Context: an optimization exercise on an open-source flow, tuned for small area, a short achievable clock period and few clock cycles per item. The choices shown serve that exercise and are no tape-out recipe.
Not every run is shown, and edits may drop behaviour that the tests do not exercise.
No run shown here included a check of the RTL's function; only the layout flow was run.

## flow/run.sh

```bash
#!/bin/bash
# synth_recipe.tcl (not shown) runs the flow's synth.tcl, then flattens the netlist and writes it again
# the make line also repeats each setting of config.mk as NAME=value (left out here)
make -C /OpenROAD-flow-scripts/flow DESIGN_CONFIG=/design/flow/config.mk WORK_HOME=/design/flow/orfs CLKGATE_MAP_FILE= SYNTH_SCRIPT=/design/flow/synth_recipe.tcl finish
```

## flow/config.mk

```make
export PLATFORM = sky130hd
export DESIGN_NAME = multiplier
export DESIGN_NICKNAME = multiplier
export VERILOG_FILES = /design/flow/design.v
export SDC_FILE = /design/flow/constraint.sdc
export NUM_CORES = 4
export LEC_CHECK = 0
export CAP_MARGIN = 20
export CORE_MARGIN = 2
export CORE_UTILIZATION = 40
export SLEW_MARGIN = 20
export SYNTH_HIERARCHICAL = 1
```

## flow/constraint.sdc

```tcl
create_clock -name core_clock -period 4.0 [get_ports {clk}]
set_input_delay 0.8000 -clock core_clock [delete_from_list [all_inputs] [get_ports {clk}]]
set_output_delay 0.8000 -clock core_clock [all_outputs]
set_load 0.01 [all_outputs]
```

## flow/design.v

```verilog
module multiplier(
	input logic clk,
	input logic rst,
	input logic start_flag,
	input logic[15:0] a,
	input logic[15:0] b,
	output logic[31:0] result,
	output logic status
	);
	logic one1;
	logic two2;
	logic cb3;
	logic y4;
	logic y5;
	logic y6;
	logic y7;
	logic y8;
	logic y9;
	logic y10;
	logic y11;
	logic y12;
	logic y13;
	logic y14;
	logic y15;
	logic y16;
	logic y17;
	logic y18;
	logic y19;
	logic y20;
	logic pp21;
	logic pp22;
	logic pp23;
	logic pp24;
	logic pp25;
	logic pp26;
	logic pp27;
	logic pp28;
	logic pp29;
	logic pp30;
	logic pp31;
	logic pp32;
	logic pp33;
	logic pp34;
	logic pp35;
	logic pp36;
	logic pp37;
	logic one38;
	logic two39;
	logic cb40;
	logic y41;
	logic y42;
	logic y43;
	logic y44;
	logic y45;
	logic y46;
	logic y47;
	logic y48;
	logic y49;
	logic y50;
	logic y51;
	logic y52;
	logic y53;
	logic y54;
	logic y55;
	logic y56;
	logic y57;
	logic pp58;
	logic pp59;
	logic pp60;
	logic pp61;
	logic pp62;
	logic pp63;
	logic pp64;
	logic pp65;
	logic pp66;
	logic pp67;
	logic pp68;
	logic pp69;
	logic pp70;
	logic pp71;
	logic pp72;
	logic pp73;
	logic pp74;
	logic one75;
	logic two76;
	logic cb77;
	logic y78;
	logic y79;
	logic y80;
	logic y81;
	logic y82;
	logic y83;
	logic y84;
	logic y85;
	logic y86;
	logic y87;
	logic y88;
	logic y89;
	logic y90;
	logic y91;
	logic y92;
	logic y93;
	logic y94;
	logic pp95;
	logic pp96;
	logic pp97;
	logic pp98;
	logic pp99;
	logic pp100;
	logic pp101;
	logic pp102;
	logic pp103;
	logic pp104;
	logic pp105;
	logic pp106;
	logic pp107;
	logic pp108;
	logic pp109;
	logic pp110;
	logic pp111;
	logic one112;
	logic two113;
	logic cb114;
	logic y115;
	logic y116;
	logic y117;
	logic y118;
	logic y119;
	logic y120;
	logic y121;
	logic y122;
	logic y123;
	logic y124;
	logic y125;
	logic y126;
	logic y127;
	logic y128;
	logic y129;
	logic y130;
	logic y131;
	logic pp132;
	logic pp133;
	logic pp134;
	logic pp135;
	logic pp136;
	logic pp137;
	logic pp138;
	logic pp139;
	logic pp140;
	logic pp141;
	logic pp142;
	logic pp143;
	logic pp144;
	logic pp145;
	logic pp146;
	logic pp147;
	logic pp148;
	logic one149;
	logic two150;
	logic cb151;
	logic y152;
	logic y153;
	logic y154;
	logic y155;
	logic y156;
	logic y157;
	logic y158;
	logic y159;
	logic y160;
	logic y161;
	logic y162;
	logic y163;
	logic y164;
	logic y165;
	logic y166;
	logic y167;
	logic y168;
	logic pp169;
	logic pp170;
	logic pp171;
	logic pp172;
	logic pp173;
	logic pp174;
	logic pp175;
	logic pp176;
	logic pp177;
	logic pp178;
	logic pp179;
	logic pp180;
	logic pp181;
	logic pp182;
	logic pp183;
	logic pp184;
	logic pp185;
	logic one186;
	logic two187;
	logic cb188;
	logic y189;
	logic y190;
	logic y191;
	logic y192;
	logic y193;
	logic y194;
	logic y195;
	logic y196;
	logic y197;
	logic y198;
	logic y199;
	logic y200;
	logic y201;
	logic y202;
	logic y203;
	logic y204;
	logic y205;
	logic pp206;
	logic pp207;
	logic pp208;
	logic pp209;
	logic pp210;
	logic pp211;
	logic pp212;
	logic pp213;
	logic pp214;
	logic pp215;
	logic pp216;
	logic pp217;
	logic pp218;
	logic pp219;
	logic pp220;
	logic pp221;
	logic pp222;
	logic one223;
	logic two224;
	logic cb225;
	logic y226;
	logic y227;
	logic y228;
	logic y229;
	logic y230;
	logic y231;
	logic y232;
	logic y233;
	logic y234;
	logic y235;
	logic y236;
	logic y237;
	logic y238;
	logic y239;
	logic y240;
	logic y241;
	logic y242;
	logic pp243;
	logic pp244;
	logic pp245;
	logic pp246;
	logic pp247;
	logic pp248;
	logic pp249;
	logic pp250;
	logic pp251;
	logic pp252;
	logic pp253;
	logic pp254;
	logic pp255;
	logic pp256;
	logic pp257;
	logic pp258;
	logic pp259;
	logic one260;
	logic two261;
	logic cb262;
	logic y263;
	logic y264;
	logic y265;
	logic y266;
	logic y267;
	logic y268;
	logic y269;
	logic y270;
	logic y271;
	logic y272;
	logic y273;
	logic y274;
	logic y275;
	logic y276;
	logic y277;
	logic y278;
	logic y279;
	logic pp280;
	logic pp281;
	logic pp282;
	logic pp283;
	logic pp284;
	logic pp285;
	logic pp286;
	logic pp287;
	logic pp288;
	logic pp289;
	logic pp290;
	logic pp291;
	logic pp292;
	logic pp293;
	logic pp294;
	logic pp295;
	logic pp296;
	logic s297;
	logic c298;
	logic s299;
	logic c300;
	logic s301;
	logic c302;
	logic s303;
	logic c304;
	logic s305;
	logic c306;
	logic s307;
	logic c308;
	logic s309;
	logic c310;
	logic s311;
	logic c312;
	logic s313;
	logic c314;
	logic s315;
	logic c316;
	logic s317;
	logic c318;
	logic s319;
	logic c320;
	logic s321;
	logic c322;
	logic s323;
	logic c324;
	logic s325;
	logic c326;
	logic s327;
	logic c328;
	logic s329;
	logic c330;
	logic s331;
	logic c332;
	logic s333;
	logic c334;
	logic s335;
	logic c336;
	logic s337;
	logic c338;
	logic s339;
	logic c340;
	logic s341;
	logic c342;
	logic s343;
	logic c344;
	logic s345;
	logic c346;
	logic s347;
	logic c348;
	logic s349;
	logic c350;
	logic s351;
	logic c352;
	logic s353;
	logic c354;
	logic s355;
	logic c356;
	logic s357;
	logic c358;
	logic s359;
	logic c360;
	logic s361;
	logic c362;
	logic s363;
	logic c364;
	logic s365;
	logic c366;
	logic s367;
	logic c368;
	logic s369;
	logic c370;
	logic s371;
	logic c372;
	logic s373;
	logic c374;
	logic s375;
	logic c376;
	logic s377;
	logic c378;
	logic s379;
	logic c380;
	logic s381;
	logic c382;
	logic s383;
	logic c384;
	logic s385;
	logic c386;
	logic s387;
	logic c388;
	logic s389;
	logic c390;
	logic s391;
	logic c392;
	logic s393;
	logic c394;
	logic s395;
	logic c396;
	logic s397;
	logic c398;
	logic s399;
	logic c400;
	logic s401;
	logic c402;
	logic s403;
	logic c404;
	logic s405;
	logic c406;
	logic s407;
	logic c408;
	logic s409;
	logic c410;
	logic s411;
	logic c412;
	logic s413;
	logic c414;
	logic s415;
	logic c416;
	logic s417;
	logic c418;
	logic s419;
	logic c420;
	logic s421;
	logic c422;
	logic s423;
	logic c424;
	logic s425;
	logic c426;
	logic s427;
	logic c428;
	logic s429;
	logic c430;
	logic s431;
	logic c432;
	logic s433;
	logic c434;
	logic s435;
	logic c436;
	logic s437;
	logic c438;
	logic s439;
	logic c440;
	logic s441;
	logic c442;
	logic s443;
	logic c444;
	logic s445;
	logic c446;
	logic s447;
	logic c448;
	logic s449;
	logic c450;
	logic s451;
	logic c452;
	logic s453;
	logic c454;
	logic s455;
	logic c456;
	logic s457;
	logic c458;
	logic s459;
	logic c460;
	logic s461;
	logic c462;
	logic s463;
	logic c464;
	logic s465;
	logic c466;
	logic s467;
	logic c468;
	logic s469;
	logic c470;
	logic s471;
	logic c472;
	logic s473;
	logic c474;
	logic s475;
	logic c476;
	logic s477;
	logic c478;
	logic s479;
	logic c480;
	logic s481;
	logic c482;
	logic s483;
	logic c484;
	logic s485;
	logic c486;
	logic s487;
	logic c488;
	logic s489;
	logic c490;
	logic s491;
	logic c492;
	logic s493;
	logic c494;
	logic s495;
	logic c496;
	logic s497;
	logic c498;
	logic s499;
	logic c500;
	logic s501;
	logic c502;
	logic s503;
	logic c504;
	logic s505;
	logic c506;
	logic s507;
	logic c508;
	logic s509;
	logic c510;
	logic s511;
	logic c512;
	logic s513;
	logic c514;
	logic s515;
	logic c516;
	logic s517;
	logic c518;
	logic s519;
	logic c520;
	logic q6_0;
	logic q6_1;
	logic q6_2;
	logic q7_0;
	logic q7_1;
	logic q7_2;
	logic q8_0;
	logic q8_1;
	logic q8_2;
	logic q9_0;
	logic q9_1;
	logic q9_2;
	logic q10_0;
	logic q10_1;
	logic q10_2;
	logic q11_0;
	logic q11_1;
	logic q11_2;
	logic q12_0;
	logic q12_1;
	logic q12_2;
	logic q13_0;
	logic q13_1;
	logic q13_2;
	logic q14_0;
	logic q14_1;
	logic q14_2;
	logic q15_0;
	logic q15_1;
	logic q15_2;
	logic q16_0;
	logic q16_1;
	logic q16_2;
	logic q17_0;
	logic q17_1;
	logic q17_2;
	logic q18_0;
	logic q18_1;
	logic q18_2;
	logic q19_0;
	logic q19_1;
	logic q19_2;
	logic q20_0;
	logic q20_1;
	logic q20_2;
	logic q21_0;
	logic q21_1;
	logic q21_2;
	logic q22_0;
	logic q22_1;
	logic q22_2;
	logic q23_0;
	logic q23_1;
	logic q23_2;
	logic q24_0;
	logic q24_1;
	logic q24_2;
	logic q25_0;
	logic q25_1;
	logic q25_2;
	logic q26_0;
	logic q26_1;
	logic q26_2;
	logic q27_0;
	logic q27_1;
	logic q27_2;
	logic q28_0;
	logic q28_1;
	logic q28_2;
	logic q29_0;
	logic q30_0;
	logic cin_q;
	logic[5:0] lo_q;
	logic done;
	assign one1 = b[0];
	assign two2 = b[1] & ~b[0];
	assign cb3 = b[1] | ~b[0];
	assign y4 = ~(a[0] ^ b[1]);
	assign y5 = ~(a[1] ^ b[1]);
	assign y6 = ~(a[2] ^ b[1]);
	assign y7 = ~(a[3] ^ b[1]);
	assign y8 = ~(a[4] ^ b[1]);
	assign y9 = ~(a[5] ^ b[1]);
	assign y10 = ~(a[6] ^ b[1]);
	assign y11 = ~(a[7] ^ b[1]);
	assign y12 = ~(a[8] ^ b[1]);
	assign y13 = ~(a[9] ^ b[1]);
	assign y14 = ~(a[10] ^ b[1]);
	assign y15 = ~(a[11] ^ b[1]);
	assign y16 = ~(a[12] ^ b[1]);
	assign y17 = ~(a[13] ^ b[1]);
	assign y18 = ~(a[14] ^ b[1]);
	assign y19 = ~(a[15] ^ b[1]);
	assign y20 = ~b[1];
	mult_pp u_pp21 (.one(one1), .two(two2), .y0(y4), .y1(y20), .p(pp21));
	mult_pp u_pp22 (.one(one1), .two(two2), .y0(y5), .y1(y4), .p(pp22));
	mult_pp u_pp23 (.one(one1), .two(two2), .y0(y6), .y1(y5), .p(pp23));
	mult_pp u_pp24 (.one(one1), .two(two2), .y0(y7), .y1(y6), .p(pp24));
	mult_pp u_pp25 (.one(one1), .two(two2), .y0(y8), .y1(y7), .p(pp25));
	mult_pp u_pp26 (.one(one1), .two(two2), .y0(y9), .y1(y8), .p(pp26));
	mult_pp u_pp27 (.one(one1), .two(two2), .y0(y10), .y1(y9), .p(pp27));
	mult_pp u_pp28 (.one(one1), .two(two2), .y0(y11), .y1(y10), .p(pp28));
	mult_pp u_pp29 (.one(one1), .two(two2), .y0(y12), .y1(y11), .p(pp29));
	mult_pp u_pp30 (.one(one1), .two(two2), .y0(y13), .y1(y12), .p(pp30));
	mult_pp u_pp31 (.one(one1), .two(two2), .y0(y14), .y1(y13), .p(pp31));
	mult_pp u_pp32 (.one(one1), .two(two2), .y0(y15), .y1(y14), .p(pp32));
	mult_pp u_pp33 (.one(one1), .two(two2), .y0(y16), .y1(y15), .p(pp33));
	mult_pp u_pp34 (.one(one1), .two(two2), .y0(y17), .y1(y16), .p(pp34));
	mult_pp u_pp35 (.one(one1), .two(two2), .y0(y18), .y1(y17), .p(pp35));
	mult_pp u_pp36 (.one(one1), .two(two2), .y0(y19), .y1(y18), .p(pp36));
	assign pp37 = (one1 | two2) & y19;
	assign one38 = b[2] ^ b[1];
	assign two39 = (b[3] & ~b[2] & ~b[1]) | (~b[3] & b[2] & b[1]);
	assign cb40 = b[3] | ~(b[2] | b[1]);
	assign y41 = ~(a[0] ^ b[3]);
	assign y42 = ~(a[1] ^ b[3]);
	assign y43 = ~(a[2] ^ b[3]);
	assign y44 = ~(a[3] ^ b[3]);
	assign y45 = ~(a[4] ^ b[3]);
	assign y46 = ~(a[5] ^ b[3]);
	assign y47 = ~(a[6] ^ b[3]);
	assign y48 = ~(a[7] ^ b[3]);
	assign y49 = ~(a[8] ^ b[3]);
	assign y50 = ~(a[9] ^ b[3]);
	assign y51 = ~(a[10] ^ b[3]);
	assign y52 = ~(a[11] ^ b[3]);
	assign y53 = ~(a[12] ^ b[3]);
	assign y54 = ~(a[13] ^ b[3]);
	assign y55 = ~(a[14] ^ b[3]);
	assign y56 = ~(a[15] ^ b[3]);
	assign y57 = ~b[3];
	mult_pp u_pp58 (.one(one38), .two(two39), .y0(y41), .y1(y57), .p(pp58));
	mult_pp u_pp59 (.one(one38), .two(two39), .y0(y42), .y1(y41), .p(pp59));
	mult_pp u_pp60 (.one(one38), .two(two39), .y0(y43), .y1(y42), .p(pp60));
	mult_pp u_pp61 (.one(one38), .two(two39), .y0(y44), .y1(y43), .p(pp61));
	mult_pp u_pp62 (.one(one38), .two(two39), .y0(y45), .y1(y44), .p(pp62));
	mult_pp u_pp63 (.one(one38), .two(two39), .y0(y46), .y1(y45), .p(pp63));
	mult_pp u_pp64 (.one(one38), .two(two39), .y0(y47), .y1(y46), .p(pp64));
	mult_pp u_pp65 (.one(one38), .two(two39), .y0(y48), .y1(y47), .p(pp65));
	mult_pp u_pp66 (.one(one38), .two(two39), .y0(y49), .y1(y48), .p(pp66));
	mult_pp u_pp67 (.one(one38), .two(two39), .y0(y50), .y1(y49), .p(pp67));
	mult_pp u_pp68 (.one(one38), .two(two39), .y0(y51), .y1(y50), .p(pp68));
	mult_pp u_pp69 (.one(one38), .two(two39), .y0(y52), .y1(y51), .p(pp69));
	mult_pp u_pp70 (.one(one38), .two(two39), .y0(y53), .y1(y52), .p(pp70));
	mult_pp u_pp71 (.one(one38), .two(two39), .y0(y54), .y1(y53), .p(pp71));
	mult_pp u_pp72 (.one(one38), .two(two39), .y0(y55), .y1(y54), .p(pp72));
	mult_pp u_pp73 (.one(one38), .two(two39), .y0(y56), .y1(y55), .p(pp73));
	assign pp74 = (one38 | two39) & y56;
	assign one75 = b[4] ^ b[3];
	assign two76 = (b[5] & ~b[4] & ~b[3]) | (~b[5] & b[4] & b[3]);
	assign cb77 = b[5] | ~(b[4] | b[3]);
	assign y78 = ~(a[0] ^ b[5]);
	assign y79 = ~(a[1] ^ b[5]);
	assign y80 = ~(a[2] ^ b[5]);
	assign y81 = ~(a[3] ^ b[5]);
	assign y82 = ~(a[4] ^ b[5]);
	assign y83 = ~(a[5] ^ b[5]);
	assign y84 = ~(a[6] ^ b[5]);
	assign y85 = ~(a[7] ^ b[5]);
	assign y86 = ~(a[8] ^ b[5]);
	assign y87 = ~(a[9] ^ b[5]);
	assign y88 = ~(a[10] ^ b[5]);
	assign y89 = ~(a[11] ^ b[5]);
	assign y90 = ~(a[12] ^ b[5]);
	assign y91 = ~(a[13] ^ b[5]);
	assign y92 = ~(a[14] ^ b[5]);
	assign y93 = ~(a[15] ^ b[5]);
	assign y94 = ~b[5];
	mult_pp u_pp95 (.one(one75), .two(two76), .y0(y78), .y1(y94), .p(pp95));
	mult_pp u_pp96 (.one(one75), .two(two76), .y0(y79), .y1(y78), .p(pp96));
	mult_pp u_pp97 (.one(one75), .two(two76), .y0(y80), .y1(y79), .p(pp97));
	mult_pp u_pp98 (.one(one75), .two(two76), .y0(y81), .y1(y80), .p(pp98));
	mult_pp u_pp99 (.one(one75), .two(two76), .y0(y82), .y1(y81), .p(pp99));
	mult_pp u_pp100 (.one(one75), .two(two76), .y0(y83), .y1(y82), .p(pp100));
	mult_pp u_pp101 (.one(one75), .two(two76), .y0(y84), .y1(y83), .p(pp101));
	mult_pp u_pp102 (.one(one75), .two(two76), .y0(y85), .y1(y84), .p(pp102));
	mult_pp u_pp103 (.one(one75), .two(two76), .y0(y86), .y1(y85), .p(pp103));
	mult_pp u_pp104 (.one(one75), .two(two76), .y0(y87), .y1(y86), .p(pp104));
	mult_pp u_pp105 (.one(one75), .two(two76), .y0(y88), .y1(y87), .p(pp105));
	mult_pp u_pp106 (.one(one75), .two(two76), .y0(y89), .y1(y88), .p(pp106));
	mult_pp u_pp107 (.one(one75), .two(two76), .y0(y90), .y1(y89), .p(pp107));
	mult_pp u_pp108 (.one(one75), .two(two76), .y0(y91), .y1(y90), .p(pp108));
	mult_pp u_pp109 (.one(one75), .two(two76), .y0(y92), .y1(y91), .p(pp109));
	mult_pp u_pp110 (.one(one75), .two(two76), .y0(y93), .y1(y92), .p(pp110));
	assign pp111 = (one75 | two76) & y93;
	assign one112 = b[6] ^ b[5];
	assign two113 = (b[7] & ~b[6] & ~b[5]) | (~b[7] & b[6] & b[5]);
	assign cb114 = b[7] | ~(b[6] | b[5]);
	assign y115 = ~(a[0] ^ b[7]);
	assign y116 = ~(a[1] ^ b[7]);
	assign y117 = ~(a[2] ^ b[7]);
	assign y118 = ~(a[3] ^ b[7]);
	assign y119 = ~(a[4] ^ b[7]);
	assign y120 = ~(a[5] ^ b[7]);
	assign y121 = ~(a[6] ^ b[7]);
	assign y122 = ~(a[7] ^ b[7]);
	assign y123 = ~(a[8] ^ b[7]);
	assign y124 = ~(a[9] ^ b[7]);
	assign y125 = ~(a[10] ^ b[7]);
	assign y126 = ~(a[11] ^ b[7]);
	assign y127 = ~(a[12] ^ b[7]);
	assign y128 = ~(a[13] ^ b[7]);
	assign y129 = ~(a[14] ^ b[7]);
	assign y130 = ~(a[15] ^ b[7]);
	assign y131 = ~b[7];
	mult_pp u_pp132 (.one(one112), .two(two113), .y0(y115), .y1(y131), .p(pp132));
	mult_pp u_pp133 (.one(one112), .two(two113), .y0(y116), .y1(y115), .p(pp133));
	mult_pp u_pp134 (.one(one112), .two(two113), .y0(y117), .y1(y116), .p(pp134));
	mult_pp u_pp135 (.one(one112), .two(two113), .y0(y118), .y1(y117), .p(pp135));
	mult_pp u_pp136 (.one(one112), .two(two113), .y0(y119), .y1(y118), .p(pp136));
	mult_pp u_pp137 (.one(one112), .two(two113), .y0(y120), .y1(y119), .p(pp137));
	mult_pp u_pp138 (.one(one112), .two(two113), .y0(y121), .y1(y120), .p(pp138));
	mult_pp u_pp139 (.one(one112), .two(two113), .y0(y122), .y1(y121), .p(pp139));
	mult_pp u_pp140 (.one(one112), .two(two113), .y0(y123), .y1(y122), .p(pp140));
	mult_pp u_pp141 (.one(one112), .two(two113), .y0(y124), .y1(y123), .p(pp141));
	mult_pp u_pp142 (.one(one112), .two(two113), .y0(y125), .y1(y124), .p(pp142));
	mult_pp u_pp143 (.one(one112), .two(two113), .y0(y126), .y1(y125), .p(pp143));
	mult_pp u_pp144 (.one(one112), .two(two113), .y0(y127), .y1(y126), .p(pp144));
	mult_pp u_pp145 (.one(one112), .two(two113), .y0(y128), .y1(y127), .p(pp145));
	mult_pp u_pp146 (.one(one112), .two(two113), .y0(y129), .y1(y128), .p(pp146));
	mult_pp u_pp147 (.one(one112), .two(two113), .y0(y130), .y1(y129), .p(pp147));
	assign pp148 = (one112 | two113) & y130;
	assign one149 = b[8] ^ b[7];
	assign two150 = (b[9] & ~b[8] & ~b[7]) | (~b[9] & b[8] & b[7]);
	assign cb151 = b[9] | ~(b[8] | b[7]);
	assign y152 = ~(a[0] ^ b[9]);
	assign y153 = ~(a[1] ^ b[9]);
	assign y154 = ~(a[2] ^ b[9]);
	assign y155 = ~(a[3] ^ b[9]);
	assign y156 = ~(a[4] ^ b[9]);
	assign y157 = ~(a[5] ^ b[9]);
	assign y158 = ~(a[6] ^ b[9]);
	assign y159 = ~(a[7] ^ b[9]);
	assign y160 = ~(a[8] ^ b[9]);
	assign y161 = ~(a[9] ^ b[9]);
	assign y162 = ~(a[10] ^ b[9]);
	assign y163 = ~(a[11] ^ b[9]);
	assign y164 = ~(a[12] ^ b[9]);
	assign y165 = ~(a[13] ^ b[9]);
	assign y166 = ~(a[14] ^ b[9]);
	assign y167 = ~(a[15] ^ b[9]);
	assign y168 = ~b[9];
	mult_pp u_pp169 (.one(one149), .two(two150), .y0(y152), .y1(y168), .p(pp169));
	mult_pp u_pp170 (.one(one149), .two(two150), .y0(y153), .y1(y152), .p(pp170));
	mult_pp u_pp171 (.one(one149), .two(two150), .y0(y154), .y1(y153), .p(pp171));
	mult_pp u_pp172 (.one(one149), .two(two150), .y0(y155), .y1(y154), .p(pp172));
	mult_pp u_pp173 (.one(one149), .two(two150), .y0(y156), .y1(y155), .p(pp173));
	mult_pp u_pp174 (.one(one149), .two(two150), .y0(y157), .y1(y156), .p(pp174));
	mult_pp u_pp175 (.one(one149), .two(two150), .y0(y158), .y1(y157), .p(pp175));
	mult_pp u_pp176 (.one(one149), .two(two150), .y0(y159), .y1(y158), .p(pp176));
	mult_pp u_pp177 (.one(one149), .two(two150), .y0(y160), .y1(y159), .p(pp177));
	mult_pp u_pp178 (.one(one149), .two(two150), .y0(y161), .y1(y160), .p(pp178));
	mult_pp u_pp179 (.one(one149), .two(two150), .y0(y162), .y1(y161), .p(pp179));
	mult_pp u_pp180 (.one(one149), .two(two150), .y0(y163), .y1(y162), .p(pp180));
	mult_pp u_pp181 (.one(one149), .two(two150), .y0(y164), .y1(y163), .p(pp181));
	mult_pp u_pp182 (.one(one149), .two(two150), .y0(y165), .y1(y164), .p(pp182));
	mult_pp u_pp183 (.one(one149), .two(two150), .y0(y166), .y1(y165), .p(pp183));
	mult_pp u_pp184 (.one(one149), .two(two150), .y0(y167), .y1(y166), .p(pp184));
	assign pp185 = (one149 | two150) & y167;
	assign one186 = b[10] ^ b[9];
	assign two187 = (b[11] & ~b[10] & ~b[9]) | (~b[11] & b[10] & b[9]);
	assign cb188 = b[11] | ~(b[10] | b[9]);
	assign y189 = ~(a[0] ^ b[11]);
	assign y190 = ~(a[1] ^ b[11]);
	assign y191 = ~(a[2] ^ b[11]);
	assign y192 = ~(a[3] ^ b[11]);
	assign y193 = ~(a[4] ^ b[11]);
	assign y194 = ~(a[5] ^ b[11]);
	assign y195 = ~(a[6] ^ b[11]);
	assign y196 = ~(a[7] ^ b[11]);
	assign y197 = ~(a[8] ^ b[11]);
	assign y198 = ~(a[9] ^ b[11]);
	assign y199 = ~(a[10] ^ b[11]);
	assign y200 = ~(a[11] ^ b[11]);
	assign y201 = ~(a[12] ^ b[11]);
	assign y202 = ~(a[13] ^ b[11]);
	assign y203 = ~(a[14] ^ b[11]);
	assign y204 = ~(a[15] ^ b[11]);
	assign y205 = ~b[11];
	mult_pp u_pp206 (.one(one186), .two(two187), .y0(y189), .y1(y205), .p(pp206));
	mult_pp u_pp207 (.one(one186), .two(two187), .y0(y190), .y1(y189), .p(pp207));
	mult_pp u_pp208 (.one(one186), .two(two187), .y0(y191), .y1(y190), .p(pp208));
	mult_pp u_pp209 (.one(one186), .two(two187), .y0(y192), .y1(y191), .p(pp209));
	mult_pp u_pp210 (.one(one186), .two(two187), .y0(y193), .y1(y192), .p(pp210));
	mult_pp u_pp211 (.one(one186), .two(two187), .y0(y194), .y1(y193), .p(pp211));
	mult_pp u_pp212 (.one(one186), .two(two187), .y0(y195), .y1(y194), .p(pp212));
	mult_pp u_pp213 (.one(one186), .two(two187), .y0(y196), .y1(y195), .p(pp213));
	mult_pp u_pp214 (.one(one186), .two(two187), .y0(y197), .y1(y196), .p(pp214));
	mult_pp u_pp215 (.one(one186), .two(two187), .y0(y198), .y1(y197), .p(pp215));
	mult_pp u_pp216 (.one(one186), .two(two187), .y0(y199), .y1(y198), .p(pp216));
	mult_pp u_pp217 (.one(one186), .two(two187), .y0(y200), .y1(y199), .p(pp217));
	mult_pp u_pp218 (.one(one186), .two(two187), .y0(y201), .y1(y200), .p(pp218));
	mult_pp u_pp219 (.one(one186), .two(two187), .y0(y202), .y1(y201), .p(pp219));
	mult_pp u_pp220 (.one(one186), .two(two187), .y0(y203), .y1(y202), .p(pp220));
	mult_pp u_pp221 (.one(one186), .two(two187), .y0(y204), .y1(y203), .p(pp221));
	assign pp222 = (one186 | two187) & y204;
	assign one223 = b[12] ^ b[11];
	assign two224 = (b[13] & ~b[12] & ~b[11]) | (~b[13] & b[12] & b[11]);
	assign cb225 = b[13] | ~(b[12] | b[11]);
	assign y226 = ~(a[0] ^ b[13]);
	assign y227 = ~(a[1] ^ b[13]);
	assign y228 = ~(a[2] ^ b[13]);
	assign y229 = ~(a[3] ^ b[13]);
	assign y230 = ~(a[4] ^ b[13]);
	assign y231 = ~(a[5] ^ b[13]);
	assign y232 = ~(a[6] ^ b[13]);
	assign y233 = ~(a[7] ^ b[13]);
	assign y234 = ~(a[8] ^ b[13]);
	assign y235 = ~(a[9] ^ b[13]);
	assign y236 = ~(a[10] ^ b[13]);
	assign y237 = ~(a[11] ^ b[13]);
	assign y238 = ~(a[12] ^ b[13]);
	assign y239 = ~(a[13] ^ b[13]);
	assign y240 = ~(a[14] ^ b[13]);
	assign y241 = ~(a[15] ^ b[13]);
	assign y242 = ~b[13];
	mult_pp u_pp243 (.one(one223), .two(two224), .y0(y226), .y1(y242), .p(pp243));
	mult_pp u_pp244 (.one(one223), .two(two224), .y0(y227), .y1(y226), .p(pp244));
	mult_pp u_pp245 (.one(one223), .two(two224), .y0(y228), .y1(y227), .p(pp245));
	mult_pp u_pp246 (.one(one223), .two(two224), .y0(y229), .y1(y228), .p(pp246));
	mult_pp u_pp247 (.one(one223), .two(two224), .y0(y230), .y1(y229), .p(pp247));
	mult_pp u_pp248 (.one(one223), .two(two224), .y0(y231), .y1(y230), .p(pp248));
	mult_pp u_pp249 (.one(one223), .two(two224), .y0(y232), .y1(y231), .p(pp249));
	mult_pp u_pp250 (.one(one223), .two(two224), .y0(y233), .y1(y232), .p(pp250));
	mult_pp u_pp251 (.one(one223), .two(two224), .y0(y234), .y1(y233), .p(pp251));
	mult_pp u_pp252 (.one(one223), .two(two224), .y0(y235), .y1(y234), .p(pp252));
	mult_pp u_pp253 (.one(one223), .two(two224), .y0(y236), .y1(y235), .p(pp253));
	mult_pp u_pp254 (.one(one223), .two(two224), .y0(y237), .y1(y236), .p(pp254));
	mult_pp u_pp255 (.one(one223), .two(two224), .y0(y238), .y1(y237), .p(pp255));
	mult_pp u_pp256 (.one(one223), .two(two224), .y0(y239), .y1(y238), .p(pp256));
	mult_pp u_pp257 (.one(one223), .two(two224), .y0(y240), .y1(y239), .p(pp257));
	mult_pp u_pp258 (.one(one223), .two(two224), .y0(y241), .y1(y240), .p(pp258));
	assign pp259 = (one223 | two224) & y241;
	assign one260 = b[14] ^ b[13];
	assign two261 = (b[15] & ~b[14] & ~b[13]) | (~b[15] & b[14] & b[13]);
	assign cb262 = b[15] | ~(b[14] | b[13]);
	assign y263 = ~(a[0] ^ b[15]);
	assign y264 = ~(a[1] ^ b[15]);
	assign y265 = ~(a[2] ^ b[15]);
	assign y266 = ~(a[3] ^ b[15]);
	assign y267 = ~(a[4] ^ b[15]);
	assign y268 = ~(a[5] ^ b[15]);
	assign y269 = ~(a[6] ^ b[15]);
	assign y270 = ~(a[7] ^ b[15]);
	assign y271 = ~(a[8] ^ b[15]);
	assign y272 = ~(a[9] ^ b[15]);
	assign y273 = ~(a[10] ^ b[15]);
	assign y274 = ~(a[11] ^ b[15]);
	assign y275 = ~(a[12] ^ b[15]);
	assign y276 = ~(a[13] ^ b[15]);
	assign y277 = ~(a[14] ^ b[15]);
	assign y278 = ~(a[15] ^ b[15]);
	assign y279 = ~b[15];
	mult_pp u_pp280 (.one(one260), .two(two261), .y0(y263), .y1(y279), .p(pp280));
	mult_pp u_pp281 (.one(one260), .two(two261), .y0(y264), .y1(y263), .p(pp281));
	mult_pp u_pp282 (.one(one260), .two(two261), .y0(y265), .y1(y264), .p(pp282));
	mult_pp u_pp283 (.one(one260), .two(two261), .y0(y266), .y1(y265), .p(pp283));
	mult_pp u_pp284 (.one(one260), .two(two261), .y0(y267), .y1(y266), .p(pp284));
	mult_pp u_pp285 (.one(one260), .two(two261), .y0(y268), .y1(y267), .p(pp285));
	mult_pp u_pp286 (.one(one260), .two(two261), .y0(y269), .y1(y268), .p(pp286));
	mult_pp u_pp287 (.one(one260), .two(two261), .y0(y270), .y1(y269), .p(pp287));
	mult_pp u_pp288 (.one(one260), .two(two261), .y0(y271), .y1(y270), .p(pp288));
	mult_pp u_pp289 (.one(one260), .two(two261), .y0(y272), .y1(y271), .p(pp289));
	mult_pp u_pp290 (.one(one260), .two(two261), .y0(y273), .y1(y272), .p(pp290));
	mult_pp u_pp291 (.one(one260), .two(two261), .y0(y274), .y1(y273), .p(pp291));
	mult_pp u_pp292 (.one(one260), .two(two261), .y0(y275), .y1(y274), .p(pp292));
	mult_pp u_pp293 (.one(one260), .two(two261), .y0(y276), .y1(y275), .p(pp293));
	mult_pp u_pp294 (.one(one260), .two(two261), .y0(y277), .y1(y276), .p(pp294));
	mult_pp u_pp295 (.one(one260), .two(two261), .y0(y278), .y1(y277), .p(pp295));
	assign pp296 = (one260 | two261) & y278;
	mult_ha u_s297 (.x(cb40), .y(pp23), .s(s297), .c(c298));
	mult_ha u_s299 (.x(pp24), .y(pp59), .s(s299), .c(c300));
	mult_fa u_s301 (.x(cb77), .y(pp25), .z(pp60), .s(s301), .c(c302));
	mult_ha u_s303 (.x(pp95), .y(c300), .s(s303), .c(c304));
	mult_fa u_s305 (.x(pp26), .y(pp61), .z(pp96), .s(s305), .c(c306));
	mult_ha u_s307 (.x(c304), .y(c302), .s(s307), .c(c308));
	mult_fa u_s309 (.x(cb114), .y(pp27), .z(pp62), .s(s309), .c(c310));
	mult_fa u_s311 (.x(pp97), .y(pp132), .z(c306), .s(s311), .c(c312));
	mult_fa u_s313 (.x(pp28), .y(pp63), .z(pp98), .s(s313), .c(c314));
	mult_ha u_s315 (.x(pp133), .y(c310), .s(s315), .c(c316));
	mult_fa u_s317 (.x(cb151), .y(pp29), .z(pp64), .s(s317), .c(c318));
	mult_fa u_s319 (.x(pp99), .y(pp134), .z(pp169), .s(s319), .c(c320));
	mult_ha u_s321 (.x(c314), .y(s317), .s(s321), .c(c322));
	mult_fa u_s323 (.x(pp30), .y(pp65), .z(pp100), .s(s323), .c(c324));
	mult_fa u_s325 (.x(pp135), .y(pp170), .z(c318), .s(s325), .c(c326));
	mult_ha u_s327 (.x(c320), .y(s323), .s(s327), .c(c328));
	mult_fa u_s329 (.x(cb188), .y(pp31), .z(pp66), .s(s329), .c(c330));
	mult_fa u_s331 (.x(pp101), .y(pp136), .z(pp171), .s(s331), .c(c332));
	mult_fa u_s333 (.x(pp206), .y(c324), .z(s329), .s(s333), .c(c334));
	mult_ha u_s335 (.x(s331), .y(c328), .s(s335), .c(c336));
	mult_fa u_s337 (.x(pp32), .y(pp67), .z(pp102), .s(s337), .c(c338));
	mult_fa u_s339 (.x(pp137), .y(pp172), .z(pp207), .s(s339), .c(c340));
	mult_fa u_s341 (.x(c330), .y(c332), .z(s337), .s(s341), .c(c342));
	mult_ha u_s343 (.x(s339), .y(c334), .s(s343), .c(c344));
	mult_fa u_s345 (.x(cb225), .y(pp33), .z(pp68), .s(s345), .c(c346));
	mult_fa u_s347 (.x(pp103), .y(pp138), .z(pp173), .s(s347), .c(c348));
	mult_fa u_s349 (.x(pp208), .y(pp243), .z(c338), .s(s349), .c(c350));
	mult_fa u_s351 (.x(c340), .y(s345), .z(s347), .s(s351), .c(c352));
	mult_ha u_s353 (.x(c342), .y(s349), .s(s353), .c(c354));
	mult_fa u_s355 (.x(pp34), .y(pp69), .z(pp104), .s(s355), .c(c356));
	mult_fa u_s357 (.x(pp139), .y(pp174), .z(pp209), .s(s357), .c(c358));
	mult_fa u_s359 (.x(pp244), .y(c346), .z(c348), .s(s359), .c(c360));
	mult_fa u_s361 (.x(s355), .y(s357), .z(c350), .s(s361), .c(c362));
	mult_ha u_s363 (.x(c352), .y(s359), .s(s363), .c(c364));
	mult_fa u_s365 (.x(cb262), .y(pp35), .z(pp70), .s(s365), .c(c366));
	mult_fa u_s367 (.x(pp105), .y(pp140), .z(pp175), .s(s367), .c(c368));
	mult_fa u_s369 (.x(pp210), .y(pp245), .z(pp280), .s(s369), .c(c370));
	mult_fa u_s371 (.x(c356), .y(c358), .z(s365), .s(s371), .c(c372));
	mult_fa u_s373 (.x(s367), .y(s369), .z(c360), .s(s373), .c(c374));
	mult_ha u_s375 (.x(s371), .y(c364), .s(s375), .c(c376));
	mult_fa u_s377 (.x(pp36), .y(pp71), .z(pp106), .s(s377), .c(c378));
	mult_fa u_s379 (.x(pp141), .y(pp176), .z(pp211), .s(s379), .c(c380));
	mult_fa u_s381 (.x(pp246), .y(pp281), .z(c366), .s(s381), .c(c382));
	mult_fa u_s383 (.x(c368), .y(c370), .z(s377), .s(s383), .c(c384));
	mult_fa u_s385 (.x(s379), .y(c372), .z(s381), .s(s385), .c(c386));
	mult_ha u_s387 (.x(s383), .y(c374), .s(s387), .c(c388));
	assign s389 = ~(pp37 ^ pp72);
	assign c390 = pp37 | pp72;
	mult_fa u_s391 (.x(pp107), .y(pp142), .z(pp177), .s(s391), .c(c392));
	mult_fa u_s393 (.x(pp212), .y(pp247), .z(pp282), .s(s393), .c(c394));
	mult_fa u_s395 (.x(c378), .y(c380), .z(s389), .s(s395), .c(c396));
	mult_fa u_s397 (.x(s391), .y(s393), .z(c382), .s(s397), .c(c398));
	mult_fa u_s399 (.x(c384), .y(s395), .z(c386), .s(s399), .c(c400));
	assign s401 = ~(pp73 ^ pp108);
	assign c402 = pp73 | pp108;
	mult_fa u_s403 (.x(pp143), .y(pp178), .z(pp213), .s(s403), .c(c404));
	mult_fa u_s405 (.x(pp248), .y(pp283), .z(c390), .s(s405), .c(c406));
	mult_fa u_s407 (.x(c392), .y(c394), .z(s401), .s(s407), .c(c408));
	mult_fa u_s409 (.x(s403), .y(c396), .z(s405), .s(s409), .c(c410));
	mult_ha u_s411 (.x(s407), .y(c398), .s(s411), .c(c412));
	mult_fa u_s413 (.x(pp74), .y(pp109), .z(pp144), .s(s413), .c(c414));
	mult_fa u_s415 (.x(pp179), .y(pp214), .z(pp249), .s(s415), .c(c416));
	mult_fa u_s417 (.x(pp284), .y(c402), .z(c404), .s(s417), .c(c418));
	mult_fa u_s419 (.x(s413), .y(s415), .z(c406), .s(s419), .c(c420));
	mult_fa u_s421 (.x(c408), .y(s417), .z(c410), .s(s421), .c(c422));
	assign s423 = ~(pp110 ^ pp145);
	assign c424 = pp110 | pp145;
	mult_fa u_s425 (.x(pp180), .y(pp215), .z(pp250), .s(s425), .c(c426));
	mult_fa u_s427 (.x(pp285), .y(c414), .z(c416), .s(s427), .c(c428));
	mult_fa u_s429 (.x(s423), .y(s425), .z(c418), .s(s429), .c(c430));
	mult_ha u_s431 (.x(s427), .y(c420), .s(s431), .c(c432));
	mult_fa u_s433 (.x(pp111), .y(pp146), .z(pp181), .s(s433), .c(c434));
	mult_fa u_s435 (.x(pp216), .y(pp251), .z(pp286), .s(s435), .c(c436));
	mult_fa u_s437 (.x(c424), .y(c426), .z(s433), .s(s437), .c(c438));
	mult_fa u_s439 (.x(s435), .y(c428), .z(s437), .s(s439), .c(c440));
	assign s441 = ~(pp147 ^ pp182);
	assign c442 = pp147 | pp182;
	mult_fa u_s443 (.x(pp217), .y(pp252), .z(pp287), .s(s443), .c(c444));
	mult_fa u_s445 (.x(c434), .y(c436), .z(s441), .s(s445), .c(c446));
	mult_ha u_s447 (.x(s443), .y(c438), .s(s447), .c(c448));
	mult_fa u_s449 (.x(pp148), .y(pp183), .z(pp218), .s(s449), .c(c450));
	mult_fa u_s451 (.x(pp253), .y(pp288), .z(c442), .s(s451), .c(c452));
	mult_fa u_s453 (.x(c444), .y(s449), .z(c446), .s(s453), .c(c454));
	assign s455 = ~(pp184 ^ pp219);
	assign c456 = pp184 | pp219;
	mult_fa u_s457 (.x(pp254), .y(pp289), .z(c450), .s(s457), .c(c458));
	mult_ha u_s459 (.x(s455), .y(c452), .s(s459), .c(c460));
	mult_fa u_s461 (.x(pp185), .y(pp220), .z(pp255), .s(s461), .c(c462));
	mult_fa u_s463 (.x(pp290), .y(c456), .z(s461), .s(s463), .c(c464));
	assign s465 = ~(pp221 ^ pp256);
	assign c466 = pp221 | pp256;
	mult_ha u_s467 (.x(pp291), .y(c462), .s(s467), .c(c468));
	mult_fa u_s469 (.x(pp222), .y(pp257), .z(pp292), .s(s469), .c(c470));
	assign s471 = ~pp258;
	assign c472 = pp258;
	logic[6:0] lo;
	assign lo = {1'b0, s305, s301, c298, pp58, pp22, pp21} + {1'b0, s307, s303, s299, s297, 1'b0, cb3};
	mult_fa u_s473 (.x(q6_0), .y(q6_1), .z(q6_2), .s(s473), .c(c474));
	mult_fa u_s475 (.x(q7_0), .y(q7_1), .z(q7_2), .s(s475), .c(c476));
	mult_fa u_s477 (.x(q8_0), .y(q8_1), .z(q8_2), .s(s477), .c(c478));
	mult_fa u_s479 (.x(q9_0), .y(q9_1), .z(q9_2), .s(s479), .c(c480));
	mult_fa u_s481 (.x(q10_0), .y(q10_1), .z(q10_2), .s(s481), .c(c482));
	mult_fa u_s483 (.x(q11_0), .y(q11_1), .z(q11_2), .s(s483), .c(c484));
	mult_fa u_s485 (.x(q12_0), .y(q12_1), .z(q12_2), .s(s485), .c(c486));
	mult_fa u_s487 (.x(q13_0), .y(q13_1), .z(q13_2), .s(s487), .c(c488));
	mult_fa u_s489 (.x(q14_0), .y(q14_1), .z(q14_2), .s(s489), .c(c490));
	mult_fa u_s491 (.x(q15_0), .y(q15_1), .z(q15_2), .s(s491), .c(c492));
	mult_fa u_s493 (.x(q16_0), .y(q16_1), .z(q16_2), .s(s493), .c(c494));
	mult_fa u_s495 (.x(q17_0), .y(q17_1), .z(q17_2), .s(s495), .c(c496));
	mult_fa u_s497 (.x(q18_0), .y(q18_1), .z(q18_2), .s(s497), .c(c498));
	mult_fa u_s499 (.x(q19_0), .y(q19_1), .z(q19_2), .s(s499), .c(c500));
	mult_fa u_s501 (.x(q20_0), .y(q20_1), .z(q20_2), .s(s501), .c(c502));
	mult_fa u_s503 (.x(q21_0), .y(q21_1), .z(q21_2), .s(s503), .c(c504));
	mult_fa u_s505 (.x(q22_0), .y(q22_1), .z(q22_2), .s(s505), .c(c506));
	mult_fa u_s507 (.x(q23_0), .y(q23_1), .z(q23_2), .s(s507), .c(c508));
	mult_fa u_s509 (.x(q24_0), .y(q24_1), .z(q24_2), .s(s509), .c(c510));
	mult_fa u_s511 (.x(q25_0), .y(q25_1), .z(q25_2), .s(s511), .c(c512));
	mult_fa u_s513 (.x(q26_0), .y(q26_1), .z(q26_2), .s(s513), .c(c514));
	mult_fa u_s515 (.x(q27_0), .y(q27_1), .z(q27_2), .s(s515), .c(c516));
	mult_fa u_s517 (.x(q28_0), .y(q28_1), .z(q28_2), .s(s517), .c(c518));
	assign s519 = ~q29_0;
	assign c520 = q29_0;
	always_ff @(posedge clk) begin
		q6_0 <= s309;
		q6_1 <= c308;
		q6_2 <= s311;
		q7_0 <= s313;
		q7_1 <= c312;
		q7_2 <= s315;
		q8_0 <= s319;
		q8_1 <= c316;
		q8_2 <= s321;
		q9_0 <= c322;
		q9_1 <= s325;
		q9_2 <= s327;
		q10_0 <= c326;
		q10_1 <= s333;
		q10_2 <= s335;
		q11_0 <= c336;
		q11_1 <= s341;
		q11_2 <= s343;
		q12_0 <= s351;
		q12_1 <= c344;
		q12_2 <= s353;
		q13_0 <= c354;
		q13_1 <= s361;
		q13_2 <= s363;
		q14_0 <= c362;
		q14_1 <= s373;
		q14_2 <= s375;
		q15_0 <= c376;
		q15_1 <= s385;
		q15_2 <= s387;
		q16_0 <= s397;
		q16_1 <= c388;
		q16_2 <= s399;
		q17_0 <= s409;
		q17_1 <= c400;
		q17_2 <= s411;
		q18_0 <= s419;
		q18_1 <= c412;
		q18_2 <= s421;
		q19_0 <= s429;
		q19_1 <= c422;
		q19_2 <= s431;
		q20_0 <= c430;
		q20_1 <= c432;
		q20_2 <= s439;
		q21_0 <= s445;
		q21_1 <= c440;
		q21_2 <= s447;
		q22_0 <= s451;
		q22_1 <= c448;
		q22_2 <= s453;
		q23_0 <= s457;
		q23_1 <= c454;
		q23_2 <= s459;
		q24_0 <= c458;
		q24_1 <= c460;
		q24_2 <= s463;
		q25_0 <= s465;
		q25_1 <= c464;
		q25_2 <= s467;
		q26_0 <= c466;
		q26_1 <= c468;
		q26_2 <= s469;
		q27_0 <= pp293;
		q27_1 <= c470;
		q27_2 <= s471;
		q28_0 <= pp259;
		q28_1 <= pp294;
		q28_2 <= c472;
		q29_0 <= pp295;
		q30_0 <= pp296;
		cin_q <= lo[6];
		lo_q <= lo[5:0];
	end
	always_ff @(posedge clk or negedge rst) begin
		if(~rst) done <= 1'b0;
		else done <= start_flag;
	end
	logic[26:0] hi;
	assign hi = {1'b1, q30_0, c518, c516, c514, c512, c510, c508, c506, c504, c502, c500, c498, c496, c494, c492, c490, c488, c486, c484, c482, c480, c478, c476, c474, cin_q, 1'b0} + {1'b0, c520, s519, s517, s515, s513, s511, s509, s507, s505, s503, s501, s499, s497, s495, s493, s491, s489, s487, s485, s483, s481, s479, s477, s475, s473, 1'b0};
	assign result = {hi[26:1], lo_q};
	assign status = done;
endmodule
module mult_fa(input logic x, input logic y, input logic z, output logic s, output logic c);
	assign s = x ^ y ^ z;
	assign c = (x & y) | (x & z) | (y & z);
endmodule
module mult_pp(input logic one, input logic two, input logic y0, input logic y1, output logic p);
	assign p = ~((one & y0) | (two & y1));
endmodule
module mult_ha(input logic x, input logic y, output logic s, output logic c);
	assign s = x ^ y;
	assign c = x & y;
endmodule
```

==> flow_summary_export.csv, run 1 <==
group,metric,value,unit
status,status,"complete, but fails checks",
status,so_faults,"setup timing",
clocking,cts_inserted_buffers,9,
synth,ys_seq_area_share,18.92,%
setup_path,crit_start,"q6_1",
hold_path,min_path_type,"input pin to asynchronous set/reset pin",
synth,yosys.area.top_type,"fa_1",
sta,period_needed,4.199,ns
floorplan,core-area,20430,um^2
routing,via_per_inst,5.147,
setup_path,required,3.20,ns
setup_path,crit_path_max_fanout,2,
place,numPortBuffers,67,
sta,clock.fmax,238.2,MHz
final_layout,largest_register_ffs,6,
synth,synth_top_area_share,20.77,%
final_layout,fin_nets,1110,
routing,drtPass1Iterations,4,
clocking,post_cts_buffers,7,
global_routing,gr-usage-met2,31.00,%
sta,hold_viol_final,0,
synth,synth_compound_area_share,25.96,%
floorplan,io_pins,68,
sta,fin_crit_sh,105.0,%
clocking,root_buffer,"clkbuf_16",
floorplan,initial_utilization,41.05,%
setup_path,crit_path_end_kind,"output port",
sta,setup-tns-final,-0.6225,ns
synth,synth_area_per_cell,10.93,um^2
sta,setup_viol,4,
sta,layout_setup_ws,-0.1988,ns
final_layout,fillerInstances,1876,
global_routing,grt-ovfl-total,0,
synth,ys_types,52,
setup_path,timing.critical_path.to,"result[28]",
[run 1: cell type report]
class	instances	area, um^2	area share [%]
inverters	49	183.9	1.745
clock inverters	5	81.33	0.7715
well taps	270	337.8	3.205
repair buffers	183	1531	14.53
multi-input cells	604	6575	62.37
clock buffers	11	242.7	2.303
flip-flops and latches	79	1589	15.07
[run 1: worst max-delay path: cells and delay by family (launching register included)]
family / cells / cell delay, ns
fa+ha+maj: 3 / 1.06
compound gates: 6 / 1.11
flops: 1 / 0.32
buf+inv: 4 / 0.41
simple gates: 1 / 0.14
[run 1: per-module statistics from Yosys, one instance, submodules excluded]
module,flip-flops and latches,cells
multiplier,79,535
mult_fa,0,1
mult_ha,0,1
mult_pp,0,1
[run 1: cells by family (layout without fill, tap and decap cells)]
family / after synthesis / in the layout
buf+inv: 84 / 248
mux: 1 / 1
xor+xnor: 153 / 153
flops: 79 / 79
compound gates: 214 / 214
simple gates: 87 / 87
fa+ha+maj: 149 / 149
Figure 1. Track usage over the die (run 1).
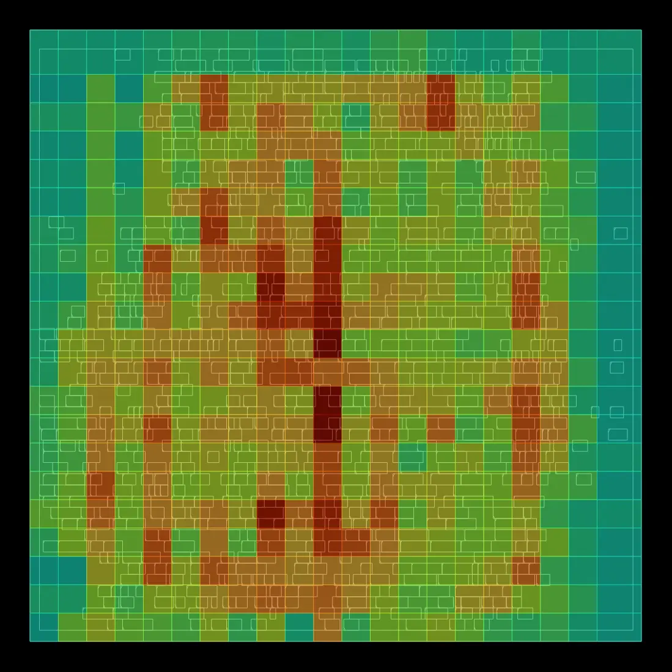
GRT met1 Usage: 30.02%
Avg WL per Cell: 17.92 um

Figure 2. Logic cells by family (run 1).
Bar = 50 um.
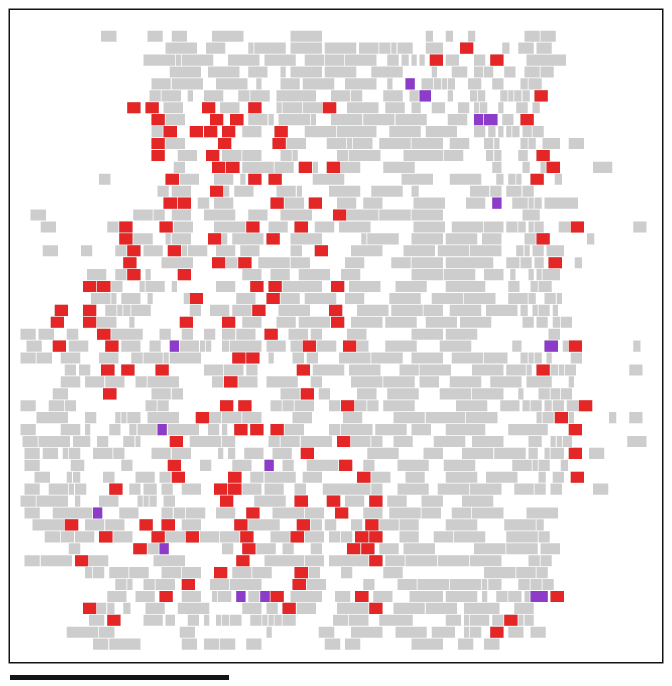
purple -> AND and OR gates  # cells 14, most used or2_2
red -> XOR/XNOR gates  # cells 153, most used xnor2_1, where spread over the die
multi-input combinational area share: 62.37%
fin cells: 1201
most common cell after layout, fill and taps aside: xnor2_1

Figure 3. Metal 1 (run 1).
Bar = 50 um. Supply wires on this layer in gray.
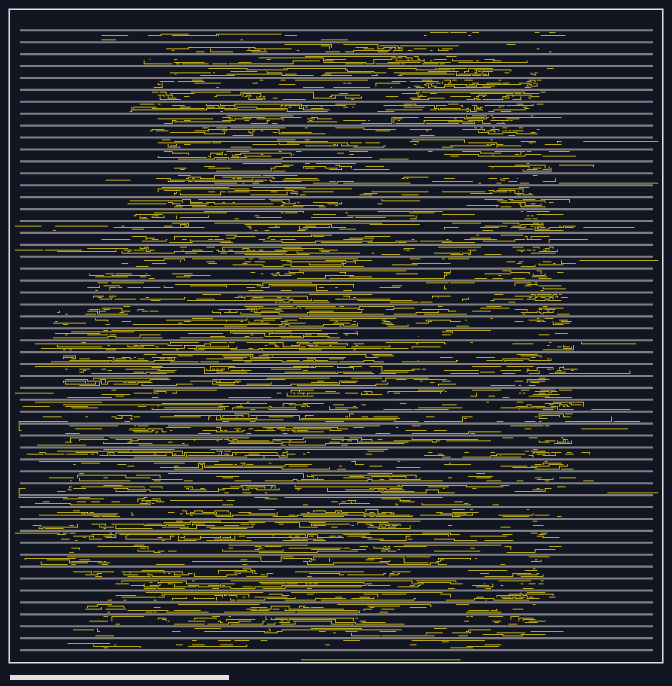
main direction = horizontal
longest straight run = 58.0 um
final WL: 21.52 mm
via count: 6181

Figure 4. Metal layers overlaid (run 1).
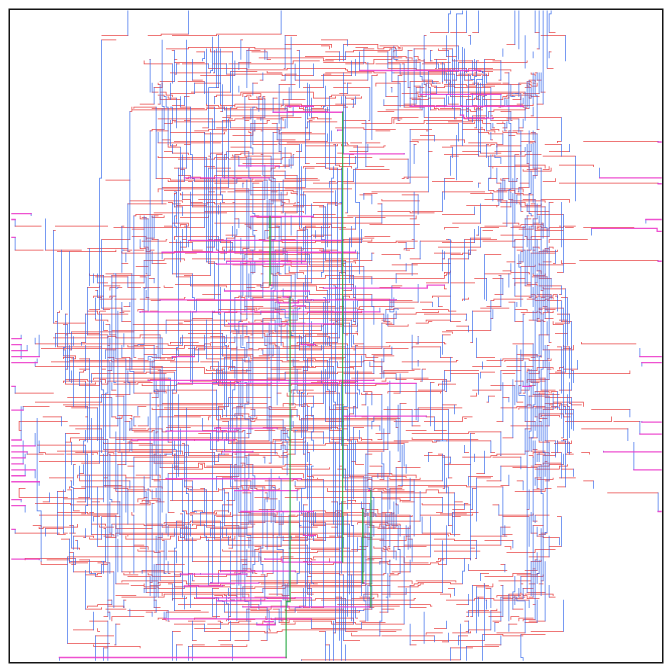
blue -> met2  # wire length 9400 um
red -> met1  # wire length 10800 um
green -> met4  # wire length 245 um
magenta -> met3  # wire length 1100 um

Figure 5. Routing view (run 1).
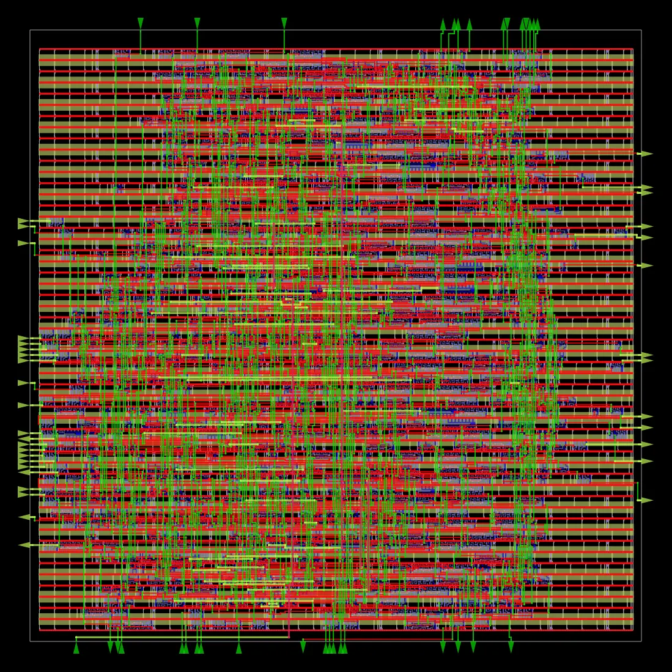

## Run 2: files that changed since run 1, shown whole
==> flow/design.v <==
module multiplier(
	input logic clk,
	input logic rst,
	input logic start_flag,
	input logic[15:0] a,
	input logic[15:0] b,
	output logic[31:0] result,
	output logic status
	);
	logic one1;
	logic two2;
	logic cb3;
	logic y4;
	logic y5;
	logic y6;
	logic y7;
	logic y8;
	logic y9;
	logic y10;
	logic y11;
	logic y12;
	logic y13;
	logic y14;
	logic y15;
	logic y16;
	logic y17;
	logic y18;
	logic y19;
	logic y20;
	logic pp21;
	logic pp22;
	logic pp23;
	logic pp24;
	logic pp25;
	logic pp26;
	logic pp27;
	logic pp28;
	logic pp29;
	logic pp30;
	logic pp31;
	logic pp32;
	logic pp33;
	logic pp34;
	logic pp35;
	logic pp36;
	logic pp37;
	logic one38;
	logic two39;
	logic cb40;
	logic y41;
	logic y42;
	logic y43;
	logic y44;
	logic y45;
	logic y46;
	logic y47;
	logic y48;
	logic y49;
	logic y50;
	logic y51;
	logic y52;
	logic y53;
	logic y54;
	logic y55;
	logic y56;
	logic y57;
	logic pp58;
	logic pp59;
	logic pp60;
	logic pp61;
	logic pp62;
	logic pp63;
	logic pp64;
	logic pp65;
	logic pp66;
	logic pp67;
	logic pp68;
	logic pp69;
	logic pp70;
	logic pp71;
	logic pp72;
	logic pp73;
	logic pp74;
	logic one75;
	logic two76;
	logic cb77;
	logic y78;
	logic y79;
	logic y80;
	logic y81;
	logic y82;
	logic y83;
	logic y84;
	logic y85;
	logic y86;
	logic y87;
	logic y88;
	logic y89;
	logic y90;
	logic y91;
	logic y92;
	logic y93;
	logic y94;
	logic pp95;
	logic pp96;
	logic pp97;
	logic pp98;
	logic pp99;
	logic pp100;
	logic pp101;
	logic pp102;
	logic pp103;
	logic pp104;
	logic pp105;
	logic pp106;
	logic pp107;
	logic pp108;
	logic pp109;
	logic pp110;
	logic pp111;
	logic one112;
	logic two113;
	logic cb114;
	logic y115;
	logic y116;
	logic y117;
	logic y118;
	logic y119;
	logic y120;
	logic y121;
	logic y122;
	logic y123;
	logic y124;
	logic y125;
	logic y126;
	logic y127;
	logic y128;
	logic y129;
	logic y130;
	logic y131;
	logic pp132;
	logic pp133;
	logic pp134;
	logic pp135;
	logic pp136;
	logic pp137;
	logic pp138;
	logic pp139;
	logic pp140;
	logic pp141;
	logic pp142;
	logic pp143;
	logic pp144;
	logic pp145;
	logic pp146;
	logic pp147;
	logic pp148;
	logic one149;
	logic two150;
	logic cb151;
	logic y152;
	logic y153;
	logic y154;
	logic y155;
	logic y156;
	logic y157;
	logic y158;
	logic y159;
	logic y160;
	logic y161;
	logic y162;
	logic y163;
	logic y164;
	logic y165;
	logic y166;
	logic y167;
	logic y168;
	logic pp169;
	logic pp170;
	logic pp171;
	logic pp172;
	logic pp173;
	logic pp174;
	logic pp175;
	logic pp176;
	logic pp177;
	logic pp178;
	logic pp179;
	logic pp180;
	logic pp181;
	logic pp182;
	logic pp183;
	logic pp184;
	logic pp185;
	logic one186;
	logic two187;
	logic cb188;
	logic y189;
	logic y190;
	logic y191;
	logic y192;
	logic y193;
	logic y194;
	logic y195;
	logic y196;
	logic y197;
	logic y198;
	logic y199;
	logic y200;
	logic y201;
	logic y202;
	logic y203;
	logic y204;
	logic y205;
	logic pp206;
	logic pp207;
	logic pp208;
	logic pp209;
	logic pp210;
	logic pp211;
	logic pp212;
	logic pp213;
	logic pp214;
	logic pp215;
	logic pp216;
	logic pp217;
	logic pp218;
	logic pp219;
	logic pp220;
	logic pp221;
	logic pp222;
	logic one223;
	logic two224;
	logic cb225;
	logic y226;
	logic y227;
	logic y228;
	logic y229;
	logic y230;
	logic y231;
	logic y232;
	logic y233;
	logic y234;
	logic y235;
	logic y236;
	logic y237;
	logic y238;
	logic y239;
	logic y240;
	logic y241;
	logic y242;
	logic pp243;
	logic pp244;
	logic pp245;
	logic pp246;
	logic pp247;
	logic pp248;
	logic pp249;
	logic pp250;
	logic pp251;
	logic pp252;
	logic pp253;
	logic pp254;
	logic pp255;
	logic pp256;
	logic pp257;
	logic pp258;
	logic pp259;
	logic one260;
	logic two261;
	logic cb262;
	logic y263;
	logic y264;
	logic y265;
	logic y266;
	logic y267;
	logic y268;
	logic y269;
	logic y270;
	logic y271;
	logic y272;
	logic y273;
	logic y274;
	logic y275;
	logic y276;
	logic y277;
	logic y278;
	logic y279;
	logic pp280;
	logic pp281;
	logic pp282;
	logic pp283;
	logic pp284;
	logic pp285;
	logic pp286;
	logic pp287;
	logic pp288;
	logic pp289;
	logic pp290;
	logic pp291;
	logic pp292;
	logic pp293;
	logic pp294;
	logic pp295;
	logic pp296;
	logic s297;
	logic c298;
	logic s299;
	logic c300;
	logic s301;
	logic c302;
	logic s303;
	logic c304;
	logic s305;
	logic c306;
	logic s307;
	logic c308;
	logic s309;
	logic c310;
	logic s311;
	logic c312;
	logic s313;
	logic c314;
	logic s315;
	logic c316;
	logic s317;
	logic c318;
	logic s319;
	logic c320;
	logic s321;
	logic c322;
	logic s323;
	logic c324;
	logic s325;
	logic c326;
	logic s327;
	logic c328;
	logic s329;
	logic c330;
	logic s331;
	logic c332;
	logic s333;
	logic c334;
	logic s335;
	logic c336;
	logic s337;
	logic c338;
	logic s339;
	logic c340;
	logic s341;
	logic c342;
	logic s343;
	logic c344;
	logic s345;
	logic c346;
	logic s347;
	logic c348;
	logic s349;
	logic c350;
	logic s351;
	logic c352;
	logic s353;
	logic c354;
	logic s355;
	logic c356;
	logic s357;
	logic c358;
	logic s359;
	logic c360;
	logic s361;
	logic c362;
	logic s363;
	logic c364;
	logic s365;
	logic c366;
	logic s367;
	logic c368;
	logic s369;
	logic c370;
	logic s371;
	logic c372;
	logic s373;
	logic c374;
	logic s375;
	logic c376;
	logic s377;
	logic c378;
	logic s379;
	logic c380;
	logic s381;
	logic c382;
	logic s383;
	logic c384;
	logic s385;
	logic c386;
	logic s387;
	logic c388;
	logic s389;
	logic c390;
	logic s391;
	logic c392;
	logic s393;
	logic c394;
	logic s395;
	logic c396;
	logic s397;
	logic c398;
	logic s399;
	logic c400;
	logic s401;
	logic c402;
	logic s403;
	logic c404;
	logic s405;
	logic c406;
	logic s407;
	logic c408;
	logic s409;
	logic c410;
	logic s411;
	logic c412;
	logic s413;
	logic c414;
	logic s415;
	logic c416;
	logic s417;
	logic c418;
	logic s419;
	logic c420;
	logic s421;
	logic c422;
	logic s423;
	logic c424;
	logic s425;
	logic c426;
	logic s427;
	logic c428;
	logic s429;
	logic c430;
	logic s431;
	logic c432;
	logic s433;
	logic c434;
	logic s435;
	logic c436;
	logic s437;
	logic c438;
	logic s439;
	logic c440;
	logic s441;
	logic c442;
	logic s443;
	logic c444;
	logic s445;
	logic c446;
	logic s447;
	logic c448;
	logic s449;
	logic c450;
	logic s451;
	logic c452;
	logic s453;
	logic c454;
	logic s455;
	logic c456;
	logic s457;
	logic c458;
	logic s459;
	logic c460;
	logic s461;
	logic c462;
	logic s463;
	logic c464;
	logic s465;
	logic c466;
	logic s467;
	logic c468;
	logic s469;
	logic c470;
	logic s471;
	logic c472;
	logic s473;
	logic c474;
	logic s475;
	logic c476;
	logic s477;
	logic c478;
	logic s479;
	logic c480;
	logic s481;
	logic c482;
	logic s483;
	logic c484;
	logic s485;
	logic c486;
	logic s487;
	logic c488;
	logic s489;
	logic c490;
	logic s491;
	logic c492;
	logic s493;
	logic c494;
	logic s495;
	logic c496;
	logic s497;
	logic c498;
	logic s499;
	logic c500;
	logic s501;
	logic c502;
	logic s503;
	logic c504;
	logic s505;
	logic c506;
	logic s507;
	logic c508;
	logic s509;
	logic c510;
	logic s511;
	logic c512;
	logic s513;
	logic c514;
	logic s515;
	logic c516;
	logic s517;
	logic c518;
	logic s519;
	logic c520;
	logic q0_0;
	logic q0_1;
	logic q1_0;
	logic q2_0;
	logic q2_1;
	logic q3_0;
	logic q3_1;
	logic q4_0;
	logic q4_1;
	logic q5_0;
	logic q5_1;
	logic q6_0;
	logic q6_1;
	logic q7_0;
	logic q7_1;
	logic q8_0;
	logic q8_1;
	logic q9_0;
	logic q9_1;
	logic q10_0;
	logic q10_1;
	logic q11_0;
	logic q11_1;
	logic q12_0;
	logic q12_1;
	logic q13_0;
	logic q13_1;
	logic q14_0;
	logic q14_1;
	logic q15_0;
	logic q15_1;
	logic q16_0;
	logic q16_1;
	logic q17_0;
	logic q17_1;
	logic q18_0;
	logic q18_1;
	logic q19_0;
	logic q19_1;
	logic q20_0;
	logic q20_1;
	logic q21_0;
	logic q21_1;
	logic q22_0;
	logic q22_1;
	logic q23_0;
	logic q23_1;
	logic q24_0;
	logic q24_1;
	logic q25_0;
	logic q25_1;
	logic q26_0;
	logic q26_1;
	logic q27_0;
	logic q27_1;
	logic q28_0;
	logic q28_1;
	logic q29_0;
	logic q29_1;
	logic q30_0;
	logic q30_1;
	logic done;
	assign one1 = b[0];
	assign two2 = b[1] & ~b[0];
	assign cb3 = b[1] | ~b[0];
	assign y4 = ~(a[0] ^ b[1]);
	assign y5 = ~(a[1] ^ b[1]);
	assign y6 = ~(a[2] ^ b[1]);
	assign y7 = ~(a[3] ^ b[1]);
	assign y8 = ~(a[4] ^ b[1]);
	assign y9 = ~(a[5] ^ b[1]);
	assign y10 = ~(a[6] ^ b[1]);
	assign y11 = ~(a[7] ^ b[1]);
	assign y12 = ~(a[8] ^ b[1]);
	assign y13 = ~(a[9] ^ b[1]);
	assign y14 = ~(a[10] ^ b[1]);
	assign y15 = ~(a[11] ^ b[1]);
	assign y16 = ~(a[12] ^ b[1]);
	assign y17 = ~(a[13] ^ b[1]);
	assign y18 = ~(a[14] ^ b[1]);
	assign y19 = ~(a[15] ^ b[1]);
	assign y20 = ~b[1];
	mult_pp u_pp21 (.one(one1), .two(two2), .y0(y4), .y1(y20), .p(pp21));
	mult_pp u_pp22 (.one(one1), .two(two2), .y0(y5), .y1(y4), .p(pp22));
	mult_pp u_pp23 (.one(one1), .two(two2), .y0(y6), .y1(y5), .p(pp23));
	mult_pp u_pp24 (.one(one1), .two(two2), .y0(y7), .y1(y6), .p(pp24));
	mult_pp u_pp25 (.one(one1), .two(two2), .y0(y8), .y1(y7), .p(pp25));
	mult_pp u_pp26 (.one(one1), .two(two2), .y0(y9), .y1(y8), .p(pp26));
	mult_pp u_pp27 (.one(one1), .two(two2), .y0(y10), .y1(y9), .p(pp27));
	mult_pp u_pp28 (.one(one1), .two(two2), .y0(y11), .y1(y10), .p(pp28));
	mult_pp u_pp29 (.one(one1), .two(two2), .y0(y12), .y1(y11), .p(pp29));
	mult_pp u_pp30 (.one(one1), .two(two2), .y0(y13), .y1(y12), .p(pp30));
	mult_pp u_pp31 (.one(one1), .two(two2), .y0(y14), .y1(y13), .p(pp31));
	mult_pp u_pp32 (.one(one1), .two(two2), .y0(y15), .y1(y14), .p(pp32));
	mult_pp u_pp33 (.one(one1), .two(two2), .y0(y16), .y1(y15), .p(pp33));
	mult_pp u_pp34 (.one(one1), .two(two2), .y0(y17), .y1(y16), .p(pp34));
	mult_pp u_pp35 (.one(one1), .two(two2), .y0(y18), .y1(y17), .p(pp35));
	mult_pp u_pp36 (.one(one1), .two(two2), .y0(y19), .y1(y18), .p(pp36));
	assign pp37 = (one1 | two2) & y19;
	assign one38 = b[2] ^ b[1];
	assign two39 = (b[3] & ~b[2] & ~b[1]) | (~b[3] & b[2] & b[1]);
	assign cb40 = b[3] | ~(b[2] | b[1]);
	assign y41 = ~(a[0] ^ b[3]);
	assign y42 = ~(a[1] ^ b[3]);
	assign y43 = ~(a[2] ^ b[3]);
	assign y44 = ~(a[3] ^ b[3]);
	assign y45 = ~(a[4] ^ b[3]);
	assign y46 = ~(a[5] ^ b[3]);
	assign y47 = ~(a[6] ^ b[3]);
	assign y48 = ~(a[7] ^ b[3]);
	assign y49 = ~(a[8] ^ b[3]);
	assign y50 = ~(a[9] ^ b[3]);
	assign y51 = ~(a[10] ^ b[3]);
	assign y52 = ~(a[11] ^ b[3]);
	assign y53 = ~(a[12] ^ b[3]);
	assign y54 = ~(a[13] ^ b[3]);
	assign y55 = ~(a[14] ^ b[3]);
	assign y56 = ~(a[15] ^ b[3]);
	assign y57 = ~b[3];
	mult_pp u_pp58 (.one(one38), .two(two39), .y0(y41), .y1(y57), .p(pp58));
	mult_pp u_pp59 (.one(one38), .two(two39), .y0(y42), .y1(y41), .p(pp59));
	mult_pp u_pp60 (.one(one38), .two(two39), .y0(y43), .y1(y42), .p(pp60));
	mult_pp u_pp61 (.one(one38), .two(two39), .y0(y44), .y1(y43), .p(pp61));
	mult_pp u_pp62 (.one(one38), .two(two39), .y0(y45), .y1(y44), .p(pp62));
	mult_pp u_pp63 (.one(one38), .two(two39), .y0(y46), .y1(y45), .p(pp63));
	mult_pp u_pp64 (.one(one38), .two(two39), .y0(y47), .y1(y46), .p(pp64));
	mult_pp u_pp65 (.one(one38), .two(two39), .y0(y48), .y1(y47), .p(pp65));
	mult_pp u_pp66 (.one(one38), .two(two39), .y0(y49), .y1(y48), .p(pp66));
	mult_pp u_pp67 (.one(one38), .two(two39), .y0(y50), .y1(y49), .p(pp67));
	mult_pp u_pp68 (.one(one38), .two(two39), .y0(y51), .y1(y50), .p(pp68));
	mult_pp u_pp69 (.one(one38), .two(two39), .y0(y52), .y1(y51), .p(pp69));
	mult_pp u_pp70 (.one(one38), .two(two39), .y0(y53), .y1(y52), .p(pp70));
	mult_pp u_pp71 (.one(one38), .two(two39), .y0(y54), .y1(y53), .p(pp71));
	mult_pp u_pp72 (.one(one38), .two(two39), .y0(y55), .y1(y54), .p(pp72));
	mult_pp u_pp73 (.one(one38), .two(two39), .y0(y56), .y1(y55), .p(pp73));
	assign pp74 = (one38 | two39) & y56;
	assign one75 = b[4] ^ b[3];
	assign two76 = (b[5] & ~b[4] & ~b[3]) | (~b[5] & b[4] & b[3]);
	assign cb77 = b[5] | ~(b[4] | b[3]);
	assign y78 = ~(a[0] ^ b[5]);
	assign y79 = ~(a[1] ^ b[5]);
	assign y80 = ~(a[2] ^ b[5]);
	assign y81 = ~(a[3] ^ b[5]);
	assign y82 = ~(a[4] ^ b[5]);
	assign y83 = ~(a[5] ^ b[5]);
	assign y84 = ~(a[6] ^ b[5]);
	assign y85 = ~(a[7] ^ b[5]);
	assign y86 = ~(a[8] ^ b[5]);
	assign y87 = ~(a[9] ^ b[5]);
	assign y88 = ~(a[10] ^ b[5]);
	assign y89 = ~(a[11] ^ b[5]);
	assign y90 = ~(a[12] ^ b[5]);
	assign y91 = ~(a[13] ^ b[5]);
	assign y92 = ~(a[14] ^ b[5]);
	assign y93 = ~(a[15] ^ b[5]);
	assign y94 = ~b[5];
	mult_pp u_pp95 (.one(one75), .two(two76), .y0(y78), .y1(y94), .p(pp95));
	mult_pp u_pp96 (.one(one75), .two(two76), .y0(y79), .y1(y78), .p(pp96));
	mult_pp u_pp97 (.one(one75), .two(two76), .y0(y80), .y1(y79), .p(pp97));
	mult_pp u_pp98 (.one(one75), .two(two76), .y0(y81), .y1(y80), .p(pp98));
	mult_pp u_pp99 (.one(one75), .two(two76), .y0(y82), .y1(y81), .p(pp99));
	mult_pp u_pp100 (.one(one75), .two(two76), .y0(y83), .y1(y82), .p(pp100));
	mult_pp u_pp101 (.one(one75), .two(two76), .y0(y84), .y1(y83), .p(pp101));
	mult_pp u_pp102 (.one(one75), .two(two76), .y0(y85), .y1(y84), .p(pp102));
	mult_pp u_pp103 (.one(one75), .two(two76), .y0(y86), .y1(y85), .p(pp103));
	mult_pp u_pp104 (.one(one75), .two(two76), .y0(y87), .y1(y86), .p(pp104));
	mult_pp u_pp105 (.one(one75), .two(two76), .y0(y88), .y1(y87), .p(pp105));
	mult_pp u_pp106 (.one(one75), .two(two76), .y0(y89), .y1(y88), .p(pp106));
	mult_pp u_pp107 (.one(one75), .two(two76), .y0(y90), .y1(y89), .p(pp107));
	mult_pp u_pp108 (.one(one75), .two(two76), .y0(y91), .y1(y90), .p(pp108));
	mult_pp u_pp109 (.one(one75), .two(two76), .y0(y92), .y1(y91), .p(pp109));
	mult_pp u_pp110 (.one(one75), .two(two76), .y0(y93), .y1(y92), .p(pp110));
	assign pp111 = (one75 | two76) & y93;
	assign one112 = b[6] ^ b[5];
	assign two113 = (b[7] & ~b[6] & ~b[5]) | (~b[7] & b[6] & b[5]);
	assign cb114 = b[7] | ~(b[6] | b[5]);
	assign y115 = ~(a[0] ^ b[7]);
	assign y116 = ~(a[1] ^ b[7]);
	assign y117 = ~(a[2] ^ b[7]);
	assign y118 = ~(a[3] ^ b[7]);
	assign y119 = ~(a[4] ^ b[7]);
	assign y120 = ~(a[5] ^ b[7]);
	assign y121 = ~(a[6] ^ b[7]);
	assign y122 = ~(a[7] ^ b[7]);
	assign y123 = ~(a[8] ^ b[7]);
	assign y124 = ~(a[9] ^ b[7]);
	assign y125 = ~(a[10] ^ b[7]);
	assign y126 = ~(a[11] ^ b[7]);
	assign y127 = ~(a[12] ^ b[7]);
	assign y128 = ~(a[13] ^ b[7]);
	assign y129 = ~(a[14] ^ b[7]);
	assign y130 = ~(a[15] ^ b[7]);
	assign y131 = ~b[7];
	mult_pp u_pp132 (.one(one112), .two(two113), .y0(y115), .y1(y131), .p(pp132));
	mult_pp u_pp133 (.one(one112), .two(two113), .y0(y116), .y1(y115), .p(pp133));
	mult_pp u_pp134 (.one(one112), .two(two113), .y0(y117), .y1(y116), .p(pp134));
	mult_pp u_pp135 (.one(one112), .two(two113), .y0(y118), .y1(y117), .p(pp135));
	mult_pp u_pp136 (.one(one112), .two(two113), .y0(y119), .y1(y118), .p(pp136));
	mult_pp u_pp137 (.one(one112), .two(two113), .y0(y120), .y1(y119), .p(pp137));
	mult_pp u_pp138 (.one(one112), .two(two113), .y0(y121), .y1(y120), .p(pp138));
	mult_pp u_pp139 (.one(one112), .two(two113), .y0(y122), .y1(y121), .p(pp139));
	mult_pp u_pp140 (.one(one112), .two(two113), .y0(y123), .y1(y122), .p(pp140));
	mult_pp u_pp141 (.one(one112), .two(two113), .y0(y124), .y1(y123), .p(pp141));
	mult_pp u_pp142 (.one(one112), .two(two113), .y0(y125), .y1(y124), .p(pp142));
	mult_pp u_pp143 (.one(one112), .two(two113), .y0(y126), .y1(y125), .p(pp143));
	mult_pp u_pp144 (.one(one112), .two(two113), .y0(y127), .y1(y126), .p(pp144));
	mult_pp u_pp145 (.one(one112), .two(two113), .y0(y128), .y1(y127), .p(pp145));
	mult_pp u_pp146 (.one(one112), .two(two113), .y0(y129), .y1(y128), .p(pp146));
	mult_pp u_pp147 (.one(one112), .two(two113), .y0(y130), .y1(y129), .p(pp147));
	assign pp148 = (one112 | two113) & y130;
	assign one149 = b[8] ^ b[7];
	assign two150 = (b[9] & ~b[8] & ~b[7]) | (~b[9] & b[8] & b[7]);
	assign cb151 = b[9] | ~(b[8] | b[7]);
	assign y152 = ~(a[0] ^ b[9]);
	assign y153 = ~(a[1] ^ b[9]);
	assign y154 = ~(a[2] ^ b[9]);
	assign y155 = ~(a[3] ^ b[9]);
	assign y156 = ~(a[4] ^ b[9]);
	assign y157 = ~(a[5] ^ b[9]);
	assign y158 = ~(a[6] ^ b[9]);
	assign y159 = ~(a[7] ^ b[9]);
	assign y160 = ~(a[8] ^ b[9]);
	assign y161 = ~(a[9] ^ b[9]);
	assign y162 = ~(a[10] ^ b[9]);
	assign y163 = ~(a[11] ^ b[9]);
	assign y164 = ~(a[12] ^ b[9]);
	assign y165 = ~(a[13] ^ b[9]);
	assign y166 = ~(a[14] ^ b[9]);
	assign y167 = ~(a[15] ^ b[9]);
	assign y168 = ~b[9];
	mult_pp u_pp169 (.one(one149), .two(two150), .y0(y152), .y1(y168), .p(pp169));
	mult_pp u_pp170 (.one(one149), .two(two150), .y0(y153), .y1(y152), .p(pp170));
	mult_pp u_pp171 (.one(one149), .two(two150), .y0(y154), .y1(y153), .p(pp171));
	mult_pp u_pp172 (.one(one149), .two(two150), .y0(y155), .y1(y154), .p(pp172));
	mult_pp u_pp173 (.one(one149), .two(two150), .y0(y156), .y1(y155), .p(pp173));
	mult_pp u_pp174 (.one(one149), .two(two150), .y0(y157), .y1(y156), .p(pp174));
	mult_pp u_pp175 (.one(one149), .two(two150), .y0(y158), .y1(y157), .p(pp175));
	mult_pp u_pp176 (.one(one149), .two(two150), .y0(y159), .y1(y158), .p(pp176));
	mult_pp u_pp177 (.one(one149), .two(two150), .y0(y160), .y1(y159), .p(pp177));
	mult_pp u_pp178 (.one(one149), .two(two150), .y0(y161), .y1(y160), .p(pp178));
	mult_pp u_pp179 (.one(one149), .two(two150), .y0(y162), .y1(y161), .p(pp179));
	mult_pp u_pp180 (.one(one149), .two(two150), .y0(y163), .y1(y162), .p(pp180));
	mult_pp u_pp181 (.one(one149), .two(two150), .y0(y164), .y1(y163), .p(pp181));
	mult_pp u_pp182 (.one(one149), .two(two150), .y0(y165), .y1(y164), .p(pp182));
	mult_pp u_pp183 (.one(one149), .two(two150), .y0(y166), .y1(y165), .p(pp183));
	mult_pp u_pp184 (.one(one149), .two(two150), .y0(y167), .y1(y166), .p(pp184));
	assign pp185 = (one149 | two150) & y167;
	assign one186 = b[10] ^ b[9];
	assign two187 = (b[11] & ~b[10] & ~b[9]) | (~b[11] & b[10] & b[9]);
	assign cb188 = b[11] | ~(b[10] | b[9]);
	assign y189 = ~(a[0] ^ b[11]);
	assign y190 = ~(a[1] ^ b[11]);
	assign y191 = ~(a[2] ^ b[11]);
	assign y192 = ~(a[3] ^ b[11]);
	assign y193 = ~(a[4] ^ b[11]);
	assign y194 = ~(a[5] ^ b[11]);
	assign y195 = ~(a[6] ^ b[11]);
	assign y196 = ~(a[7] ^ b[11]);
	assign y197 = ~(a[8] ^ b[11]);
	assign y198 = ~(a[9] ^ b[11]);
	assign y199 = ~(a[10] ^ b[11]);
	assign y200 = ~(a[11] ^ b[11]);
	assign y201 = ~(a[12] ^ b[11]);
	assign y202 = ~(a[13] ^ b[11]);
	assign y203 = ~(a[14] ^ b[11]);
	assign y204 = ~(a[15] ^ b[11]);
	assign y205 = ~b[11];
	mult_pp u_pp206 (.one(one186), .two(two187), .y0(y189), .y1(y205), .p(pp206));
	mult_pp u_pp207 (.one(one186), .two(two187), .y0(y190), .y1(y189), .p(pp207));
	mult_pp u_pp208 (.one(one186), .two(two187), .y0(y191), .y1(y190), .p(pp208));
	mult_pp u_pp209 (.one(one186), .two(two187), .y0(y192), .y1(y191), .p(pp209));
	mult_pp u_pp210 (.one(one186), .two(two187), .y0(y193), .y1(y192), .p(pp210));
	mult_pp u_pp211 (.one(one186), .two(two187), .y0(y194), .y1(y193), .p(pp211));
	mult_pp u_pp212 (.one(one186), .two(two187), .y0(y195), .y1(y194), .p(pp212));
	mult_pp u_pp213 (.one(one186), .two(two187), .y0(y196), .y1(y195), .p(pp213));
	mult_pp u_pp214 (.one(one186), .two(two187), .y0(y197), .y1(y196), .p(pp214));
	mult_pp u_pp215 (.one(one186), .two(two187), .y0(y198), .y1(y197), .p(pp215));
	mult_pp u_pp216 (.one(one186), .two(two187), .y0(y199), .y1(y198), .p(pp216));
	mult_pp u_pp217 (.one(one186), .two(two187), .y0(y200), .y1(y199), .p(pp217));
	mult_pp u_pp218 (.one(one186), .two(two187), .y0(y201), .y1(y200), .p(pp218));
	mult_pp u_pp219 (.one(one186), .two(two187), .y0(y202), .y1(y201), .p(pp219));
	mult_pp u_pp220 (.one(one186), .two(two187), .y0(y203), .y1(y202), .p(pp220));
	mult_pp u_pp221 (.one(one186), .two(two187), .y0(y204), .y1(y203), .p(pp221));
	assign pp222 = (one186 | two187) & y204;
	assign one223 = b[12] ^ b[11];
	assign two224 = (b[13] & ~b[12] & ~b[11]) | (~b[13] & b[12] & b[11]);
	assign cb225 = b[13] | ~(b[12] | b[11]);
	assign y226 = ~(a[0] ^ b[13]);
	assign y227 = ~(a[1] ^ b[13]);
	assign y228 = ~(a[2] ^ b[13]);
	assign y229 = ~(a[3] ^ b[13]);
	assign y230 = ~(a[4] ^ b[13]);
	assign y231 = ~(a[5] ^ b[13]);
	assign y232 = ~(a[6] ^ b[13]);
	assign y233 = ~(a[7] ^ b[13]);
	assign y234 = ~(a[8] ^ b[13]);
	assign y235 = ~(a[9] ^ b[13]);
	assign y236 = ~(a[10] ^ b[13]);
	assign y237 = ~(a[11] ^ b[13]);
	assign y238 = ~(a[12] ^ b[13]);
	assign y239 = ~(a[13] ^ b[13]);
	assign y240 = ~(a[14] ^ b[13]);
	assign y241 = ~(a[15] ^ b[13]);
	assign y242 = ~b[13];
	mult_pp u_pp243 (.one(one223), .two(two224), .y0(y226), .y1(y242), .p(pp243));
	mult_pp u_pp244 (.one(one223), .two(two224), .y0(y227), .y1(y226), .p(pp244));
	mult_pp u_pp245 (.one(one223), .two(two224), .y0(y228), .y1(y227), .p(pp245));
	mult_pp u_pp246 (.one(one223), .two(two224), .y0(y229), .y1(y228), .p(pp246));
	mult_pp u_pp247 (.one(one223), .two(two224), .y0(y230), .y1(y229), .p(pp247));
	mult_pp u_pp248 (.one(one223), .two(two224), .y0(y231), .y1(y230), .p(pp248));
	mult_pp u_pp249 (.one(one223), .two(two224), .y0(y232), .y1(y231), .p(pp249));
	mult_pp u_pp250 (.one(one223), .two(two224), .y0(y233), .y1(y232), .p(pp250));
	mult_pp u_pp251 (.one(one223), .two(two224), .y0(y234), .y1(y233), .p(pp251));
	mult_pp u_pp252 (.one(one223), .two(two224), .y0(y235), .y1(y234), .p(pp252));
	mult_pp u_pp253 (.one(one223), .two(two224), .y0(y236), .y1(y235), .p(pp253));
	mult_pp u_pp254 (.one(one223), .two(two224), .y0(y237), .y1(y236), .p(pp254));
	mult_pp u_pp255 (.one(one223), .two(two224), .y0(y238), .y1(y237), .p(pp255));
	mult_pp u_pp256 (.one(one223), .two(two224), .y0(y239), .y1(y238), .p(pp256));
	mult_pp u_pp257 (.one(one223), .two(two224), .y0(y240), .y1(y239), .p(pp257));
	mult_pp u_pp258 (.one(one223), .two(two224), .y0(y241), .y1(y240), .p(pp258));
	assign pp259 = (one223 | two224) & y241;
	assign one260 = b[14] ^ b[13];
	assign two261 = (b[15] & ~b[14] & ~b[13]) | (~b[15] & b[14] & b[13]);
	assign cb262 = b[15] | ~(b[14] | b[13]);
	assign y263 = ~(a[0] ^ b[15]);
	assign y264 = ~(a[1] ^ b[15]);
	assign y265 = ~(a[2] ^ b[15]);
	assign y266 = ~(a[3] ^ b[15]);
	assign y267 = ~(a[4] ^ b[15]);
	assign y268 = ~(a[5] ^ b[15]);
	assign y269 = ~(a[6] ^ b[15]);
	assign y270 = ~(a[7] ^ b[15]);
	assign y271 = ~(a[8] ^ b[15]);
	assign y272 = ~(a[9] ^ b[15]);
	assign y273 = ~(a[10] ^ b[15]);
	assign y274 = ~(a[11] ^ b[15]);
	assign y275 = ~(a[12] ^ b[15]);
	assign y276 = ~(a[13] ^ b[15]);
	assign y277 = ~(a[14] ^ b[15]);
	assign y278 = ~(a[15] ^ b[15]);
	assign y279 = ~b[15];
	mult_pp u_pp280 (.one(one260), .two(two261), .y0(y263), .y1(y279), .p(pp280));
	mult_pp u_pp281 (.one(one260), .two(two261), .y0(y264), .y1(y263), .p(pp281));
	mult_pp u_pp282 (.one(one260), .two(two261), .y0(y265), .y1(y264), .p(pp282));
	mult_pp u_pp283 (.one(one260), .two(two261), .y0(y266), .y1(y265), .p(pp283));
	mult_pp u_pp284 (.one(one260), .two(two261), .y0(y267), .y1(y266), .p(pp284));
	mult_pp u_pp285 (.one(one260), .two(two261), .y0(y268), .y1(y267), .p(pp285));
	mult_pp u_pp286 (.one(one260), .two(two261), .y0(y269), .y1(y268), .p(pp286));
	mult_pp u_pp287 (.one(one260), .two(two261), .y0(y270), .y1(y269), .p(pp287));
	mult_pp u_pp288 (.one(one260), .two(two261), .y0(y271), .y1(y270), .p(pp288));
	mult_pp u_pp289 (.one(one260), .two(two261), .y0(y272), .y1(y271), .p(pp289));
	mult_pp u_pp290 (.one(one260), .two(two261), .y0(y273), .y1(y272), .p(pp290));
	mult_pp u_pp291 (.one(one260), .two(two261), .y0(y274), .y1(y273), .p(pp291));
	mult_pp u_pp292 (.one(one260), .two(two261), .y0(y275), .y1(y274), .p(pp292));
	mult_pp u_pp293 (.one(one260), .two(two261), .y0(y276), .y1(y275), .p(pp293));
	mult_pp u_pp294 (.one(one260), .two(two261), .y0(y277), .y1(y276), .p(pp294));
	mult_pp u_pp295 (.one(one260), .two(two261), .y0(y278), .y1(y277), .p(pp295));
	assign pp296 = (one260 | two261) & y278;
	mult_ha u_s297 (.x(cb40), .y(pp23), .s(s297), .c(c298));
	mult_ha u_s299 (.x(pp24), .y(pp59), .s(s299), .c(c300));
	mult_fa u_s301 (.x(cb77), .y(pp25), .z(pp60), .s(s301), .c(c302));
	mult_ha u_s303 (.x(pp95), .y(c300), .s(s303), .c(c304));
	mult_fa u_s305 (.x(pp26), .y(pp61), .z(pp96), .s(s305), .c(c306));
	mult_ha u_s307 (.x(c304), .y(c302), .s(s307), .c(c308));
	mult_fa u_s309 (.x(cb114), .y(pp27), .z(pp62), .s(s309), .c(c310));
	mult_fa u_s311 (.x(pp97), .y(pp132), .z(c306), .s(s311), .c(c312));
	mult_ha u_s313 (.x(s309), .y(c308), .s(s313), .c(c314));
	mult_fa u_s315 (.x(pp28), .y(pp63), .z(pp98), .s(s315), .c(c316));
	mult_fa u_s317 (.x(pp133), .y(c310), .z(s315), .s(s317), .c(c318));
	mult_ha u_s319 (.x(c312), .y(c314), .s(s319), .c(c320));
	mult_fa u_s321 (.x(cb151), .y(pp29), .z(pp64), .s(s321), .c(c322));
	mult_fa u_s323 (.x(pp99), .y(pp134), .z(pp169), .s(s323), .c(c324));
	mult_fa u_s325 (.x(c316), .y(s321), .z(s323), .s(s325), .c(c326));
	mult_ha u_s327 (.x(c318), .y(c320), .s(s327), .c(c328));
	mult_fa u_s329 (.x(pp30), .y(pp65), .z(pp100), .s(s329), .c(c330));
	mult_fa u_s331 (.x(pp135), .y(pp170), .z(c322), .s(s331), .c(c332));
	mult_fa u_s333 (.x(c324), .y(s329), .z(c326), .s(s333), .c(c334));
	mult_ha u_s335 (.x(s331), .y(c328), .s(s335), .c(c336));
	mult_fa u_s337 (.x(cb188), .y(pp31), .z(pp66), .s(s337), .c(c338));
	mult_fa u_s339 (.x(pp101), .y(pp136), .z(pp171), .s(s339), .c(c340));
	mult_fa u_s341 (.x(pp206), .y(c330), .z(s337), .s(s341), .c(c342));
	mult_fa u_s343 (.x(s339), .y(c332), .z(s341), .s(s343), .c(c344));
	mult_ha u_s345 (.x(c334), .y(c336), .s(s345), .c(c346));
	mult_fa u_s347 (.x(pp32), .y(pp67), .z(pp102), .s(s347), .c(c348));
	mult_fa u_s349 (.x(pp137), .y(pp172), .z(pp207), .s(s349), .c(c350));
	mult_fa u_s351 (.x(c338), .y(c340), .z(s347), .s(s351), .c(c352));
	mult_fa u_s353 (.x(s349), .y(c342), .z(s351), .s(s353), .c(c354));
	mult_ha u_s355 (.x(c344), .y(s353), .s(s355), .c(c356));
	mult_fa u_s357 (.x(cb225), .y(pp33), .z(pp68), .s(s357), .c(c358));
	mult_fa u_s359 (.x(pp103), .y(pp138), .z(pp173), .s(s359), .c(c360));
	mult_fa u_s361 (.x(pp208), .y(pp243), .z(c348), .s(s361), .c(c362));
	mult_fa u_s363 (.x(c350), .y(s357), .z(s359), .s(s363), .c(c364));
	mult_fa u_s365 (.x(c352), .y(s361), .z(s363), .s(s365), .c(c366));
	mult_ha u_s367 (.x(c354), .y(s365), .s(s367), .c(c368));
	mult_fa u_s369 (.x(pp34), .y(pp69), .z(pp104), .s(s369), .c(c370));
	mult_fa u_s371 (.x(pp139), .y(pp174), .z(pp209), .s(s371), .c(c372));
	mult_fa u_s373 (.x(pp244), .y(c358), .z(c360), .s(s373), .c(c374));
	mult_fa u_s375 (.x(s369), .y(s371), .z(c362), .s(s375), .c(c376));
	mult_fa u_s377 (.x(c364), .y(s373), .z(s375), .s(s377), .c(c378));
	mult_ha u_s379 (.x(c366), .y(c368), .s(s379), .c(c380));
	mult_fa u_s381 (.x(cb262), .y(pp35), .z(pp70), .s(s381), .c(c382));
	mult_fa u_s383 (.x(pp105), .y(pp140), .z(pp175), .s(s383), .c(c384));
	mult_fa u_s385 (.x(pp210), .y(pp245), .z(pp280), .s(s385), .c(c386));
	mult_fa u_s387 (.x(c370), .y(c372), .z(s381), .s(s387), .c(c388));
	mult_fa u_s389 (.x(s383), .y(s385), .z(c374), .s(s389), .c(c390));
	mult_fa u_s391 (.x(s387), .y(c376), .z(s389), .s(s391), .c(c392));
	mult_ha u_s393 (.x(c378), .y(s391), .s(s393), .c(c394));
	mult_fa u_s395 (.x(pp36), .y(pp71), .z(pp106), .s(s395), .c(c396));
	mult_fa u_s397 (.x(pp141), .y(pp176), .z(pp211), .s(s397), .c(c398));
	mult_fa u_s399 (.x(pp246), .y(pp281), .z(c382), .s(s399), .c(c400));
	mult_fa u_s401 (.x(c384), .y(c386), .z(s395), .s(s401), .c(c402));
	mult_fa u_s403 (.x(s397), .y(c388), .z(s399), .s(s403), .c(c404));
	mult_fa u_s405 (.x(s401), .y(c390), .z(s403), .s(s405), .c(c406));
	mult_ha u_s407 (.x(c392), .y(s405), .s(s407), .c(c408));
	assign s409 = ~(pp37 ^ pp72);
	assign c410 = pp37 | pp72;
	mult_fa u_s411 (.x(pp107), .y(pp142), .z(pp177), .s(s411), .c(c412));
	mult_fa u_s413 (.x(pp212), .y(pp247), .z(pp282), .s(s413), .c(c414));
	mult_fa u_s415 (.x(c396), .y(c398), .z(s409), .s(s415), .c(c416));
	mult_fa u_s417 (.x(s411), .y(s413), .z(c400), .s(s417), .c(c418));
	mult_fa u_s419 (.x(c402), .y(s415), .z(c404), .s(s419), .c(c420));
	mult_fa u_s421 (.x(s417), .y(c406), .z(s419), .s(s421), .c(c422));
	assign s423 = ~(pp73 ^ pp108);
	assign c424 = pp73 | pp108;
	mult_fa u_s425 (.x(pp143), .y(pp178), .z(pp213), .s(s425), .c(c426));
	mult_fa u_s427 (.x(pp248), .y(pp283), .z(c410), .s(s427), .c(c428));
	mult_fa u_s429 (.x(c412), .y(c414), .z(s423), .s(s429), .c(c430));
	mult_fa u_s431 (.x(s425), .y(c416), .z(s427), .s(s431), .c(c432));
	mult_fa u_s433 (.x(s429), .y(c418), .z(s431), .s(s433), .c(c434));
	mult_ha u_s435 (.x(c420), .y(s433), .s(s435), .c(c436));
	mult_fa u_s437 (.x(pp74), .y(pp109), .z(pp144), .s(s437), .c(c438));
	mult_fa u_s439 (.x(pp179), .y(pp214), .z(pp249), .s(s439), .c(c440));
	mult_fa u_s441 (.x(pp284), .y(c424), .z(c426), .s(s441), .c(c442));
	mult_fa u_s443 (.x(s437), .y(s439), .z(c428), .s(s443), .c(c444));
	mult_fa u_s445 (.x(c430), .y(s441), .z(c432), .s(s445), .c(c446));
	mult_fa u_s447 (.x(s443), .y(c434), .z(s445), .s(s447), .c(c448));
	assign s449 = ~(pp110 ^ pp145);
	assign c450 = pp110 | pp145;
	mult_fa u_s451 (.x(pp180), .y(pp215), .z(pp250), .s(s451), .c(c452));
	mult_fa u_s453 (.x(pp285), .y(c438), .z(c440), .s(s453), .c(c454));
	mult_fa u_s455 (.x(s449), .y(s451), .z(c442), .s(s455), .c(c456));
	mult_fa u_s457 (.x(s453), .y(c444), .z(s455), .s(s457), .c(c458));
	mult_ha u_s459 (.x(c446), .y(s457), .s(s459), .c(c460));
	mult_fa u_s461 (.x(pp111), .y(pp146), .z(pp181), .s(s461), .c(c462));
	mult_fa u_s463 (.x(pp216), .y(pp251), .z(pp286), .s(s463), .c(c464));
	mult_fa u_s465 (.x(c450), .y(c452), .z(s461), .s(s465), .c(c466));
	mult_fa u_s467 (.x(s463), .y(c454), .z(s465), .s(s467), .c(c468));
	mult_fa u_s469 (.x(c456), .y(s467), .z(c458), .s(s469), .c(c470));
	assign s471 = ~(pp147 ^ pp182);
	assign c472 = pp147 | pp182;
	mult_fa u_s473 (.x(pp217), .y(pp252), .z(pp287), .s(s473), .c(c474));
	mult_fa u_s475 (.x(c462), .y(c464), .z(s471), .s(s475), .c(c476));
	mult_fa u_s477 (.x(s473), .y(c466), .z(s475), .s(s477), .c(c478));
	mult_ha u_s479 (.x(c468), .y(s477), .s(s479), .c(c480));
	mult_fa u_s481 (.x(pp148), .y(pp183), .z(pp218), .s(s481), .c(c482));
	mult_fa u_s483 (.x(pp253), .y(pp288), .z(c472), .s(s483), .c(c484));
	mult_fa u_s485 (.x(c474), .y(s481), .z(c476), .s(s485), .c(c486));
	mult_fa u_s487 (.x(s483), .y(c478), .z(s485), .s(s487), .c(c488));
	assign s489 = ~(pp184 ^ pp219);
	assign c490 = pp184 | pp219;
	mult_fa u_s491 (.x(pp254), .y(pp289), .z(c482), .s(s491), .c(c492));
	mult_fa u_s493 (.x(s489), .y(c484), .z(s491), .s(s493), .c(c494));
	mult_ha u_s495 (.x(c486), .y(s493), .s(s495), .c(c496));
	mult_fa u_s497 (.x(pp185), .y(pp220), .z(pp255), .s(s497), .c(c498));
	mult_fa u_s499 (.x(pp290), .y(c490), .z(s497), .s(s499), .c(c500));
	mult_fa u_s501 (.x(c492), .y(s499), .z(c494), .s(s501), .c(c502));
	assign s503 = ~(pp221 ^ pp256);
	assign c504 = pp221 | pp256;
	mult_fa u_s505 (.x(pp291), .y(c498), .z(s503), .s(s505), .c(c506));
	mult_ha u_s507 (.x(c500), .y(s505), .s(s507), .c(c508));
	mult_fa u_s509 (.x(pp222), .y(pp257), .z(pp292), .s(s509), .c(c510));
	mult_fa u_s511 (.x(c504), .y(s509), .z(c506), .s(s511), .c(c512));
	assign s513 = ~(pp258 ^ pp293);
	assign c514 = pp258 | pp293;
	mult_ha u_s515 (.x(c510), .y(s513), .s(s515), .c(c516));
	mult_fa u_s517 (.x(pp259), .y(pp294), .z(c514), .s(s517), .c(c518));
	assign s519 = ~pp295;
	assign c520 = pp295;
	always_ff @(posedge clk) begin
		q0_0 <= pp21;
		q0_1 <= cb3;
		q1_0 <= pp22;
		q2_0 <= pp58;
		q2_1 <= s297;
		q3_0 <= c298;
		q3_1 <= s299;
		q4_0 <= s301;
		q4_1 <= s303;
		q5_0 <= s305;
		q5_1 <= s307;
		q6_0 <= s311;
		q6_1 <= s313;
		q7_0 <= s317;
		q7_1 <= s319;
		q8_0 <= s325;
		q8_1 <= s327;
		q9_0 <= s333;
		q9_1 <= s335;
		q10_0 <= s343;
		q10_1 <= s345;
		q11_0 <= c346;
		q11_1 <= s355;
		q12_0 <= c356;
		q12_1 <= s367;
		q13_0 <= s377;
		q13_1 <= s379;
		q14_0 <= c380;
		q14_1 <= s393;
		q15_0 <= c394;
		q15_1 <= s407;
		q16_0 <= c408;
		q16_1 <= s421;
		q17_0 <= c422;
		q17_1 <= s435;
		q18_0 <= c436;
		q18_1 <= s447;
		q19_0 <= c448;
		q19_1 <= s459;
		q20_0 <= c460;
		q20_1 <= s469;
		q21_0 <= c470;
		q21_1 <= s479;
		q22_0 <= c480;
		q22_1 <= s487;
		q23_0 <= c488;
		q23_1 <= s495;
		q24_0 <= c496;
		q24_1 <= s501;
		q25_0 <= c502;
		q25_1 <= s507;
		q26_0 <= c508;
		q26_1 <= s511;
		q27_0 <= c512;
		q27_1 <= s515;
		q28_0 <= c516;
		q28_1 <= s517;
		q29_0 <= c518;
		q29_1 <= s519;
		q30_0 <= pp296;
		q30_1 <= c520;
	end
	always_ff @(posedge clk or negedge rst) begin
		if(~rst) done <= 1'b0;
		else done <= start_flag;
	end
	logic[32:0] hi;
	assign hi = {1'b1, q30_0, q29_0, q28_0, q27_0, q26_0, q25_0, q24_0, q23_0, q22_0, q21_0, q20_0, q19_0, q18_0, q17_0, q16_0, q15_0, q14_0, q13_0, q12_0, q11_0, q10_0, q9_0, q8_0, q7_0, q6_0, q5_0, q4_0, q3_0, q2_0, q1_0, q0_0, 1'b0} + {1'b0, q30_1, q29_1, q28_1, q27_1, q26_1, q25_1, q24_1, q23_1, q22_1, q21_1, q20_1, q19_1, q18_1, q17_1, q16_1, q15_1, q14_1, q13_1, q12_1, q11_1, q10_1, q9_1, q8_1, q7_1, q6_1, q5_1, q4_1, q3_1, q2_1, 1'b0, q0_1, 1'b0};
	assign result = hi[32:1];
	assign status = done;
endmodule
module mult_fa(input logic x, input logic y, input logic z, output logic s, output logic c);
	assign s = x ^ y ^ z;
	assign c = (x & y) | (x & z) | (y & z);
endmodule
module mult_pp(input logic one, input logic two, input logic y0, input logic y1, output logic p);
	assign p = ~((one & y0) | (two & y1));
endmodule
module mult_ha(input logic x, input logic y, output logic s, output logic c);
	assign s = x ^ y;
	assign c = x & y;
endmodule
Figure 6. Routing view (run 2).
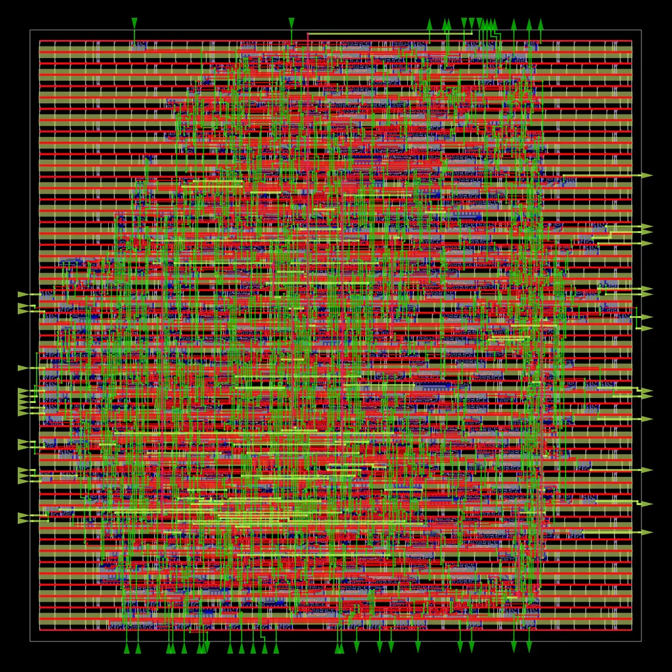
Top Metal Used: met4
final WL: 22.21 mm
met2 WL post-DR: 9.655 mm

Figure 7. Track usage over the die (run 2).
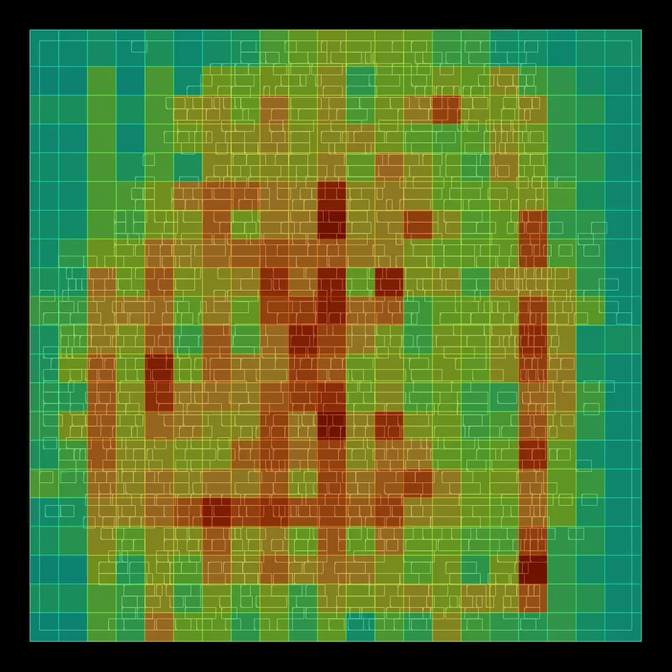
GRT met1 Usage: 31.27%
Post-Route Utilization: 54.51%
Total GRT Usage: 20.97%

Figure 8. Logic cells by family (run 2).
Bar = 50 um.
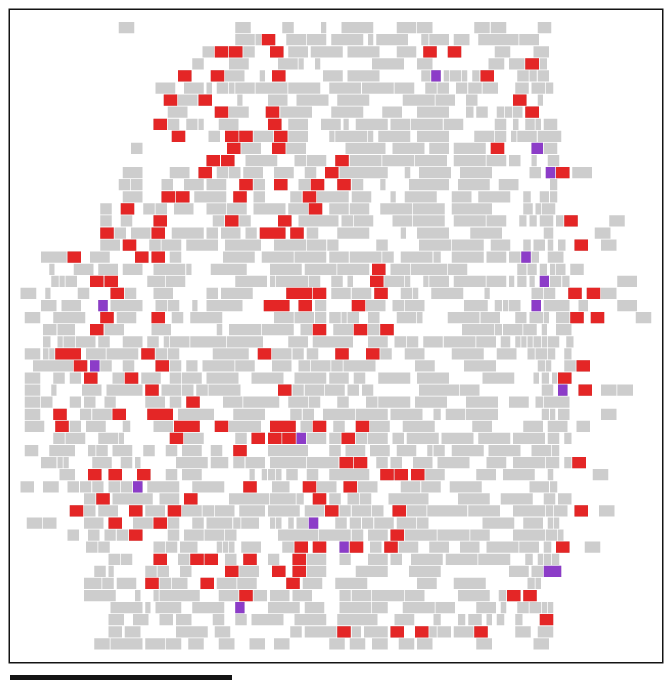
red -> XOR/XNOR gates  # cells 155, most used xnor2_1, where spread over the die
purple -> AND and OR gates  # cells 15, most used or2_2, where spread over the die

==> run 2 against run 1 <==
Now clean on timing, DRC and antenna. First-iteration DRC count shrank 7.3%. Non-clock buffer count rose by 52. Highest routed layer unchanged. Sequential cell count fell by 17.
==> flow_summary_export.csv, run 2 <==
group,metric,value,unit
global_routing,grt-ovfl-total,0,
final_layout,multi_input_gates,623,
final_layout,multi_input_area,6884,um^2
hold_path,min_path_type,"input pin to asynchronous set/reset pin",
status,status,"no timing/DRC/antenna violations",
sta,fin_crit_sh,97.89,%
routing,wl_per_cell,17.73,um
setup_path,cp_top_family,"adder cells",
final_layout,clkCellAreaFrac,2.660,%
final_layout,regArea,1246,um^2
synth,yosys.area.top_type,"fa_1",
final_layout,fin_nets,1162,
routing,via_per_inst,5.178,
floorplan,io_pins,68,
final_layout,nonClkBufAreaFrac,18.46,%
sta,setup-tns-final,0,ns
floorplan,initial_utilization,40.55,%
place,numPortBuffers,67,
synth,ys_types,56,
clocking,cts_inserted_buffers,9,
routing,drtPass1Iterations,5,
floorplan,core-area,20100,um^2
clocking,root_buffer,"clkbuf_16",
setup_path,required,4.20,ns
setup_path,crit_path_end_kind,"flop",
clocking,post_cts_buffers,4,
final_layout,top_area_cell_class,"multi-input gates",
final_layout,multi_input_area_share,62.82,%
final_layout,n_all_inverters,47,
sta,period_needed,3.915,ns
floorplan,taps,270,
final_layout,num-clock-buffers,10,
final_layout,fillerInstances,1784,
sta,hold_viol_final,0,
routing,vias,6488,
final_layout,sh_seq_area,11.37,%
synth,synth_top_area_share,20.63,%
setup_path,crit_path_max_fanout,6,
final_layout,buffers_excl_clock,235,
setup_path,timing.critical_path.buf_inv,2,
sta,setup_viol,0,
sta,clock.fmax,255.4,MHz
synth,ys_seq_area_share,15.29,%
final_layout,layout_commonest_cell,"buf_4",
-- run 2: cell count changes after synthesis, moves of 4 or more --
cell      delta
nor2_1       -4
clkbuf_1     +4
a21o_1       +4
buf_2        -5
a211oi_1     +4
nor2b_1      -7
dfxtp_1     -17
-- run 2: worst paths after layout --
check,start,endpoint,slack [ns],cells past startpoint
worst max-delay path,b[8],q16_1,0.08,9
worst min-delay path,rst,done,0.61,1
max in group asynchronous,rst,done,3.29,1
min in group core_clock,start_flag,done,0.91,1
-- run 2: logic make-up (layout without fill, tap and decap cells) --
logic type / after synthesis / in the layout / share of synthesized area (%)
flops: 62 / 62 / 15.29
buf+inv: 82 / 298 / 3.791
fa+ha+maj: 149 / 149 / 30.60
simple gates: 83 / 83 / 5.095
compound gates: 236 / 236 / 28.58
xor+xnor: 155 / 155 / 16.65
-- run 2: layer usage --
metal	part of all wire [%]	track usage (%)	up-vias	wire length [um]
li1	-	-	3166	-
met1	50	31.27	3153	11090
met2	43	31.83	145	9655
met3	5.0	3.137	24	1101
met4	1.6	5.388	0	365
met5	0	0	-	0
-- run 2: per-module statistics from Yosys, one instance, submodules excluded --
module,flip-flops and latches,cells inside
mult_fa,0,1
multiplier,62,535
mult_pp,0,1
mult_ha,0,1
Figure 9. Cells by drive strength (run 2).
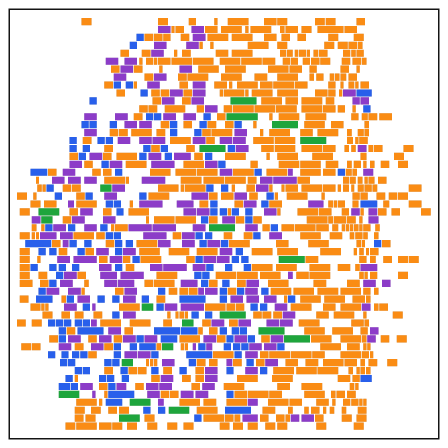

==> run 3: changes to the inputs <==
--- a/flow/config.mk
+++ b/flow/config.mk
@@ -8,5 +8,6 @@
 export CAP_MARGIN = 20
 export CORE_MARGIN = 2
 export CORE_UTILIZATION = 40
+export GPL_TIMING_DRIVEN = 0
 export SLEW_MARGIN = 20
 export SYNTH_HIERARCHICAL = 1
Figure 10. Cells by drive strength (run 3).
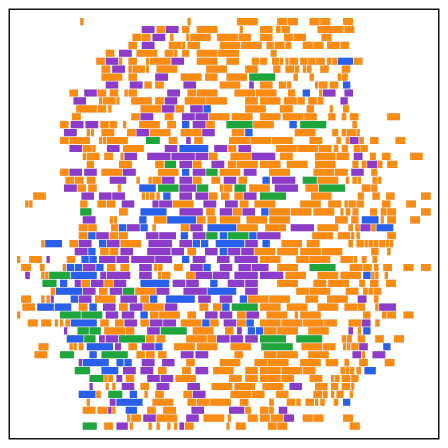
orange -> drive 1 or less  # cells 588
purple -> drive 2  # cells 192
blue -> drive 3 to 4  # cells 77
green -> drive 6 and up  # cells 36

Figure 11. Metal 1 (run 3).
Bar = 50 um. Supply wires on this layer in gray.
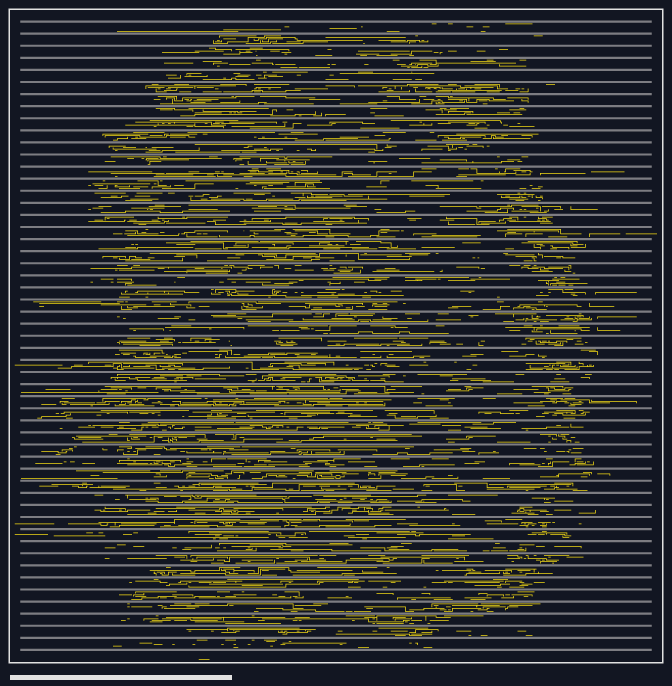
longest straight run = 51.1 um
share of all routed wire = 48%
nets with wire on the layer = 983
wire length on this layer = 10500 um
main direction = horizontal

==> run 3 against run 2 <==
Hold slack gained 0.0093 ns. Highest routed layer unchanged. Die area is the same. Routed wire length fell by 2.1%. Sequential cell count did not move. Final cell count down 7.2%. Non-clock buffer count decreased by 89. Via count is 4.3% lower.
==> flow_summary_export.csv, run 3 <==
group,metric,value,unit
routing,drtPass1Iterations,5,
sta,hold_viol_final,0,
final_layout,fillerInstances,1782,
routing,vias,6206,
final_layout,fin_util,52.07,%
final_layout,multi_input_area,7064,um^2
floorplan,core-area,20100,um^2
setup_path,crit_path_end_kind,"flop",
routing,wl_per_cell,18.70,um
synth,ys_types,56,
setup_path,crit_start,"b[7]",
place,numPortBuffers,49,
routing,via_per_inst,5.336,
setup_path,timing.critical_path.to,"q19_1",
status,status,"no timing/DRC/antenna violations",
setup_path,crit_path_max_fanout,5,
hold_path,min_path_type,"input pin to asynchronous set/reset pin",
synth,ys_seq_area_share,15.29,%
setup_path,required,4.20,ns
routing,wirelength,21.75,mm
sta,period_needed,3.944,ns
sta,clock.fmax,253.6,MHz
setup_path,cp_num_cells,10,
sta,setup-tns-final,0,ns
clocking,post_cts_buffers,31,
Figure 12. Metal layers overlaid (run 3).
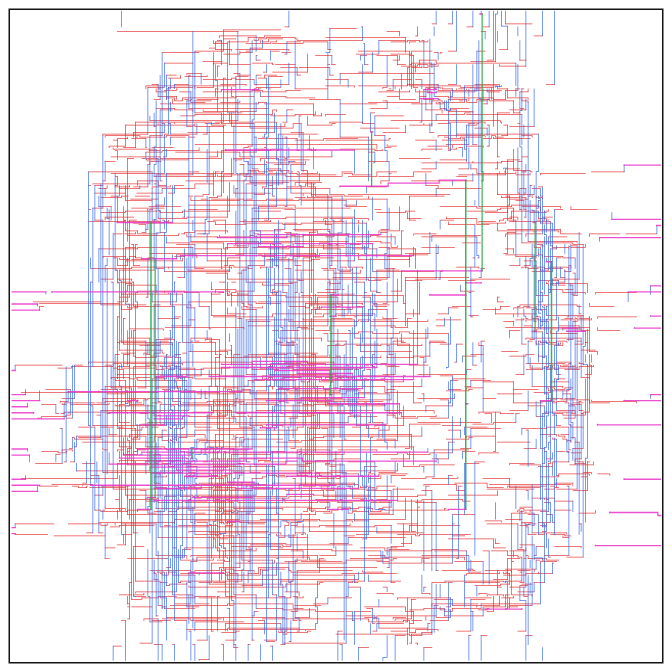
red -> met1  # wire length 10500 um
green -> met4  # wire length 343 um
magenta -> met3  # wire length 1460 um
blue -> met2  # wire length 9400 um

==> run 3: cell counts after synthesis <==
Identical to the previous run, type by type.
==> run 3: final cells by class <==
type                    count  share of cell area (%)
well taps                 270                   3.227
inverters                  47                   1.685
plain buffers              35                   2.845
multi-input cells         623                   67.48
repair buffers            111                   10.09
clock buffers              11                   2.319
flip-flops and latches     62                   11.90
clock inverters             4                  0.4542
==> run 3: metal layers <==
layer | global-route usage (%) | wire length (um)
met5 | 0 | 0
met4 | 4.563 | 342
met3 | 3.913 | 1463
met2 | 31.27 | 9403
met1 | 29.89 | 10540
==> run 3: logic make-up (layout without fill, tap and decap cells) <==
| family | after synthesis | after routing | share of synthesized area (%) |
|---|---|---|---|
| XOR/XNOR | 155 | 155 | 16.65 |
| flip-flops | 62 | 62 | 15.29 |
| adder cells (fa/ha/maj) | 149 | 149 | 30.60 |
| AND/OR/NAND/NOR | 83 | 83 | 5.095 |
| buffers and inverters | 82 | 208 | 3.791 |
| AO/OA/AOI/OAI | 236 | 236 | 28.58 |
==> run 3: per-module statistics from Yosys, one instance, submodules excluded <==
module	cell area [um^2]	cells	copies in the design
mult_fa	20.02	1	84
multiplier	4619	535	1
mult_ha	12.51	1	20
mult_pp	12.51	1	128
Figure 13. Logic cells by family (run 3).
Bar = 50 um.
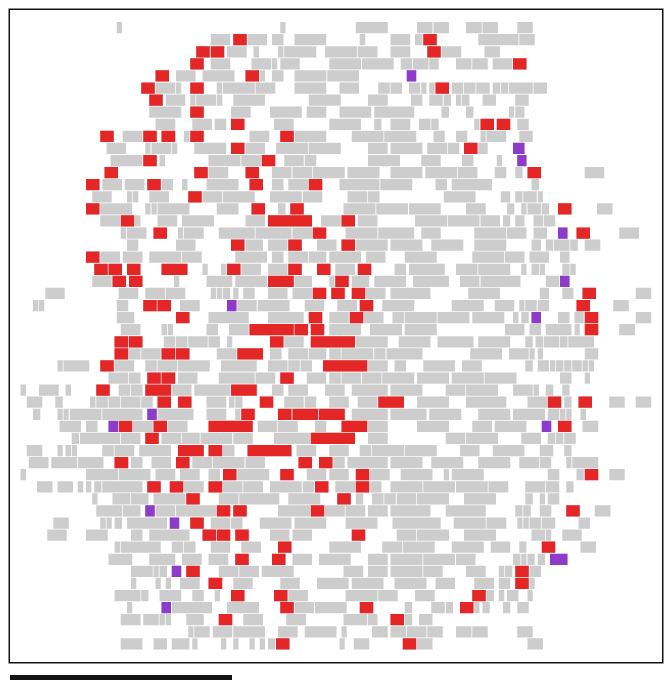

==> run 4: changes to the inputs <==
==> flow/flow/run.sh (new file) <==
#!/bin/bash
set -euo pipefail
cd "$(dirname "$0")/.."
export BUFFER_PORTS_ARGS="-buffer_cell sky130_fd_sc_hd__buf_2"
bash standard.sh > make.log 2>&1
==> flow/standard.sh (new file) <==
#!/bin/bash
# synth_recipe.tcl (not shown) runs the flow's synth.tcl, then flattens the netlist and writes it again
# the make line also repeats each setting of config.mk as NAME=value (left out here)
make -C /OpenROAD-flow-scripts/flow DESIGN_CONFIG=/design/flow/config.mk WORK_HOME=/design/flow/orfs CLKGATE_MAP_FILE= SYNTH_SCRIPT=/design/flow/synth_recipe.tcl "${@:-finish}"
removed: flow/run.sh
Figure 14. Logic cells by family (run 4).
Bar = 50 um.
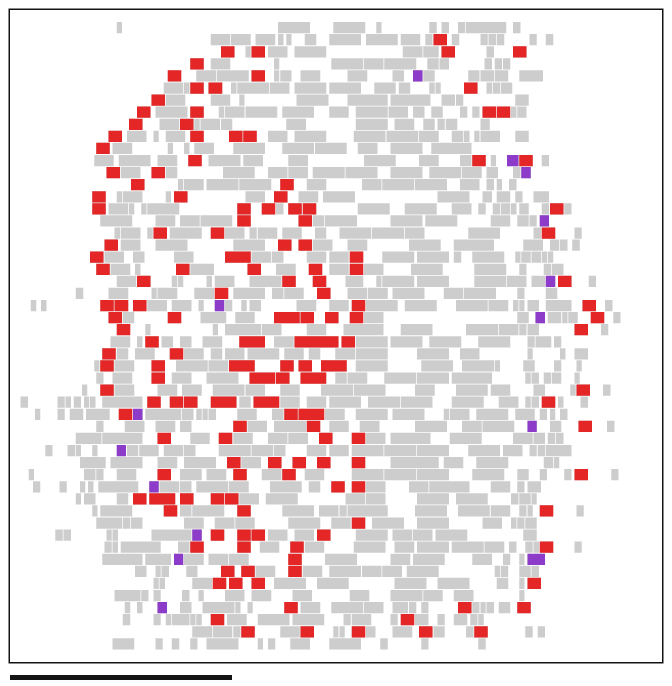
purple -> AND and OR gates  # cells 15, most used or2_2, where spread over the die
red -> XOR/XNOR gates  # cells 155, most used xnor2_1
fin cells: 1127
multi-input combinational area share: 71.65%

Figure 15. Routing view (run 4).
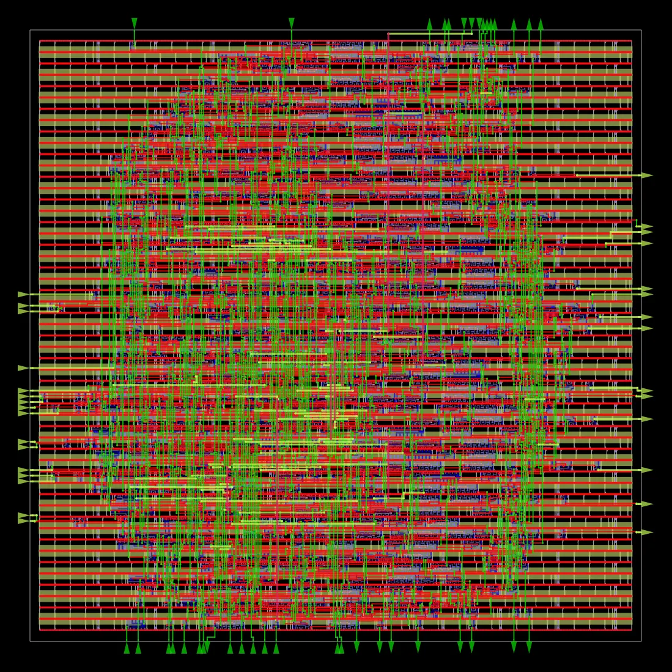
met3 wire len: 1.072 mm
final WL: 20.62 mm
Total GRT Usage: 19.56%
met2 WL post-DR: 8.819 mm
via count: 5972

Figure 16. Metal layers overlaid (run 4).
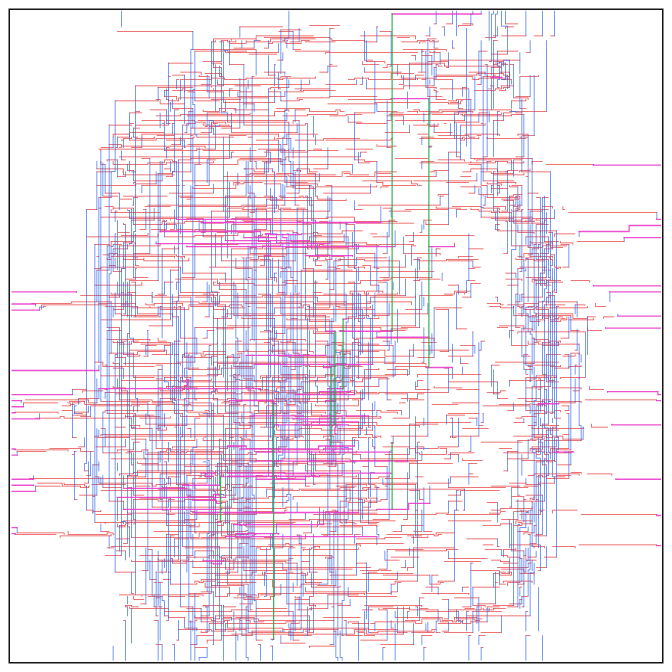
blue -> met2  # wire length 8820 um
magenta -> met3  # wire length 1070 um
green -> met4  # wire length 265 um
red -> met1  # wire length 10500 um

==> run 4 against run 3 <==
Via count fell by 3.8%. Highest routed layer unchanged. Sequential share of layout area rose by 1.1 points. Critical endpoint is now q16_1. Final cell count fell by 3.1%.
==> flow_summary_export.csv, run 4 <==
group,metric,value,unit
setup_path,crit_path_end_kind,"flop",
final_layout,top_area_cell_class,"multi-input gates",
clocking,path_clk_slew,0.05,ns
place,numPortBuffers,49,
setup_path,crit_path_max_fanout,10,
setup_path,timing.critical_path.to,"q16_1",
sta,period_needed,3.947,ns
final_layout,num-clock-buffers,11,
clocking,htreeDepth,3,
setup_path,worst_path_most_repeated_cell,"fa_1",
final_layout,multi_input_area,6868,um^2
final_layout,nonClkBufAreaFrac,6.957,%
final_layout,nFlopsAndLatches,62,
final_layout,n_all_inverters,47,
sta,setup-tns-final,0,ns
routing,drtPass1Iterations,7,
final_layout,clkCellAreaFrac,3.028,%
clocking,root_buffer,"clkbuf_16",
final_layout,sh_seq_area,13.00,%
final_layout,fillerInstances,1899,
setup_path,crit_start,"b[9]",
setup_path,required,4.19,ns
sta,maxSlewHeadroom,42.20,%
synth,synth_area_per_cell,10.63,um^2
floorplan,die_h,146.8,um
synth,syn_inst,767,
final_layout,syn_to_final_growth,17.57,%
synth,ys_ff_latch,62,
place,hpwl,16.70,mm
synth,synth_top_area_share,20.63,%
clocking,postCtsHoldBufs,0,
routing,highest_layer,"met4",
synth,ys_types,56,
sta,clock.fmax,253.4,MHz
final_layout,multi_input_gates,623,
routing,wl_met1,10.47,mm
floorplan,core-area,20100,um^2
sta,hold_viol_final,0,
global_routing,antenna_found_initial,0,
floorplan,taps,270,
final_layout,buffers_excl_clock,110,
routing,via_per_inst,5.299,
routing,wl_per_cell,18.30,um
synth,ys_seq_area_share,15.29,%
clocking,cts_tree,"done",
hold_path,min_path_type,"input pin to asynchronous set/reset pin",
final_layout,fin_util,47.68,%
routing,final_antenna_net_count,0,
status,status,"no timing/DRC/antenna violations",
## run 4: kinds of logic after synthesis
family	synth area share (%)
flops	15.29
simple gates	5.095
buf+inv	3.791
xor+xnor	16.65
fa+ha+maj	30.60
compound gates	28.58
## run 4: how the worst min path moves through the flow
stage / endpoint / cells after the start
final: done / 1
after global routing: done / 1
after CTS: done / 1
after detailed placement: done / 1
after global placement: done / 1
after floorplan: done / 0
## run 4: worst max-delay path: cells and delay by family
family          cells  cell delay, ns
compound gates      1            0.10
fa+ha+maj           5            2.38
xor+xnor            1            0.29
buf+inv             3            0.56
## run 4: routing by layer
metal / vias up / GRT usage, %
met1: 2883 / 29.21
met3: 20 / 3.043
li1: 2916 / -
met2: 153 / 29.58
met4: 0 / 5.000
met5: - / 0
## run 4: what timing repair did
action	4_1_cts	5_1_grt
gates cloned	0	0
setup buffers	14	11
gates resized for setup	19	18
pin swaps	5	1
endpoints found under the hold margin	0	0
endpoints found under the setup margin	11	9
Figure 17. Track usage over the die (run 4).
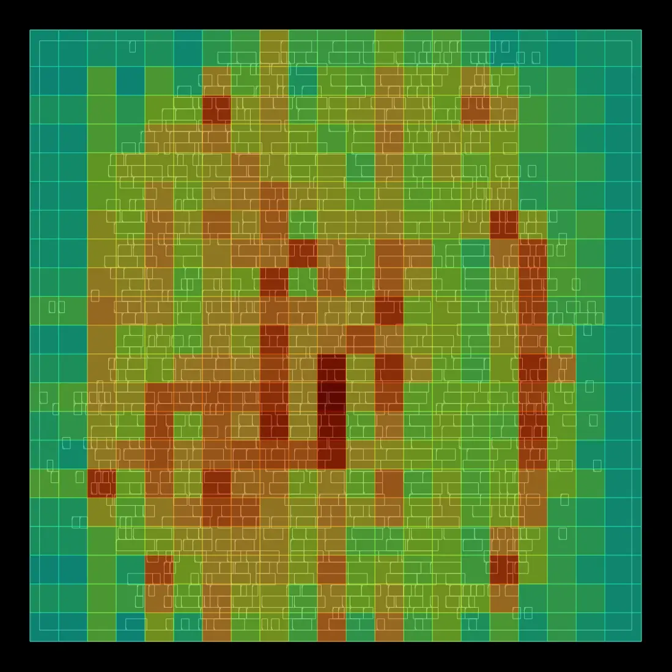

==> run 5: changes to the inputs <==
--- a/flow/design.v
+++ b/flow/design.v
@@ -885,188 +885,188 @@
 	mult_pp u_pp294 (.one(one260), .two(two261), .y0(y277), .y1(y276), .p(pp294));
 	mult_pp u_pp295 (.one(one260), .two(two261), .y0(y278), .y1(y277), .p(pp295));
 	assign pp296 = (one260 | two261) & y278;
-	mult_ha u_s297 (.x(cb40), .y(pp23), .s(s297), .c(c298));
-	mult_ha u_s299 (.x(pp24), .y(pp59), .s(s299), .c(c300));
-	mult_fa u_s301 (.x(cb77), .y(pp25), .z(pp60), .s(s301), .c(c302));
-	mult_ha u_s303 (.x(pp95), .y(c300), .s(s303), .c(c304));
-	mult_fa u_s305 (.x(pp26), .y(pp61), .z(pp96), .s(s305), .c(c306));
-	mult_ha u_s307 (.x(c304), .y(c302), .s(s307), .c(c308));
-	mult_fa u_s309 (.x(cb114), .y(pp27), .z(pp62), .s(s309), .c(c310));
-	mult_fa u_s311 (.x(pp97), .y(pp132), .z(c306), .s(s311), .c(c312));
-	mult_ha u_s313 (.x(s309), .y(c308), .s(s313), .c(c314));
-	mult_fa u_s315 (.x(pp28), .y(pp63), .z(pp98), .s(s315), .c(c316));
-	mult_fa u_s317 (.x(pp133), .y(c310), .z(s315), .s(s317), .c(c318));
-	mult_ha u_s319 (.x(c312), .y(c314), .s(s319), .c(c320));
-	mult_fa u_s321 (.x(cb151), .y(pp29), .z(pp64), .s(s321), .c(c322));
-	mult_fa u_s323 (.x(pp99), .y(pp134), .z(pp169), .s(s323), .c(c324));
-	mult_fa u_s325 (.x(c316), .y(s321), .z(s323), .s(s325), .c(c326));
-	mult_ha u_s327 (.x(c318), .y(c320), .s(s327), .c(c328));
-	mult_fa u_s329 (.x(pp30), .y(pp65), .z(pp100), .s(s329), .c(c330));
-	mult_fa u_s331 (.x(pp135), .y(pp170), .z(c322), .s(s331), .c(c332));
-	mult_fa u_s333 (.x(c324), .y(s329), .z(c326), .s(s333), .c(c334));
-	mult_ha u_s335 (.x(s331), .y(c328), .s(s335), .c(c336));
-	mult_fa u_s337 (.x(cb188), .y(pp31), .z(pp66), .s(s337), .c(c338));
-	mult_fa u_s339 (.x(pp101), .y(pp136), .z(pp171), .s(s339), .c(c340));
-	mult_fa u_s341 (.x(pp206), .y(c330), .z(s337), .s(s341), .c(c342));
-	mult_fa u_s343 (.x(s339), .y(c332), .z(s341), .s(s343), .c(c344));
-	mult_ha u_s345 (.x(c334), .y(c336), .s(s345), .c(c346));
-	mult_fa u_s347 (.x(pp32), .y(pp67), .z(pp102), .s(s347), .c(c348));
-	mult_fa u_s349 (.x(pp137), .y(pp172), .z(pp207), .s(s349), .c(c350));
-	mult_fa u_s351 (.x(c338), .y(c340), .z(s347), .s(s351), .c(c352));
-	mult_fa u_s353 (.x(s349), .y(c342), .z(s351), .s(s353), .c(c354));
-	mult_ha u_s355 (.x(c344), .y(s353), .s(s355), .c(c356));
-	mult_fa u_s357 (.x(cb225), .y(pp33), .z(pp68), .s(s357), .c(c358));
-	mult_fa u_s359 (.x(pp103), .y(pp138), .z(pp173), .s(s359), .c(c360));
-	mult_fa u_s361 (.x(pp208), .y(pp243), .z(c348), .s(s361), .c(c362));
-	mult_fa u_s363 (.x(c350), .y(s357), .z(s359), .s(s363), .c(c364));
-	mult_fa u_s365 (.x(c352), .y(s361), .z(s363), .s(s365), .c(c366));
-	mult_ha u_s367 (.x(c354), .y(s365), .s(s367), .c(c368));
-	mult_fa u_s369 (.x(pp34), .y(pp69), .z(pp104), .s(s369), .c(c370));
-	mult_fa u_s371 (.x(pp139), .y(pp174), .z(pp209), .s(s371), .c(c372));
-	mult_fa u_s373 (.x(pp244), .y(c358), .z(c360), .s(s373), .c(c374));
-	mult_fa u_s375 (.x(s369), .y(s371), .z(c362), .s(s375), .c(c376));
-	mult_fa u_s377 (.x(c364), .y(s373), .z(s375), .s(s377), .c(c378));
-	mult_ha u_s379 (.x(c366), .y(c368), .s(s379), .c(c380));
-	mult_fa u_s381 (.x(cb262), .y(pp35), .z(pp70), .s(s381), .c(c382));
-	mult_fa u_s383 (.x(pp105), .y(pp140), .z(pp175), .s(s383), .c(c384));
-	mult_fa u_s385 (.x(pp210), .y(pp245), .z(pp280), .s(s385), .c(c386));
-	mult_fa u_s387 (.x(c370), .y(c372), .z(s381), .s(s387), .c(c388));
-	mult_fa u_s389 (.x(s383), .y(s385), .z(c374), .s(s389), .c(c390));
-	mult_fa u_s391 (.x(s387), .y(c376), .z(s389), .s(s391), .c(c392));
-	mult_ha u_s393 (.x(c378), .y(s391), .s(s393), .c(c394));
-	mult_fa u_s395 (.x(pp36), .y(pp71), .z(pp106), .s(s395), .c(c396));
-	mult_fa u_s397 (.x(pp141), .y(pp176), .z(pp211), .s(s397), .c(c398));
-	mult_fa u_s399 (.x(pp246), .y(pp281), .z(c382), .s(s399), .c(c400));
-	mult_fa u_s401 (.x(c384), .y(c386), .z(s395), .s(s401), .c(c402));
-	mult_fa u_s403 (.x(s397), .y(c388), .z(s399), .s(s403), .c(c404));
-	mult_fa u_s405 (.x(s401), .y(c390), .z(s403), .s(s405), .c(c406));
-	mult_ha u_s407 (.x(c392), .y(s405), .s(s407), .c(c408));
-	assign s409 = ~(pp37 ^ pp72);
-	assign c410 = pp37 | pp72;
-	mult_fa u_s411 (.x(pp107), .y(pp142), .z(pp177), .s(s411), .c(c412));
-	mult_fa u_s413 (.x(pp212), .y(pp247), .z(pp282), .s(s413), .c(c414));
-	mult_fa u_s415 (.x(c396), .y(c398), .z(s409), .s(s415), .c(c416));
-	mult_fa u_s417 (.x(s411), .y(s413), .z(c400), .s(s417), .c(c418));
-	mult_fa u_s419 (.x(c402), .y(s415), .z(c404), .s(s419), .c(c420));
-	mult_fa u_s421 (.x(s417), .y(c406), .z(s419), .s(s421), .c(c422));
-	assign s423 = ~(pp73 ^ pp108);
-	assign c424 = pp73 | pp108;
-	mult_fa u_s425 (.x(pp143), .y(pp178), .z(pp213), .s(s425), .c(c426));
-	mult_fa u_s427 (.x(pp248), .y(pp283), .z(c410), .s(s427), .c(c428));
-	mult_fa u_s429 (.x(c412), .y(c414), .z(s423), .s(s429), .c(c430));
-	mult_fa u_s431 (.x(s425), .y(c416), .z(s427), .s(s431), .c(c432));
-	mult_fa u_s433 (.x(s429), .y(c418), .z(s431), .s(s433), .c(c434));
-	mult_ha u_s435 (.x(c420), .y(s433), .s(s435), .c(c436));
-	mult_fa u_s437 (.x(pp74), .y(pp109), .z(pp144), .s(s437), .c(c438));
-	mult_fa u_s439 (.x(pp179), .y(pp214), .z(pp249), .s(s439), .c(c440));
-	mult_fa u_s441 (.x(pp284), .y(c424), .z(c426), .s(s441), .c(c442));
-	mult_fa u_s443 (.x(s437), .y(s439), .z(c428), .s(s443), .c(c444));
-	mult_fa u_s445 (.x(c430), .y(s441), .z(c432), .s(s445), .c(c446));
-	mult_fa u_s447 (.x(s443), .y(c434), .z(s445), .s(s447), .c(c448));
-	assign s449 = ~(pp110 ^ pp145);
-	assign c450 = pp110 | pp145;
-	mult_fa u_s451 (.x(pp180), .y(pp215), .z(pp250), .s(s451), .c(c452));
-	mult_fa u_s453 (.x(pp285), .y(c438), .z(c440), .s(s453), .c(c454));
-	mult_fa u_s455 (.x(s449), .y(s451), .z(c442), .s(s455), .c(c456));
-	mult_fa u_s457 (.x(s453), .y(c444), .z(s455), .s(s457), .c(c458));
-	mult_ha u_s459 (.x(c446), .y(s457), .s(s459), .c(c460));
-	mult_fa u_s461 (.x(pp111), .y(pp146), .z(pp181), .s(s461), .c(c462));
-	mult_fa u_s463 (.x(pp216), .y(pp251), .z(pp286), .s(s463), .c(c464));
-	mult_fa u_s465 (.x(c450), .y(c452), .z(s461), .s(s465), .c(c466));
-	mult_fa u_s467 (.x(s463), .y(c454), .z(s465), .s(s467), .c(c468));
-	mult_fa u_s469 (.x(c456), .y(s467), .z(c458), .s(s469), .c(c470));
-	assign s471 = ~(pp147 ^ pp182);
-	assign c472 = pp147 | pp182;
-	mult_fa u_s473 (.x(pp217), .y(pp252), .z(pp287), .s(s473), .c(c474));
-	mult_fa u_s475 (.x(c462), .y(c464), .z(s471), .s(s475), .c(c476));
-	mult_fa u_s477 (.x(s473), .y(c466), .z(s475), .s(s477), .c(c478));
-	mult_ha u_s479 (.x(c468), .y(s477), .s(s479), .c(c480));
-	mult_fa u_s481 (.x(pp148), .y(pp183), .z(pp218), .s(s481), .c(c482));
-	mult_fa u_s483 (.x(pp253), .y(pp288), .z(c472), .s(s483), .c(c484));
-	mult_fa u_s485 (.x(c474), .y(s481), .z(c476), .s(s485), .c(c486));
-	mult_fa u_s487 (.x(s483), .y(c478), .z(s485), .s(s487), .c(c488));
-	assign s489 = ~(pp184 ^ pp219);
-	assign c490 = pp184 | pp219;
-	mult_fa u_s491 (.x(pp254), .y(pp289), .z(c482), .s(s491), .c(c492));
-	mult_fa u_s493 (.x(s489), .y(c484), .z(s491), .s(s493), .c(c494));
-	mult_ha u_s495 (.x(c486), .y(s493), .s(s495), .c(c496));
-	mult_fa u_s497 (.x(pp185), .y(pp220), .z(pp255), .s(s497), .c(c498));
-	mult_fa u_s499 (.x(pp290), .y(c490), .z(s497), .s(s499), .c(c500));
-	mult_fa u_s501 (.x(c492), .y(s499), .z(c494), .s(s501), .c(c502));
-	assign s503 = ~(pp221 ^ pp256);
-	assign c504 = pp221 | pp256;
-	mult_fa u_s505 (.x(pp291), .y(c498), .z(s503), .s(s505), .c(c506));
-	mult_ha u_s507 (.x(c500), .y(s505), .s(s507), .c(c508));
-	mult_fa u_s509 (.x(pp222), .y(pp257), .z(pp292), .s(s509), .c(c510));
-	mult_fa u_s511 (.x(c504), .y(s509), .z(c506), .s(s511), .c(c512));
-	assign s513 = ~(pp258 ^ pp293);
-	assign c514 = pp258 | pp293;
-	mult_ha u_s515 (.x(c510), .y(s513), .s(s515), .c(c516));
-	mult_fa u_s517 (.x(pp259), .y(pp294), .z(c514), .s(s517), .c(c518));
+	mult_ha u_s297 (.x(cb188), .y(pp31), .s(s297), .c(c298));
+	mult_ha u_s299 (.x(pp32), .y(pp67), .s(s299), .c(c300));
+	mult_fa u_s301 (.x(cb225), .y(pp33), .z(pp68), .s(s301), .c(c302));
+	mult_ha u_s303 (.x(pp103), .y(pp138), .s(s303), .c(c304));
+	mult_fa u_s305 (.x(pp34), .y(pp69), .z(pp104), .s(s305), .c(c306));
+	mult_ha u_s307 (.x(pp139), .y(pp174), .s(s307), .c(c308));
+	mult_fa u_s309 (.x(cb262), .y(pp35), .z(pp70), .s(s309), .c(c310));
+	mult_fa u_s311 (.x(pp105), .y(pp140), .z(pp175), .s(s311), .c(c312));
+	mult_ha u_s313 (.x(pp210), .y(pp245), .s(s313), .c(c314));
+	mult_fa u_s315 (.x(pp36), .y(pp71), .z(pp106), .s(s315), .c(c316));
+	mult_fa u_s317 (.x(pp141), .y(pp176), .z(pp211), .s(s317), .c(c318));
+	mult_ha u_s319 (.x(pp246), .y(pp281), .s(s319), .c(c320));
+	assign s321 = ~(pp37 ^ pp72);
+	assign c322 = pp37 | pp72;
+	mult_fa u_s323 (.x(pp107), .y(pp142), .z(pp177), .s(s323), .c(c324));
+	mult_fa u_s325 (.x(pp212), .y(pp247), .z(pp282), .s(s325), .c(c326));
+	assign s327 = ~(pp73 ^ pp108);
+	assign c328 = pp73 | pp108;
+	mult_fa u_s329 (.x(pp143), .y(pp178), .z(pp213), .s(s329), .c(c330));
+	mult_ha u_s331 (.x(pp248), .y(pp283), .s(s331), .c(c332));
+	mult_fa u_s333 (.x(pp74), .y(pp109), .z(pp144), .s(s333), .c(c334));
+	mult_fa u_s335 (.x(pp179), .y(pp214), .z(pp249), .s(s335), .c(c336));
+	assign s337 = ~(pp110 ^ pp145);
+	assign c338 = pp110 | pp145;
+	mult_ha u_s339 (.x(pp180), .y(pp215), .s(s339), .c(c340));
+	mult_fa u_s341 (.x(pp111), .y(pp146), .z(pp181), .s(s341), .c(c342));
+	assign s343 = ~pp147;
+	assign c344 = pp147;
+	mult_ha u_s345 (.x(cb114), .y(pp27), .s(s345), .c(c346));
+	mult_ha u_s347 (.x(pp28), .y(pp63), .s(s347), .c(c348));
+	mult_fa u_s349 (.x(cb151), .y(pp29), .z(pp64), .s(s349), .c(c350));
+	mult_ha u_s351 (.x(pp99), .y(pp134), .s(s351), .c(c352));
+	mult_fa u_s353 (.x(pp30), .y(pp65), .z(pp100), .s(s353), .c(c354));
+	mult_ha u_s355 (.x(pp135), .y(pp170), .s(s355), .c(c356));
+	mult_fa u_s357 (.x(pp66), .y(pp101), .z(pp136), .s(s357), .c(c358));
+	mult_fa u_s359 (.x(pp171), .y(pp206), .z(s297), .s(s359), .c(c360));
+	mult_fa u_s361 (.x(pp102), .y(pp137), .z(pp172), .s(s361), .c(c362));
+	mult_fa u_s363 (.x(pp207), .y(c298), .z(s299), .s(s363), .c(c364));
+	mult_fa u_s365 (.x(pp173), .y(pp208), .z(pp243), .s(s365), .c(c366));
+	mult_fa u_s367 (.x(c300), .y(s303), .z(s301), .s(s367), .c(c368));
+	mult_fa u_s369 (.x(pp209), .y(pp244), .z(c304), .s(s369), .c(c370));
+	mult_fa u_s371 (.x(s307), .y(c302), .z(s305), .s(s371), .c(c372));
+	mult_fa u_s373 (.x(pp280), .y(c308), .z(s313), .s(s373), .c(c374));
+	mult_fa u_s375 (.x(c306), .y(s309), .z(s311), .s(s375), .c(c376));
+	mult_fa u_s377 (.x(c314), .y(s319), .z(c310), .s(s377), .c(c378));
+	mult_fa u_s379 (.x(c312), .y(s315), .z(s317), .s(s379), .c(c380));
+	mult_fa u_s381 (.x(c320), .y(c316), .z(c318), .s(s381), .c(c382));
+	mult_fa u_s383 (.x(s321), .y(s323), .z(s325), .s(s383), .c(c384));
+	mult_fa u_s385 (.x(s331), .y(c322), .z(c324), .s(s385), .c(c386));
+	mult_fa u_s387 (.x(c326), .y(s327), .z(s329), .s(s387), .c(c388));
+	mult_fa u_s389 (.x(pp284), .y(c332), .z(c328), .s(s389), .c(c390));
+	mult_fa u_s391 (.x(c330), .y(s333), .z(s335), .s(s391), .c(c392));
+	mult_fa u_s393 (.x(pp250), .y(pp285), .z(s339), .s(s393), .c(c394));
+	mult_fa u_s395 (.x(c334), .y(c336), .z(s337), .s(s395), .c(c396));
+	mult_fa u_s397 (.x(pp216), .y(pp251), .z(pp286), .s(s397), .c(c398));
+	mult_fa u_s399 (.x(c340), .y(c338), .z(s341), .s(s399), .c(c400));
+	mult_fa u_s401 (.x(pp182), .y(pp217), .z(pp252), .s(s401), .c(c402));
+	mult_fa u_s403 (.x(pp287), .y(s343), .z(c342), .s(s403), .c(c404));
+	mult_fa u_s405 (.x(pp148), .y(pp183), .z(pp218), .s(s405), .c(c406));
+	mult_fa u_s407 (.x(pp253), .y(pp288), .z(c344), .s(s407), .c(c408));
+	assign s409 = ~(pp184 ^ pp219);
+	assign c410 = pp184 | pp219;
+	mult_ha u_s411 (.x(pp254), .y(pp289), .s(s411), .c(c412));
+	mult_fa u_s413 (.x(pp185), .y(pp220), .z(pp255), .s(s413), .c(c414));
+	assign s415 = ~pp221;
+	assign c416 = pp221;
+	mult_ha u_s417 (.x(cb77), .y(pp25), .s(s417), .c(c418));
+	mult_ha u_s419 (.x(pp26), .y(pp61), .s(s419), .c(c420));
+	mult_fa u_s421 (.x(pp62), .y(pp97), .z(pp132), .s(s421), .c(c422));
+	mult_fa u_s423 (.x(pp98), .y(pp133), .z(c346), .s(s423), .c(c424));
+	mult_fa u_s425 (.x(pp169), .y(c348), .z(s351), .s(s425), .c(c426));
+	mult_fa u_s427 (.x(c352), .y(s355), .z(c350), .s(s427), .c(c428));
+	mult_fa u_s429 (.x(c356), .y(c354), .z(s357), .s(s429), .c(c430));
+	mult_fa u_s431 (.x(c358), .y(s361), .z(c360), .s(s431), .c(c432));
+	mult_fa u_s433 (.x(c362), .y(s365), .z(c364), .s(s433), .c(c434));
+	mult_fa u_s435 (.x(c366), .y(s369), .z(c368), .s(s435), .c(c436));
+	mult_fa u_s437 (.x(c370), .y(s373), .z(c372), .s(s437), .c(c438));
+	mult_fa u_s439 (.x(c374), .y(c376), .z(s377), .s(s439), .c(c440));
+	mult_fa u_s441 (.x(c378), .y(c380), .z(s381), .s(s441), .c(c442));
+	mult_fa u_s443 (.x(c382), .y(c384), .z(s385), .s(s443), .c(c444));
+	mult_fa u_s445 (.x(c386), .y(c388), .z(s389), .s(s445), .c(c446));
+	mult_fa u_s447 (.x(c390), .y(s393), .z(c392), .s(s447), .c(c448));
+	mult_fa u_s449 (.x(s397), .y(c394), .z(c396), .s(s449), .c(c450));
+	mult_fa u_s451 (.x(c398), .y(s401), .z(c400), .s(s451), .c(c452));
+	mult_fa u_s453 (.x(c402), .y(s405), .z(s407), .s(s453), .c(c454));
+	mult_fa u_s455 (.x(s411), .y(c406), .z(s409), .s(s455), .c(c456));
+	mult_fa u_s457 (.x(pp290), .y(c412), .z(c410), .s(s457), .c(c458));
+	mult_fa u_s459 (.x(pp256), .y(pp291), .z(s415), .s(s459), .c(c460));
+	mult_fa u_s461 (.x(pp222), .y(pp257), .z(pp292), .s(s461), .c(c462));
+	assign s463 = ~pp258;
+	assign c464 = pp258;
+	mult_ha u_s465 (.x(cb40), .y(pp23), .s(s465), .c(c466));
+	mult_ha u_s467 (.x(pp24), .y(pp59), .s(s467), .c(c468));
+	mult_fa u_s469 (.x(pp60), .y(pp95), .z(s417), .s(s469), .c(c470));
+	mult_fa u_s471 (.x(pp96), .y(c418), .z(s419), .s(s471), .c(c472));
+	mult_fa u_s473 (.x(c420), .y(s345), .z(s421), .s(s473), .c(c474));
+	mult_fa u_s475 (.x(s347), .y(c422), .z(s423), .s(s475), .c(c476));
+	mult_fa u_s477 (.x(s349), .y(c424), .z(s425), .s(s477), .c(c478));
+	mult_fa u_s479 (.x(s353), .y(c426), .z(s427), .s(s479), .c(c480));
+	mult_fa u_s481 (.x(c428), .y(s359), .z(s429), .s(s481), .c(c482));
+	mult_fa u_s483 (.x(s363), .y(c430), .z(s431), .s(s483), .c(c484));
+	mult_fa u_s485 (.x(s367), .y(c432), .z(s433), .s(s485), .c(c486));
+	mult_fa u_s487 (.x(s371), .y(c434), .z(s435), .s(s487), .c(c488));
+	mult_fa u_s489 (.x(s375), .y(c436), .z(s437), .s(s489), .c(c490));
+	mult_fa u_s491 (.x(s379), .y(c438), .z(s439), .s(s491), .c(c492));
+	mult_fa u_s493 (.x(s383), .y(c440), .z(s441), .s(s493), .c(c494));
+	mult_fa u_s495 (.x(s387), .y(c442), .z(s443), .s(s495), .c(c496));
+	mult_fa u_s497 (.x(s391), .y(c444), .z(s445), .s(s497), .c(c498));
+	mult_fa u_s499 (.x(s395), .y(c446), .z(s447), .s(s499), .c(c500));
+	mult_fa u_s501 (.x(s399), .y(c448), .z(s449), .s(s501), .c(c502));
+	mult_fa u_s503 (.x(s403), .y(c450), .z(s451), .s(s503), .c(c504));
+	mult_fa u_s505 (.x(c404), .y(s453), .z(c452), .s(s505), .c(c506));
+	mult_fa u_s507 (.x(c408), .y(s455), .z(c454), .s(s507), .c(c508));
+	mult_fa u_s509 (.x(s413), .y(c456), .z(s457), .s(s509), .c(c510));
+	mult_fa u_s511 (.x(c414), .y(c458), .z(s459), .s(s511), .c(c512));
+	mult_fa u_s513 (.x(c416), .y(s461), .z(c460), .s(s513), .c(c514));
+	mult_fa u_s515 (.x(pp293), .y(s463), .z(c462), .s(s515), .c(c516));
+	mult_fa u_s517 (.x(pp259), .y(pp294), .z(c464), .s(s517), .c(c518));
 	assign s519 = ~pp295;
 	assign c520 = pp295;
 	always_ff @(posedge clk) begin
-		q0_0 <= pp21;
-		q0_1 <= cb3;
+		q0_0 <= cb3;
+		q0_1 <= pp21;
 		q1_0 <= pp22;
-		q2_0 <= pp58;
-		q2_1 <= s297;
-		q3_0 <= c298;
-		q3_1 <= s299;
-		q4_0 <= s301;
-		q4_1 <= s303;
-		q5_0 <= s305;
-		q5_1 <= s307;
-		q6_0 <= s311;
-		q6_1 <= s313;
-		q7_0 <= s317;
-		q7_1 <= s319;
-		q8_0 <= s325;
-		q8_1 <= s327;
-		q9_0 <= s333;
-		q9_1 <= s335;
-		q10_0 <= s343;
-		q10_1 <= s345;
-		q11_0 <= c346;
-		q11_1 <= s355;
-		q12_0 <= c356;
-		q12_1 <= s367;
-		q13_0 <= s377;
-		q13_1 <= s379;
-		q14_0 <= c380;
-		q14_1 <= s393;
-		q15_0 <= c394;
-		q15_1 <= s407;
-		q16_0 <= c408;
-		q16_1 <= s421;
-		q17_0 <= c422;
-		q17_1 <= s435;
-		q18_0 <= c436;
-		q18_1 <= s447;
-		q19_0 <= c448;
-		q19_1 <= s459;
-		q20_0 <= c460;
-		q20_1 <= s469;
-		q21_0 <= c470;
-		q21_1 <= s479;
-		q22_0 <= c480;
-		q22_1 <= s487;
-		q23_0 <= c488;
-		q23_1 <= s495;
-		q24_0 <= c496;
-		q24_1 <= s501;
-		q25_0 <= c502;
-		q25_1 <= s507;
-		q26_0 <= c508;
-		q26_1 <= s511;
-		q27_0 <= c512;
+		q2_0 <= s465;
+		q2_1 <= pp58;
+		q3_0 <= c466;
+		q3_1 <= s467;
+		q4_0 <= c468;
+		q4_1 <= s469;
+		q5_0 <= c470;
+		q5_1 <= s471;
+		q6_0 <= c472;
+		q6_1 <= s473;
+		q7_0 <= c474;
+		q7_1 <= s475;
+		q8_0 <= c476;
+		q8_1 <= s477;
+		q9_0 <= c478;
+		q9_1 <= s479;
+		q10_0 <= c480;
+		q10_1 <= s481;
+		q11_0 <= c482;
+		q11_1 <= s483;
+		q12_0 <= c484;
+		q12_1 <= s485;
+		q13_0 <= c486;
+		q13_1 <= s487;
+		q14_0 <= c488;
+		q14_1 <= s489;
+		q15_0 <= c490;
+		q15_1 <= s491;
+		q16_0 <= c492;
+		q16_1 <= s493;
+		q17_0 <= c494;
+		q17_1 <= s495;
+		q18_0 <= c496;
+		q18_1 <= s497;
+		q19_0 <= c498;
+		q19_1 <= s499;
+		q20_0 <= c500;
+		q20_1 <= s501;
+		q21_0 <= c502;
+		q21_1 <= s503;
+		q22_0 <= c504;
+		q22_1 <= s505;
+		q23_0 <= c506;
+		q23_1 <= s507;
+		q24_0 <= c508;
+		q24_1 <= s509;
+		q25_0 <= c510;
+		q25_1 <= s511;
+		q26_0 <= c512;
+		q26_1 <= s513;
+		q27_0 <= c514;
 		q27_1 <= s515;
 		q28_0 <= c516;
 		q28_1 <= s517;
 		q29_0 <= c518;
 		q29_1 <= s519;
-		q30_0 <= pp296;
-		q30_1 <= c520;
+		q30_0 <= c520;
+		q30_1 <= pp296;
 	end
 	always_ff @(posedge clk or negedge rst) begin
 		if(~rst) done <= 1'b0;
Figure 18. Track usage over the die (run 5).
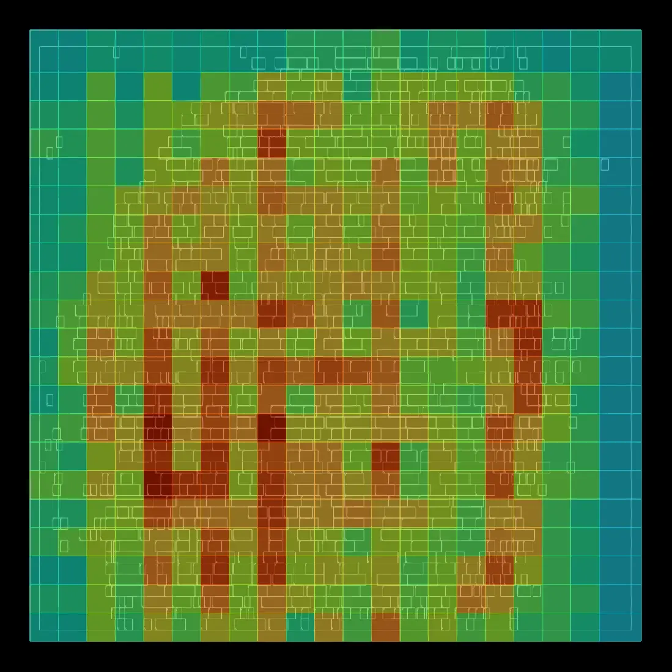
gr busiest metal: met1
Total GRT Usage: 19.09%
Avg WL per Cell: 17.91 um

Figure 19. Routing view (run 5).
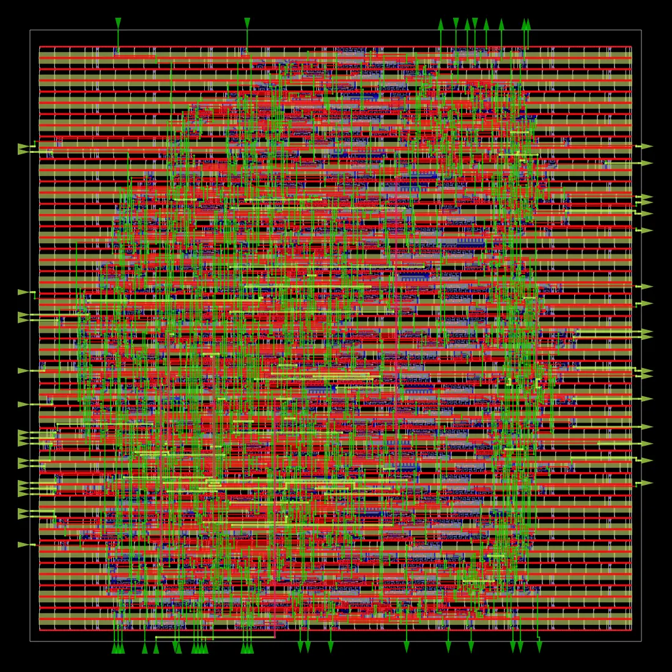
met2 WL post-DR: 8.770 mm
routed length on met1: 10.78 mm
via count: 6259

Figure 20. Metal layers overlaid (run 5).
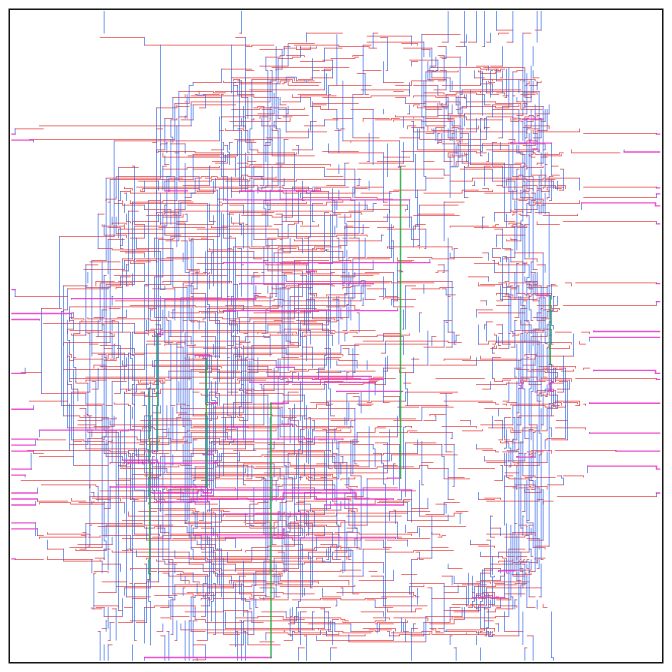
green -> met4  # wire length 243 um
magenta -> met3  # wire length 957 um
red -> met1  # wire length 10800 um
blue -> met2  # wire length 8770 um

==> run 5 against run 4 <==
Critical endpoint is now q14_1. Critical path depth increased by 2. Still clean on timing, DRC and antenna. Routed wire length increased by 0.65%. Sequential share of layout area about the same.
==> flow_summary_export.csv, run 5 <==
group,metric,value,unit
synth,ys_seq_area_share,14.98,%
synth,post_synth_fa_ha_maj_area_fraction,29.80,%
routing,wirelength,20.76,mm
final_layout,syn_to_final_growth,15.07,%
synth,ys_ff_latch,62,
synth,synth_xor_area_share,15.68,%
global_routing,met1_usage,29.20,%
routing,met3_length,957,um
final_layout,instances_no_fill,1159,
setup_path,crit_path_end_kind,"flop",
sta,clock.fmax,255.8,MHz
setup_path,timing.critical_path.buf_inv,6,
synth,synth.cell_area,8320,um^2
setup_path,required,4.19,ns
sta,maxSlewHeadroom,42.48,%
setup_path,cp_top_family,"adder cells",
synth,synth_top_family_by_area,"adder cells",
global_routing,antenna_found_initial,0,
setup_path,crit_start,"b[7]",
floorplan,die_h,148.2,um
status,status,"no timing/DRC/antenna violations",
synth,synth_compound_area_share,28.77,%
setup_path,worst_path_most_repeated_cell,"fa_1",
synth,synth.area.mux_share,0.1203,%
global_routing,grt.met3_usage,2.454,%
synth,synth_simple_gate_area_share,6.752,%
clocking,postCtsHoldBufs,0,
hold_path,min_path_type,"input pin to asynchronous set/reset pin",
routing,via_per_inst,5.400,
synth,syn_inst,807,
place,hpwl,17.18,mm
routing,drtPass1Iterations,4,
synth,ys_types,57,
place,numPortBuffers,50,
sta,hold_viol_final,0,
setup_path,crit_path_max_fanout,10,
clocking,htreeDepth,3,
-- run 5: cell types whose count changed in the layout (fill, tap and decap cells not counted), sizes merged, moves of 4 or more --
| cell | before | now |
|---|---|---|
| o21ai | 25 | 30 |
| buf | 86 | 80 |
| nor2 | 13 | 30 |
| nor3 | 3 | 10 |
| xnor2 | 146 | 139 |
| ha | 65 | 59 |
| nand2 | 27 | 31 |
| a21o | 15 | 8 |
| nor4 | 0 | 4 |
-- run 5: repair_timing --
item	CTS	global route
pin swaps	2	2
setup endpoints to repair	17	14
setup buffers	4	12
gates resized for setup	11	9
-- run 5: path summary, 6_finish.rpt --
kind,to,cells past startpoint
min in group core_clock,done,1
worst max-delay path,q14_1,12
max in group asynchronous,done,1
worst min-delay path,done,1
-- run 5: final cells by class --
type	instances	area, um^2
buffer	38	188.9
multi-input combinational	660	6904
clock inverter	3	90.09
inverter	47	176.4
fill	1973	10730
timing repair buffer	66	370.4
tap	270	337.8
clock buffer	13	260.3
sequential	62	1246
Figure 21. Metal 1 (run 5).
Bar = 50 um. Supply wires on this layer in gray.
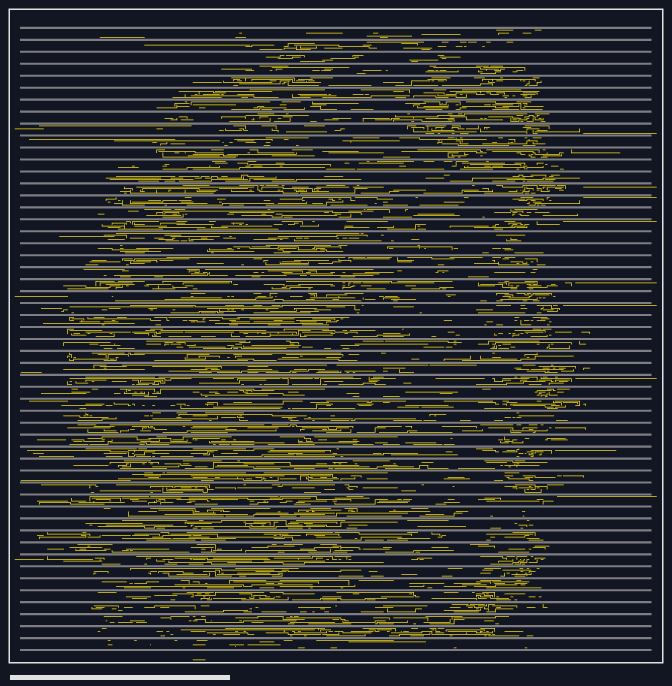

--- run 6 (changed files replaced; the others as in run 5) ---
removed: flow/flow/run.sh
removed: flow/standard.sh
==> flow/design.v <==
module multiplier(
	input logic clk,
	input logic rst,
	input logic start_flag,
	input logic[15:0] a,
	input logic[15:0] b,
	output logic[31:0] result,
	output logic status
	);
	logic one1;
	logic two2;
	logic cb3;
	logic y4;
	logic y5;
	logic y6;
	logic y7;
	logic y8;
	logic y9;
	logic y10;
	logic y11;
	logic y12;
	logic y13;
	logic y14;
	logic y15;
	logic y16;
	logic y17;
	logic y18;
	logic y19;
	logic y20;
	logic pp21;
	logic pp22;
	logic pp23;
	logic pp24;
	logic pp25;
	logic pp26;
	logic pp27;
	logic pp28;
	logic pp29;
	logic pp30;
	logic pp31;
	logic pp32;
	logic pp33;
	logic pp34;
	logic pp35;
	logic pp36;
	logic pp37;
	logic one38;
	logic two39;
	logic cb40;
	logic y41;
	logic y42;
	logic y43;
	logic y44;
	logic y45;
	logic y46;
	logic y47;
	logic y48;
	logic y49;
	logic y50;
	logic y51;
	logic y52;
	logic y53;
	logic y54;
	logic y55;
	logic y56;
	logic y57;
	logic pp58;
	logic pp59;
	logic pp60;
	logic pp61;
	logic pp62;
	logic pp63;
	logic pp64;
	logic pp65;
	logic pp66;
	logic pp67;
	logic pp68;
	logic pp69;
	logic pp70;
	logic pp71;
	logic pp72;
	logic pp73;
	logic pp74;
	logic one75;
	logic two76;
	logic cb77;
	logic y78;
	logic y79;
	logic y80;
	logic y81;
	logic y82;
	logic y83;
	logic y84;
	logic y85;
	logic y86;
	logic y87;
	logic y88;
	logic y89;
	logic y90;
	logic y91;
	logic y92;
	logic y93;
	logic y94;
	logic pp95;
	logic pp96;
	logic pp97;
	logic pp98;
	logic pp99;
	logic pp100;
	logic pp101;
	logic pp102;
	logic pp103;
	logic pp104;
	logic pp105;
	logic pp106;
	logic pp107;
	logic pp108;
	logic pp109;
	logic pp110;
	logic pp111;
	logic one112;
	logic two113;
	logic cb114;
	logic y115;
	logic y116;
	logic y117;
	logic y118;
	logic y119;
	logic y120;
	logic y121;
	logic y122;
	logic y123;
	logic y124;
	logic y125;
	logic y126;
	logic y127;
	logic y128;
	logic y129;
	logic y130;
	logic y131;
	logic pp132;
	logic pp133;
	logic pp134;
	logic pp135;
	logic pp136;
	logic pp137;
	logic pp138;
	logic pp139;
	logic pp140;
	logic pp141;
	logic pp142;
	logic pp143;
	logic pp144;
	logic pp145;
	logic pp146;
	logic pp147;
	logic pp148;
	logic one149;
	logic two150;
	logic cb151;
	logic y152;
	logic y153;
	logic y154;
	logic y155;
	logic y156;
	logic y157;
	logic y158;
	logic y159;
	logic y160;
	logic y161;
	logic y162;
	logic y163;
	logic y164;
	logic y165;
	logic y166;
	logic y167;
	logic y168;
	logic pp169;
	logic pp170;
	logic pp171;
	logic pp172;
	logic pp173;
	logic pp174;
	logic pp175;
	logic pp176;
	logic pp177;
	logic pp178;
	logic pp179;
	logic pp180;
	logic pp181;
	logic pp182;
	logic pp183;
	logic pp184;
	logic pp185;
	logic one186;
	logic two187;
	logic cb188;
	logic y189;
	logic y190;
	logic y191;
	logic y192;
	logic y193;
	logic y194;
	logic y195;
	logic y196;
	logic y197;
	logic y198;
	logic y199;
	logic y200;
	logic y201;
	logic y202;
	logic y203;
	logic y204;
	logic y205;
	logic pp206;
	logic pp207;
	logic pp208;
	logic pp209;
	logic pp210;
	logic pp211;
	logic pp212;
	logic pp213;
	logic pp214;
	logic pp215;
	logic pp216;
	logic pp217;
	logic pp218;
	logic pp219;
	logic pp220;
	logic pp221;
	logic pp222;
	logic one223;
	logic two224;
	logic cb225;
	logic y226;
	logic y227;
	logic y228;
	logic y229;
	logic y230;
	logic y231;
	logic y232;
	logic y233;
	logic y234;
	logic y235;
	logic y236;
	logic y237;
	logic y238;
	logic y239;
	logic y240;
	logic y241;
	logic y242;
	logic pp243;
	logic pp244;
	logic pp245;
	logic pp246;
	logic pp247;
	logic pp248;
	logic pp249;
	logic pp250;
	logic pp251;
	logic pp252;
	logic pp253;
	logic pp254;
	logic pp255;
	logic pp256;
	logic pp257;
	logic pp258;
	logic pp259;
	logic one260;
	logic two261;
	logic cb262;
	logic y263;
	logic y264;
	logic y265;
	logic y266;
	logic y267;
	logic y268;
	logic y269;
	logic y270;
	logic y271;
	logic y272;
	logic y273;
	logic y274;
	logic y275;
	logic y276;
	logic y277;
	logic y278;
	logic y279;
	logic pp280;
	logic pp281;
	logic pp282;
	logic pp283;
	logic pp284;
	logic pp285;
	logic pp286;
	logic pp287;
	logic pp288;
	logic pp289;
	logic pp290;
	logic pp291;
	logic pp292;
	logic pp293;
	logic pp294;
	logic pp295;
	logic pp296;
	logic s297;
	logic c298;
	logic s299;
	logic c300;
	logic s301;
	logic c302;
	logic s303;
	logic c304;
	logic s305;
	logic c306;
	logic s307;
	logic c308;
	logic s309;
	logic c310;
	logic s311;
	logic c312;
	logic s313;
	logic c314;
	logic s315;
	logic c316;
	logic s317;
	logic c318;
	logic s319;
	logic c320;
	logic s321;
	logic c322;
	logic s323;
	logic c324;
	logic s325;
	logic c326;
	logic s327;
	logic c328;
	logic s329;
	logic c330;
	logic s331;
	logic c332;
	logic s333;
	logic c334;
	logic s335;
	logic c336;
	logic s337;
	logic c338;
	logic s339;
	logic c340;
	logic s341;
	logic c342;
	logic s343;
	logic c344;
	logic s345;
	logic c346;
	logic s347;
	logic c348;
	logic s349;
	logic c350;
	logic s351;
	logic c352;
	logic s353;
	logic c354;
	logic s355;
	logic c356;
	logic s357;
	logic c358;
	logic s359;
	logic c360;
	logic s361;
	logic c362;
	logic s363;
	logic c364;
	logic s365;
	logic c366;
	logic s367;
	logic c368;
	logic s369;
	logic c370;
	logic s371;
	logic c372;
	logic s373;
	logic c374;
	logic s375;
	logic c376;
	logic s377;
	logic c378;
	logic s379;
	logic c380;
	logic s381;
	logic c382;
	logic s383;
	logic c384;
	logic s385;
	logic c386;
	logic s387;
	logic c388;
	logic s389;
	logic c390;
	logic s391;
	logic c392;
	logic s393;
	logic c394;
	logic s395;
	logic c396;
	logic s397;
	logic c398;
	logic s399;
	logic c400;
	logic s401;
	logic c402;
	logic s403;
	logic c404;
	logic s405;
	logic c406;
	logic s407;
	logic c408;
	logic s409;
	logic c410;
	logic s411;
	logic c412;
	logic s413;
	logic c414;
	logic s415;
	logic c416;
	logic s417;
	logic c418;
	logic s419;
	logic c420;
	logic s421;
	logic c422;
	logic s423;
	logic c424;
	logic s425;
	logic c426;
	logic s427;
	logic c428;
	logic s429;
	logic c430;
	logic s431;
	logic c432;
	logic s433;
	logic c434;
	logic s435;
	logic c436;
	logic s437;
	logic c438;
	logic s439;
	logic c440;
	logic s441;
	logic c442;
	logic s443;
	logic c444;
	logic s445;
	logic c446;
	logic s447;
	logic c448;
	logic s449;
	logic c450;
	logic s451;
	logic c452;
	logic s453;
	logic c454;
	logic s455;
	logic c456;
	logic s457;
	logic c458;
	logic s459;
	logic c460;
	logic s461;
	logic c462;
	logic s463;
	logic c464;
	logic s465;
	logic c466;
	logic s467;
	logic c468;
	logic s469;
	logic c470;
	logic s471;
	logic c472;
	logic s473;
	logic c474;
	logic s475;
	logic c476;
	logic s477;
	logic c478;
	logic s479;
	logic c480;
	logic s481;
	logic c482;
	logic s483;
	logic c484;
	logic s485;
	logic c486;
	logic s487;
	logic c488;
	logic s489;
	logic c490;
	logic s491;
	logic c492;
	logic s493;
	logic c494;
	logic s495;
	logic c496;
	logic s497;
	logic c498;
	logic s499;
	logic c500;
	logic s501;
	logic c502;
	logic s503;
	logic c504;
	logic s505;
	logic c506;
	logic s507;
	logic c508;
	logic s509;
	logic c510;
	logic s511;
	logic c512;
	logic s513;
	logic c514;
	logic s515;
	logic c516;
	logic s517;
	logic c518;
	logic s519;
	logic c520;
	logic q0_0;
	logic q0_1;
	logic q1_0;
	logic q2_0;
	logic q2_1;
	logic q3_0;
	logic q3_1;
	logic q4_0;
	logic q4_1;
	logic q5_0;
	logic q5_1;
	logic q6_0;
	logic q6_1;
	logic q7_0;
	logic q7_1;
	logic q8_0;
	logic q8_1;
	logic q9_0;
	logic q9_1;
	logic q10_0;
	logic q10_1;
	logic q11_0;
	logic q11_1;
	logic q12_0;
	logic q12_1;
	logic q13_0;
	logic q13_1;
	logic q14_0;
	logic q14_1;
	logic q15_0;
	logic q15_1;
	logic q16_0;
	logic q16_1;
	logic q17_0;
	logic q17_1;
	logic q18_0;
	logic q18_1;
	logic q19_0;
	logic q19_1;
	logic q20_0;
	logic q20_1;
	logic q21_0;
	logic q21_1;
	logic q22_0;
	logic q22_1;
	logic q23_0;
	logic q23_1;
	logic q24_0;
	logic q24_1;
	logic q25_0;
	logic q25_1;
	logic q26_0;
	logic q26_1;
	logic q27_0;
	logic q27_1;
	logic q28_0;
	logic q28_1;
	logic q29_0;
	logic q29_1;
	logic q30_0;
	logic q30_1;
	logic done;
	assign one1 = b[0];
	assign two2 = b[1] & ~b[0];
	assign cb3 = b[1] | ~b[0];
	assign y4 = ~(a[0] ^ b[1]);
	assign y5 = ~(a[1] ^ b[1]);
	assign y6 = ~(a[2] ^ b[1]);
	assign y7 = ~(a[3] ^ b[1]);
	assign y8 = ~(a[4] ^ b[1]);
	assign y9 = ~(a[5] ^ b[1]);
	assign y10 = ~(a[6] ^ b[1]);
	assign y11 = ~(a[7] ^ b[1]);
	assign y12 = ~(a[8] ^ b[1]);
	assign y13 = ~(a[9] ^ b[1]);
	assign y14 = ~(a[10] ^ b[1]);
	assign y15 = ~(a[11] ^ b[1]);
	assign y16 = ~(a[12] ^ b[1]);
	assign y17 = ~(a[13] ^ b[1]);
	assign y18 = ~(a[14] ^ b[1]);
	assign y19 = ~(a[15] ^ b[1]);
	assign y20 = ~b[1];
	assign pp21 = ~((one1 & y4) | (two2 & y20));
	assign pp22 = ~((one1 & y5) | (two2 & y4));
	assign pp23 = ~((one1 & y6) | (two2 & y5));
	assign pp24 = ~((one1 & y7) | (two2 & y6));
	assign pp25 = ~((one1 & y8) | (two2 & y7));
	assign pp26 = ~((one1 & y9) | (two2 & y8));
	assign pp27 = ~((one1 & y10) | (two2 & y9));
	assign pp28 = ~((one1 & y11) | (two2 & y10));
	assign pp29 = ~((one1 & y12) | (two2 & y11));
	assign pp30 = ~((one1 & y13) | (two2 & y12));
	assign pp31 = ~((one1 & y14) | (two2 & y13));
	assign pp32 = ~((one1 & y15) | (two2 & y14));
	assign pp33 = ~((one1 & y16) | (two2 & y15));
	assign pp34 = ~((one1 & y17) | (two2 & y16));
	assign pp35 = ~((one1 & y18) | (two2 & y17));
	assign pp36 = ~((one1 & y19) | (two2 & y18));
	assign pp37 = (one1 | two2) & y19;
	assign one38 = b[2] ^ b[1];
	assign two39 = (b[3] & ~b[2] & ~b[1]) | (~b[3] & b[2] & b[1]);
	assign cb40 = b[3] | ~(b[2] | b[1]);
	assign y41 = ~(a[0] ^ b[3]);
	assign y42 = ~(a[1] ^ b[3]);
	assign y43 = ~(a[2] ^ b[3]);
	assign y44 = ~(a[3] ^ b[3]);
	assign y45 = ~(a[4] ^ b[3]);
	assign y46 = ~(a[5] ^ b[3]);
	assign y47 = ~(a[6] ^ b[3]);
	assign y48 = ~(a[7] ^ b[3]);
	assign y49 = ~(a[8] ^ b[3]);
	assign y50 = ~(a[9] ^ b[3]);
	assign y51 = ~(a[10] ^ b[3]);
	assign y52 = ~(a[11] ^ b[3]);
	assign y53 = ~(a[12] ^ b[3]);
	assign y54 = ~(a[13] ^ b[3]);
	assign y55 = ~(a[14] ^ b[3]);
	assign y56 = ~(a[15] ^ b[3]);
	assign y57 = ~b[3];
	assign pp58 = ~((one38 & y41) | (two39 & y57));
	assign pp59 = ~((one38 & y42) | (two39 & y41));
	assign pp60 = ~((one38 & y43) | (two39 & y42));
	assign pp61 = ~((one38 & y44) | (two39 & y43));
	assign pp62 = ~((one38 & y45) | (two39 & y44));
	assign pp63 = ~((one38 & y46) | (two39 & y45));
	assign pp64 = ~((one38 & y47) | (two39 & y46));
	assign pp65 = ~((one38 & y48) | (two39 & y47));
	assign pp66 = ~((one38 & y49) | (two39 & y48));
	assign pp67 = ~((one38 & y50) | (two39 & y49));
	assign pp68 = ~((one38 & y51) | (two39 & y50));
	assign pp69 = ~((one38 & y52) | (two39 & y51));
	assign pp70 = ~((one38 & y53) | (two39 & y52));
	assign pp71 = ~((one38 & y54) | (two39 & y53));
	assign pp72 = ~((one38 & y55) | (two39 & y54));
	assign pp73 = ~((one38 & y56) | (two39 & y55));
	assign pp74 = (one38 | two39) & y56;
	assign one75 = b[4] ^ b[3];
	assign two76 = (b[5] & ~b[4] & ~b[3]) | (~b[5] & b[4] & b[3]);
	assign cb77 = b[5] | ~(b[4] | b[3]);
	assign y78 = ~(a[0] ^ b[5]);
	assign y79 = ~(a[1] ^ b[5]);
	assign y80 = ~(a[2] ^ b[5]);
	assign y81 = ~(a[3] ^ b[5]);
	assign y82 = ~(a[4] ^ b[5]);
	assign y83 = ~(a[5] ^ b[5]);
	assign y84 = ~(a[6] ^ b[5]);
	assign y85 = ~(a[7] ^ b[5]);
	assign y86 = ~(a[8] ^ b[5]);
	assign y87 = ~(a[9] ^ b[5]);
	assign y88 = ~(a[10] ^ b[5]);
	assign y89 = ~(a[11] ^ b[5]);
	assign y90 = ~(a[12] ^ b[5]);
	assign y91 = ~(a[13] ^ b[5]);
	assign y92 = ~(a[14] ^ b[5]);
	assign y93 = ~(a[15] ^ b[5]);
	assign y94 = ~b[5];
	assign pp95 = ~((one75 & y78) | (two76 & y94));
	assign pp96 = ~((one75 & y79) | (two76 & y78));
	assign pp97 = ~((one75 & y80) | (two76 & y79));
	assign pp98 = ~((one75 & y81) | (two76 & y80));
	assign pp99 = ~((one75 & y82) | (two76 & y81));
	assign pp100 = ~((one75 & y83) | (two76 & y82));
	assign pp101 = ~((one75 & y84) | (two76 & y83));
	assign pp102 = ~((one75 & y85) | (two76 & y84));
	assign pp103 = ~((one75 & y86) | (two76 & y85));
	assign pp104 = ~((one75 & y87) | (two76 & y86));
	assign pp105 = ~((one75 & y88) | (two76 & y87));
	assign pp106 = ~((one75 & y89) | (two76 & y88));
	assign pp107 = ~((one75 & y90) | (two76 & y89));
	assign pp108 = ~((one75 & y91) | (two76 & y90));
	assign pp109 = ~((one75 & y92) | (two76 & y91));
	assign pp110 = ~((one75 & y93) | (two76 & y92));
	assign pp111 = (one75 | two76) & y93;
	assign one112 = b[6] ^ b[5];
	assign two113 = (b[7] & ~b[6] & ~b[5]) | (~b[7] & b[6] & b[5]);
	assign cb114 = b[7] | ~(b[6] | b[5]);
	assign y115 = ~(a[0] ^ b[7]);
	assign y116 = ~(a[1] ^ b[7]);
	assign y117 = ~(a[2] ^ b[7]);
	assign y118 = ~(a[3] ^ b[7]);
	assign y119 = ~(a[4] ^ b[7]);
	assign y120 = ~(a[5] ^ b[7]);
	assign y121 = ~(a[6] ^ b[7]);
	assign y122 = ~(a[7] ^ b[7]);
	assign y123 = ~(a[8] ^ b[7]);
	assign y124 = ~(a[9] ^ b[7]);
	assign y125 = ~(a[10] ^ b[7]);
	assign y126 = ~(a[11] ^ b[7]);
	assign y127 = ~(a[12] ^ b[7]);
	assign y128 = ~(a[13] ^ b[7]);
	assign y129 = ~(a[14] ^ b[7]);
	assign y130 = ~(a[15] ^ b[7]);
	assign y131 = ~b[7];
	assign pp132 = ~((one112 & y115) | (two113 & y131));
	assign pp133 = ~((one112 & y116) | (two113 & y115));
	assign pp134 = ~((one112 & y117) | (two113 & y116));
	assign pp135 = ~((one112 & y118) | (two113 & y117));
	assign pp136 = ~((one112 & y119) | (two113 & y118));
	assign pp137 = ~((one112 & y120) | (two113 & y119));
	assign pp138 = ~((one112 & y121) | (two113 & y120));
	assign pp139 = ~((one112 & y122) | (two113 & y121));
	assign pp140 = ~((one112 & y123) | (two113 & y122));
	assign pp141 = ~((one112 & y124) | (two113 & y123));
	assign pp142 = ~((one112 & y125) | (two113 & y124));
	assign pp143 = ~((one112 & y126) | (two113 & y125));
	assign pp144 = ~((one112 & y127) | (two113 & y126));
	assign pp145 = ~((one112 & y128) | (two113 & y127));
	assign pp146 = ~((one112 & y129) | (two113 & y128));
	assign pp147 = ~((one112 & y130) | (two113 & y129));
	assign pp148 = (one112 | two113) & y130;
	assign one149 = b[8] ^ b[7];
	assign two150 = (b[9] & ~b[8] & ~b[7]) | (~b[9] & b[8] & b[7]);
	assign cb151 = b[9] | ~(b[8] | b[7]);
	assign y152 = ~(a[0] ^ b[9]);
	assign y153 = ~(a[1] ^ b[9]);
	assign y154 = ~(a[2] ^ b[9]);
	assign y155 = ~(a[3] ^ b[9]);
	assign y156 = ~(a[4] ^ b[9]);
	assign y157 = ~(a[5] ^ b[9]);
	assign y158 = ~(a[6] ^ b[9]);
	assign y159 = ~(a[7] ^ b[9]);
	assign y160 = ~(a[8] ^ b[9]);
	assign y161 = ~(a[9] ^ b[9]);
	assign y162 = ~(a[10] ^ b[9]);
	assign y163 = ~(a[11] ^ b[9]);
	assign y164 = ~(a[12] ^ b[9]);
	assign y165 = ~(a[13] ^ b[9]);
	assign y166 = ~(a[14] ^ b[9]);
	assign y167 = ~(a[15] ^ b[9]);
	assign y168 = ~b[9];
	assign pp169 = ~((one149 & y152) | (two150 & y168));
	assign pp170 = ~((one149 & y153) | (two150 & y152));
	assign pp171 = ~((one149 & y154) | (two150 & y153));
	assign pp172 = ~((one149 & y155) | (two150 & y154));
	assign pp173 = ~((one149 & y156) | (two150 & y155));
	assign pp174 = ~((one149 & y157) | (two150 & y156));
	assign pp175 = ~((one149 & y158) | (two150 & y157));
	assign pp176 = ~((one149 & y159) | (two150 & y158));
	assign pp177 = ~((one149 & y160) | (two150 & y159));
	assign pp178 = ~((one149 & y161) | (two150 & y160));
	assign pp179 = ~((one149 & y162) | (two150 & y161));
	assign pp180 = ~((one149 & y163) | (two150 & y162));
	assign pp181 = ~((one149 & y164) | (two150 & y163));
	assign pp182 = ~((one149 & y165) | (two150 & y164));
	assign pp183 = ~((one149 & y166) | (two150 & y165));
	assign pp184 = ~((one149 & y167) | (two150 & y166));
	assign pp185 = (one149 | two150) & y167;
	assign one186 = b[10] ^ b[9];
	assign two187 = (b[11] & ~b[10] & ~b[9]) | (~b[11] & b[10] & b[9]);
	assign cb188 = b[11] | ~(b[10] | b[9]);
	assign y189 = ~(a[0] ^ b[11]);
	assign y190 = ~(a[1] ^ b[11]);
	assign y191 = ~(a[2] ^ b[11]);
	assign y192 = ~(a[3] ^ b[11]);
	assign y193 = ~(a[4] ^ b[11]);
	assign y194 = ~(a[5] ^ b[11]);
	assign y195 = ~(a[6] ^ b[11]);
	assign y196 = ~(a[7] ^ b[11]);
	assign y197 = ~(a[8] ^ b[11]);
	assign y198 = ~(a[9] ^ b[11]);
	assign y199 = ~(a[10] ^ b[11]);
	assign y200 = ~(a[11] ^ b[11]);
	assign y201 = ~(a[12] ^ b[11]);
	assign y202 = ~(a[13] ^ b[11]);
	assign y203 = ~(a[14] ^ b[11]);
	assign y204 = ~(a[15] ^ b[11]);
	assign y205 = ~b[11];
	assign pp206 = ~((one186 & y189) | (two187 & y205));
	assign pp207 = ~((one186 & y190) | (two187 & y189));
	assign pp208 = ~((one186 & y191) | (two187 & y190));
	assign pp209 = ~((one186 & y192) | (two187 & y191));
	assign pp210 = ~((one186 & y193) | (two187 & y192));
	assign pp211 = ~((one186 & y194) | (two187 & y193));
	assign pp212 = ~((one186 & y195) | (two187 & y194));
	assign pp213 = ~((one186 & y196) | (two187 & y195));
	assign pp214 = ~((one186 & y197) | (two187 & y196));
	assign pp215 = ~((one186 & y198) | (two187 & y197));
	assign pp216 = ~((one186 & y199) | (two187 & y198));
	assign pp217 = ~((one186 & y200) | (two187 & y199));
	assign pp218 = ~((one186 & y201) | (two187 & y200));
	assign pp219 = ~((one186 & y202) | (two187 & y201));
	assign pp220 = ~((one186 & y203) | (two187 & y202));
	assign pp221 = ~((one186 & y204) | (two187 & y203));
	assign pp222 = (one186 | two187) & y204;
	assign one223 = b[12] ^ b[11];
	assign two224 = (b[13] & ~b[12] & ~b[11]) | (~b[13] & b[12] & b[11]);
	assign cb225 = b[13] | ~(b[12] | b[11]);
	assign y226 = ~(a[0] ^ b[13]);
	assign y227 = ~(a[1] ^ b[13]);
	assign y228 = ~(a[2] ^ b[13]);
	assign y229 = ~(a[3] ^ b[13]);
	assign y230 = ~(a[4] ^ b[13]);
	assign y231 = ~(a[5] ^ b[13]);
	assign y232 = ~(a[6] ^ b[13]);
	assign y233 = ~(a[7] ^ b[13]);
	assign y234 = ~(a[8] ^ b[13]);
	assign y235 = ~(a[9] ^ b[13]);
	assign y236 = ~(a[10] ^ b[13]);
	assign y237 = ~(a[11] ^ b[13]);
	assign y238 = ~(a[12] ^ b[13]);
	assign y239 = ~(a[13] ^ b[13]);
	assign y240 = ~(a[14] ^ b[13]);
	assign y241 = ~(a[15] ^ b[13]);
	assign y242 = ~b[13];
	assign pp243 = ~((one223 & y226) | (two224 & y242));
	assign pp244 = ~((one223 & y227) | (two224 & y226));
	assign pp245 = ~((one223 & y228) | (two224 & y227));
	assign pp246 = ~((one223 & y229) | (two224 & y228));
	assign pp247 = ~((one223 & y230) | (two224 & y229));
	assign pp248 = ~((one223 & y231) | (two224 & y230));
	assign pp249 = ~((one223 & y232) | (two224 & y231));
	assign pp250 = ~((one223 & y233) | (two224 & y232));
	assign pp251 = ~((one223 & y234) | (two224 & y233));
	assign pp252 = ~((one223 & y235) | (two224 & y234));
	assign pp253 = ~((one223 & y236) | (two224 & y235));
	assign pp254 = ~((one223 & y237) | (two224 & y236));
	assign pp255 = ~((one223 & y238) | (two224 & y237));
	assign pp256 = ~((one223 & y239) | (two224 & y238));
	assign pp257 = ~((one223 & y240) | (two224 & y239));
	assign pp258 = ~((one223 & y241) | (two224 & y240));
	assign pp259 = (one223 | two224) & y241;
	assign one260 = b[14] ^ b[13];
	assign two261 = (b[15] & ~b[14] & ~b[13]) | (~b[15] & b[14] & b[13]);
	assign cb262 = b[15] | ~(b[14] | b[13]);
	assign y263 = ~(a[0] ^ b[15]);
	assign y264 = ~(a[1] ^ b[15]);
	assign y265 = ~(a[2] ^ b[15]);
	assign y266 = ~(a[3] ^ b[15]);
	assign y267 = ~(a[4] ^ b[15]);
	assign y268 = ~(a[5] ^ b[15]);
	assign y269 = ~(a[6] ^ b[15]);
	assign y270 = ~(a[7] ^ b[15]);
	assign y271 = ~(a[8] ^ b[15]);
	assign y272 = ~(a[9] ^ b[15]);
	assign y273 = ~(a[10] ^ b[15]);
	assign y274 = ~(a[11] ^ b[15]);
	assign y275 = ~(a[12] ^ b[15]);
	assign y276 = ~(a[13] ^ b[15]);
	assign y277 = ~(a[14] ^ b[15]);
	assign y278 = ~(a[15] ^ b[15]);
	assign y279 = ~b[15];
	assign pp280 = ~((one260 & y263) | (two261 & y279));
	assign pp281 = ~((one260 & y264) | (two261 & y263));
	assign pp282 = ~((one260 & y265) | (two261 & y264));
	assign pp283 = ~((one260 & y266) | (two261 & y265));
	assign pp284 = ~((one260 & y267) | (two261 & y266));
	assign pp285 = ~((one260 & y268) | (two261 & y267));
	assign pp286 = ~((one260 & y269) | (two261 & y268));
	assign pp287 = ~((one260 & y270) | (two261 & y269));
	assign pp288 = ~((one260 & y271) | (two261 & y270));
	assign pp289 = ~((one260 & y272) | (two261 & y271));
	assign pp290 = ~((one260 & y273) | (two261 & y272));
	assign pp291 = ~((one260 & y274) | (two261 & y273));
	assign pp292 = ~((one260 & y275) | (two261 & y274));
	assign pp293 = ~((one260 & y276) | (two261 & y275));
	assign pp294 = ~((one260 & y277) | (two261 & y276));
	assign pp295 = ~((one260 & y278) | (two261 & y277));
	assign pp296 = (one260 | two261) & y278;
	assign s297 = cb40 ^ pp23;
	assign c298 = cb40 & pp23;
	assign s299 = pp24 ^ pp59;
	assign c300 = pp24 & pp59;
	assign s301 = cb77 ^ pp25 ^ pp60;
	assign c302 = (cb77 & pp25) | (cb77 & pp60) | (pp25 & pp60);
	assign s303 = pp95 ^ c300;
	assign c304 = pp95 & c300;
	assign s305 = pp26 ^ pp61 ^ pp96;
	assign c306 = (pp26 & pp61) | (pp26 & pp96) | (pp61 & pp96);
	assign s307 = c304 ^ c302;
	assign c308 = c304 & c302;
	assign s309 = cb114 ^ pp27 ^ pp62;
	assign c310 = (cb114 & pp27) | (cb114 & pp62) | (pp27 & pp62);
	assign s311 = pp97 ^ pp132 ^ c306;
	assign c312 = (pp97 & pp132) | (pp97 & c306) | (pp132 & c306);
	assign s313 = s309 ^ c308;
	assign c314 = s309 & c308;
	assign s315 = pp28 ^ pp63 ^ pp98;
	assign c316 = (pp28 & pp63) | (pp28 & pp98) | (pp63 & pp98);
	assign s317 = pp133 ^ c310 ^ s315;
	assign c318 = (pp133 & c310) | (pp133 & s315) | (c310 & s315);
	assign s319 = c312 ^ c314;
	assign c320 = c312 & c314;
	assign s321 = cb151 ^ pp29 ^ pp64;
	assign c322 = (cb151 & pp29) | (cb151 & pp64) | (pp29 & pp64);
	assign s323 = pp99 ^ pp134 ^ pp169;
	assign c324 = (pp99 & pp134) | (pp99 & pp169) | (pp134 & pp169);
	assign s325 = c316 ^ s321 ^ s323;
	assign c326 = (c316 & s321) | (c316 & s323) | (s321 & s323);
	assign s327 = c318 ^ c320;
	assign c328 = c318 & c320;
	assign s329 = pp30 ^ pp65 ^ pp100;
	assign c330 = (pp30 & pp65) | (pp30 & pp100) | (pp65 & pp100);
	assign s331 = pp135 ^ pp170 ^ c322;
	assign c332 = (pp135 & pp170) | (pp135 & c322) | (pp170 & c322);
	assign s333 = c324 ^ s329 ^ c326;
	assign c334 = (c324 & s329) | (c324 & c326) | (s329 & c326);
	assign s335 = s331 ^ c328;
	assign c336 = s331 & c328;
	assign s337 = cb188 ^ pp31 ^ pp66;
	assign c338 = (cb188 & pp31) | (cb188 & pp66) | (pp31 & pp66);
	assign s339 = pp101 ^ pp136 ^ pp171;
	assign c340 = (pp101 & pp136) | (pp101 & pp171) | (pp136 & pp171);
	assign s341 = pp206 ^ c330 ^ s337;
	assign c342 = (pp206 & c330) | (pp206 & s337) | (c330 & s337);
	assign s343 = s339 ^ c332 ^ s341;
	assign c344 = (s339 & c332) | (s339 & s341) | (c332 & s341);
	assign s345 = c334 ^ c336;
	assign c346 = c334 & c336;
	assign s347 = pp32 ^ pp67 ^ pp102;
	assign c348 = (pp32 & pp67) | (pp32 & pp102) | (pp67 & pp102);
	assign s349 = pp137 ^ pp172 ^ pp207;
	assign c350 = (pp137 & pp172) | (pp137 & pp207) | (pp172 & pp207);
	assign s351 = c338 ^ c340 ^ s347;
	assign c352 = (c338 & c340) | (c338 & s347) | (c340 & s347);
	assign s353 = s349 ^ c342 ^ s351;
	assign c354 = (s349 & c342) | (s349 & s351) | (c342 & s351);
	assign s355 = c344 ^ s353;
	assign c356 = c344 & s353;
	assign s357 = cb225 ^ pp33 ^ pp68;
	assign c358 = (cb225 & pp33) | (cb225 & pp68) | (pp33 & pp68);
	assign s359 = pp103 ^ pp138 ^ pp173;
	assign c360 = (pp103 & pp138) | (pp103 & pp173) | (pp138 & pp173);
	assign s361 = pp208 ^ pp243 ^ c348;
	assign c362 = (pp208 & pp243) | (pp208 & c348) | (pp243 & c348);
	assign s363 = c350 ^ s357 ^ s359;
	assign c364 = (c350 & s357) | (c350 & s359) | (s357 & s359);
	assign s365 = c352 ^ s361 ^ s363;
	assign c366 = (c352 & s361) | (c352 & s363) | (s361 & s363);
	assign s367 = c354 ^ s365;
	assign c368 = c354 & s365;
	assign s369 = pp34 ^ pp69 ^ pp104;
	assign c370 = (pp34 & pp69) | (pp34 & pp104) | (pp69 & pp104);
	assign s371 = pp139 ^ pp174 ^ pp209;
	assign c372 = (pp139 & pp174) | (pp139 & pp209) | (pp174 & pp209);
	assign s373 = pp244 ^ c358 ^ c360;
	assign c374 = (pp244 & c358) | (pp244 & c360) | (c358 & c360);
	assign s375 = s369 ^ s371 ^ c362;
	assign c376 = (s369 & s371) | (s369 & c362) | (s371 & c362);
	assign s377 = c364 ^ s373 ^ s375;
	assign c378 = (c364 & s373) | (c364 & s375) | (s373 & s375);
	assign s379 = c366 ^ c368;
	assign c380 = c366 & c368;
	assign s381 = cb262 ^ pp35 ^ pp70;
	assign c382 = (cb262 & pp35) | (cb262 & pp70) | (pp35 & pp70);
	assign s383 = pp105 ^ pp140 ^ pp175;
	assign c384 = (pp105 & pp140) | (pp105 & pp175) | (pp140 & pp175);
	assign s385 = pp210 ^ pp245 ^ pp280;
	assign c386 = (pp210 & pp245) | (pp210 & pp280) | (pp245 & pp280);
	assign s387 = c370 ^ c372 ^ s381;
	assign c388 = (c370 & c372) | (c370 & s381) | (c372 & s381);
	assign s389 = s383 ^ s385 ^ c374;
	assign c390 = (s383 & s385) | (s383 & c374) | (s385 & c374);
	assign s391 = s387 ^ c376 ^ s389;
	assign c392 = (s387 & c376) | (s387 & s389) | (c376 & s389);
	assign s393 = c378 ^ s391;
	assign c394 = c378 & s391;
	assign s395 = pp36 ^ pp71 ^ pp106;
	assign c396 = (pp36 & pp71) | (pp36 & pp106) | (pp71 & pp106);
	assign s397 = pp141 ^ pp176 ^ pp211;
	assign c398 = (pp141 & pp176) | (pp141 & pp211) | (pp176 & pp211);
	assign s399 = pp246 ^ pp281 ^ c382;
	assign c400 = (pp246 & pp281) | (pp246 & c382) | (pp281 & c382);
	assign s401 = c384 ^ c386 ^ s395;
	assign c402 = (c384 & c386) | (c384 & s395) | (c386 & s395);
	assign s403 = s397 ^ c388 ^ s399;
	assign c404 = (s397 & c388) | (s397 & s399) | (c388 & s399);
	assign s405 = s401 ^ c390 ^ s403;
	assign c406 = (s401 & c390) | (s401 & s403) | (c390 & s403);
	assign s407 = c392 ^ s405;
	assign c408 = c392 & s405;
	assign s409 = ~(pp37 ^ pp72);
	assign c410 = pp37 | pp72;
	assign s411 = pp107 ^ pp142 ^ pp177;
	assign c412 = (pp107 & pp142) | (pp107 & pp177) | (pp142 & pp177);
	assign s413 = pp212 ^ pp247 ^ pp282;
	assign c414 = (pp212 & pp247) | (pp212 & pp282) | (pp247 & pp282);
	assign s415 = c396 ^ c398 ^ s409;
	assign c416 = (c396 & c398) | (c396 & s409) | (c398 & s409);
	assign s417 = s411 ^ s413 ^ c400;
	assign c418 = (s411 & s413) | (s411 & c400) | (s413 & c400);
	assign s419 = c402 ^ s415 ^ c404;
	assign c420 = (c402 & s415) | (c402 & c404) | (s415 & c404);
	assign s421 = s417 ^ c406 ^ s419;
	assign c422 = (s417 & c406) | (s417 & s419) | (c406 & s419);
	assign s423 = ~(pp73 ^ pp108);
	assign c424 = pp73 | pp108;
	assign s425 = pp143 ^ pp178 ^ pp213;
	assign c426 = (pp143 & pp178) | (pp143 & pp213) | (pp178 & pp213);
	assign s427 = pp248 ^ pp283 ^ c410;
	assign c428 = (pp248 & pp283) | (pp248 & c410) | (pp283 & c410);
	assign s429 = c412 ^ c414 ^ s423;
	assign c430 = (c412 & c414) | (c412 & s423) | (c414 & s423);
	assign s431 = s425 ^ c416 ^ s427;
	assign c432 = (s425 & c416) | (s425 & s427) | (c416 & s427);
	assign s433 = s429 ^ c418 ^ s431;
	assign c434 = (s429 & c418) | (s429 & s431) | (c418 & s431);
	assign s435 = c420 ^ s433;
	assign c436 = c420 & s433;
	assign s437 = pp74 ^ pp109 ^ pp144;
	assign c438 = (pp74 & pp109) | (pp74 & pp144) | (pp109 & pp144);
	assign s439 = pp179 ^ pp214 ^ pp249;
	assign c440 = (pp179 & pp214) | (pp179 & pp249) | (pp214 & pp249);
	assign s441 = pp284 ^ c424 ^ c426;
	assign c442 = (pp284 & c424) | (pp284 & c426) | (c424 & c426);
	assign s443 = s437 ^ s439 ^ c428;
	assign c444 = (s437 & s439) | (s437 & c428) | (s439 & c428);
	assign s445 = c430 ^ s441 ^ c432;
	assign c446 = (c430 & s441) | (c430 & c432) | (s441 & c432);
	assign s447 = s443 ^ c434 ^ s445;
	assign c448 = (s443 & c434) | (s443 & s445) | (c434 & s445);
	assign s449 = ~(pp110 ^ pp145);
	assign c450 = pp110 | pp145;
	assign s451 = pp180 ^ pp215 ^ pp250;
	assign c452 = (pp180 & pp215) | (pp180 & pp250) | (pp215 & pp250);
	assign s453 = pp285 ^ c438 ^ c440;
	assign c454 = (pp285 & c438) | (pp285 & c440) | (c438 & c440);
	assign s455 = s449 ^ s451 ^ c442;
	assign c456 = (s449 & s451) | (s449 & c442) | (s451 & c442);
	assign s457 = s453 ^ c444 ^ s455;
	assign c458 = (s453 & c444) | (s453 & s455) | (c444 & s455);
	assign s459 = c446 ^ s457;
	assign c460 = c446 & s457;
	assign s461 = pp111 ^ pp146 ^ pp181;
	assign c462 = (pp111 & pp146) | (pp111 & pp181) | (pp146 & pp181);
	assign s463 = pp216 ^ pp251 ^ pp286;
	assign c464 = (pp216 & pp251) | (pp216 & pp286) | (pp251 & pp286);
	assign s465 = c450 ^ c452 ^ s461;
	assign c466 = (c450 & c452) | (c450 & s461) | (c452 & s461);
	assign s467 = s463 ^ c454 ^ s465;
	assign c468 = (s463 & c454) | (s463 & s465) | (c454 & s465);
	assign s469 = c456 ^ s467 ^ c458;
	assign c470 = (c456 & s467) | (c456 & c458) | (s467 & c458);
	assign s471 = ~(pp147 ^ pp182);
	assign c472 = pp147 | pp182;
	assign s473 = pp217 ^ pp252 ^ pp287;
	assign c474 = (pp217 & pp252) | (pp217 & pp287) | (pp252 & pp287);
	assign s475 = c462 ^ c464 ^ s471;
	assign c476 = (c462 & c464) | (c462 & s471) | (c464 & s471);
	assign s477 = s473 ^ c466 ^ s475;
	assign c478 = (s473 & c466) | (s473 & s475) | (c466 & s475);
	assign s479 = c468 ^ s477;
	assign c480 = c468 & s477;
	assign s481 = pp148 ^ pp183 ^ pp218;
	assign c482 = (pp148 & pp183) | (pp148 & pp218) | (pp183 & pp218);
	assign s483 = pp253 ^ pp288 ^ c472;
	assign c484 = (pp253 & pp288) | (pp253 & c472) | (pp288 & c472);
	assign s485 = c474 ^ s481 ^ c476;
	assign c486 = (c474 & s481) | (c474 & c476) | (s481 & c476);
	assign s487 = s483 ^ c478 ^ s485;
	assign c488 = (s483 & c478) | (s483 & s485) | (c478 & s485);
	assign s489 = ~(pp184 ^ pp219);
	assign c490 = pp184 | pp219;
	assign s491 = pp254 ^ pp289 ^ c482;
	assign c492 = (pp254 & pp289) | (pp254 & c482) | (pp289 & c482);
	assign s493 = s489 ^ c484 ^ s491;
	assign c494 = (s489 & c484) | (s489 & s491) | (c484 & s491);
	assign s495 = c486 ^ s493;
	assign c496 = c486 & s493;
	assign s497 = pp185 ^ pp220 ^ pp255;
	assign c498 = (pp185 & pp220) | (pp185 & pp255) | (pp220 & pp255);
	assign s499 = pp290 ^ c490 ^ s497;
	assign c500 = (pp290 & c490) | (pp290 & s497) | (c490 & s497);
	assign s501 = c492 ^ s499 ^ c494;
	assign c502 = (c492 & s499) | (c492 & c494) | (s499 & c494);
	assign s503 = ~(pp221 ^ pp256);
	assign c504 = pp221 | pp256;
	assign s505 = pp291 ^ c498 ^ s503;
	assign c506 = (pp291 & c498) | (pp291 & s503) | (c498 & s503);
	assign s507 = c500 ^ s505;
	assign c508 = c500 & s505;
	assign s509 = pp222 ^ pp257 ^ pp292;
	assign c510 = (pp222 & pp257) | (pp222 & pp292) | (pp257 & pp292);
	assign s511 = c504 ^ s509 ^ c506;
	assign c512 = (c504 & s509) | (c504 & c506) | (s509 & c506);
	assign s513 = ~(pp258 ^ pp293);
	assign c514 = pp258 | pp293;
	assign s515 = c510 ^ s513;
	assign c516 = c510 & s513;
	assign s517 = pp259 ^ pp294 ^ c514;
	assign c518 = (pp259 & pp294) | (pp259 & c514) | (pp294 & c514);
	assign s519 = ~pp295;
	assign c520 = pp295;
	always_ff @(posedge clk) begin
		q0_0 <= pp21;
		q0_1 <= cb3;
		q1_0 <= pp22;
		q2_0 <= pp58;
		q2_1 <= s297;
		q3_0 <= c298;
		q3_1 <= s299;
		q4_0 <= s301;
		q4_1 <= s303;
		q5_0 <= s305;
		q5_1 <= s307;
		q6_0 <= s311;
		q6_1 <= s313;
		q7_0 <= s317;
		q7_1 <= s319;
		q8_0 <= s325;
		q8_1 <= s327;
		q9_0 <= s333;
		q9_1 <= s335;
		q10_0 <= s343;
		q10_1 <= s345;
		q11_0 <= c346;
		q11_1 <= s355;
		q12_0 <= c356;
		q12_1 <= s367;
		q13_0 <= s377;
		q13_1 <= s379;
		q14_0 <= c380;
		q14_1 <= s393;
		q15_0 <= c394;
		q15_1 <= s407;
		q16_0 <= c408;
		q16_1 <= s421;
		q17_0 <= c422;
		q17_1 <= s435;
		q18_0 <= c436;
		q18_1 <= s447;
		q19_0 <= c448;
		q19_1 <= s459;
		q20_0 <= c460;
		q20_1 <= s469;
		q21_0 <= c470;
		q21_1 <= s479;
		q22_0 <= c480;
		q22_1 <= s487;
		q23_0 <= c488;
		q23_1 <= s495;
		q24_0 <= c496;
		q24_1 <= s501;
		q25_0 <= c502;
		q25_1 <= s507;
		q26_0 <= c508;
		q26_1 <= s511;
		q27_0 <= c512;
		q27_1 <= s515;
		q28_0 <= c516;
		q28_1 <= s517;
		q29_0 <= c518;
		q29_1 <= s519;
		q30_0 <= pp296;
		q30_1 <= c520;
	end
	always_ff @(posedge clk or negedge rst) begin
		if(~rst) done <= 1'b0;
		else done <= start_flag;
	end
	logic[32:0] hi;
	assign hi = {1'b1, q30_0, q29_0, q28_0, q27_0, q26_0, q25_0, q24_0, q23_0, q22_0, q21_0, q20_0, q19_0, q18_0, q17_0, q16_0, q15_0, q14_0, q13_0, q12_0, q11_0, q10_0, q9_0, q8_0, q7_0, q6_0, q5_0, q4_0, q3_0, q2_0, q1_0, q0_0, 1'b0} + {1'b0, q30_1, q29_1, q28_1, q27_1, q26_1, q25_1, q24_1, q23_1, q22_1, q21_1, q20_1, q19_1, q18_1, q17_1, q16_1, q15_1, q14_1, q13_1, q12_1, q11_1, q10_1, q9_1, q8_1, q7_1, q6_1, q5_1, q4_1, q3_1, q2_1, 1'b0, q0_1, 1'b0};
	assign result = hi[32:1];
	assign status = done;
endmodule
==> flow/run.sh <==
#!/bin/bash
# synth_recipe.tcl (not shown) runs the flow's synth.tcl, then flattens the netlist and writes it again
# the make line also repeats each setting of config.mk as NAME=value (left out here)
make -C /OpenROAD-flow-scripts/flow DESIGN_CONFIG=/design/flow/config.mk WORK_HOME=/design/flow/orfs CLKGATE_MAP_FILE= SYNTH_SCRIPT=/design/flow/synth_recipe.tcl finish
==> flow/config.mk <==
export PLATFORM = sky130hd
export DESIGN_NAME = multiplier
export DESIGN_NICKNAME = multiplier
export VERILOG_FILES = /design/flow/design.v
export SDC_FILE = /design/flow/constraint.sdc
export NUM_CORES = 4
export LEC_CHECK = 0
export CAP_MARGIN = 20
export CORE_MARGIN = 2
export CORE_UTILIZATION = 40
export GPL_TIMING_DRIVEN = 0
export SLEW_MARGIN = 20
Figure 22. Metal 1 (run 6).
Bar = 50 um. Supply wires on this layer in gray.
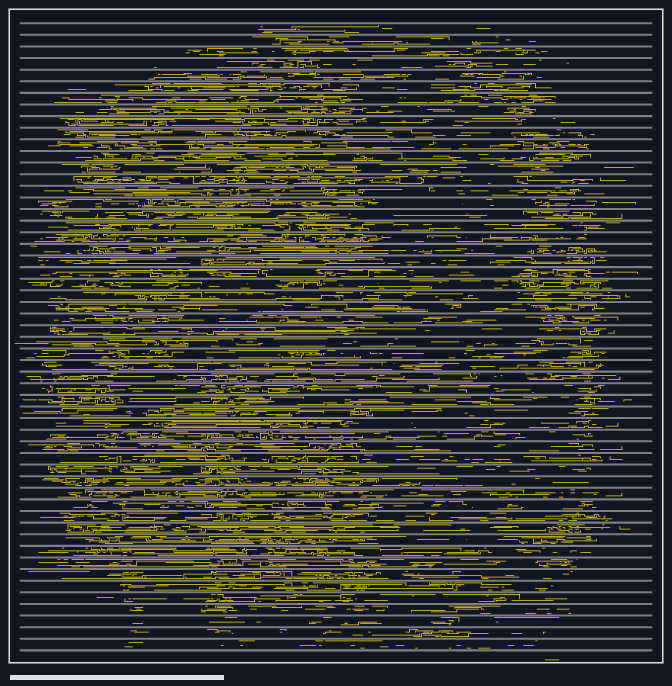
wire length on this layer = 14000 um
longest straight run = 49.0 um
main direction = horizontal
share of all routed wire = 40%

Figure 23. Routing view (run 6).
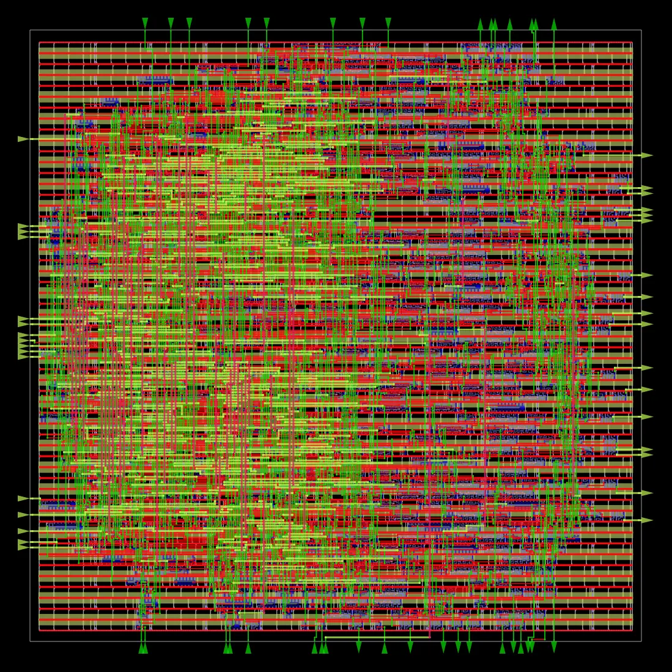
via count: 9359
met2 WL post-DR: 14.50 mm

==> run 6 against run 5 <==
Via count grew 50%. Routed wire length grew 69%. Critical path type unchanged.
==> flow_summary_export.csv, run 6 <==
group,metric,value,unit
routing,final_antenna_net_count,0,
sta,period_needed,3.933,ns
sta,fin_hold_ws,0.6104,ns
sta,maxSlewHeadroom,35.31,%
place,hpwl,25.78,mm
setup_path,start_kind,"input pin",
floorplan,die_h,152.7,um
global_routing,met1_usage,39.61,%
synth,ys_seq_area_share,14.09,%
final_layout,fin_nets,1377,
routing,via_per_inst,6.332,
synth,post-synth-top-count-cell,"nor2_1",
global_routing,grt.busiest_layer,"met2",
synth,netlist_top_cells_area,"fa_1 19%, dfxtp_1 14%, ha_1 9.2%",
job,max-cap-violations,0,
synth,ys_ff_latch,62,
global_routing,antenna_found_initial,0,
synth,synth.cell_area,8843,um^2
place,pre_cts_slack,-1.284,ns
setup_path,worst_path_most_repeated_cell,"fa_1",
synth,ys_types,58,
synth,synth_area_per_cell,7.882,um^2
sta,clock.fmax,254.3,MHz
routing,wl_per_cell,23.71,um
global_routing,grt_pass1_wl,52.81,mm
hold_path,min_path_type,"input pin to asynchronous set/reset pin",
routing,met3_length,4.579,mm
routing,drtPass1Iterations,6,
synth,syn_inst,1122,
global_routing,grt.met3_usage,6.911,%
setup_path,path_cells,"buf_4 -> inv_8 -> clkbuf_8 -> ha_1 -> clkbuf_8 -> inv_2 -> buf_6 -> o22ai_1 -> nor2_1 -> nor2_1 -> fa_1 -> inv_1 -> fa_1 -> fa_1 -> fa_1",
setup_path,required,4.20,ns
setup_path,crit_path_max_fanout,10,
setup_path,crit_type,"input pin to flop",
sta,hold_viol_final,0,
global_routing,gr-usage-met2,43.67,%
routing,wirelength,35.04,mm
global_routing,grt_pass1_vias,9042,
clocking,htreeDepth,3,
floorplan,die_x,152.7,um
synth,synthTopCellsByCount,"138 x nor2_1, 112 x inv_1, 107 x o22ai_1, 106 x clkbuf_1, 84 x fa_1",
setup_path,crit_path_end_kind,"flop",
setup_path,crit_start,"b[11]",
setup_path,timing.critical_path.buf_inv,7,
place,gp_congestion,1.009,
global_routing,grtUsageTotal,29.26,%
status,status,"no timing/DRC/antenna violations",
final_layout,instances_no_fill,1478,
setup_path,cp_top_family,"adder cells",
floorplan,rows,54,
floorplan,core-area,21760,um^2
place,numPortBuffers,47,
routing,wl_met1,13.96,mm
sta,setup-tns-final,0,ns
Figure 24. Cells by drive strength (run 6).
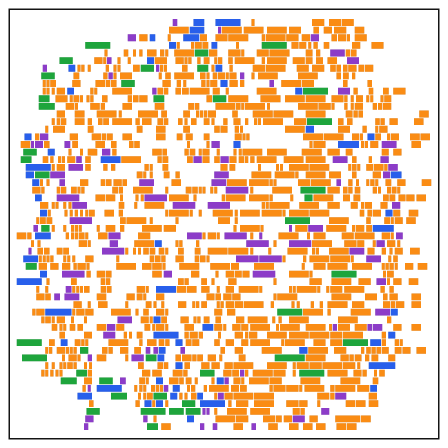
green -> drive 6 and up  # cells 43
orange -> drive 1 or less  # cells 998
blue -> drive 3 to 4  # cells 60
purple -> drive 2  # cells 97
final instance area: 10910 um^2
area delta synth->final: 23.33%
PnR worst setup slack: 0.06710 ns
Repair and plain buffers: 178

run 6: final timing paths:
path                       depth (start not counted)  slack [ns]    end
min in group core_clock                            3        0.77   q0_1
setup / recovery                                  15        0.07  q20_1
max in group asynchronous                          1        3.29   done
hold / removal                                     1        0.61   done
run 6: cells by family after synthesis:
logic type | count (synthesis) | share of synthesized area (%)
flops | 62 | 14.09
fa+ha+maj | 149 | 28.21
simple gates | 222 | 10.70
xor+xnor | 49 | 4.853
buf+inv | 235 | 10.03
compound gates | 405 | 32.12
run 6: area by class of cell:
cell class                      count  area (um^2)
Tap cell                          280        350.3
Clock inverter                      7        73.82
Buffer                            110        744.5
Clock buffer                        9        225.2
Multi-Input combinational cell    825         7128
Inverter                          117        514.2
Sequential cell                    62         1246
Timing Repair Buffer               68        624.3
Fill cell                        2152        10850
run 6: repair_timing:
item | 4_1_cts | 5_1_grt
resized for setup | 124 | 93
pin swaps | 18 | 29
setup endpoints to repair | 43 | 26
buffers inserted | 8 | 13
hold buffers | 0 | 0
Figure 25. Logic cells by family (run 6).
Bar = 50 um.
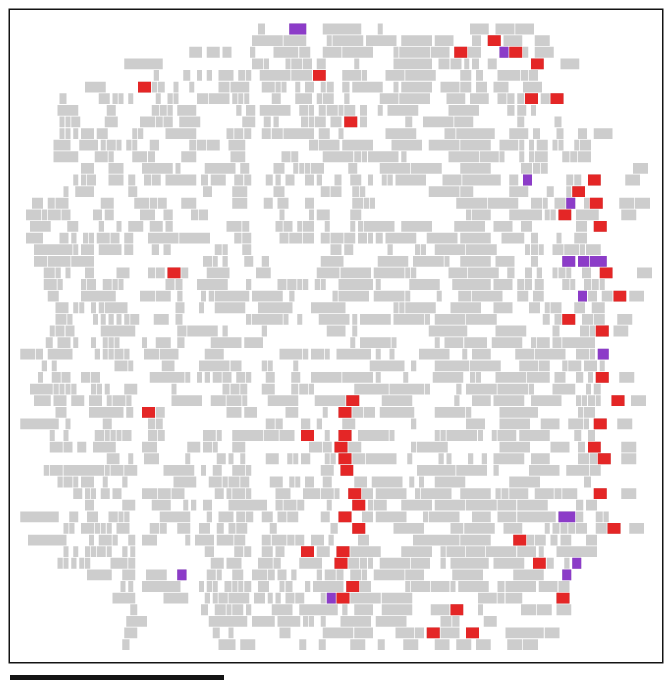

--- run 7: outline of the changes from run 6 ---
flow/design.v: 1183 -> 1466 lines; modules unchanged: 0
  multiplier: edited, 1183 -> 1431 lines
  mult_and2: new, 3 lines
  mult_enc: new, 5 lines
  mult_fa: new, 4 lines
  mult_fa1: new, 4 lines
  mult_gc: new, 3 lines
  mult_ha: new, 4 lines
  mult_pp: new, 3 lines
  mult_pps: new, 3 lines
  mult_xor: new, 3 lines
  mult_y: new, 3 lines
==> module mult_xor as of run 7 <==
module mult_xor(input logic a, input logic b, output logic y);
	assign y = a ^ b;
endmodule
==> module mult_fa as of run 7 <==
module mult_fa(input logic x, input logic y, input logic z, output logic s, output logic c);
	assign s = x ^ y ^ z;
	assign c = (x & y) | (x & z) | (y & z);
endmodule
==> module mult_and2 as of run 7 <==
module mult_and2(input logic a, input logic b, output logic y);
	assign y = a & b;
endmodule
==> module mult_y as of run 7 <==
module mult_y(input logic a, input logic n, output logic y);
	assign y = ~(a ^ n);
endmodule
==> module mult_fa1 as of run 7 <==
module mult_fa1(input logic x, input logic y, output logic s, output logic c);
	assign s = ~(x ^ y);
	assign c = x | y;
endmodule
==> module mult_ha as of run 7 <==
module mult_ha(input logic x, input logic y, output logic s, output logic c);
	assign s = x ^ y;
	assign c = x & y;
endmodule
==> module mult_pps as of run 7 <==
module mult_pps(input logic one, input logic two, input logic y0, output logic p);
	assign p = (one | two) & y0;
endmodule
==> module mult_gc as of run 7 <==
module mult_gc(input logic gh, input logic ph, input logic gl, output logic g);
	assign g = gh | (ph & gl);
endmodule
==> module mult_pp as of run 7 <==
module mult_pp(input logic one, input logic two, input logic y0, input logic y1, output logic p);
	assign p = ~((one & y0) | (two & y1));
endmodule
==> module mult_enc as of run 7 <==
module mult_enc(input logic b1, input logic b0, input logic bm, output logic one, output logic two, output logic cb);
	assign one = b0 ^ bm;
	assign two = (b1 & ~b0 & ~bm) | (~b1 & b0 & bm);
	assign cb = b1 | ~(b0 | bm);
endmodule
==> flow/flow/run.sh (new file) <==
#!/bin/bash
set -euo pipefail
cd "$(dirname "$0")/.."
export BUFFER_PORTS_ARGS="-buffer_cell sky130_fd_sc_hd__buf_2"
bash standard.sh > make.log 2>&1
==> flow/standard.sh (new file) <==
#!/bin/bash
# synth_recipe.tcl (not shown) runs the flow's synth.tcl, then flattens the netlist and writes it again
# the make line also repeats each setting of config.mk as NAME=value (left out here)
make -C /OpenROAD-flow-scripts/flow DESIGN_CONFIG=/design/flow/config.mk WORK_HOME=/design/flow/orfs CLKGATE_MAP_FILE= SYNTH_SCRIPT=/design/flow/synth_recipe.tcl "${@:-finish}"
--- a/flow/config.mk
+++ b/flow/config.mk
@@ -11,2 +11,3 @@
 export GPL_TIMING_DRIVEN = 0
 export SLEW_MARGIN = 20
+export SYNTH_HIERARCHICAL = 1
removed: flow/run.sh
Figure 26. Logic cells by family (run 7).
Bar = 50 um.
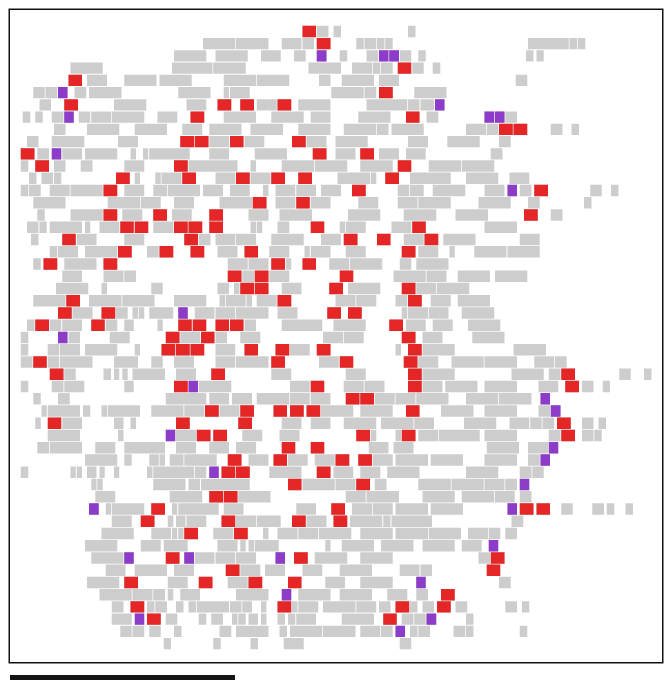
red -> XOR/XNOR gates  # cells 158, most used xnor2_1
purple -> AND and OR gates  # cells 31, most used and2_1, where spread over the die
multi-input combinational area share: 69.70%
fin cells: 1048

Figure 27. Routing view (run 7).
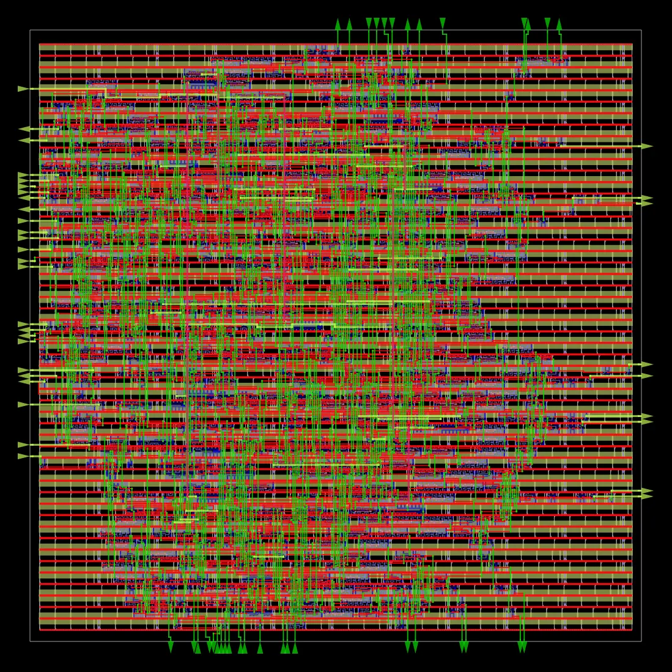
routed length on met1: 8.422 mm
via count: 5429
Total GRT Usage: 18.85%
final WL: 18.30 mm
Avg WL per Cell: 17.46 um

Figure 28. Cells by drive strength (run 7).
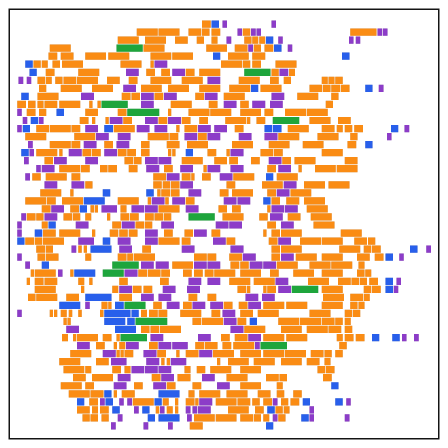
purple -> drive 2  # cells 195
green -> drive 6 and up  # cells 13
orange -> drive 1 or less  # cells 512
blue -> drive 3 to 4  # cells 63

==> run 7 against run 6 <==
Still clean on timing, DRC and antenna. Sequential cell count unchanged. Die area fell by 10%. Design area down 16%. Non-clock buffer count is 67 lower. Critical path depth shrank 4. Final cell count down 29%. Routed wire length shrank 48%. Highest routed layer unchanged.
==> flow_summary_export.csv, run 7 <==
group,metric,value,unit
place,hpwl,14.35,mm
global_routing,antenna_found_initial,0,
floorplan,die_x,144.8,um
global_routing,grt_pass1_vias,5818,
synth,synthTopCellsByCount,"128 x a22oi_2, 128 x xnor2_1, 87 x fa_1, 61 x dfxtp_1, 59 x ha_1",
setup_path,required,3.20,ns
setup_path,start_kind,"flop",
synth,synth_area_per_cell,11.58,um^2
sta,clock.fmax,259.8,MHz
floorplan,die_h,144.8,um
setup_path,timing.critical_path.buf_inv,2,
sta,setup-tns-final,0,ns
sta,period_needed,3.850,ns
routing,drtPass1Iterations,4,
setup_path,crit_path_max_fanout,5,
sta,hold_viol_final,0,
routing,wl_met2,8.947,mm
sta,fin_hold_ws,0.2094,ns
status,status,"no timing/DRC/antenna violations",
hold_path,min_path_type,"input pin to asynchronous set/reset pin",
place,gp_congestion,0.8625,
global_routing,met1_usage,25.41,%
floorplan,rows,51,
final_layout,fin_nets,959,
final_layout,regArea,1246,um^2
sta,layout_setup_ws,0.1504,ns
global_routing,grt.busiest_layer,"met2",
routing,met3_length,665,um
job,max-cap-violations,0,
place,pre_cts_slack,-0.7462,ns
final_layout,fillerInstances,1819,
routing,final_antenna_net_count,0,
setup_path,crit_path_end_kind,"output port",
place,numPortBuffers,67,
setup_path,cp_top_family,"compound AO/OA/AOI/OAI gates",
synth,ys_types,17,
final_layout,syn_to_final_growth,15.60,%
synth,ys_ff_latch,62,
setup_path,crit_type,"flop to output port",
synth,syn_inst,685,
clocking,postCtsHoldBufs,0,
synth,synth.cell_area,7934,um^2
global_routing,grt_pass1_wl,30.42,mm
floorplan,core-area,19460,um^2
## run 7: timing repair
action	CTS	global route
endpoints found under the setup margin	20	8
pin swaps	3	1
resized for setup	20	3
buffers inserted	9	4
gates cloned	0	0
hold endpoints to repair	0	0
## run 7: layout make-up
type | count | share of cell area, %
flip-flops and latches | 62 | 13.59
well taps | 265 | 3.615
clock inverters | 7 | 1.078
multi-input cells | 549 | 69.70
plain buffers | 31 | 2.538
repair buffers | 80 | 5.184
clock buffers | 9 | 2.456
inverters | 45 | 1.842
## run 7: path summary, 6_finish.rpt
check	from	endpoint	slack, ns	depth (start not counted)
max	q3_1	result[30]	0.15	11
min in group core_clock	start_flag	done	0.55	1
max in group asynchronous	rst	done	3.71	1
min	rst	done	0.21	1
## run 7: cell families after synthesis
family | count (synthesis) | synth area share [%]
AND/OR/NAND/NOR | 47 | 3.454
adder cells (fa/ha/maj) | 146 | 31.26
buffers and inverters | 76 | 5.062
flip-flops | 62 | 15.71
other | 1 | 0.04727
XOR/XNOR | 158 | 17.44
AO/OA/AOI/OAI | 195 | 27.03
Figure 29. Metal 1 (run 7).
Bar = 50 um. Supply wires on this layer in gray.
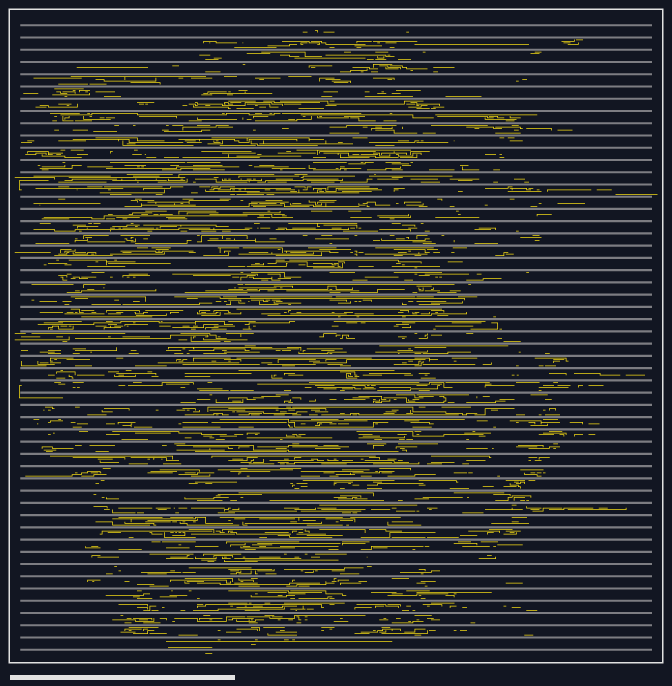

## Run 8: large edit since run 7, in outline
flow/design.v: 1466 -> 1558 lines; modules unchanged: 10
  multiplier: edited, 1431 -> 1523 lines
Figure 30. Metal 1 (run 8).
Bar = 50 um. Supply wires on this layer in gray.
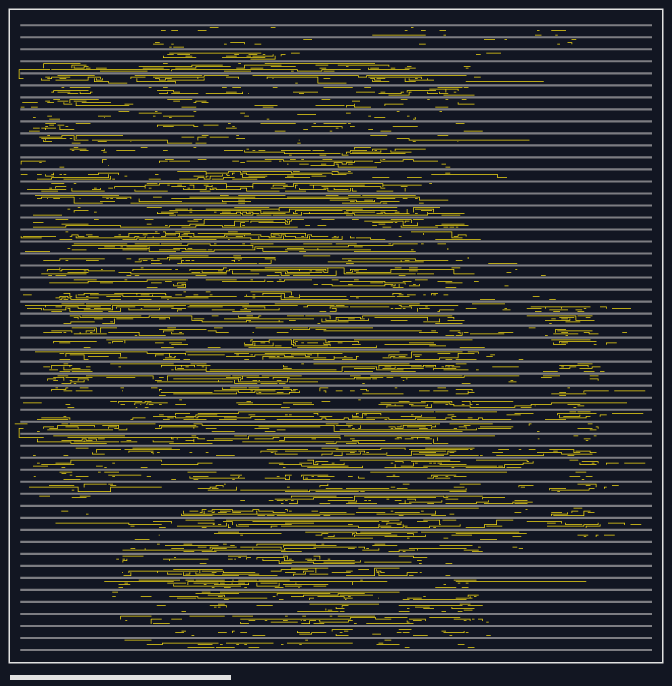
longest straight run = 48.3 um
nets with wire on the layer = 908
main direction = horizontal
final WL: 19.61 mm
via count: 5716
GRT met1 Usage: 25.20%

Figure 31. Routing view (run 8).
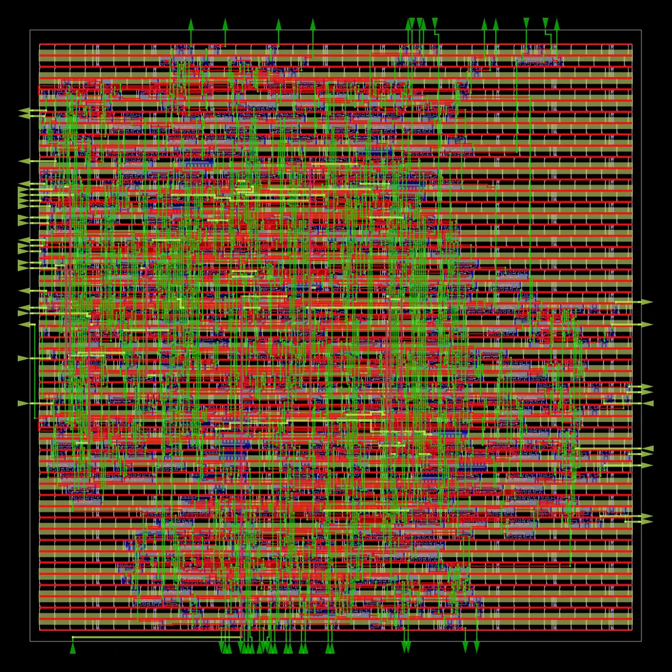
met3 wire len: 529 um
Total GRT Usage: 19.08%
Avg WL per Cell: 17.76 um
met2 WL post-DR: 9.570 mm

Figure 32. Metal layers overlaid (run 8).
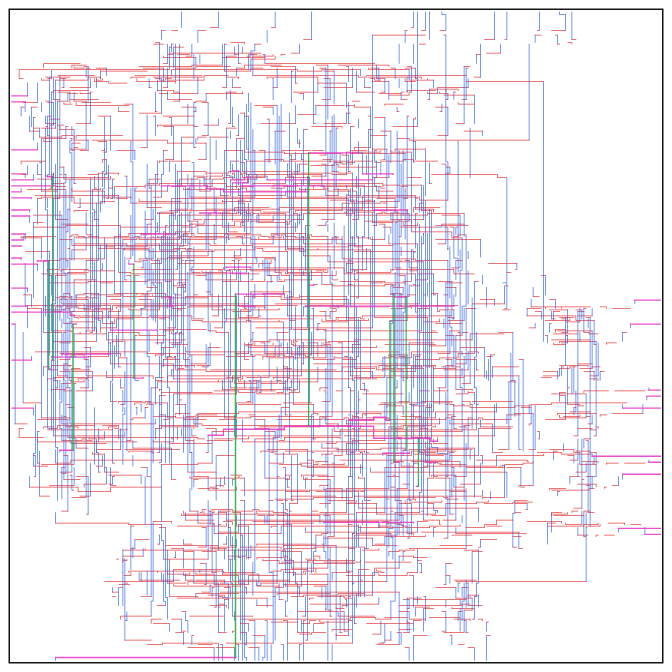
blue -> met2  # wire length 9570 um
red -> met1  # wire length 9140 um
magenta -> met3  # wire length 530 um
green -> met4  # wire length 371 um

==> run 8 against run 7 <==
Critical endpoint is now q18_1. Worst setup slack worse by 0.039 ns. Die area up 3.9%. Routed wire length up 7.2%. Critical path type is now input pin to flop. Design area up 3.9%. Core utilization about the same. Non-clock buffer count up 5.
==> flow_summary_export.csv, run 8 <==
group,metric,value,unit
sta,layout_setup_ws,0.1111,ns
sta,period_needed,3.889,ns
final_layout,syn_to_final_growth,15.53,%
job,max-cap-violations,0,
final_layout,fillerInstances,1922,
synth,post_synth_fa_ha_maj_area_fraction,30.06,%
synth,synth_area_per_cell,11.29,um^2
setup_path,cp_top_family,"adder cells",
synth,synth.area.mux_share,0,%
place,numPortBuffers,67,
global_routing,grt_pass1_wl,32.59,mm
place,hpwl,15.09,mm
setup_path,timing.critical_path.buf_inv,1,
synth,synth.cell_area,8250,um^2
synth,synthTopCellsByCount,"128 x a22oi_2, 128 x xnor2_1, 87 x fa_1, 74 x a21o_1, 61 x dfxtp_1",
sta,clock.fmax,257.1,MHz
clocking,post_cts_buffers,8,
clocking,postCtsHoldBufs,0,
synth,syn_inst,731,
sta,setup-tns-final,0,ns
place,pre_cts_slack,-0.7732,ns
setup_path,start_kind,"input pin",
final_layout,fin_nets,1010,
synth,ys_ff_latch,62,
setup_path,required,4.22,ns
synth,synth_xor_area_share,16.77,%
floorplan,core-area,20230,um^2
floorplan,die_h,147.6,um
status,status,"no timing/DRC/antenna violations",
global_routing,grt_pass1_vias,6061,
-- run 8: cell types whose count changed after synthesis --
| cell | before | now |
|---|---|---|
| a21o_1 | 51 | 74 |
| and2_1 | 23 | 46 |
-- run 8: routing by layer --
layer / vias up / part of all wire [%] / global-route usage, %
met5: - / 0 / 0
met4: 0 / 1.9 / 5.433
met3: 22 / 2.7 / 2.593
met2: 98 / 49 / 32.74
met1: 2836 / 47 / 25.20
li1: 2760 / - / -
-- run 8: cell type report --
class | instances | area, um^2 | share of cell area, %
repair buffers | 85 | 513.0 | 5.382
flip-flops and latches | 62 | 1246 | 13.07
multi-input cells | 595 | 6709 | 70.39
plain buffers | 31 | 232.7 | 2.442
clock buffers | 9 | 225.2 | 2.363
clock inverters | 7 | 98.84 | 1.037
well taps | 270 | 337.8 | 3.544
inverters | 45 | 168.9 | 1.772
Figure 33. Cells by drive strength (run 8).
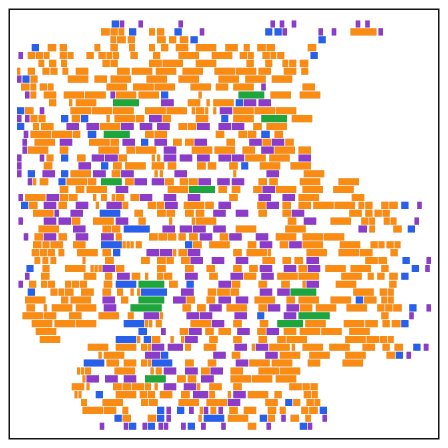

## Run 9: large edit since run 8, in outline
flow/design.v: 1558 -> 1486 lines; modules unchanged: 9
  multiplier: edited, 1523 -> 1447 lines
  mult_cb: new, 3 lines
  mult_one: new, 3 lines
  mult_two: new, 3 lines
  removed: mult_enc
==> module mult_one as of run 9 <==
module mult_one(input logic b0, input logic bm, output logic one);
	assign one = b0 ^ bm;
endmodule
==> module mult_two as of run 9 <==
module mult_two(input logic b1, input logic b0, input logic bm, output logic two);
	assign two = (b1 & ~b0 & ~bm) | (~b1 & b0 & bm);
endmodule
==> module mult_cb as of run 9 <==
module mult_cb(input logic b1, input logic b0, input logic bm, output logic cb);
	assign cb = b1 | ~(b0 | bm);
endmodule
Figure 34. Cells by drive strength (run 9).
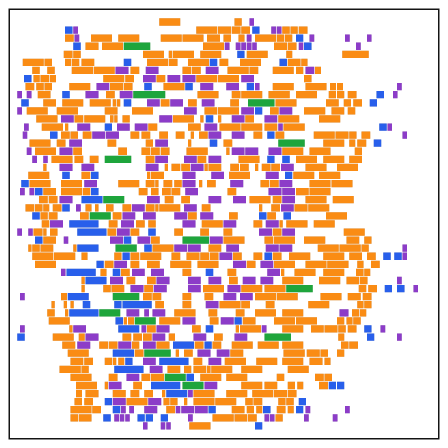
orange -> drive 1 or less  # cells 495
purple -> drive 2  # cells 195
blue -> drive 3 to 4  # cells 91
green -> drive 6 and up  # cells 17

Figure 35. Logic cells by family (run 9).
Bar = 50 um.
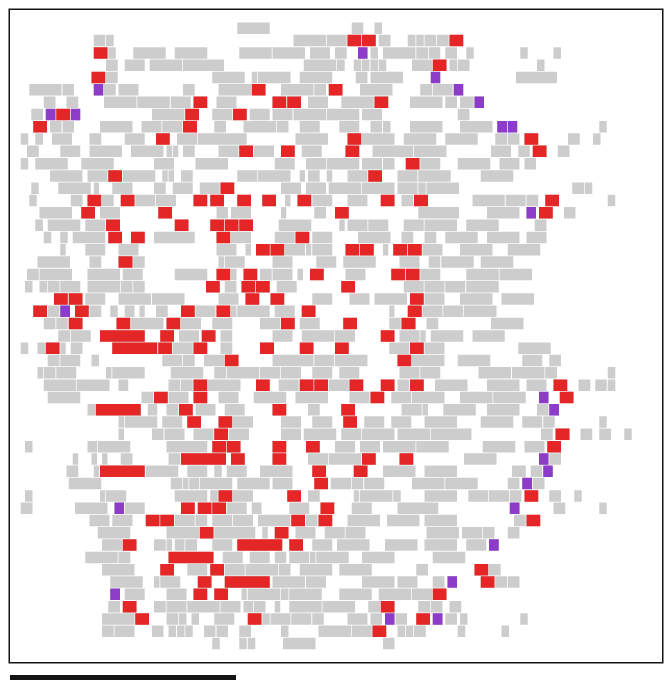
red -> XOR/XNOR gates  # cells 166, most used xnor2_1
purple -> AND and OR gates  # cells 23, most used and2_1, where spread over the die

==> run 9 against run 8 <==
Still clean. Final cell count fell by 3.7%. Global-route usage fell by 0.13 points. Area after synthesis shrank 4.8%. Core utilization is 1.8 points higher. First-iteration DRC count fell by 17%. Count of clock-buffer cells in the layout stayed put. Die area fell by 4.7%. Critical path type is now flop to output port.
==> flow_summary_export.csv, run 9 <==
group,metric,value,unit
status,status,"no timing/DRC/antenna violations",
place,numPortBuffers,67,
synth,post_synth_fa_ha_maj_area_fraction,30.30,%
sta,fin_crit_sh,96.27,%
floorplan,die_h,144.1,um
setup_path,start_kind,"flop",
synth,synth_xor_area_share,18.51,%
floorplan,io_pins,68,
global_routing,grt_pass1_vias,5833,
final_layout,fin_nets,966,
synth,synthTopCellsByCount,"128 x a22oi_2, 128 x xnor2_1, 87 x fa_1, 61 x dfxtp_1",
routing,wirelength,18.51,mm
global_routing,met1_usage,25.49,%
synth,ys_ff_latch,62,
synth,synth.cell_area,7854,um^2
global_routing,grt-ovfl-total,0,
clocking,post_cts_buffers,19,
sta,period_needed,3.851,ns
setup_path,cp_top_family,"compound AO/OA/AOI/OAI gates",
global_routing,grt_pass1_wl,30.28,mm
place,hpwl,14.48,mm
clocking,htreeDepth,3,
clocking,postCtsHoldBufs,0,
sta,clock.fmax,259.7,MHz
place,gp_congestion,0.8866,
final_layout,syn_to_final_growth,20.46,%
floorplan,initial_utilization,40.62,%
routing,met3_length,691,um
place,placed_cells,1004,
setup_path,required,3.20,ns
clocking,path_clk_slew,0.06,ns
floorplan,die_x,144.1,um
synth,yosysWarningCount,7,
routing,wl_met1,8.550,mm
synth,synth_area_per_cell,11.74,um^2
floorplan,core-area,19330,um^2
setup_path,crit_type,"flop to output port",
setup_path,timing.critical_path.buf_inv,2,
setup_path,crit_path_max_fanout,5,
synth,synth_top_family_by_area,"adder cells",
synth,ys_seq_area_share,15.87,%
routing,highest_layer,"met4",
synth,syn_inst,669,
synth,synth_top_area_share,22.18,%
global_routing,grtUsageTotal,18.96,%
routing,wl_met2,8.889,mm
job,max-cap-violations,0,
routing,vias,5457,
sta,setup-tns-final,0,ns
synth,synth.area.mux_share,0,%
Figure 36. Track usage over the die (run 9).
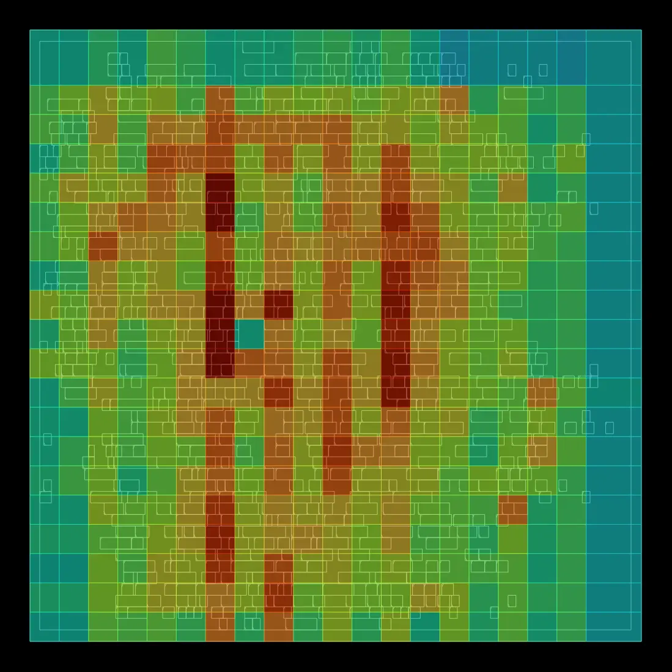
met2 Use GR: 30.73%
Post-Route Utilization: 48.93%
gr busiest metal: met2
Avg WL per Cell: 17.41 um
GR met3 Demand/Resource: 2.914%

## run 9: cell type report
class | instances | area [um^2]
Tap cell | 265 | 331.6
Clock inverter | 7 | 65.06
Clock buffer | 9 | 225.2
Inverter | 29 | 108.9
Buffer | 31 | 232.7
Timing Repair Buffer | 110 | 760.7
Sequential cell | 62 | 1246
Fill cell | 1756 | 9874
Multi-Input combinational cell | 550 | 6490
## run 9: stage by stage
stage	worst slack [ns]	hold slack, ns
after floorplan	0.1820	0.5044
after global placement	-0.7377	0.5740
after detailed placement	-0.8195	0.5759
after CTS	0.01522	0.1995
after global routing	0.01632	0.2112
final	0.1491	0.2133
## run 9: worst paths after layout
path	end	slack, ns	cells past startpoint
worst min-delay path	done	0.21	1
min in group core_clock	done	0.56	1
worst max-delay path	result[30]	0.15	11
max in group asynchronous	done	3.70	1
Figure 37. Metal 1 (run 9).
Bar = 50 um. Supply wires on this layer in gray.
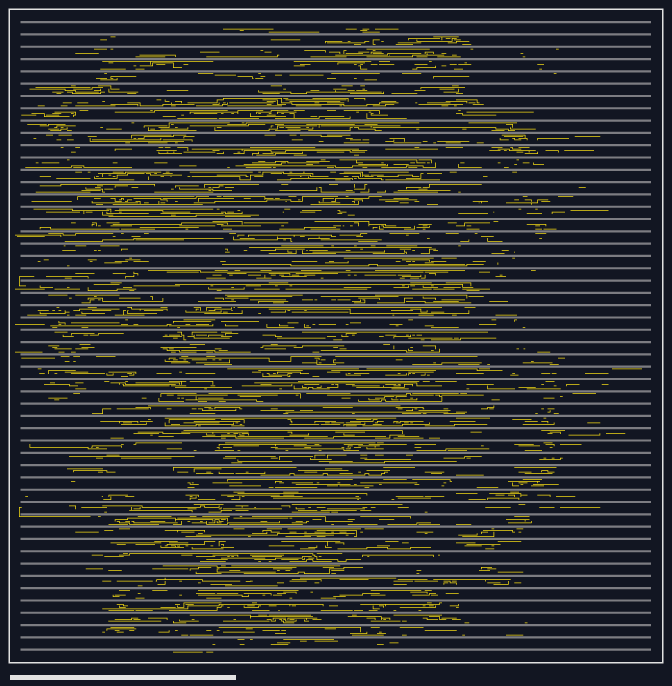

## Run 10: large edit since run 9, in outline
flow/design.v: 1486 -> 1578 lines; modules unchanged: 12
  multiplier: edited, 1447 -> 1539 lines
Figure 38. Metal 1 (run 10).
Bar = 50 um. Supply wires on this layer in gray.
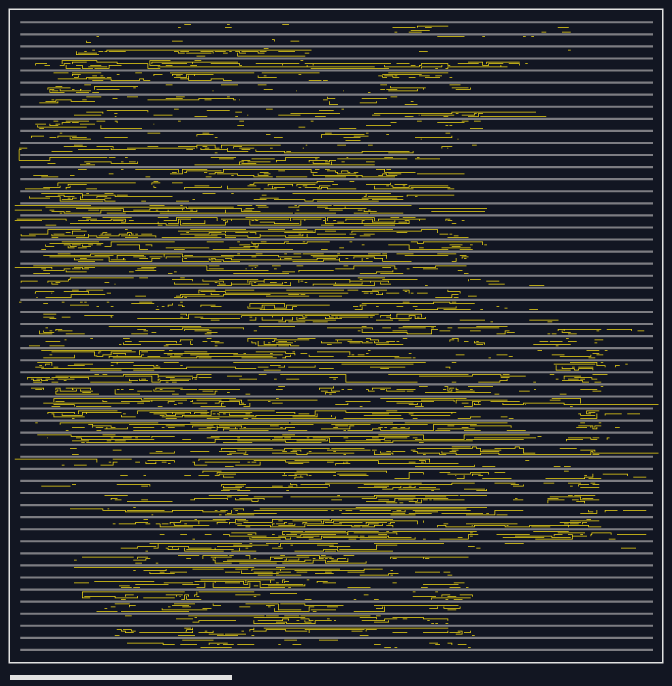
nets with wire on the layer = 914
wire length on this layer = 9310 um
main direction = horizontal
longest straight run = 52.0 um
share of all routed wire = 47%

Figure 39. Logic cells by family (run 10).
Bar = 50 um.
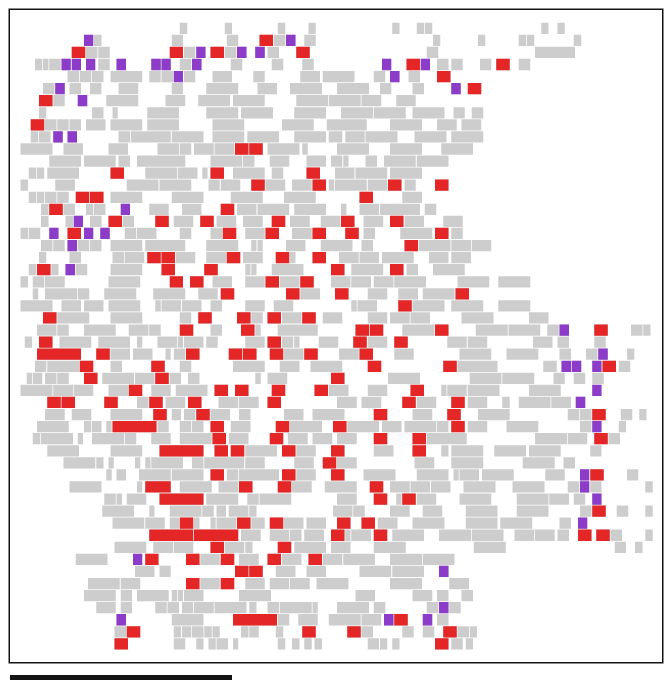
red -> XOR/XNOR gates  # cells 166, most used xnor2_1
purple -> AND and OR gates  # cells 46, most used and2_1, where spread over the die
fin cells: 1114
multi-input combinational area share: 69.10%

Figure 40. Routing view (run 10).
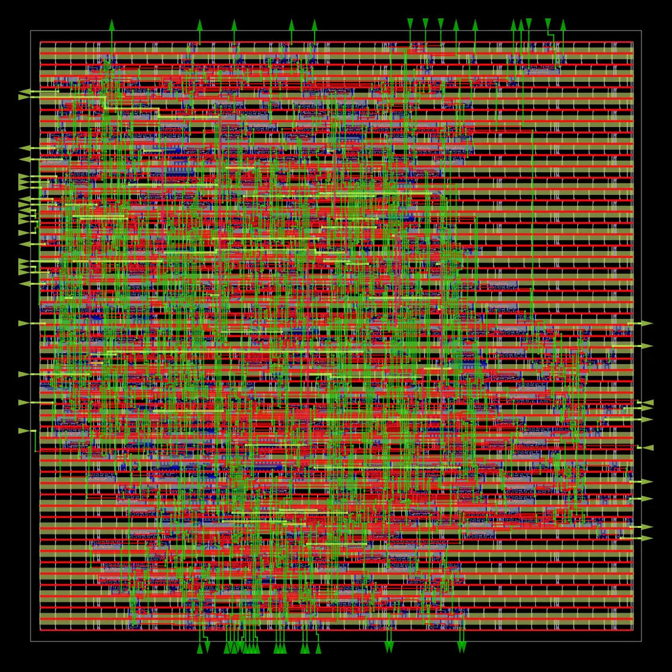
met3 wire len: 729 um
routed length on met1: 9.311 mm

==> run 10 against run 9 <==
Hold slack gained 0.0037 ns. First-iteration DRC count is 39% higher. Final cell count is 4.8% higher. Critical endpoint is now q15_1. Largest cell class unchanged.
==> flow_summary_export.csv, run 10 <==
group,metric,value,unit
status,status,"no timing/DRC/antenna violations",
global_routing,grt.met3_usage,2.764,%
sta,clock.fmax,258.0,MHz
synth,synth.area.mux_share,0,%
floorplan,die_h,146.9,um
place,pre_cts_slack,-0.7655,ns
setup_path,timing.critical_path.to,"q15_1",
final_layout,multi_input_gates,596,
setup_path,required,4.22,ns
sta,period_needed,3.876,ns
floorplan,core-area,20170,um^2
synth,ys_seq_area_share,15.25,%
sta,layout_setup_ws,0.1235,ns
final_layout,n_all_inverters,29,
setup_path,start_kind,"input pin",
job,max-cap-violations,0,
synth,synth_area_per_cell,11.43,um^2
floorplan,taps,270,
synth,synth_xor_area_share,17.79,%
global_routing,grt_pass1_vias,5999,
final_layout,fillerInstances,1875,
synth,yosysWarningCount,7,
routing,highest_layer,"met4",
floorplan,die_x,146.9,um
floorplan,io_pins,68,
final_layout,nFlopsAndLatches,62,
final_layout,top_area_cell_class,"multi-input gates",
final_layout,multi_input_area,6794,um^2
global_routing,grt_pass1_wl,32.31,mm
final_layout,fin_util,48.75,%
setup_path,crit_path_max_fanout,24,
clocking,htreeDepth,3,
setup_path,crit_type,"input pin to flop",
setup_path,cp_num_cells,8,
place,gp_congestion,0.7951,
clocking,postCtsHoldBufs,0,
synth,synth_top_area_share,21.32,%
global_routing,grt.busiest_layer,"met2",
final_layout,syn_to_final_growth,20.34,%
clocking,cts_inserted_buffers,9,
place,numPortBuffers,67,
sta,fin_crit_sh,96.91,%
final_layout,clkCellAreaFrac,3.143,%
synth,ys_ff_latch,62,
global_routing,grtUsageTotal,19.09,%
synth,post_synth_fa_ha_maj_area_fraction,29.13,%
synth,synth_top_family_by_area,"adder cells",
setup_path,cp_top_family,"adder cells",
synth,syn_inst,715,
routing,drc,0,
final_layout,num-clock-buffers,10,
global_routing,grt-ovfl-total,0,
synth,synth.cell_area,8170,um^2
synth,synthTopCellsByCount,"128 x a22oi_2, 128 x xnor2_1, 87 x fa_1, 74 x a21o_1, 61 x dfxtp_1",
routing,vias,5775,
routing,wl_met2,9.608,mm
place,hpwl,14.78,mm
final_layout,nonClkBufAreaFrac,10.54,%
routing,wl_per_cell,17.87,um
## run 10: metrics by stage
| stage | instance area [um^2] | TNS, ns |
|---|---|---|
| 2_1_floorplan | 8242 | 0 |
| 3_3_place_gp | 8915 | -14.72 |
| 3_5_place_dp | 8986 | -15.42 |
| 4_1_cts | 9593 | 0 |
| 5_1_grt | 9832 | -0.008189 |
| 6_report | 9832 | 0 |
## run 10: logic make-up (layout without fill, tap and decap cells)
family,Yosys count,after routing
xor+xnor,166,166
flops,62,62
fa+ha+maj,138,138
buf+inv,60,186
simple gates,62,62
compound gates,226,226
other cells,1,4
## run 10: worst min path at each step
stage | cells after the start | start | slack [ns] | end
floorplan | 0 | rst | 0.50 | done
global route | 1 | rst | 0.21 | done
detailed placement | 1 | rst | 0.58 | done
finish | 1 | rst | 0.22 | done
CTS | 1 | rst | 0.20 | done
global placement | 1 | rst | 0.57 | done

## Gallery

Metal layers overlaid.
panel A
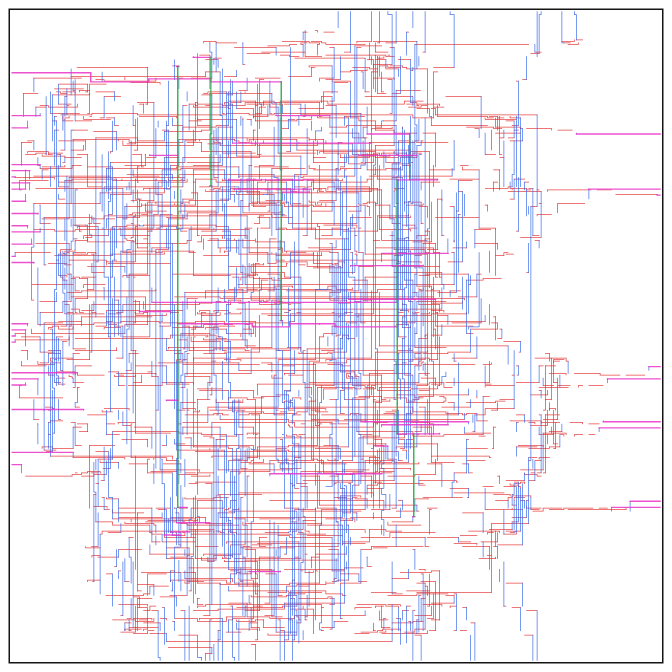
panel B
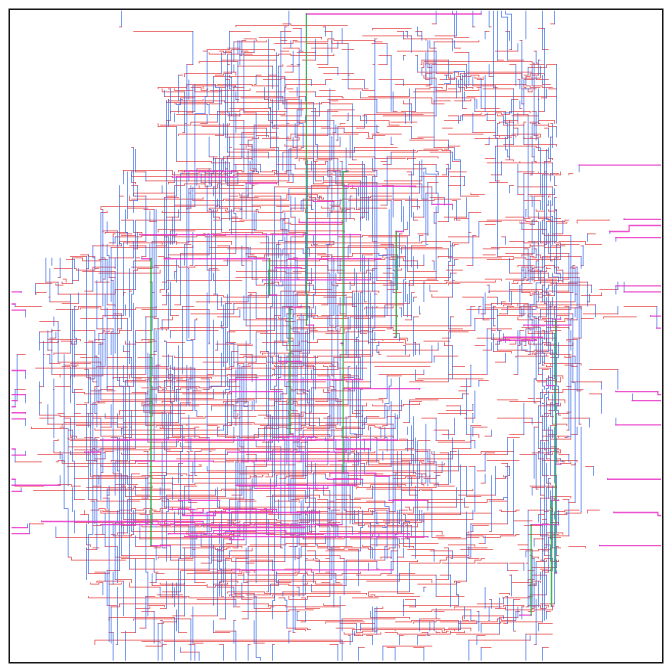
panel C
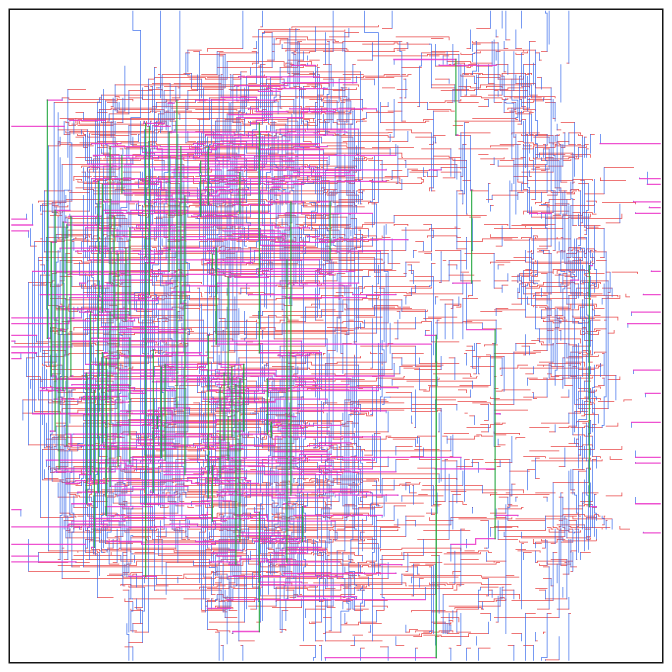
run 6 -> panel C
run 7 -> panel A
run 2 -> panel B
- most wire: panel C

Key to panel B:
blue -> met2  # wire length 9660 um
red -> met1  # wire length 11100 um
green -> met4  # wire length 365 um
magenta -> met3  # wire length 1100 um

[afterwards: timing with drivers on the ports]
The flow's constraints put no driver on any port. The routed layouts listed below were extracted and timed again, unchanged, in two steps.
Step 1 (the two cells are an assumption about what drives the block):
set clk [get_ports {clk}]
set_driving_cell -lib_cell sky130_fd_sc_hd__clkbuf_16 $clk
set_driving_cell -lib_cell sky130_fd_sc_hd__buf_2 [delete_from_list [all_inputs] $clk]
Step 2 adds t to the input delays and takes it off the output delays; t is the mean of the earliest and latest rising clock arrival at the registers after step 1. Input paths then give back, and output paths get back, about the clock's delay inside the block.
Slacks: ideal / step 1 / step 2; pairs: ideal / step 1.
| run | shift t [ns] | setup slack, ns | worst hold slack (ns) | worst setup path at the end |
|---|---|---|---|---|
| run 1 | 0.387 | -0.199 / -0.242 / -0.025 | 0.593 / 0.575 / 0.961 | input to register |
| run 2 | 0.365 | 0.085 / 0.089 / -0.269 | 0.609 / 0.592 / 0.957 | input to register |
| run 3 | 0.353 | 0.056 / 0.067 / -0.286 | 0.619 / 0.606 / 0.959 | input to register |
| run 4 | 0.356 | 0.053 / 0.067 / -0.289 | 0.244 / 0.228 / 0.584 | input to register |
| run 5 | 0.355 | 0.091 / 0.107 / -0.249 | 0.241 / 0.225 / 0.581 | input to register |
| run 6 | 0.363 | 0.067 / 0.079 / -0.284 | 0.610 / 0.594 / 0.957 | input to register |
| run 7 | 0.392 | 0.150 / 0.108 / -0.228 | 0.209 / 0.190 / 0.582 | input to register |
| run 8 | 0.380 | 0.111 / 0.114 / -0.265 | 0.223 / 0.201 / 0.581 | input to register |
| run 9 | 0.390 | 0.149 / 0.104 / -0.215 | 0.213 / 0.193 / 0.583 | input to register |
| run 10 | 0.385 | 0.124 / 0.105 / -0.280 | 0.217 / 0.194 / 0.579 | input to register |
With both steps, setup timing fails in 9 of these runs, where it was met with ideal ports. For run 10, which loses most, drivers alone change the setup slack by -0.019 ns; drivers and shift together by -0.404 ns.
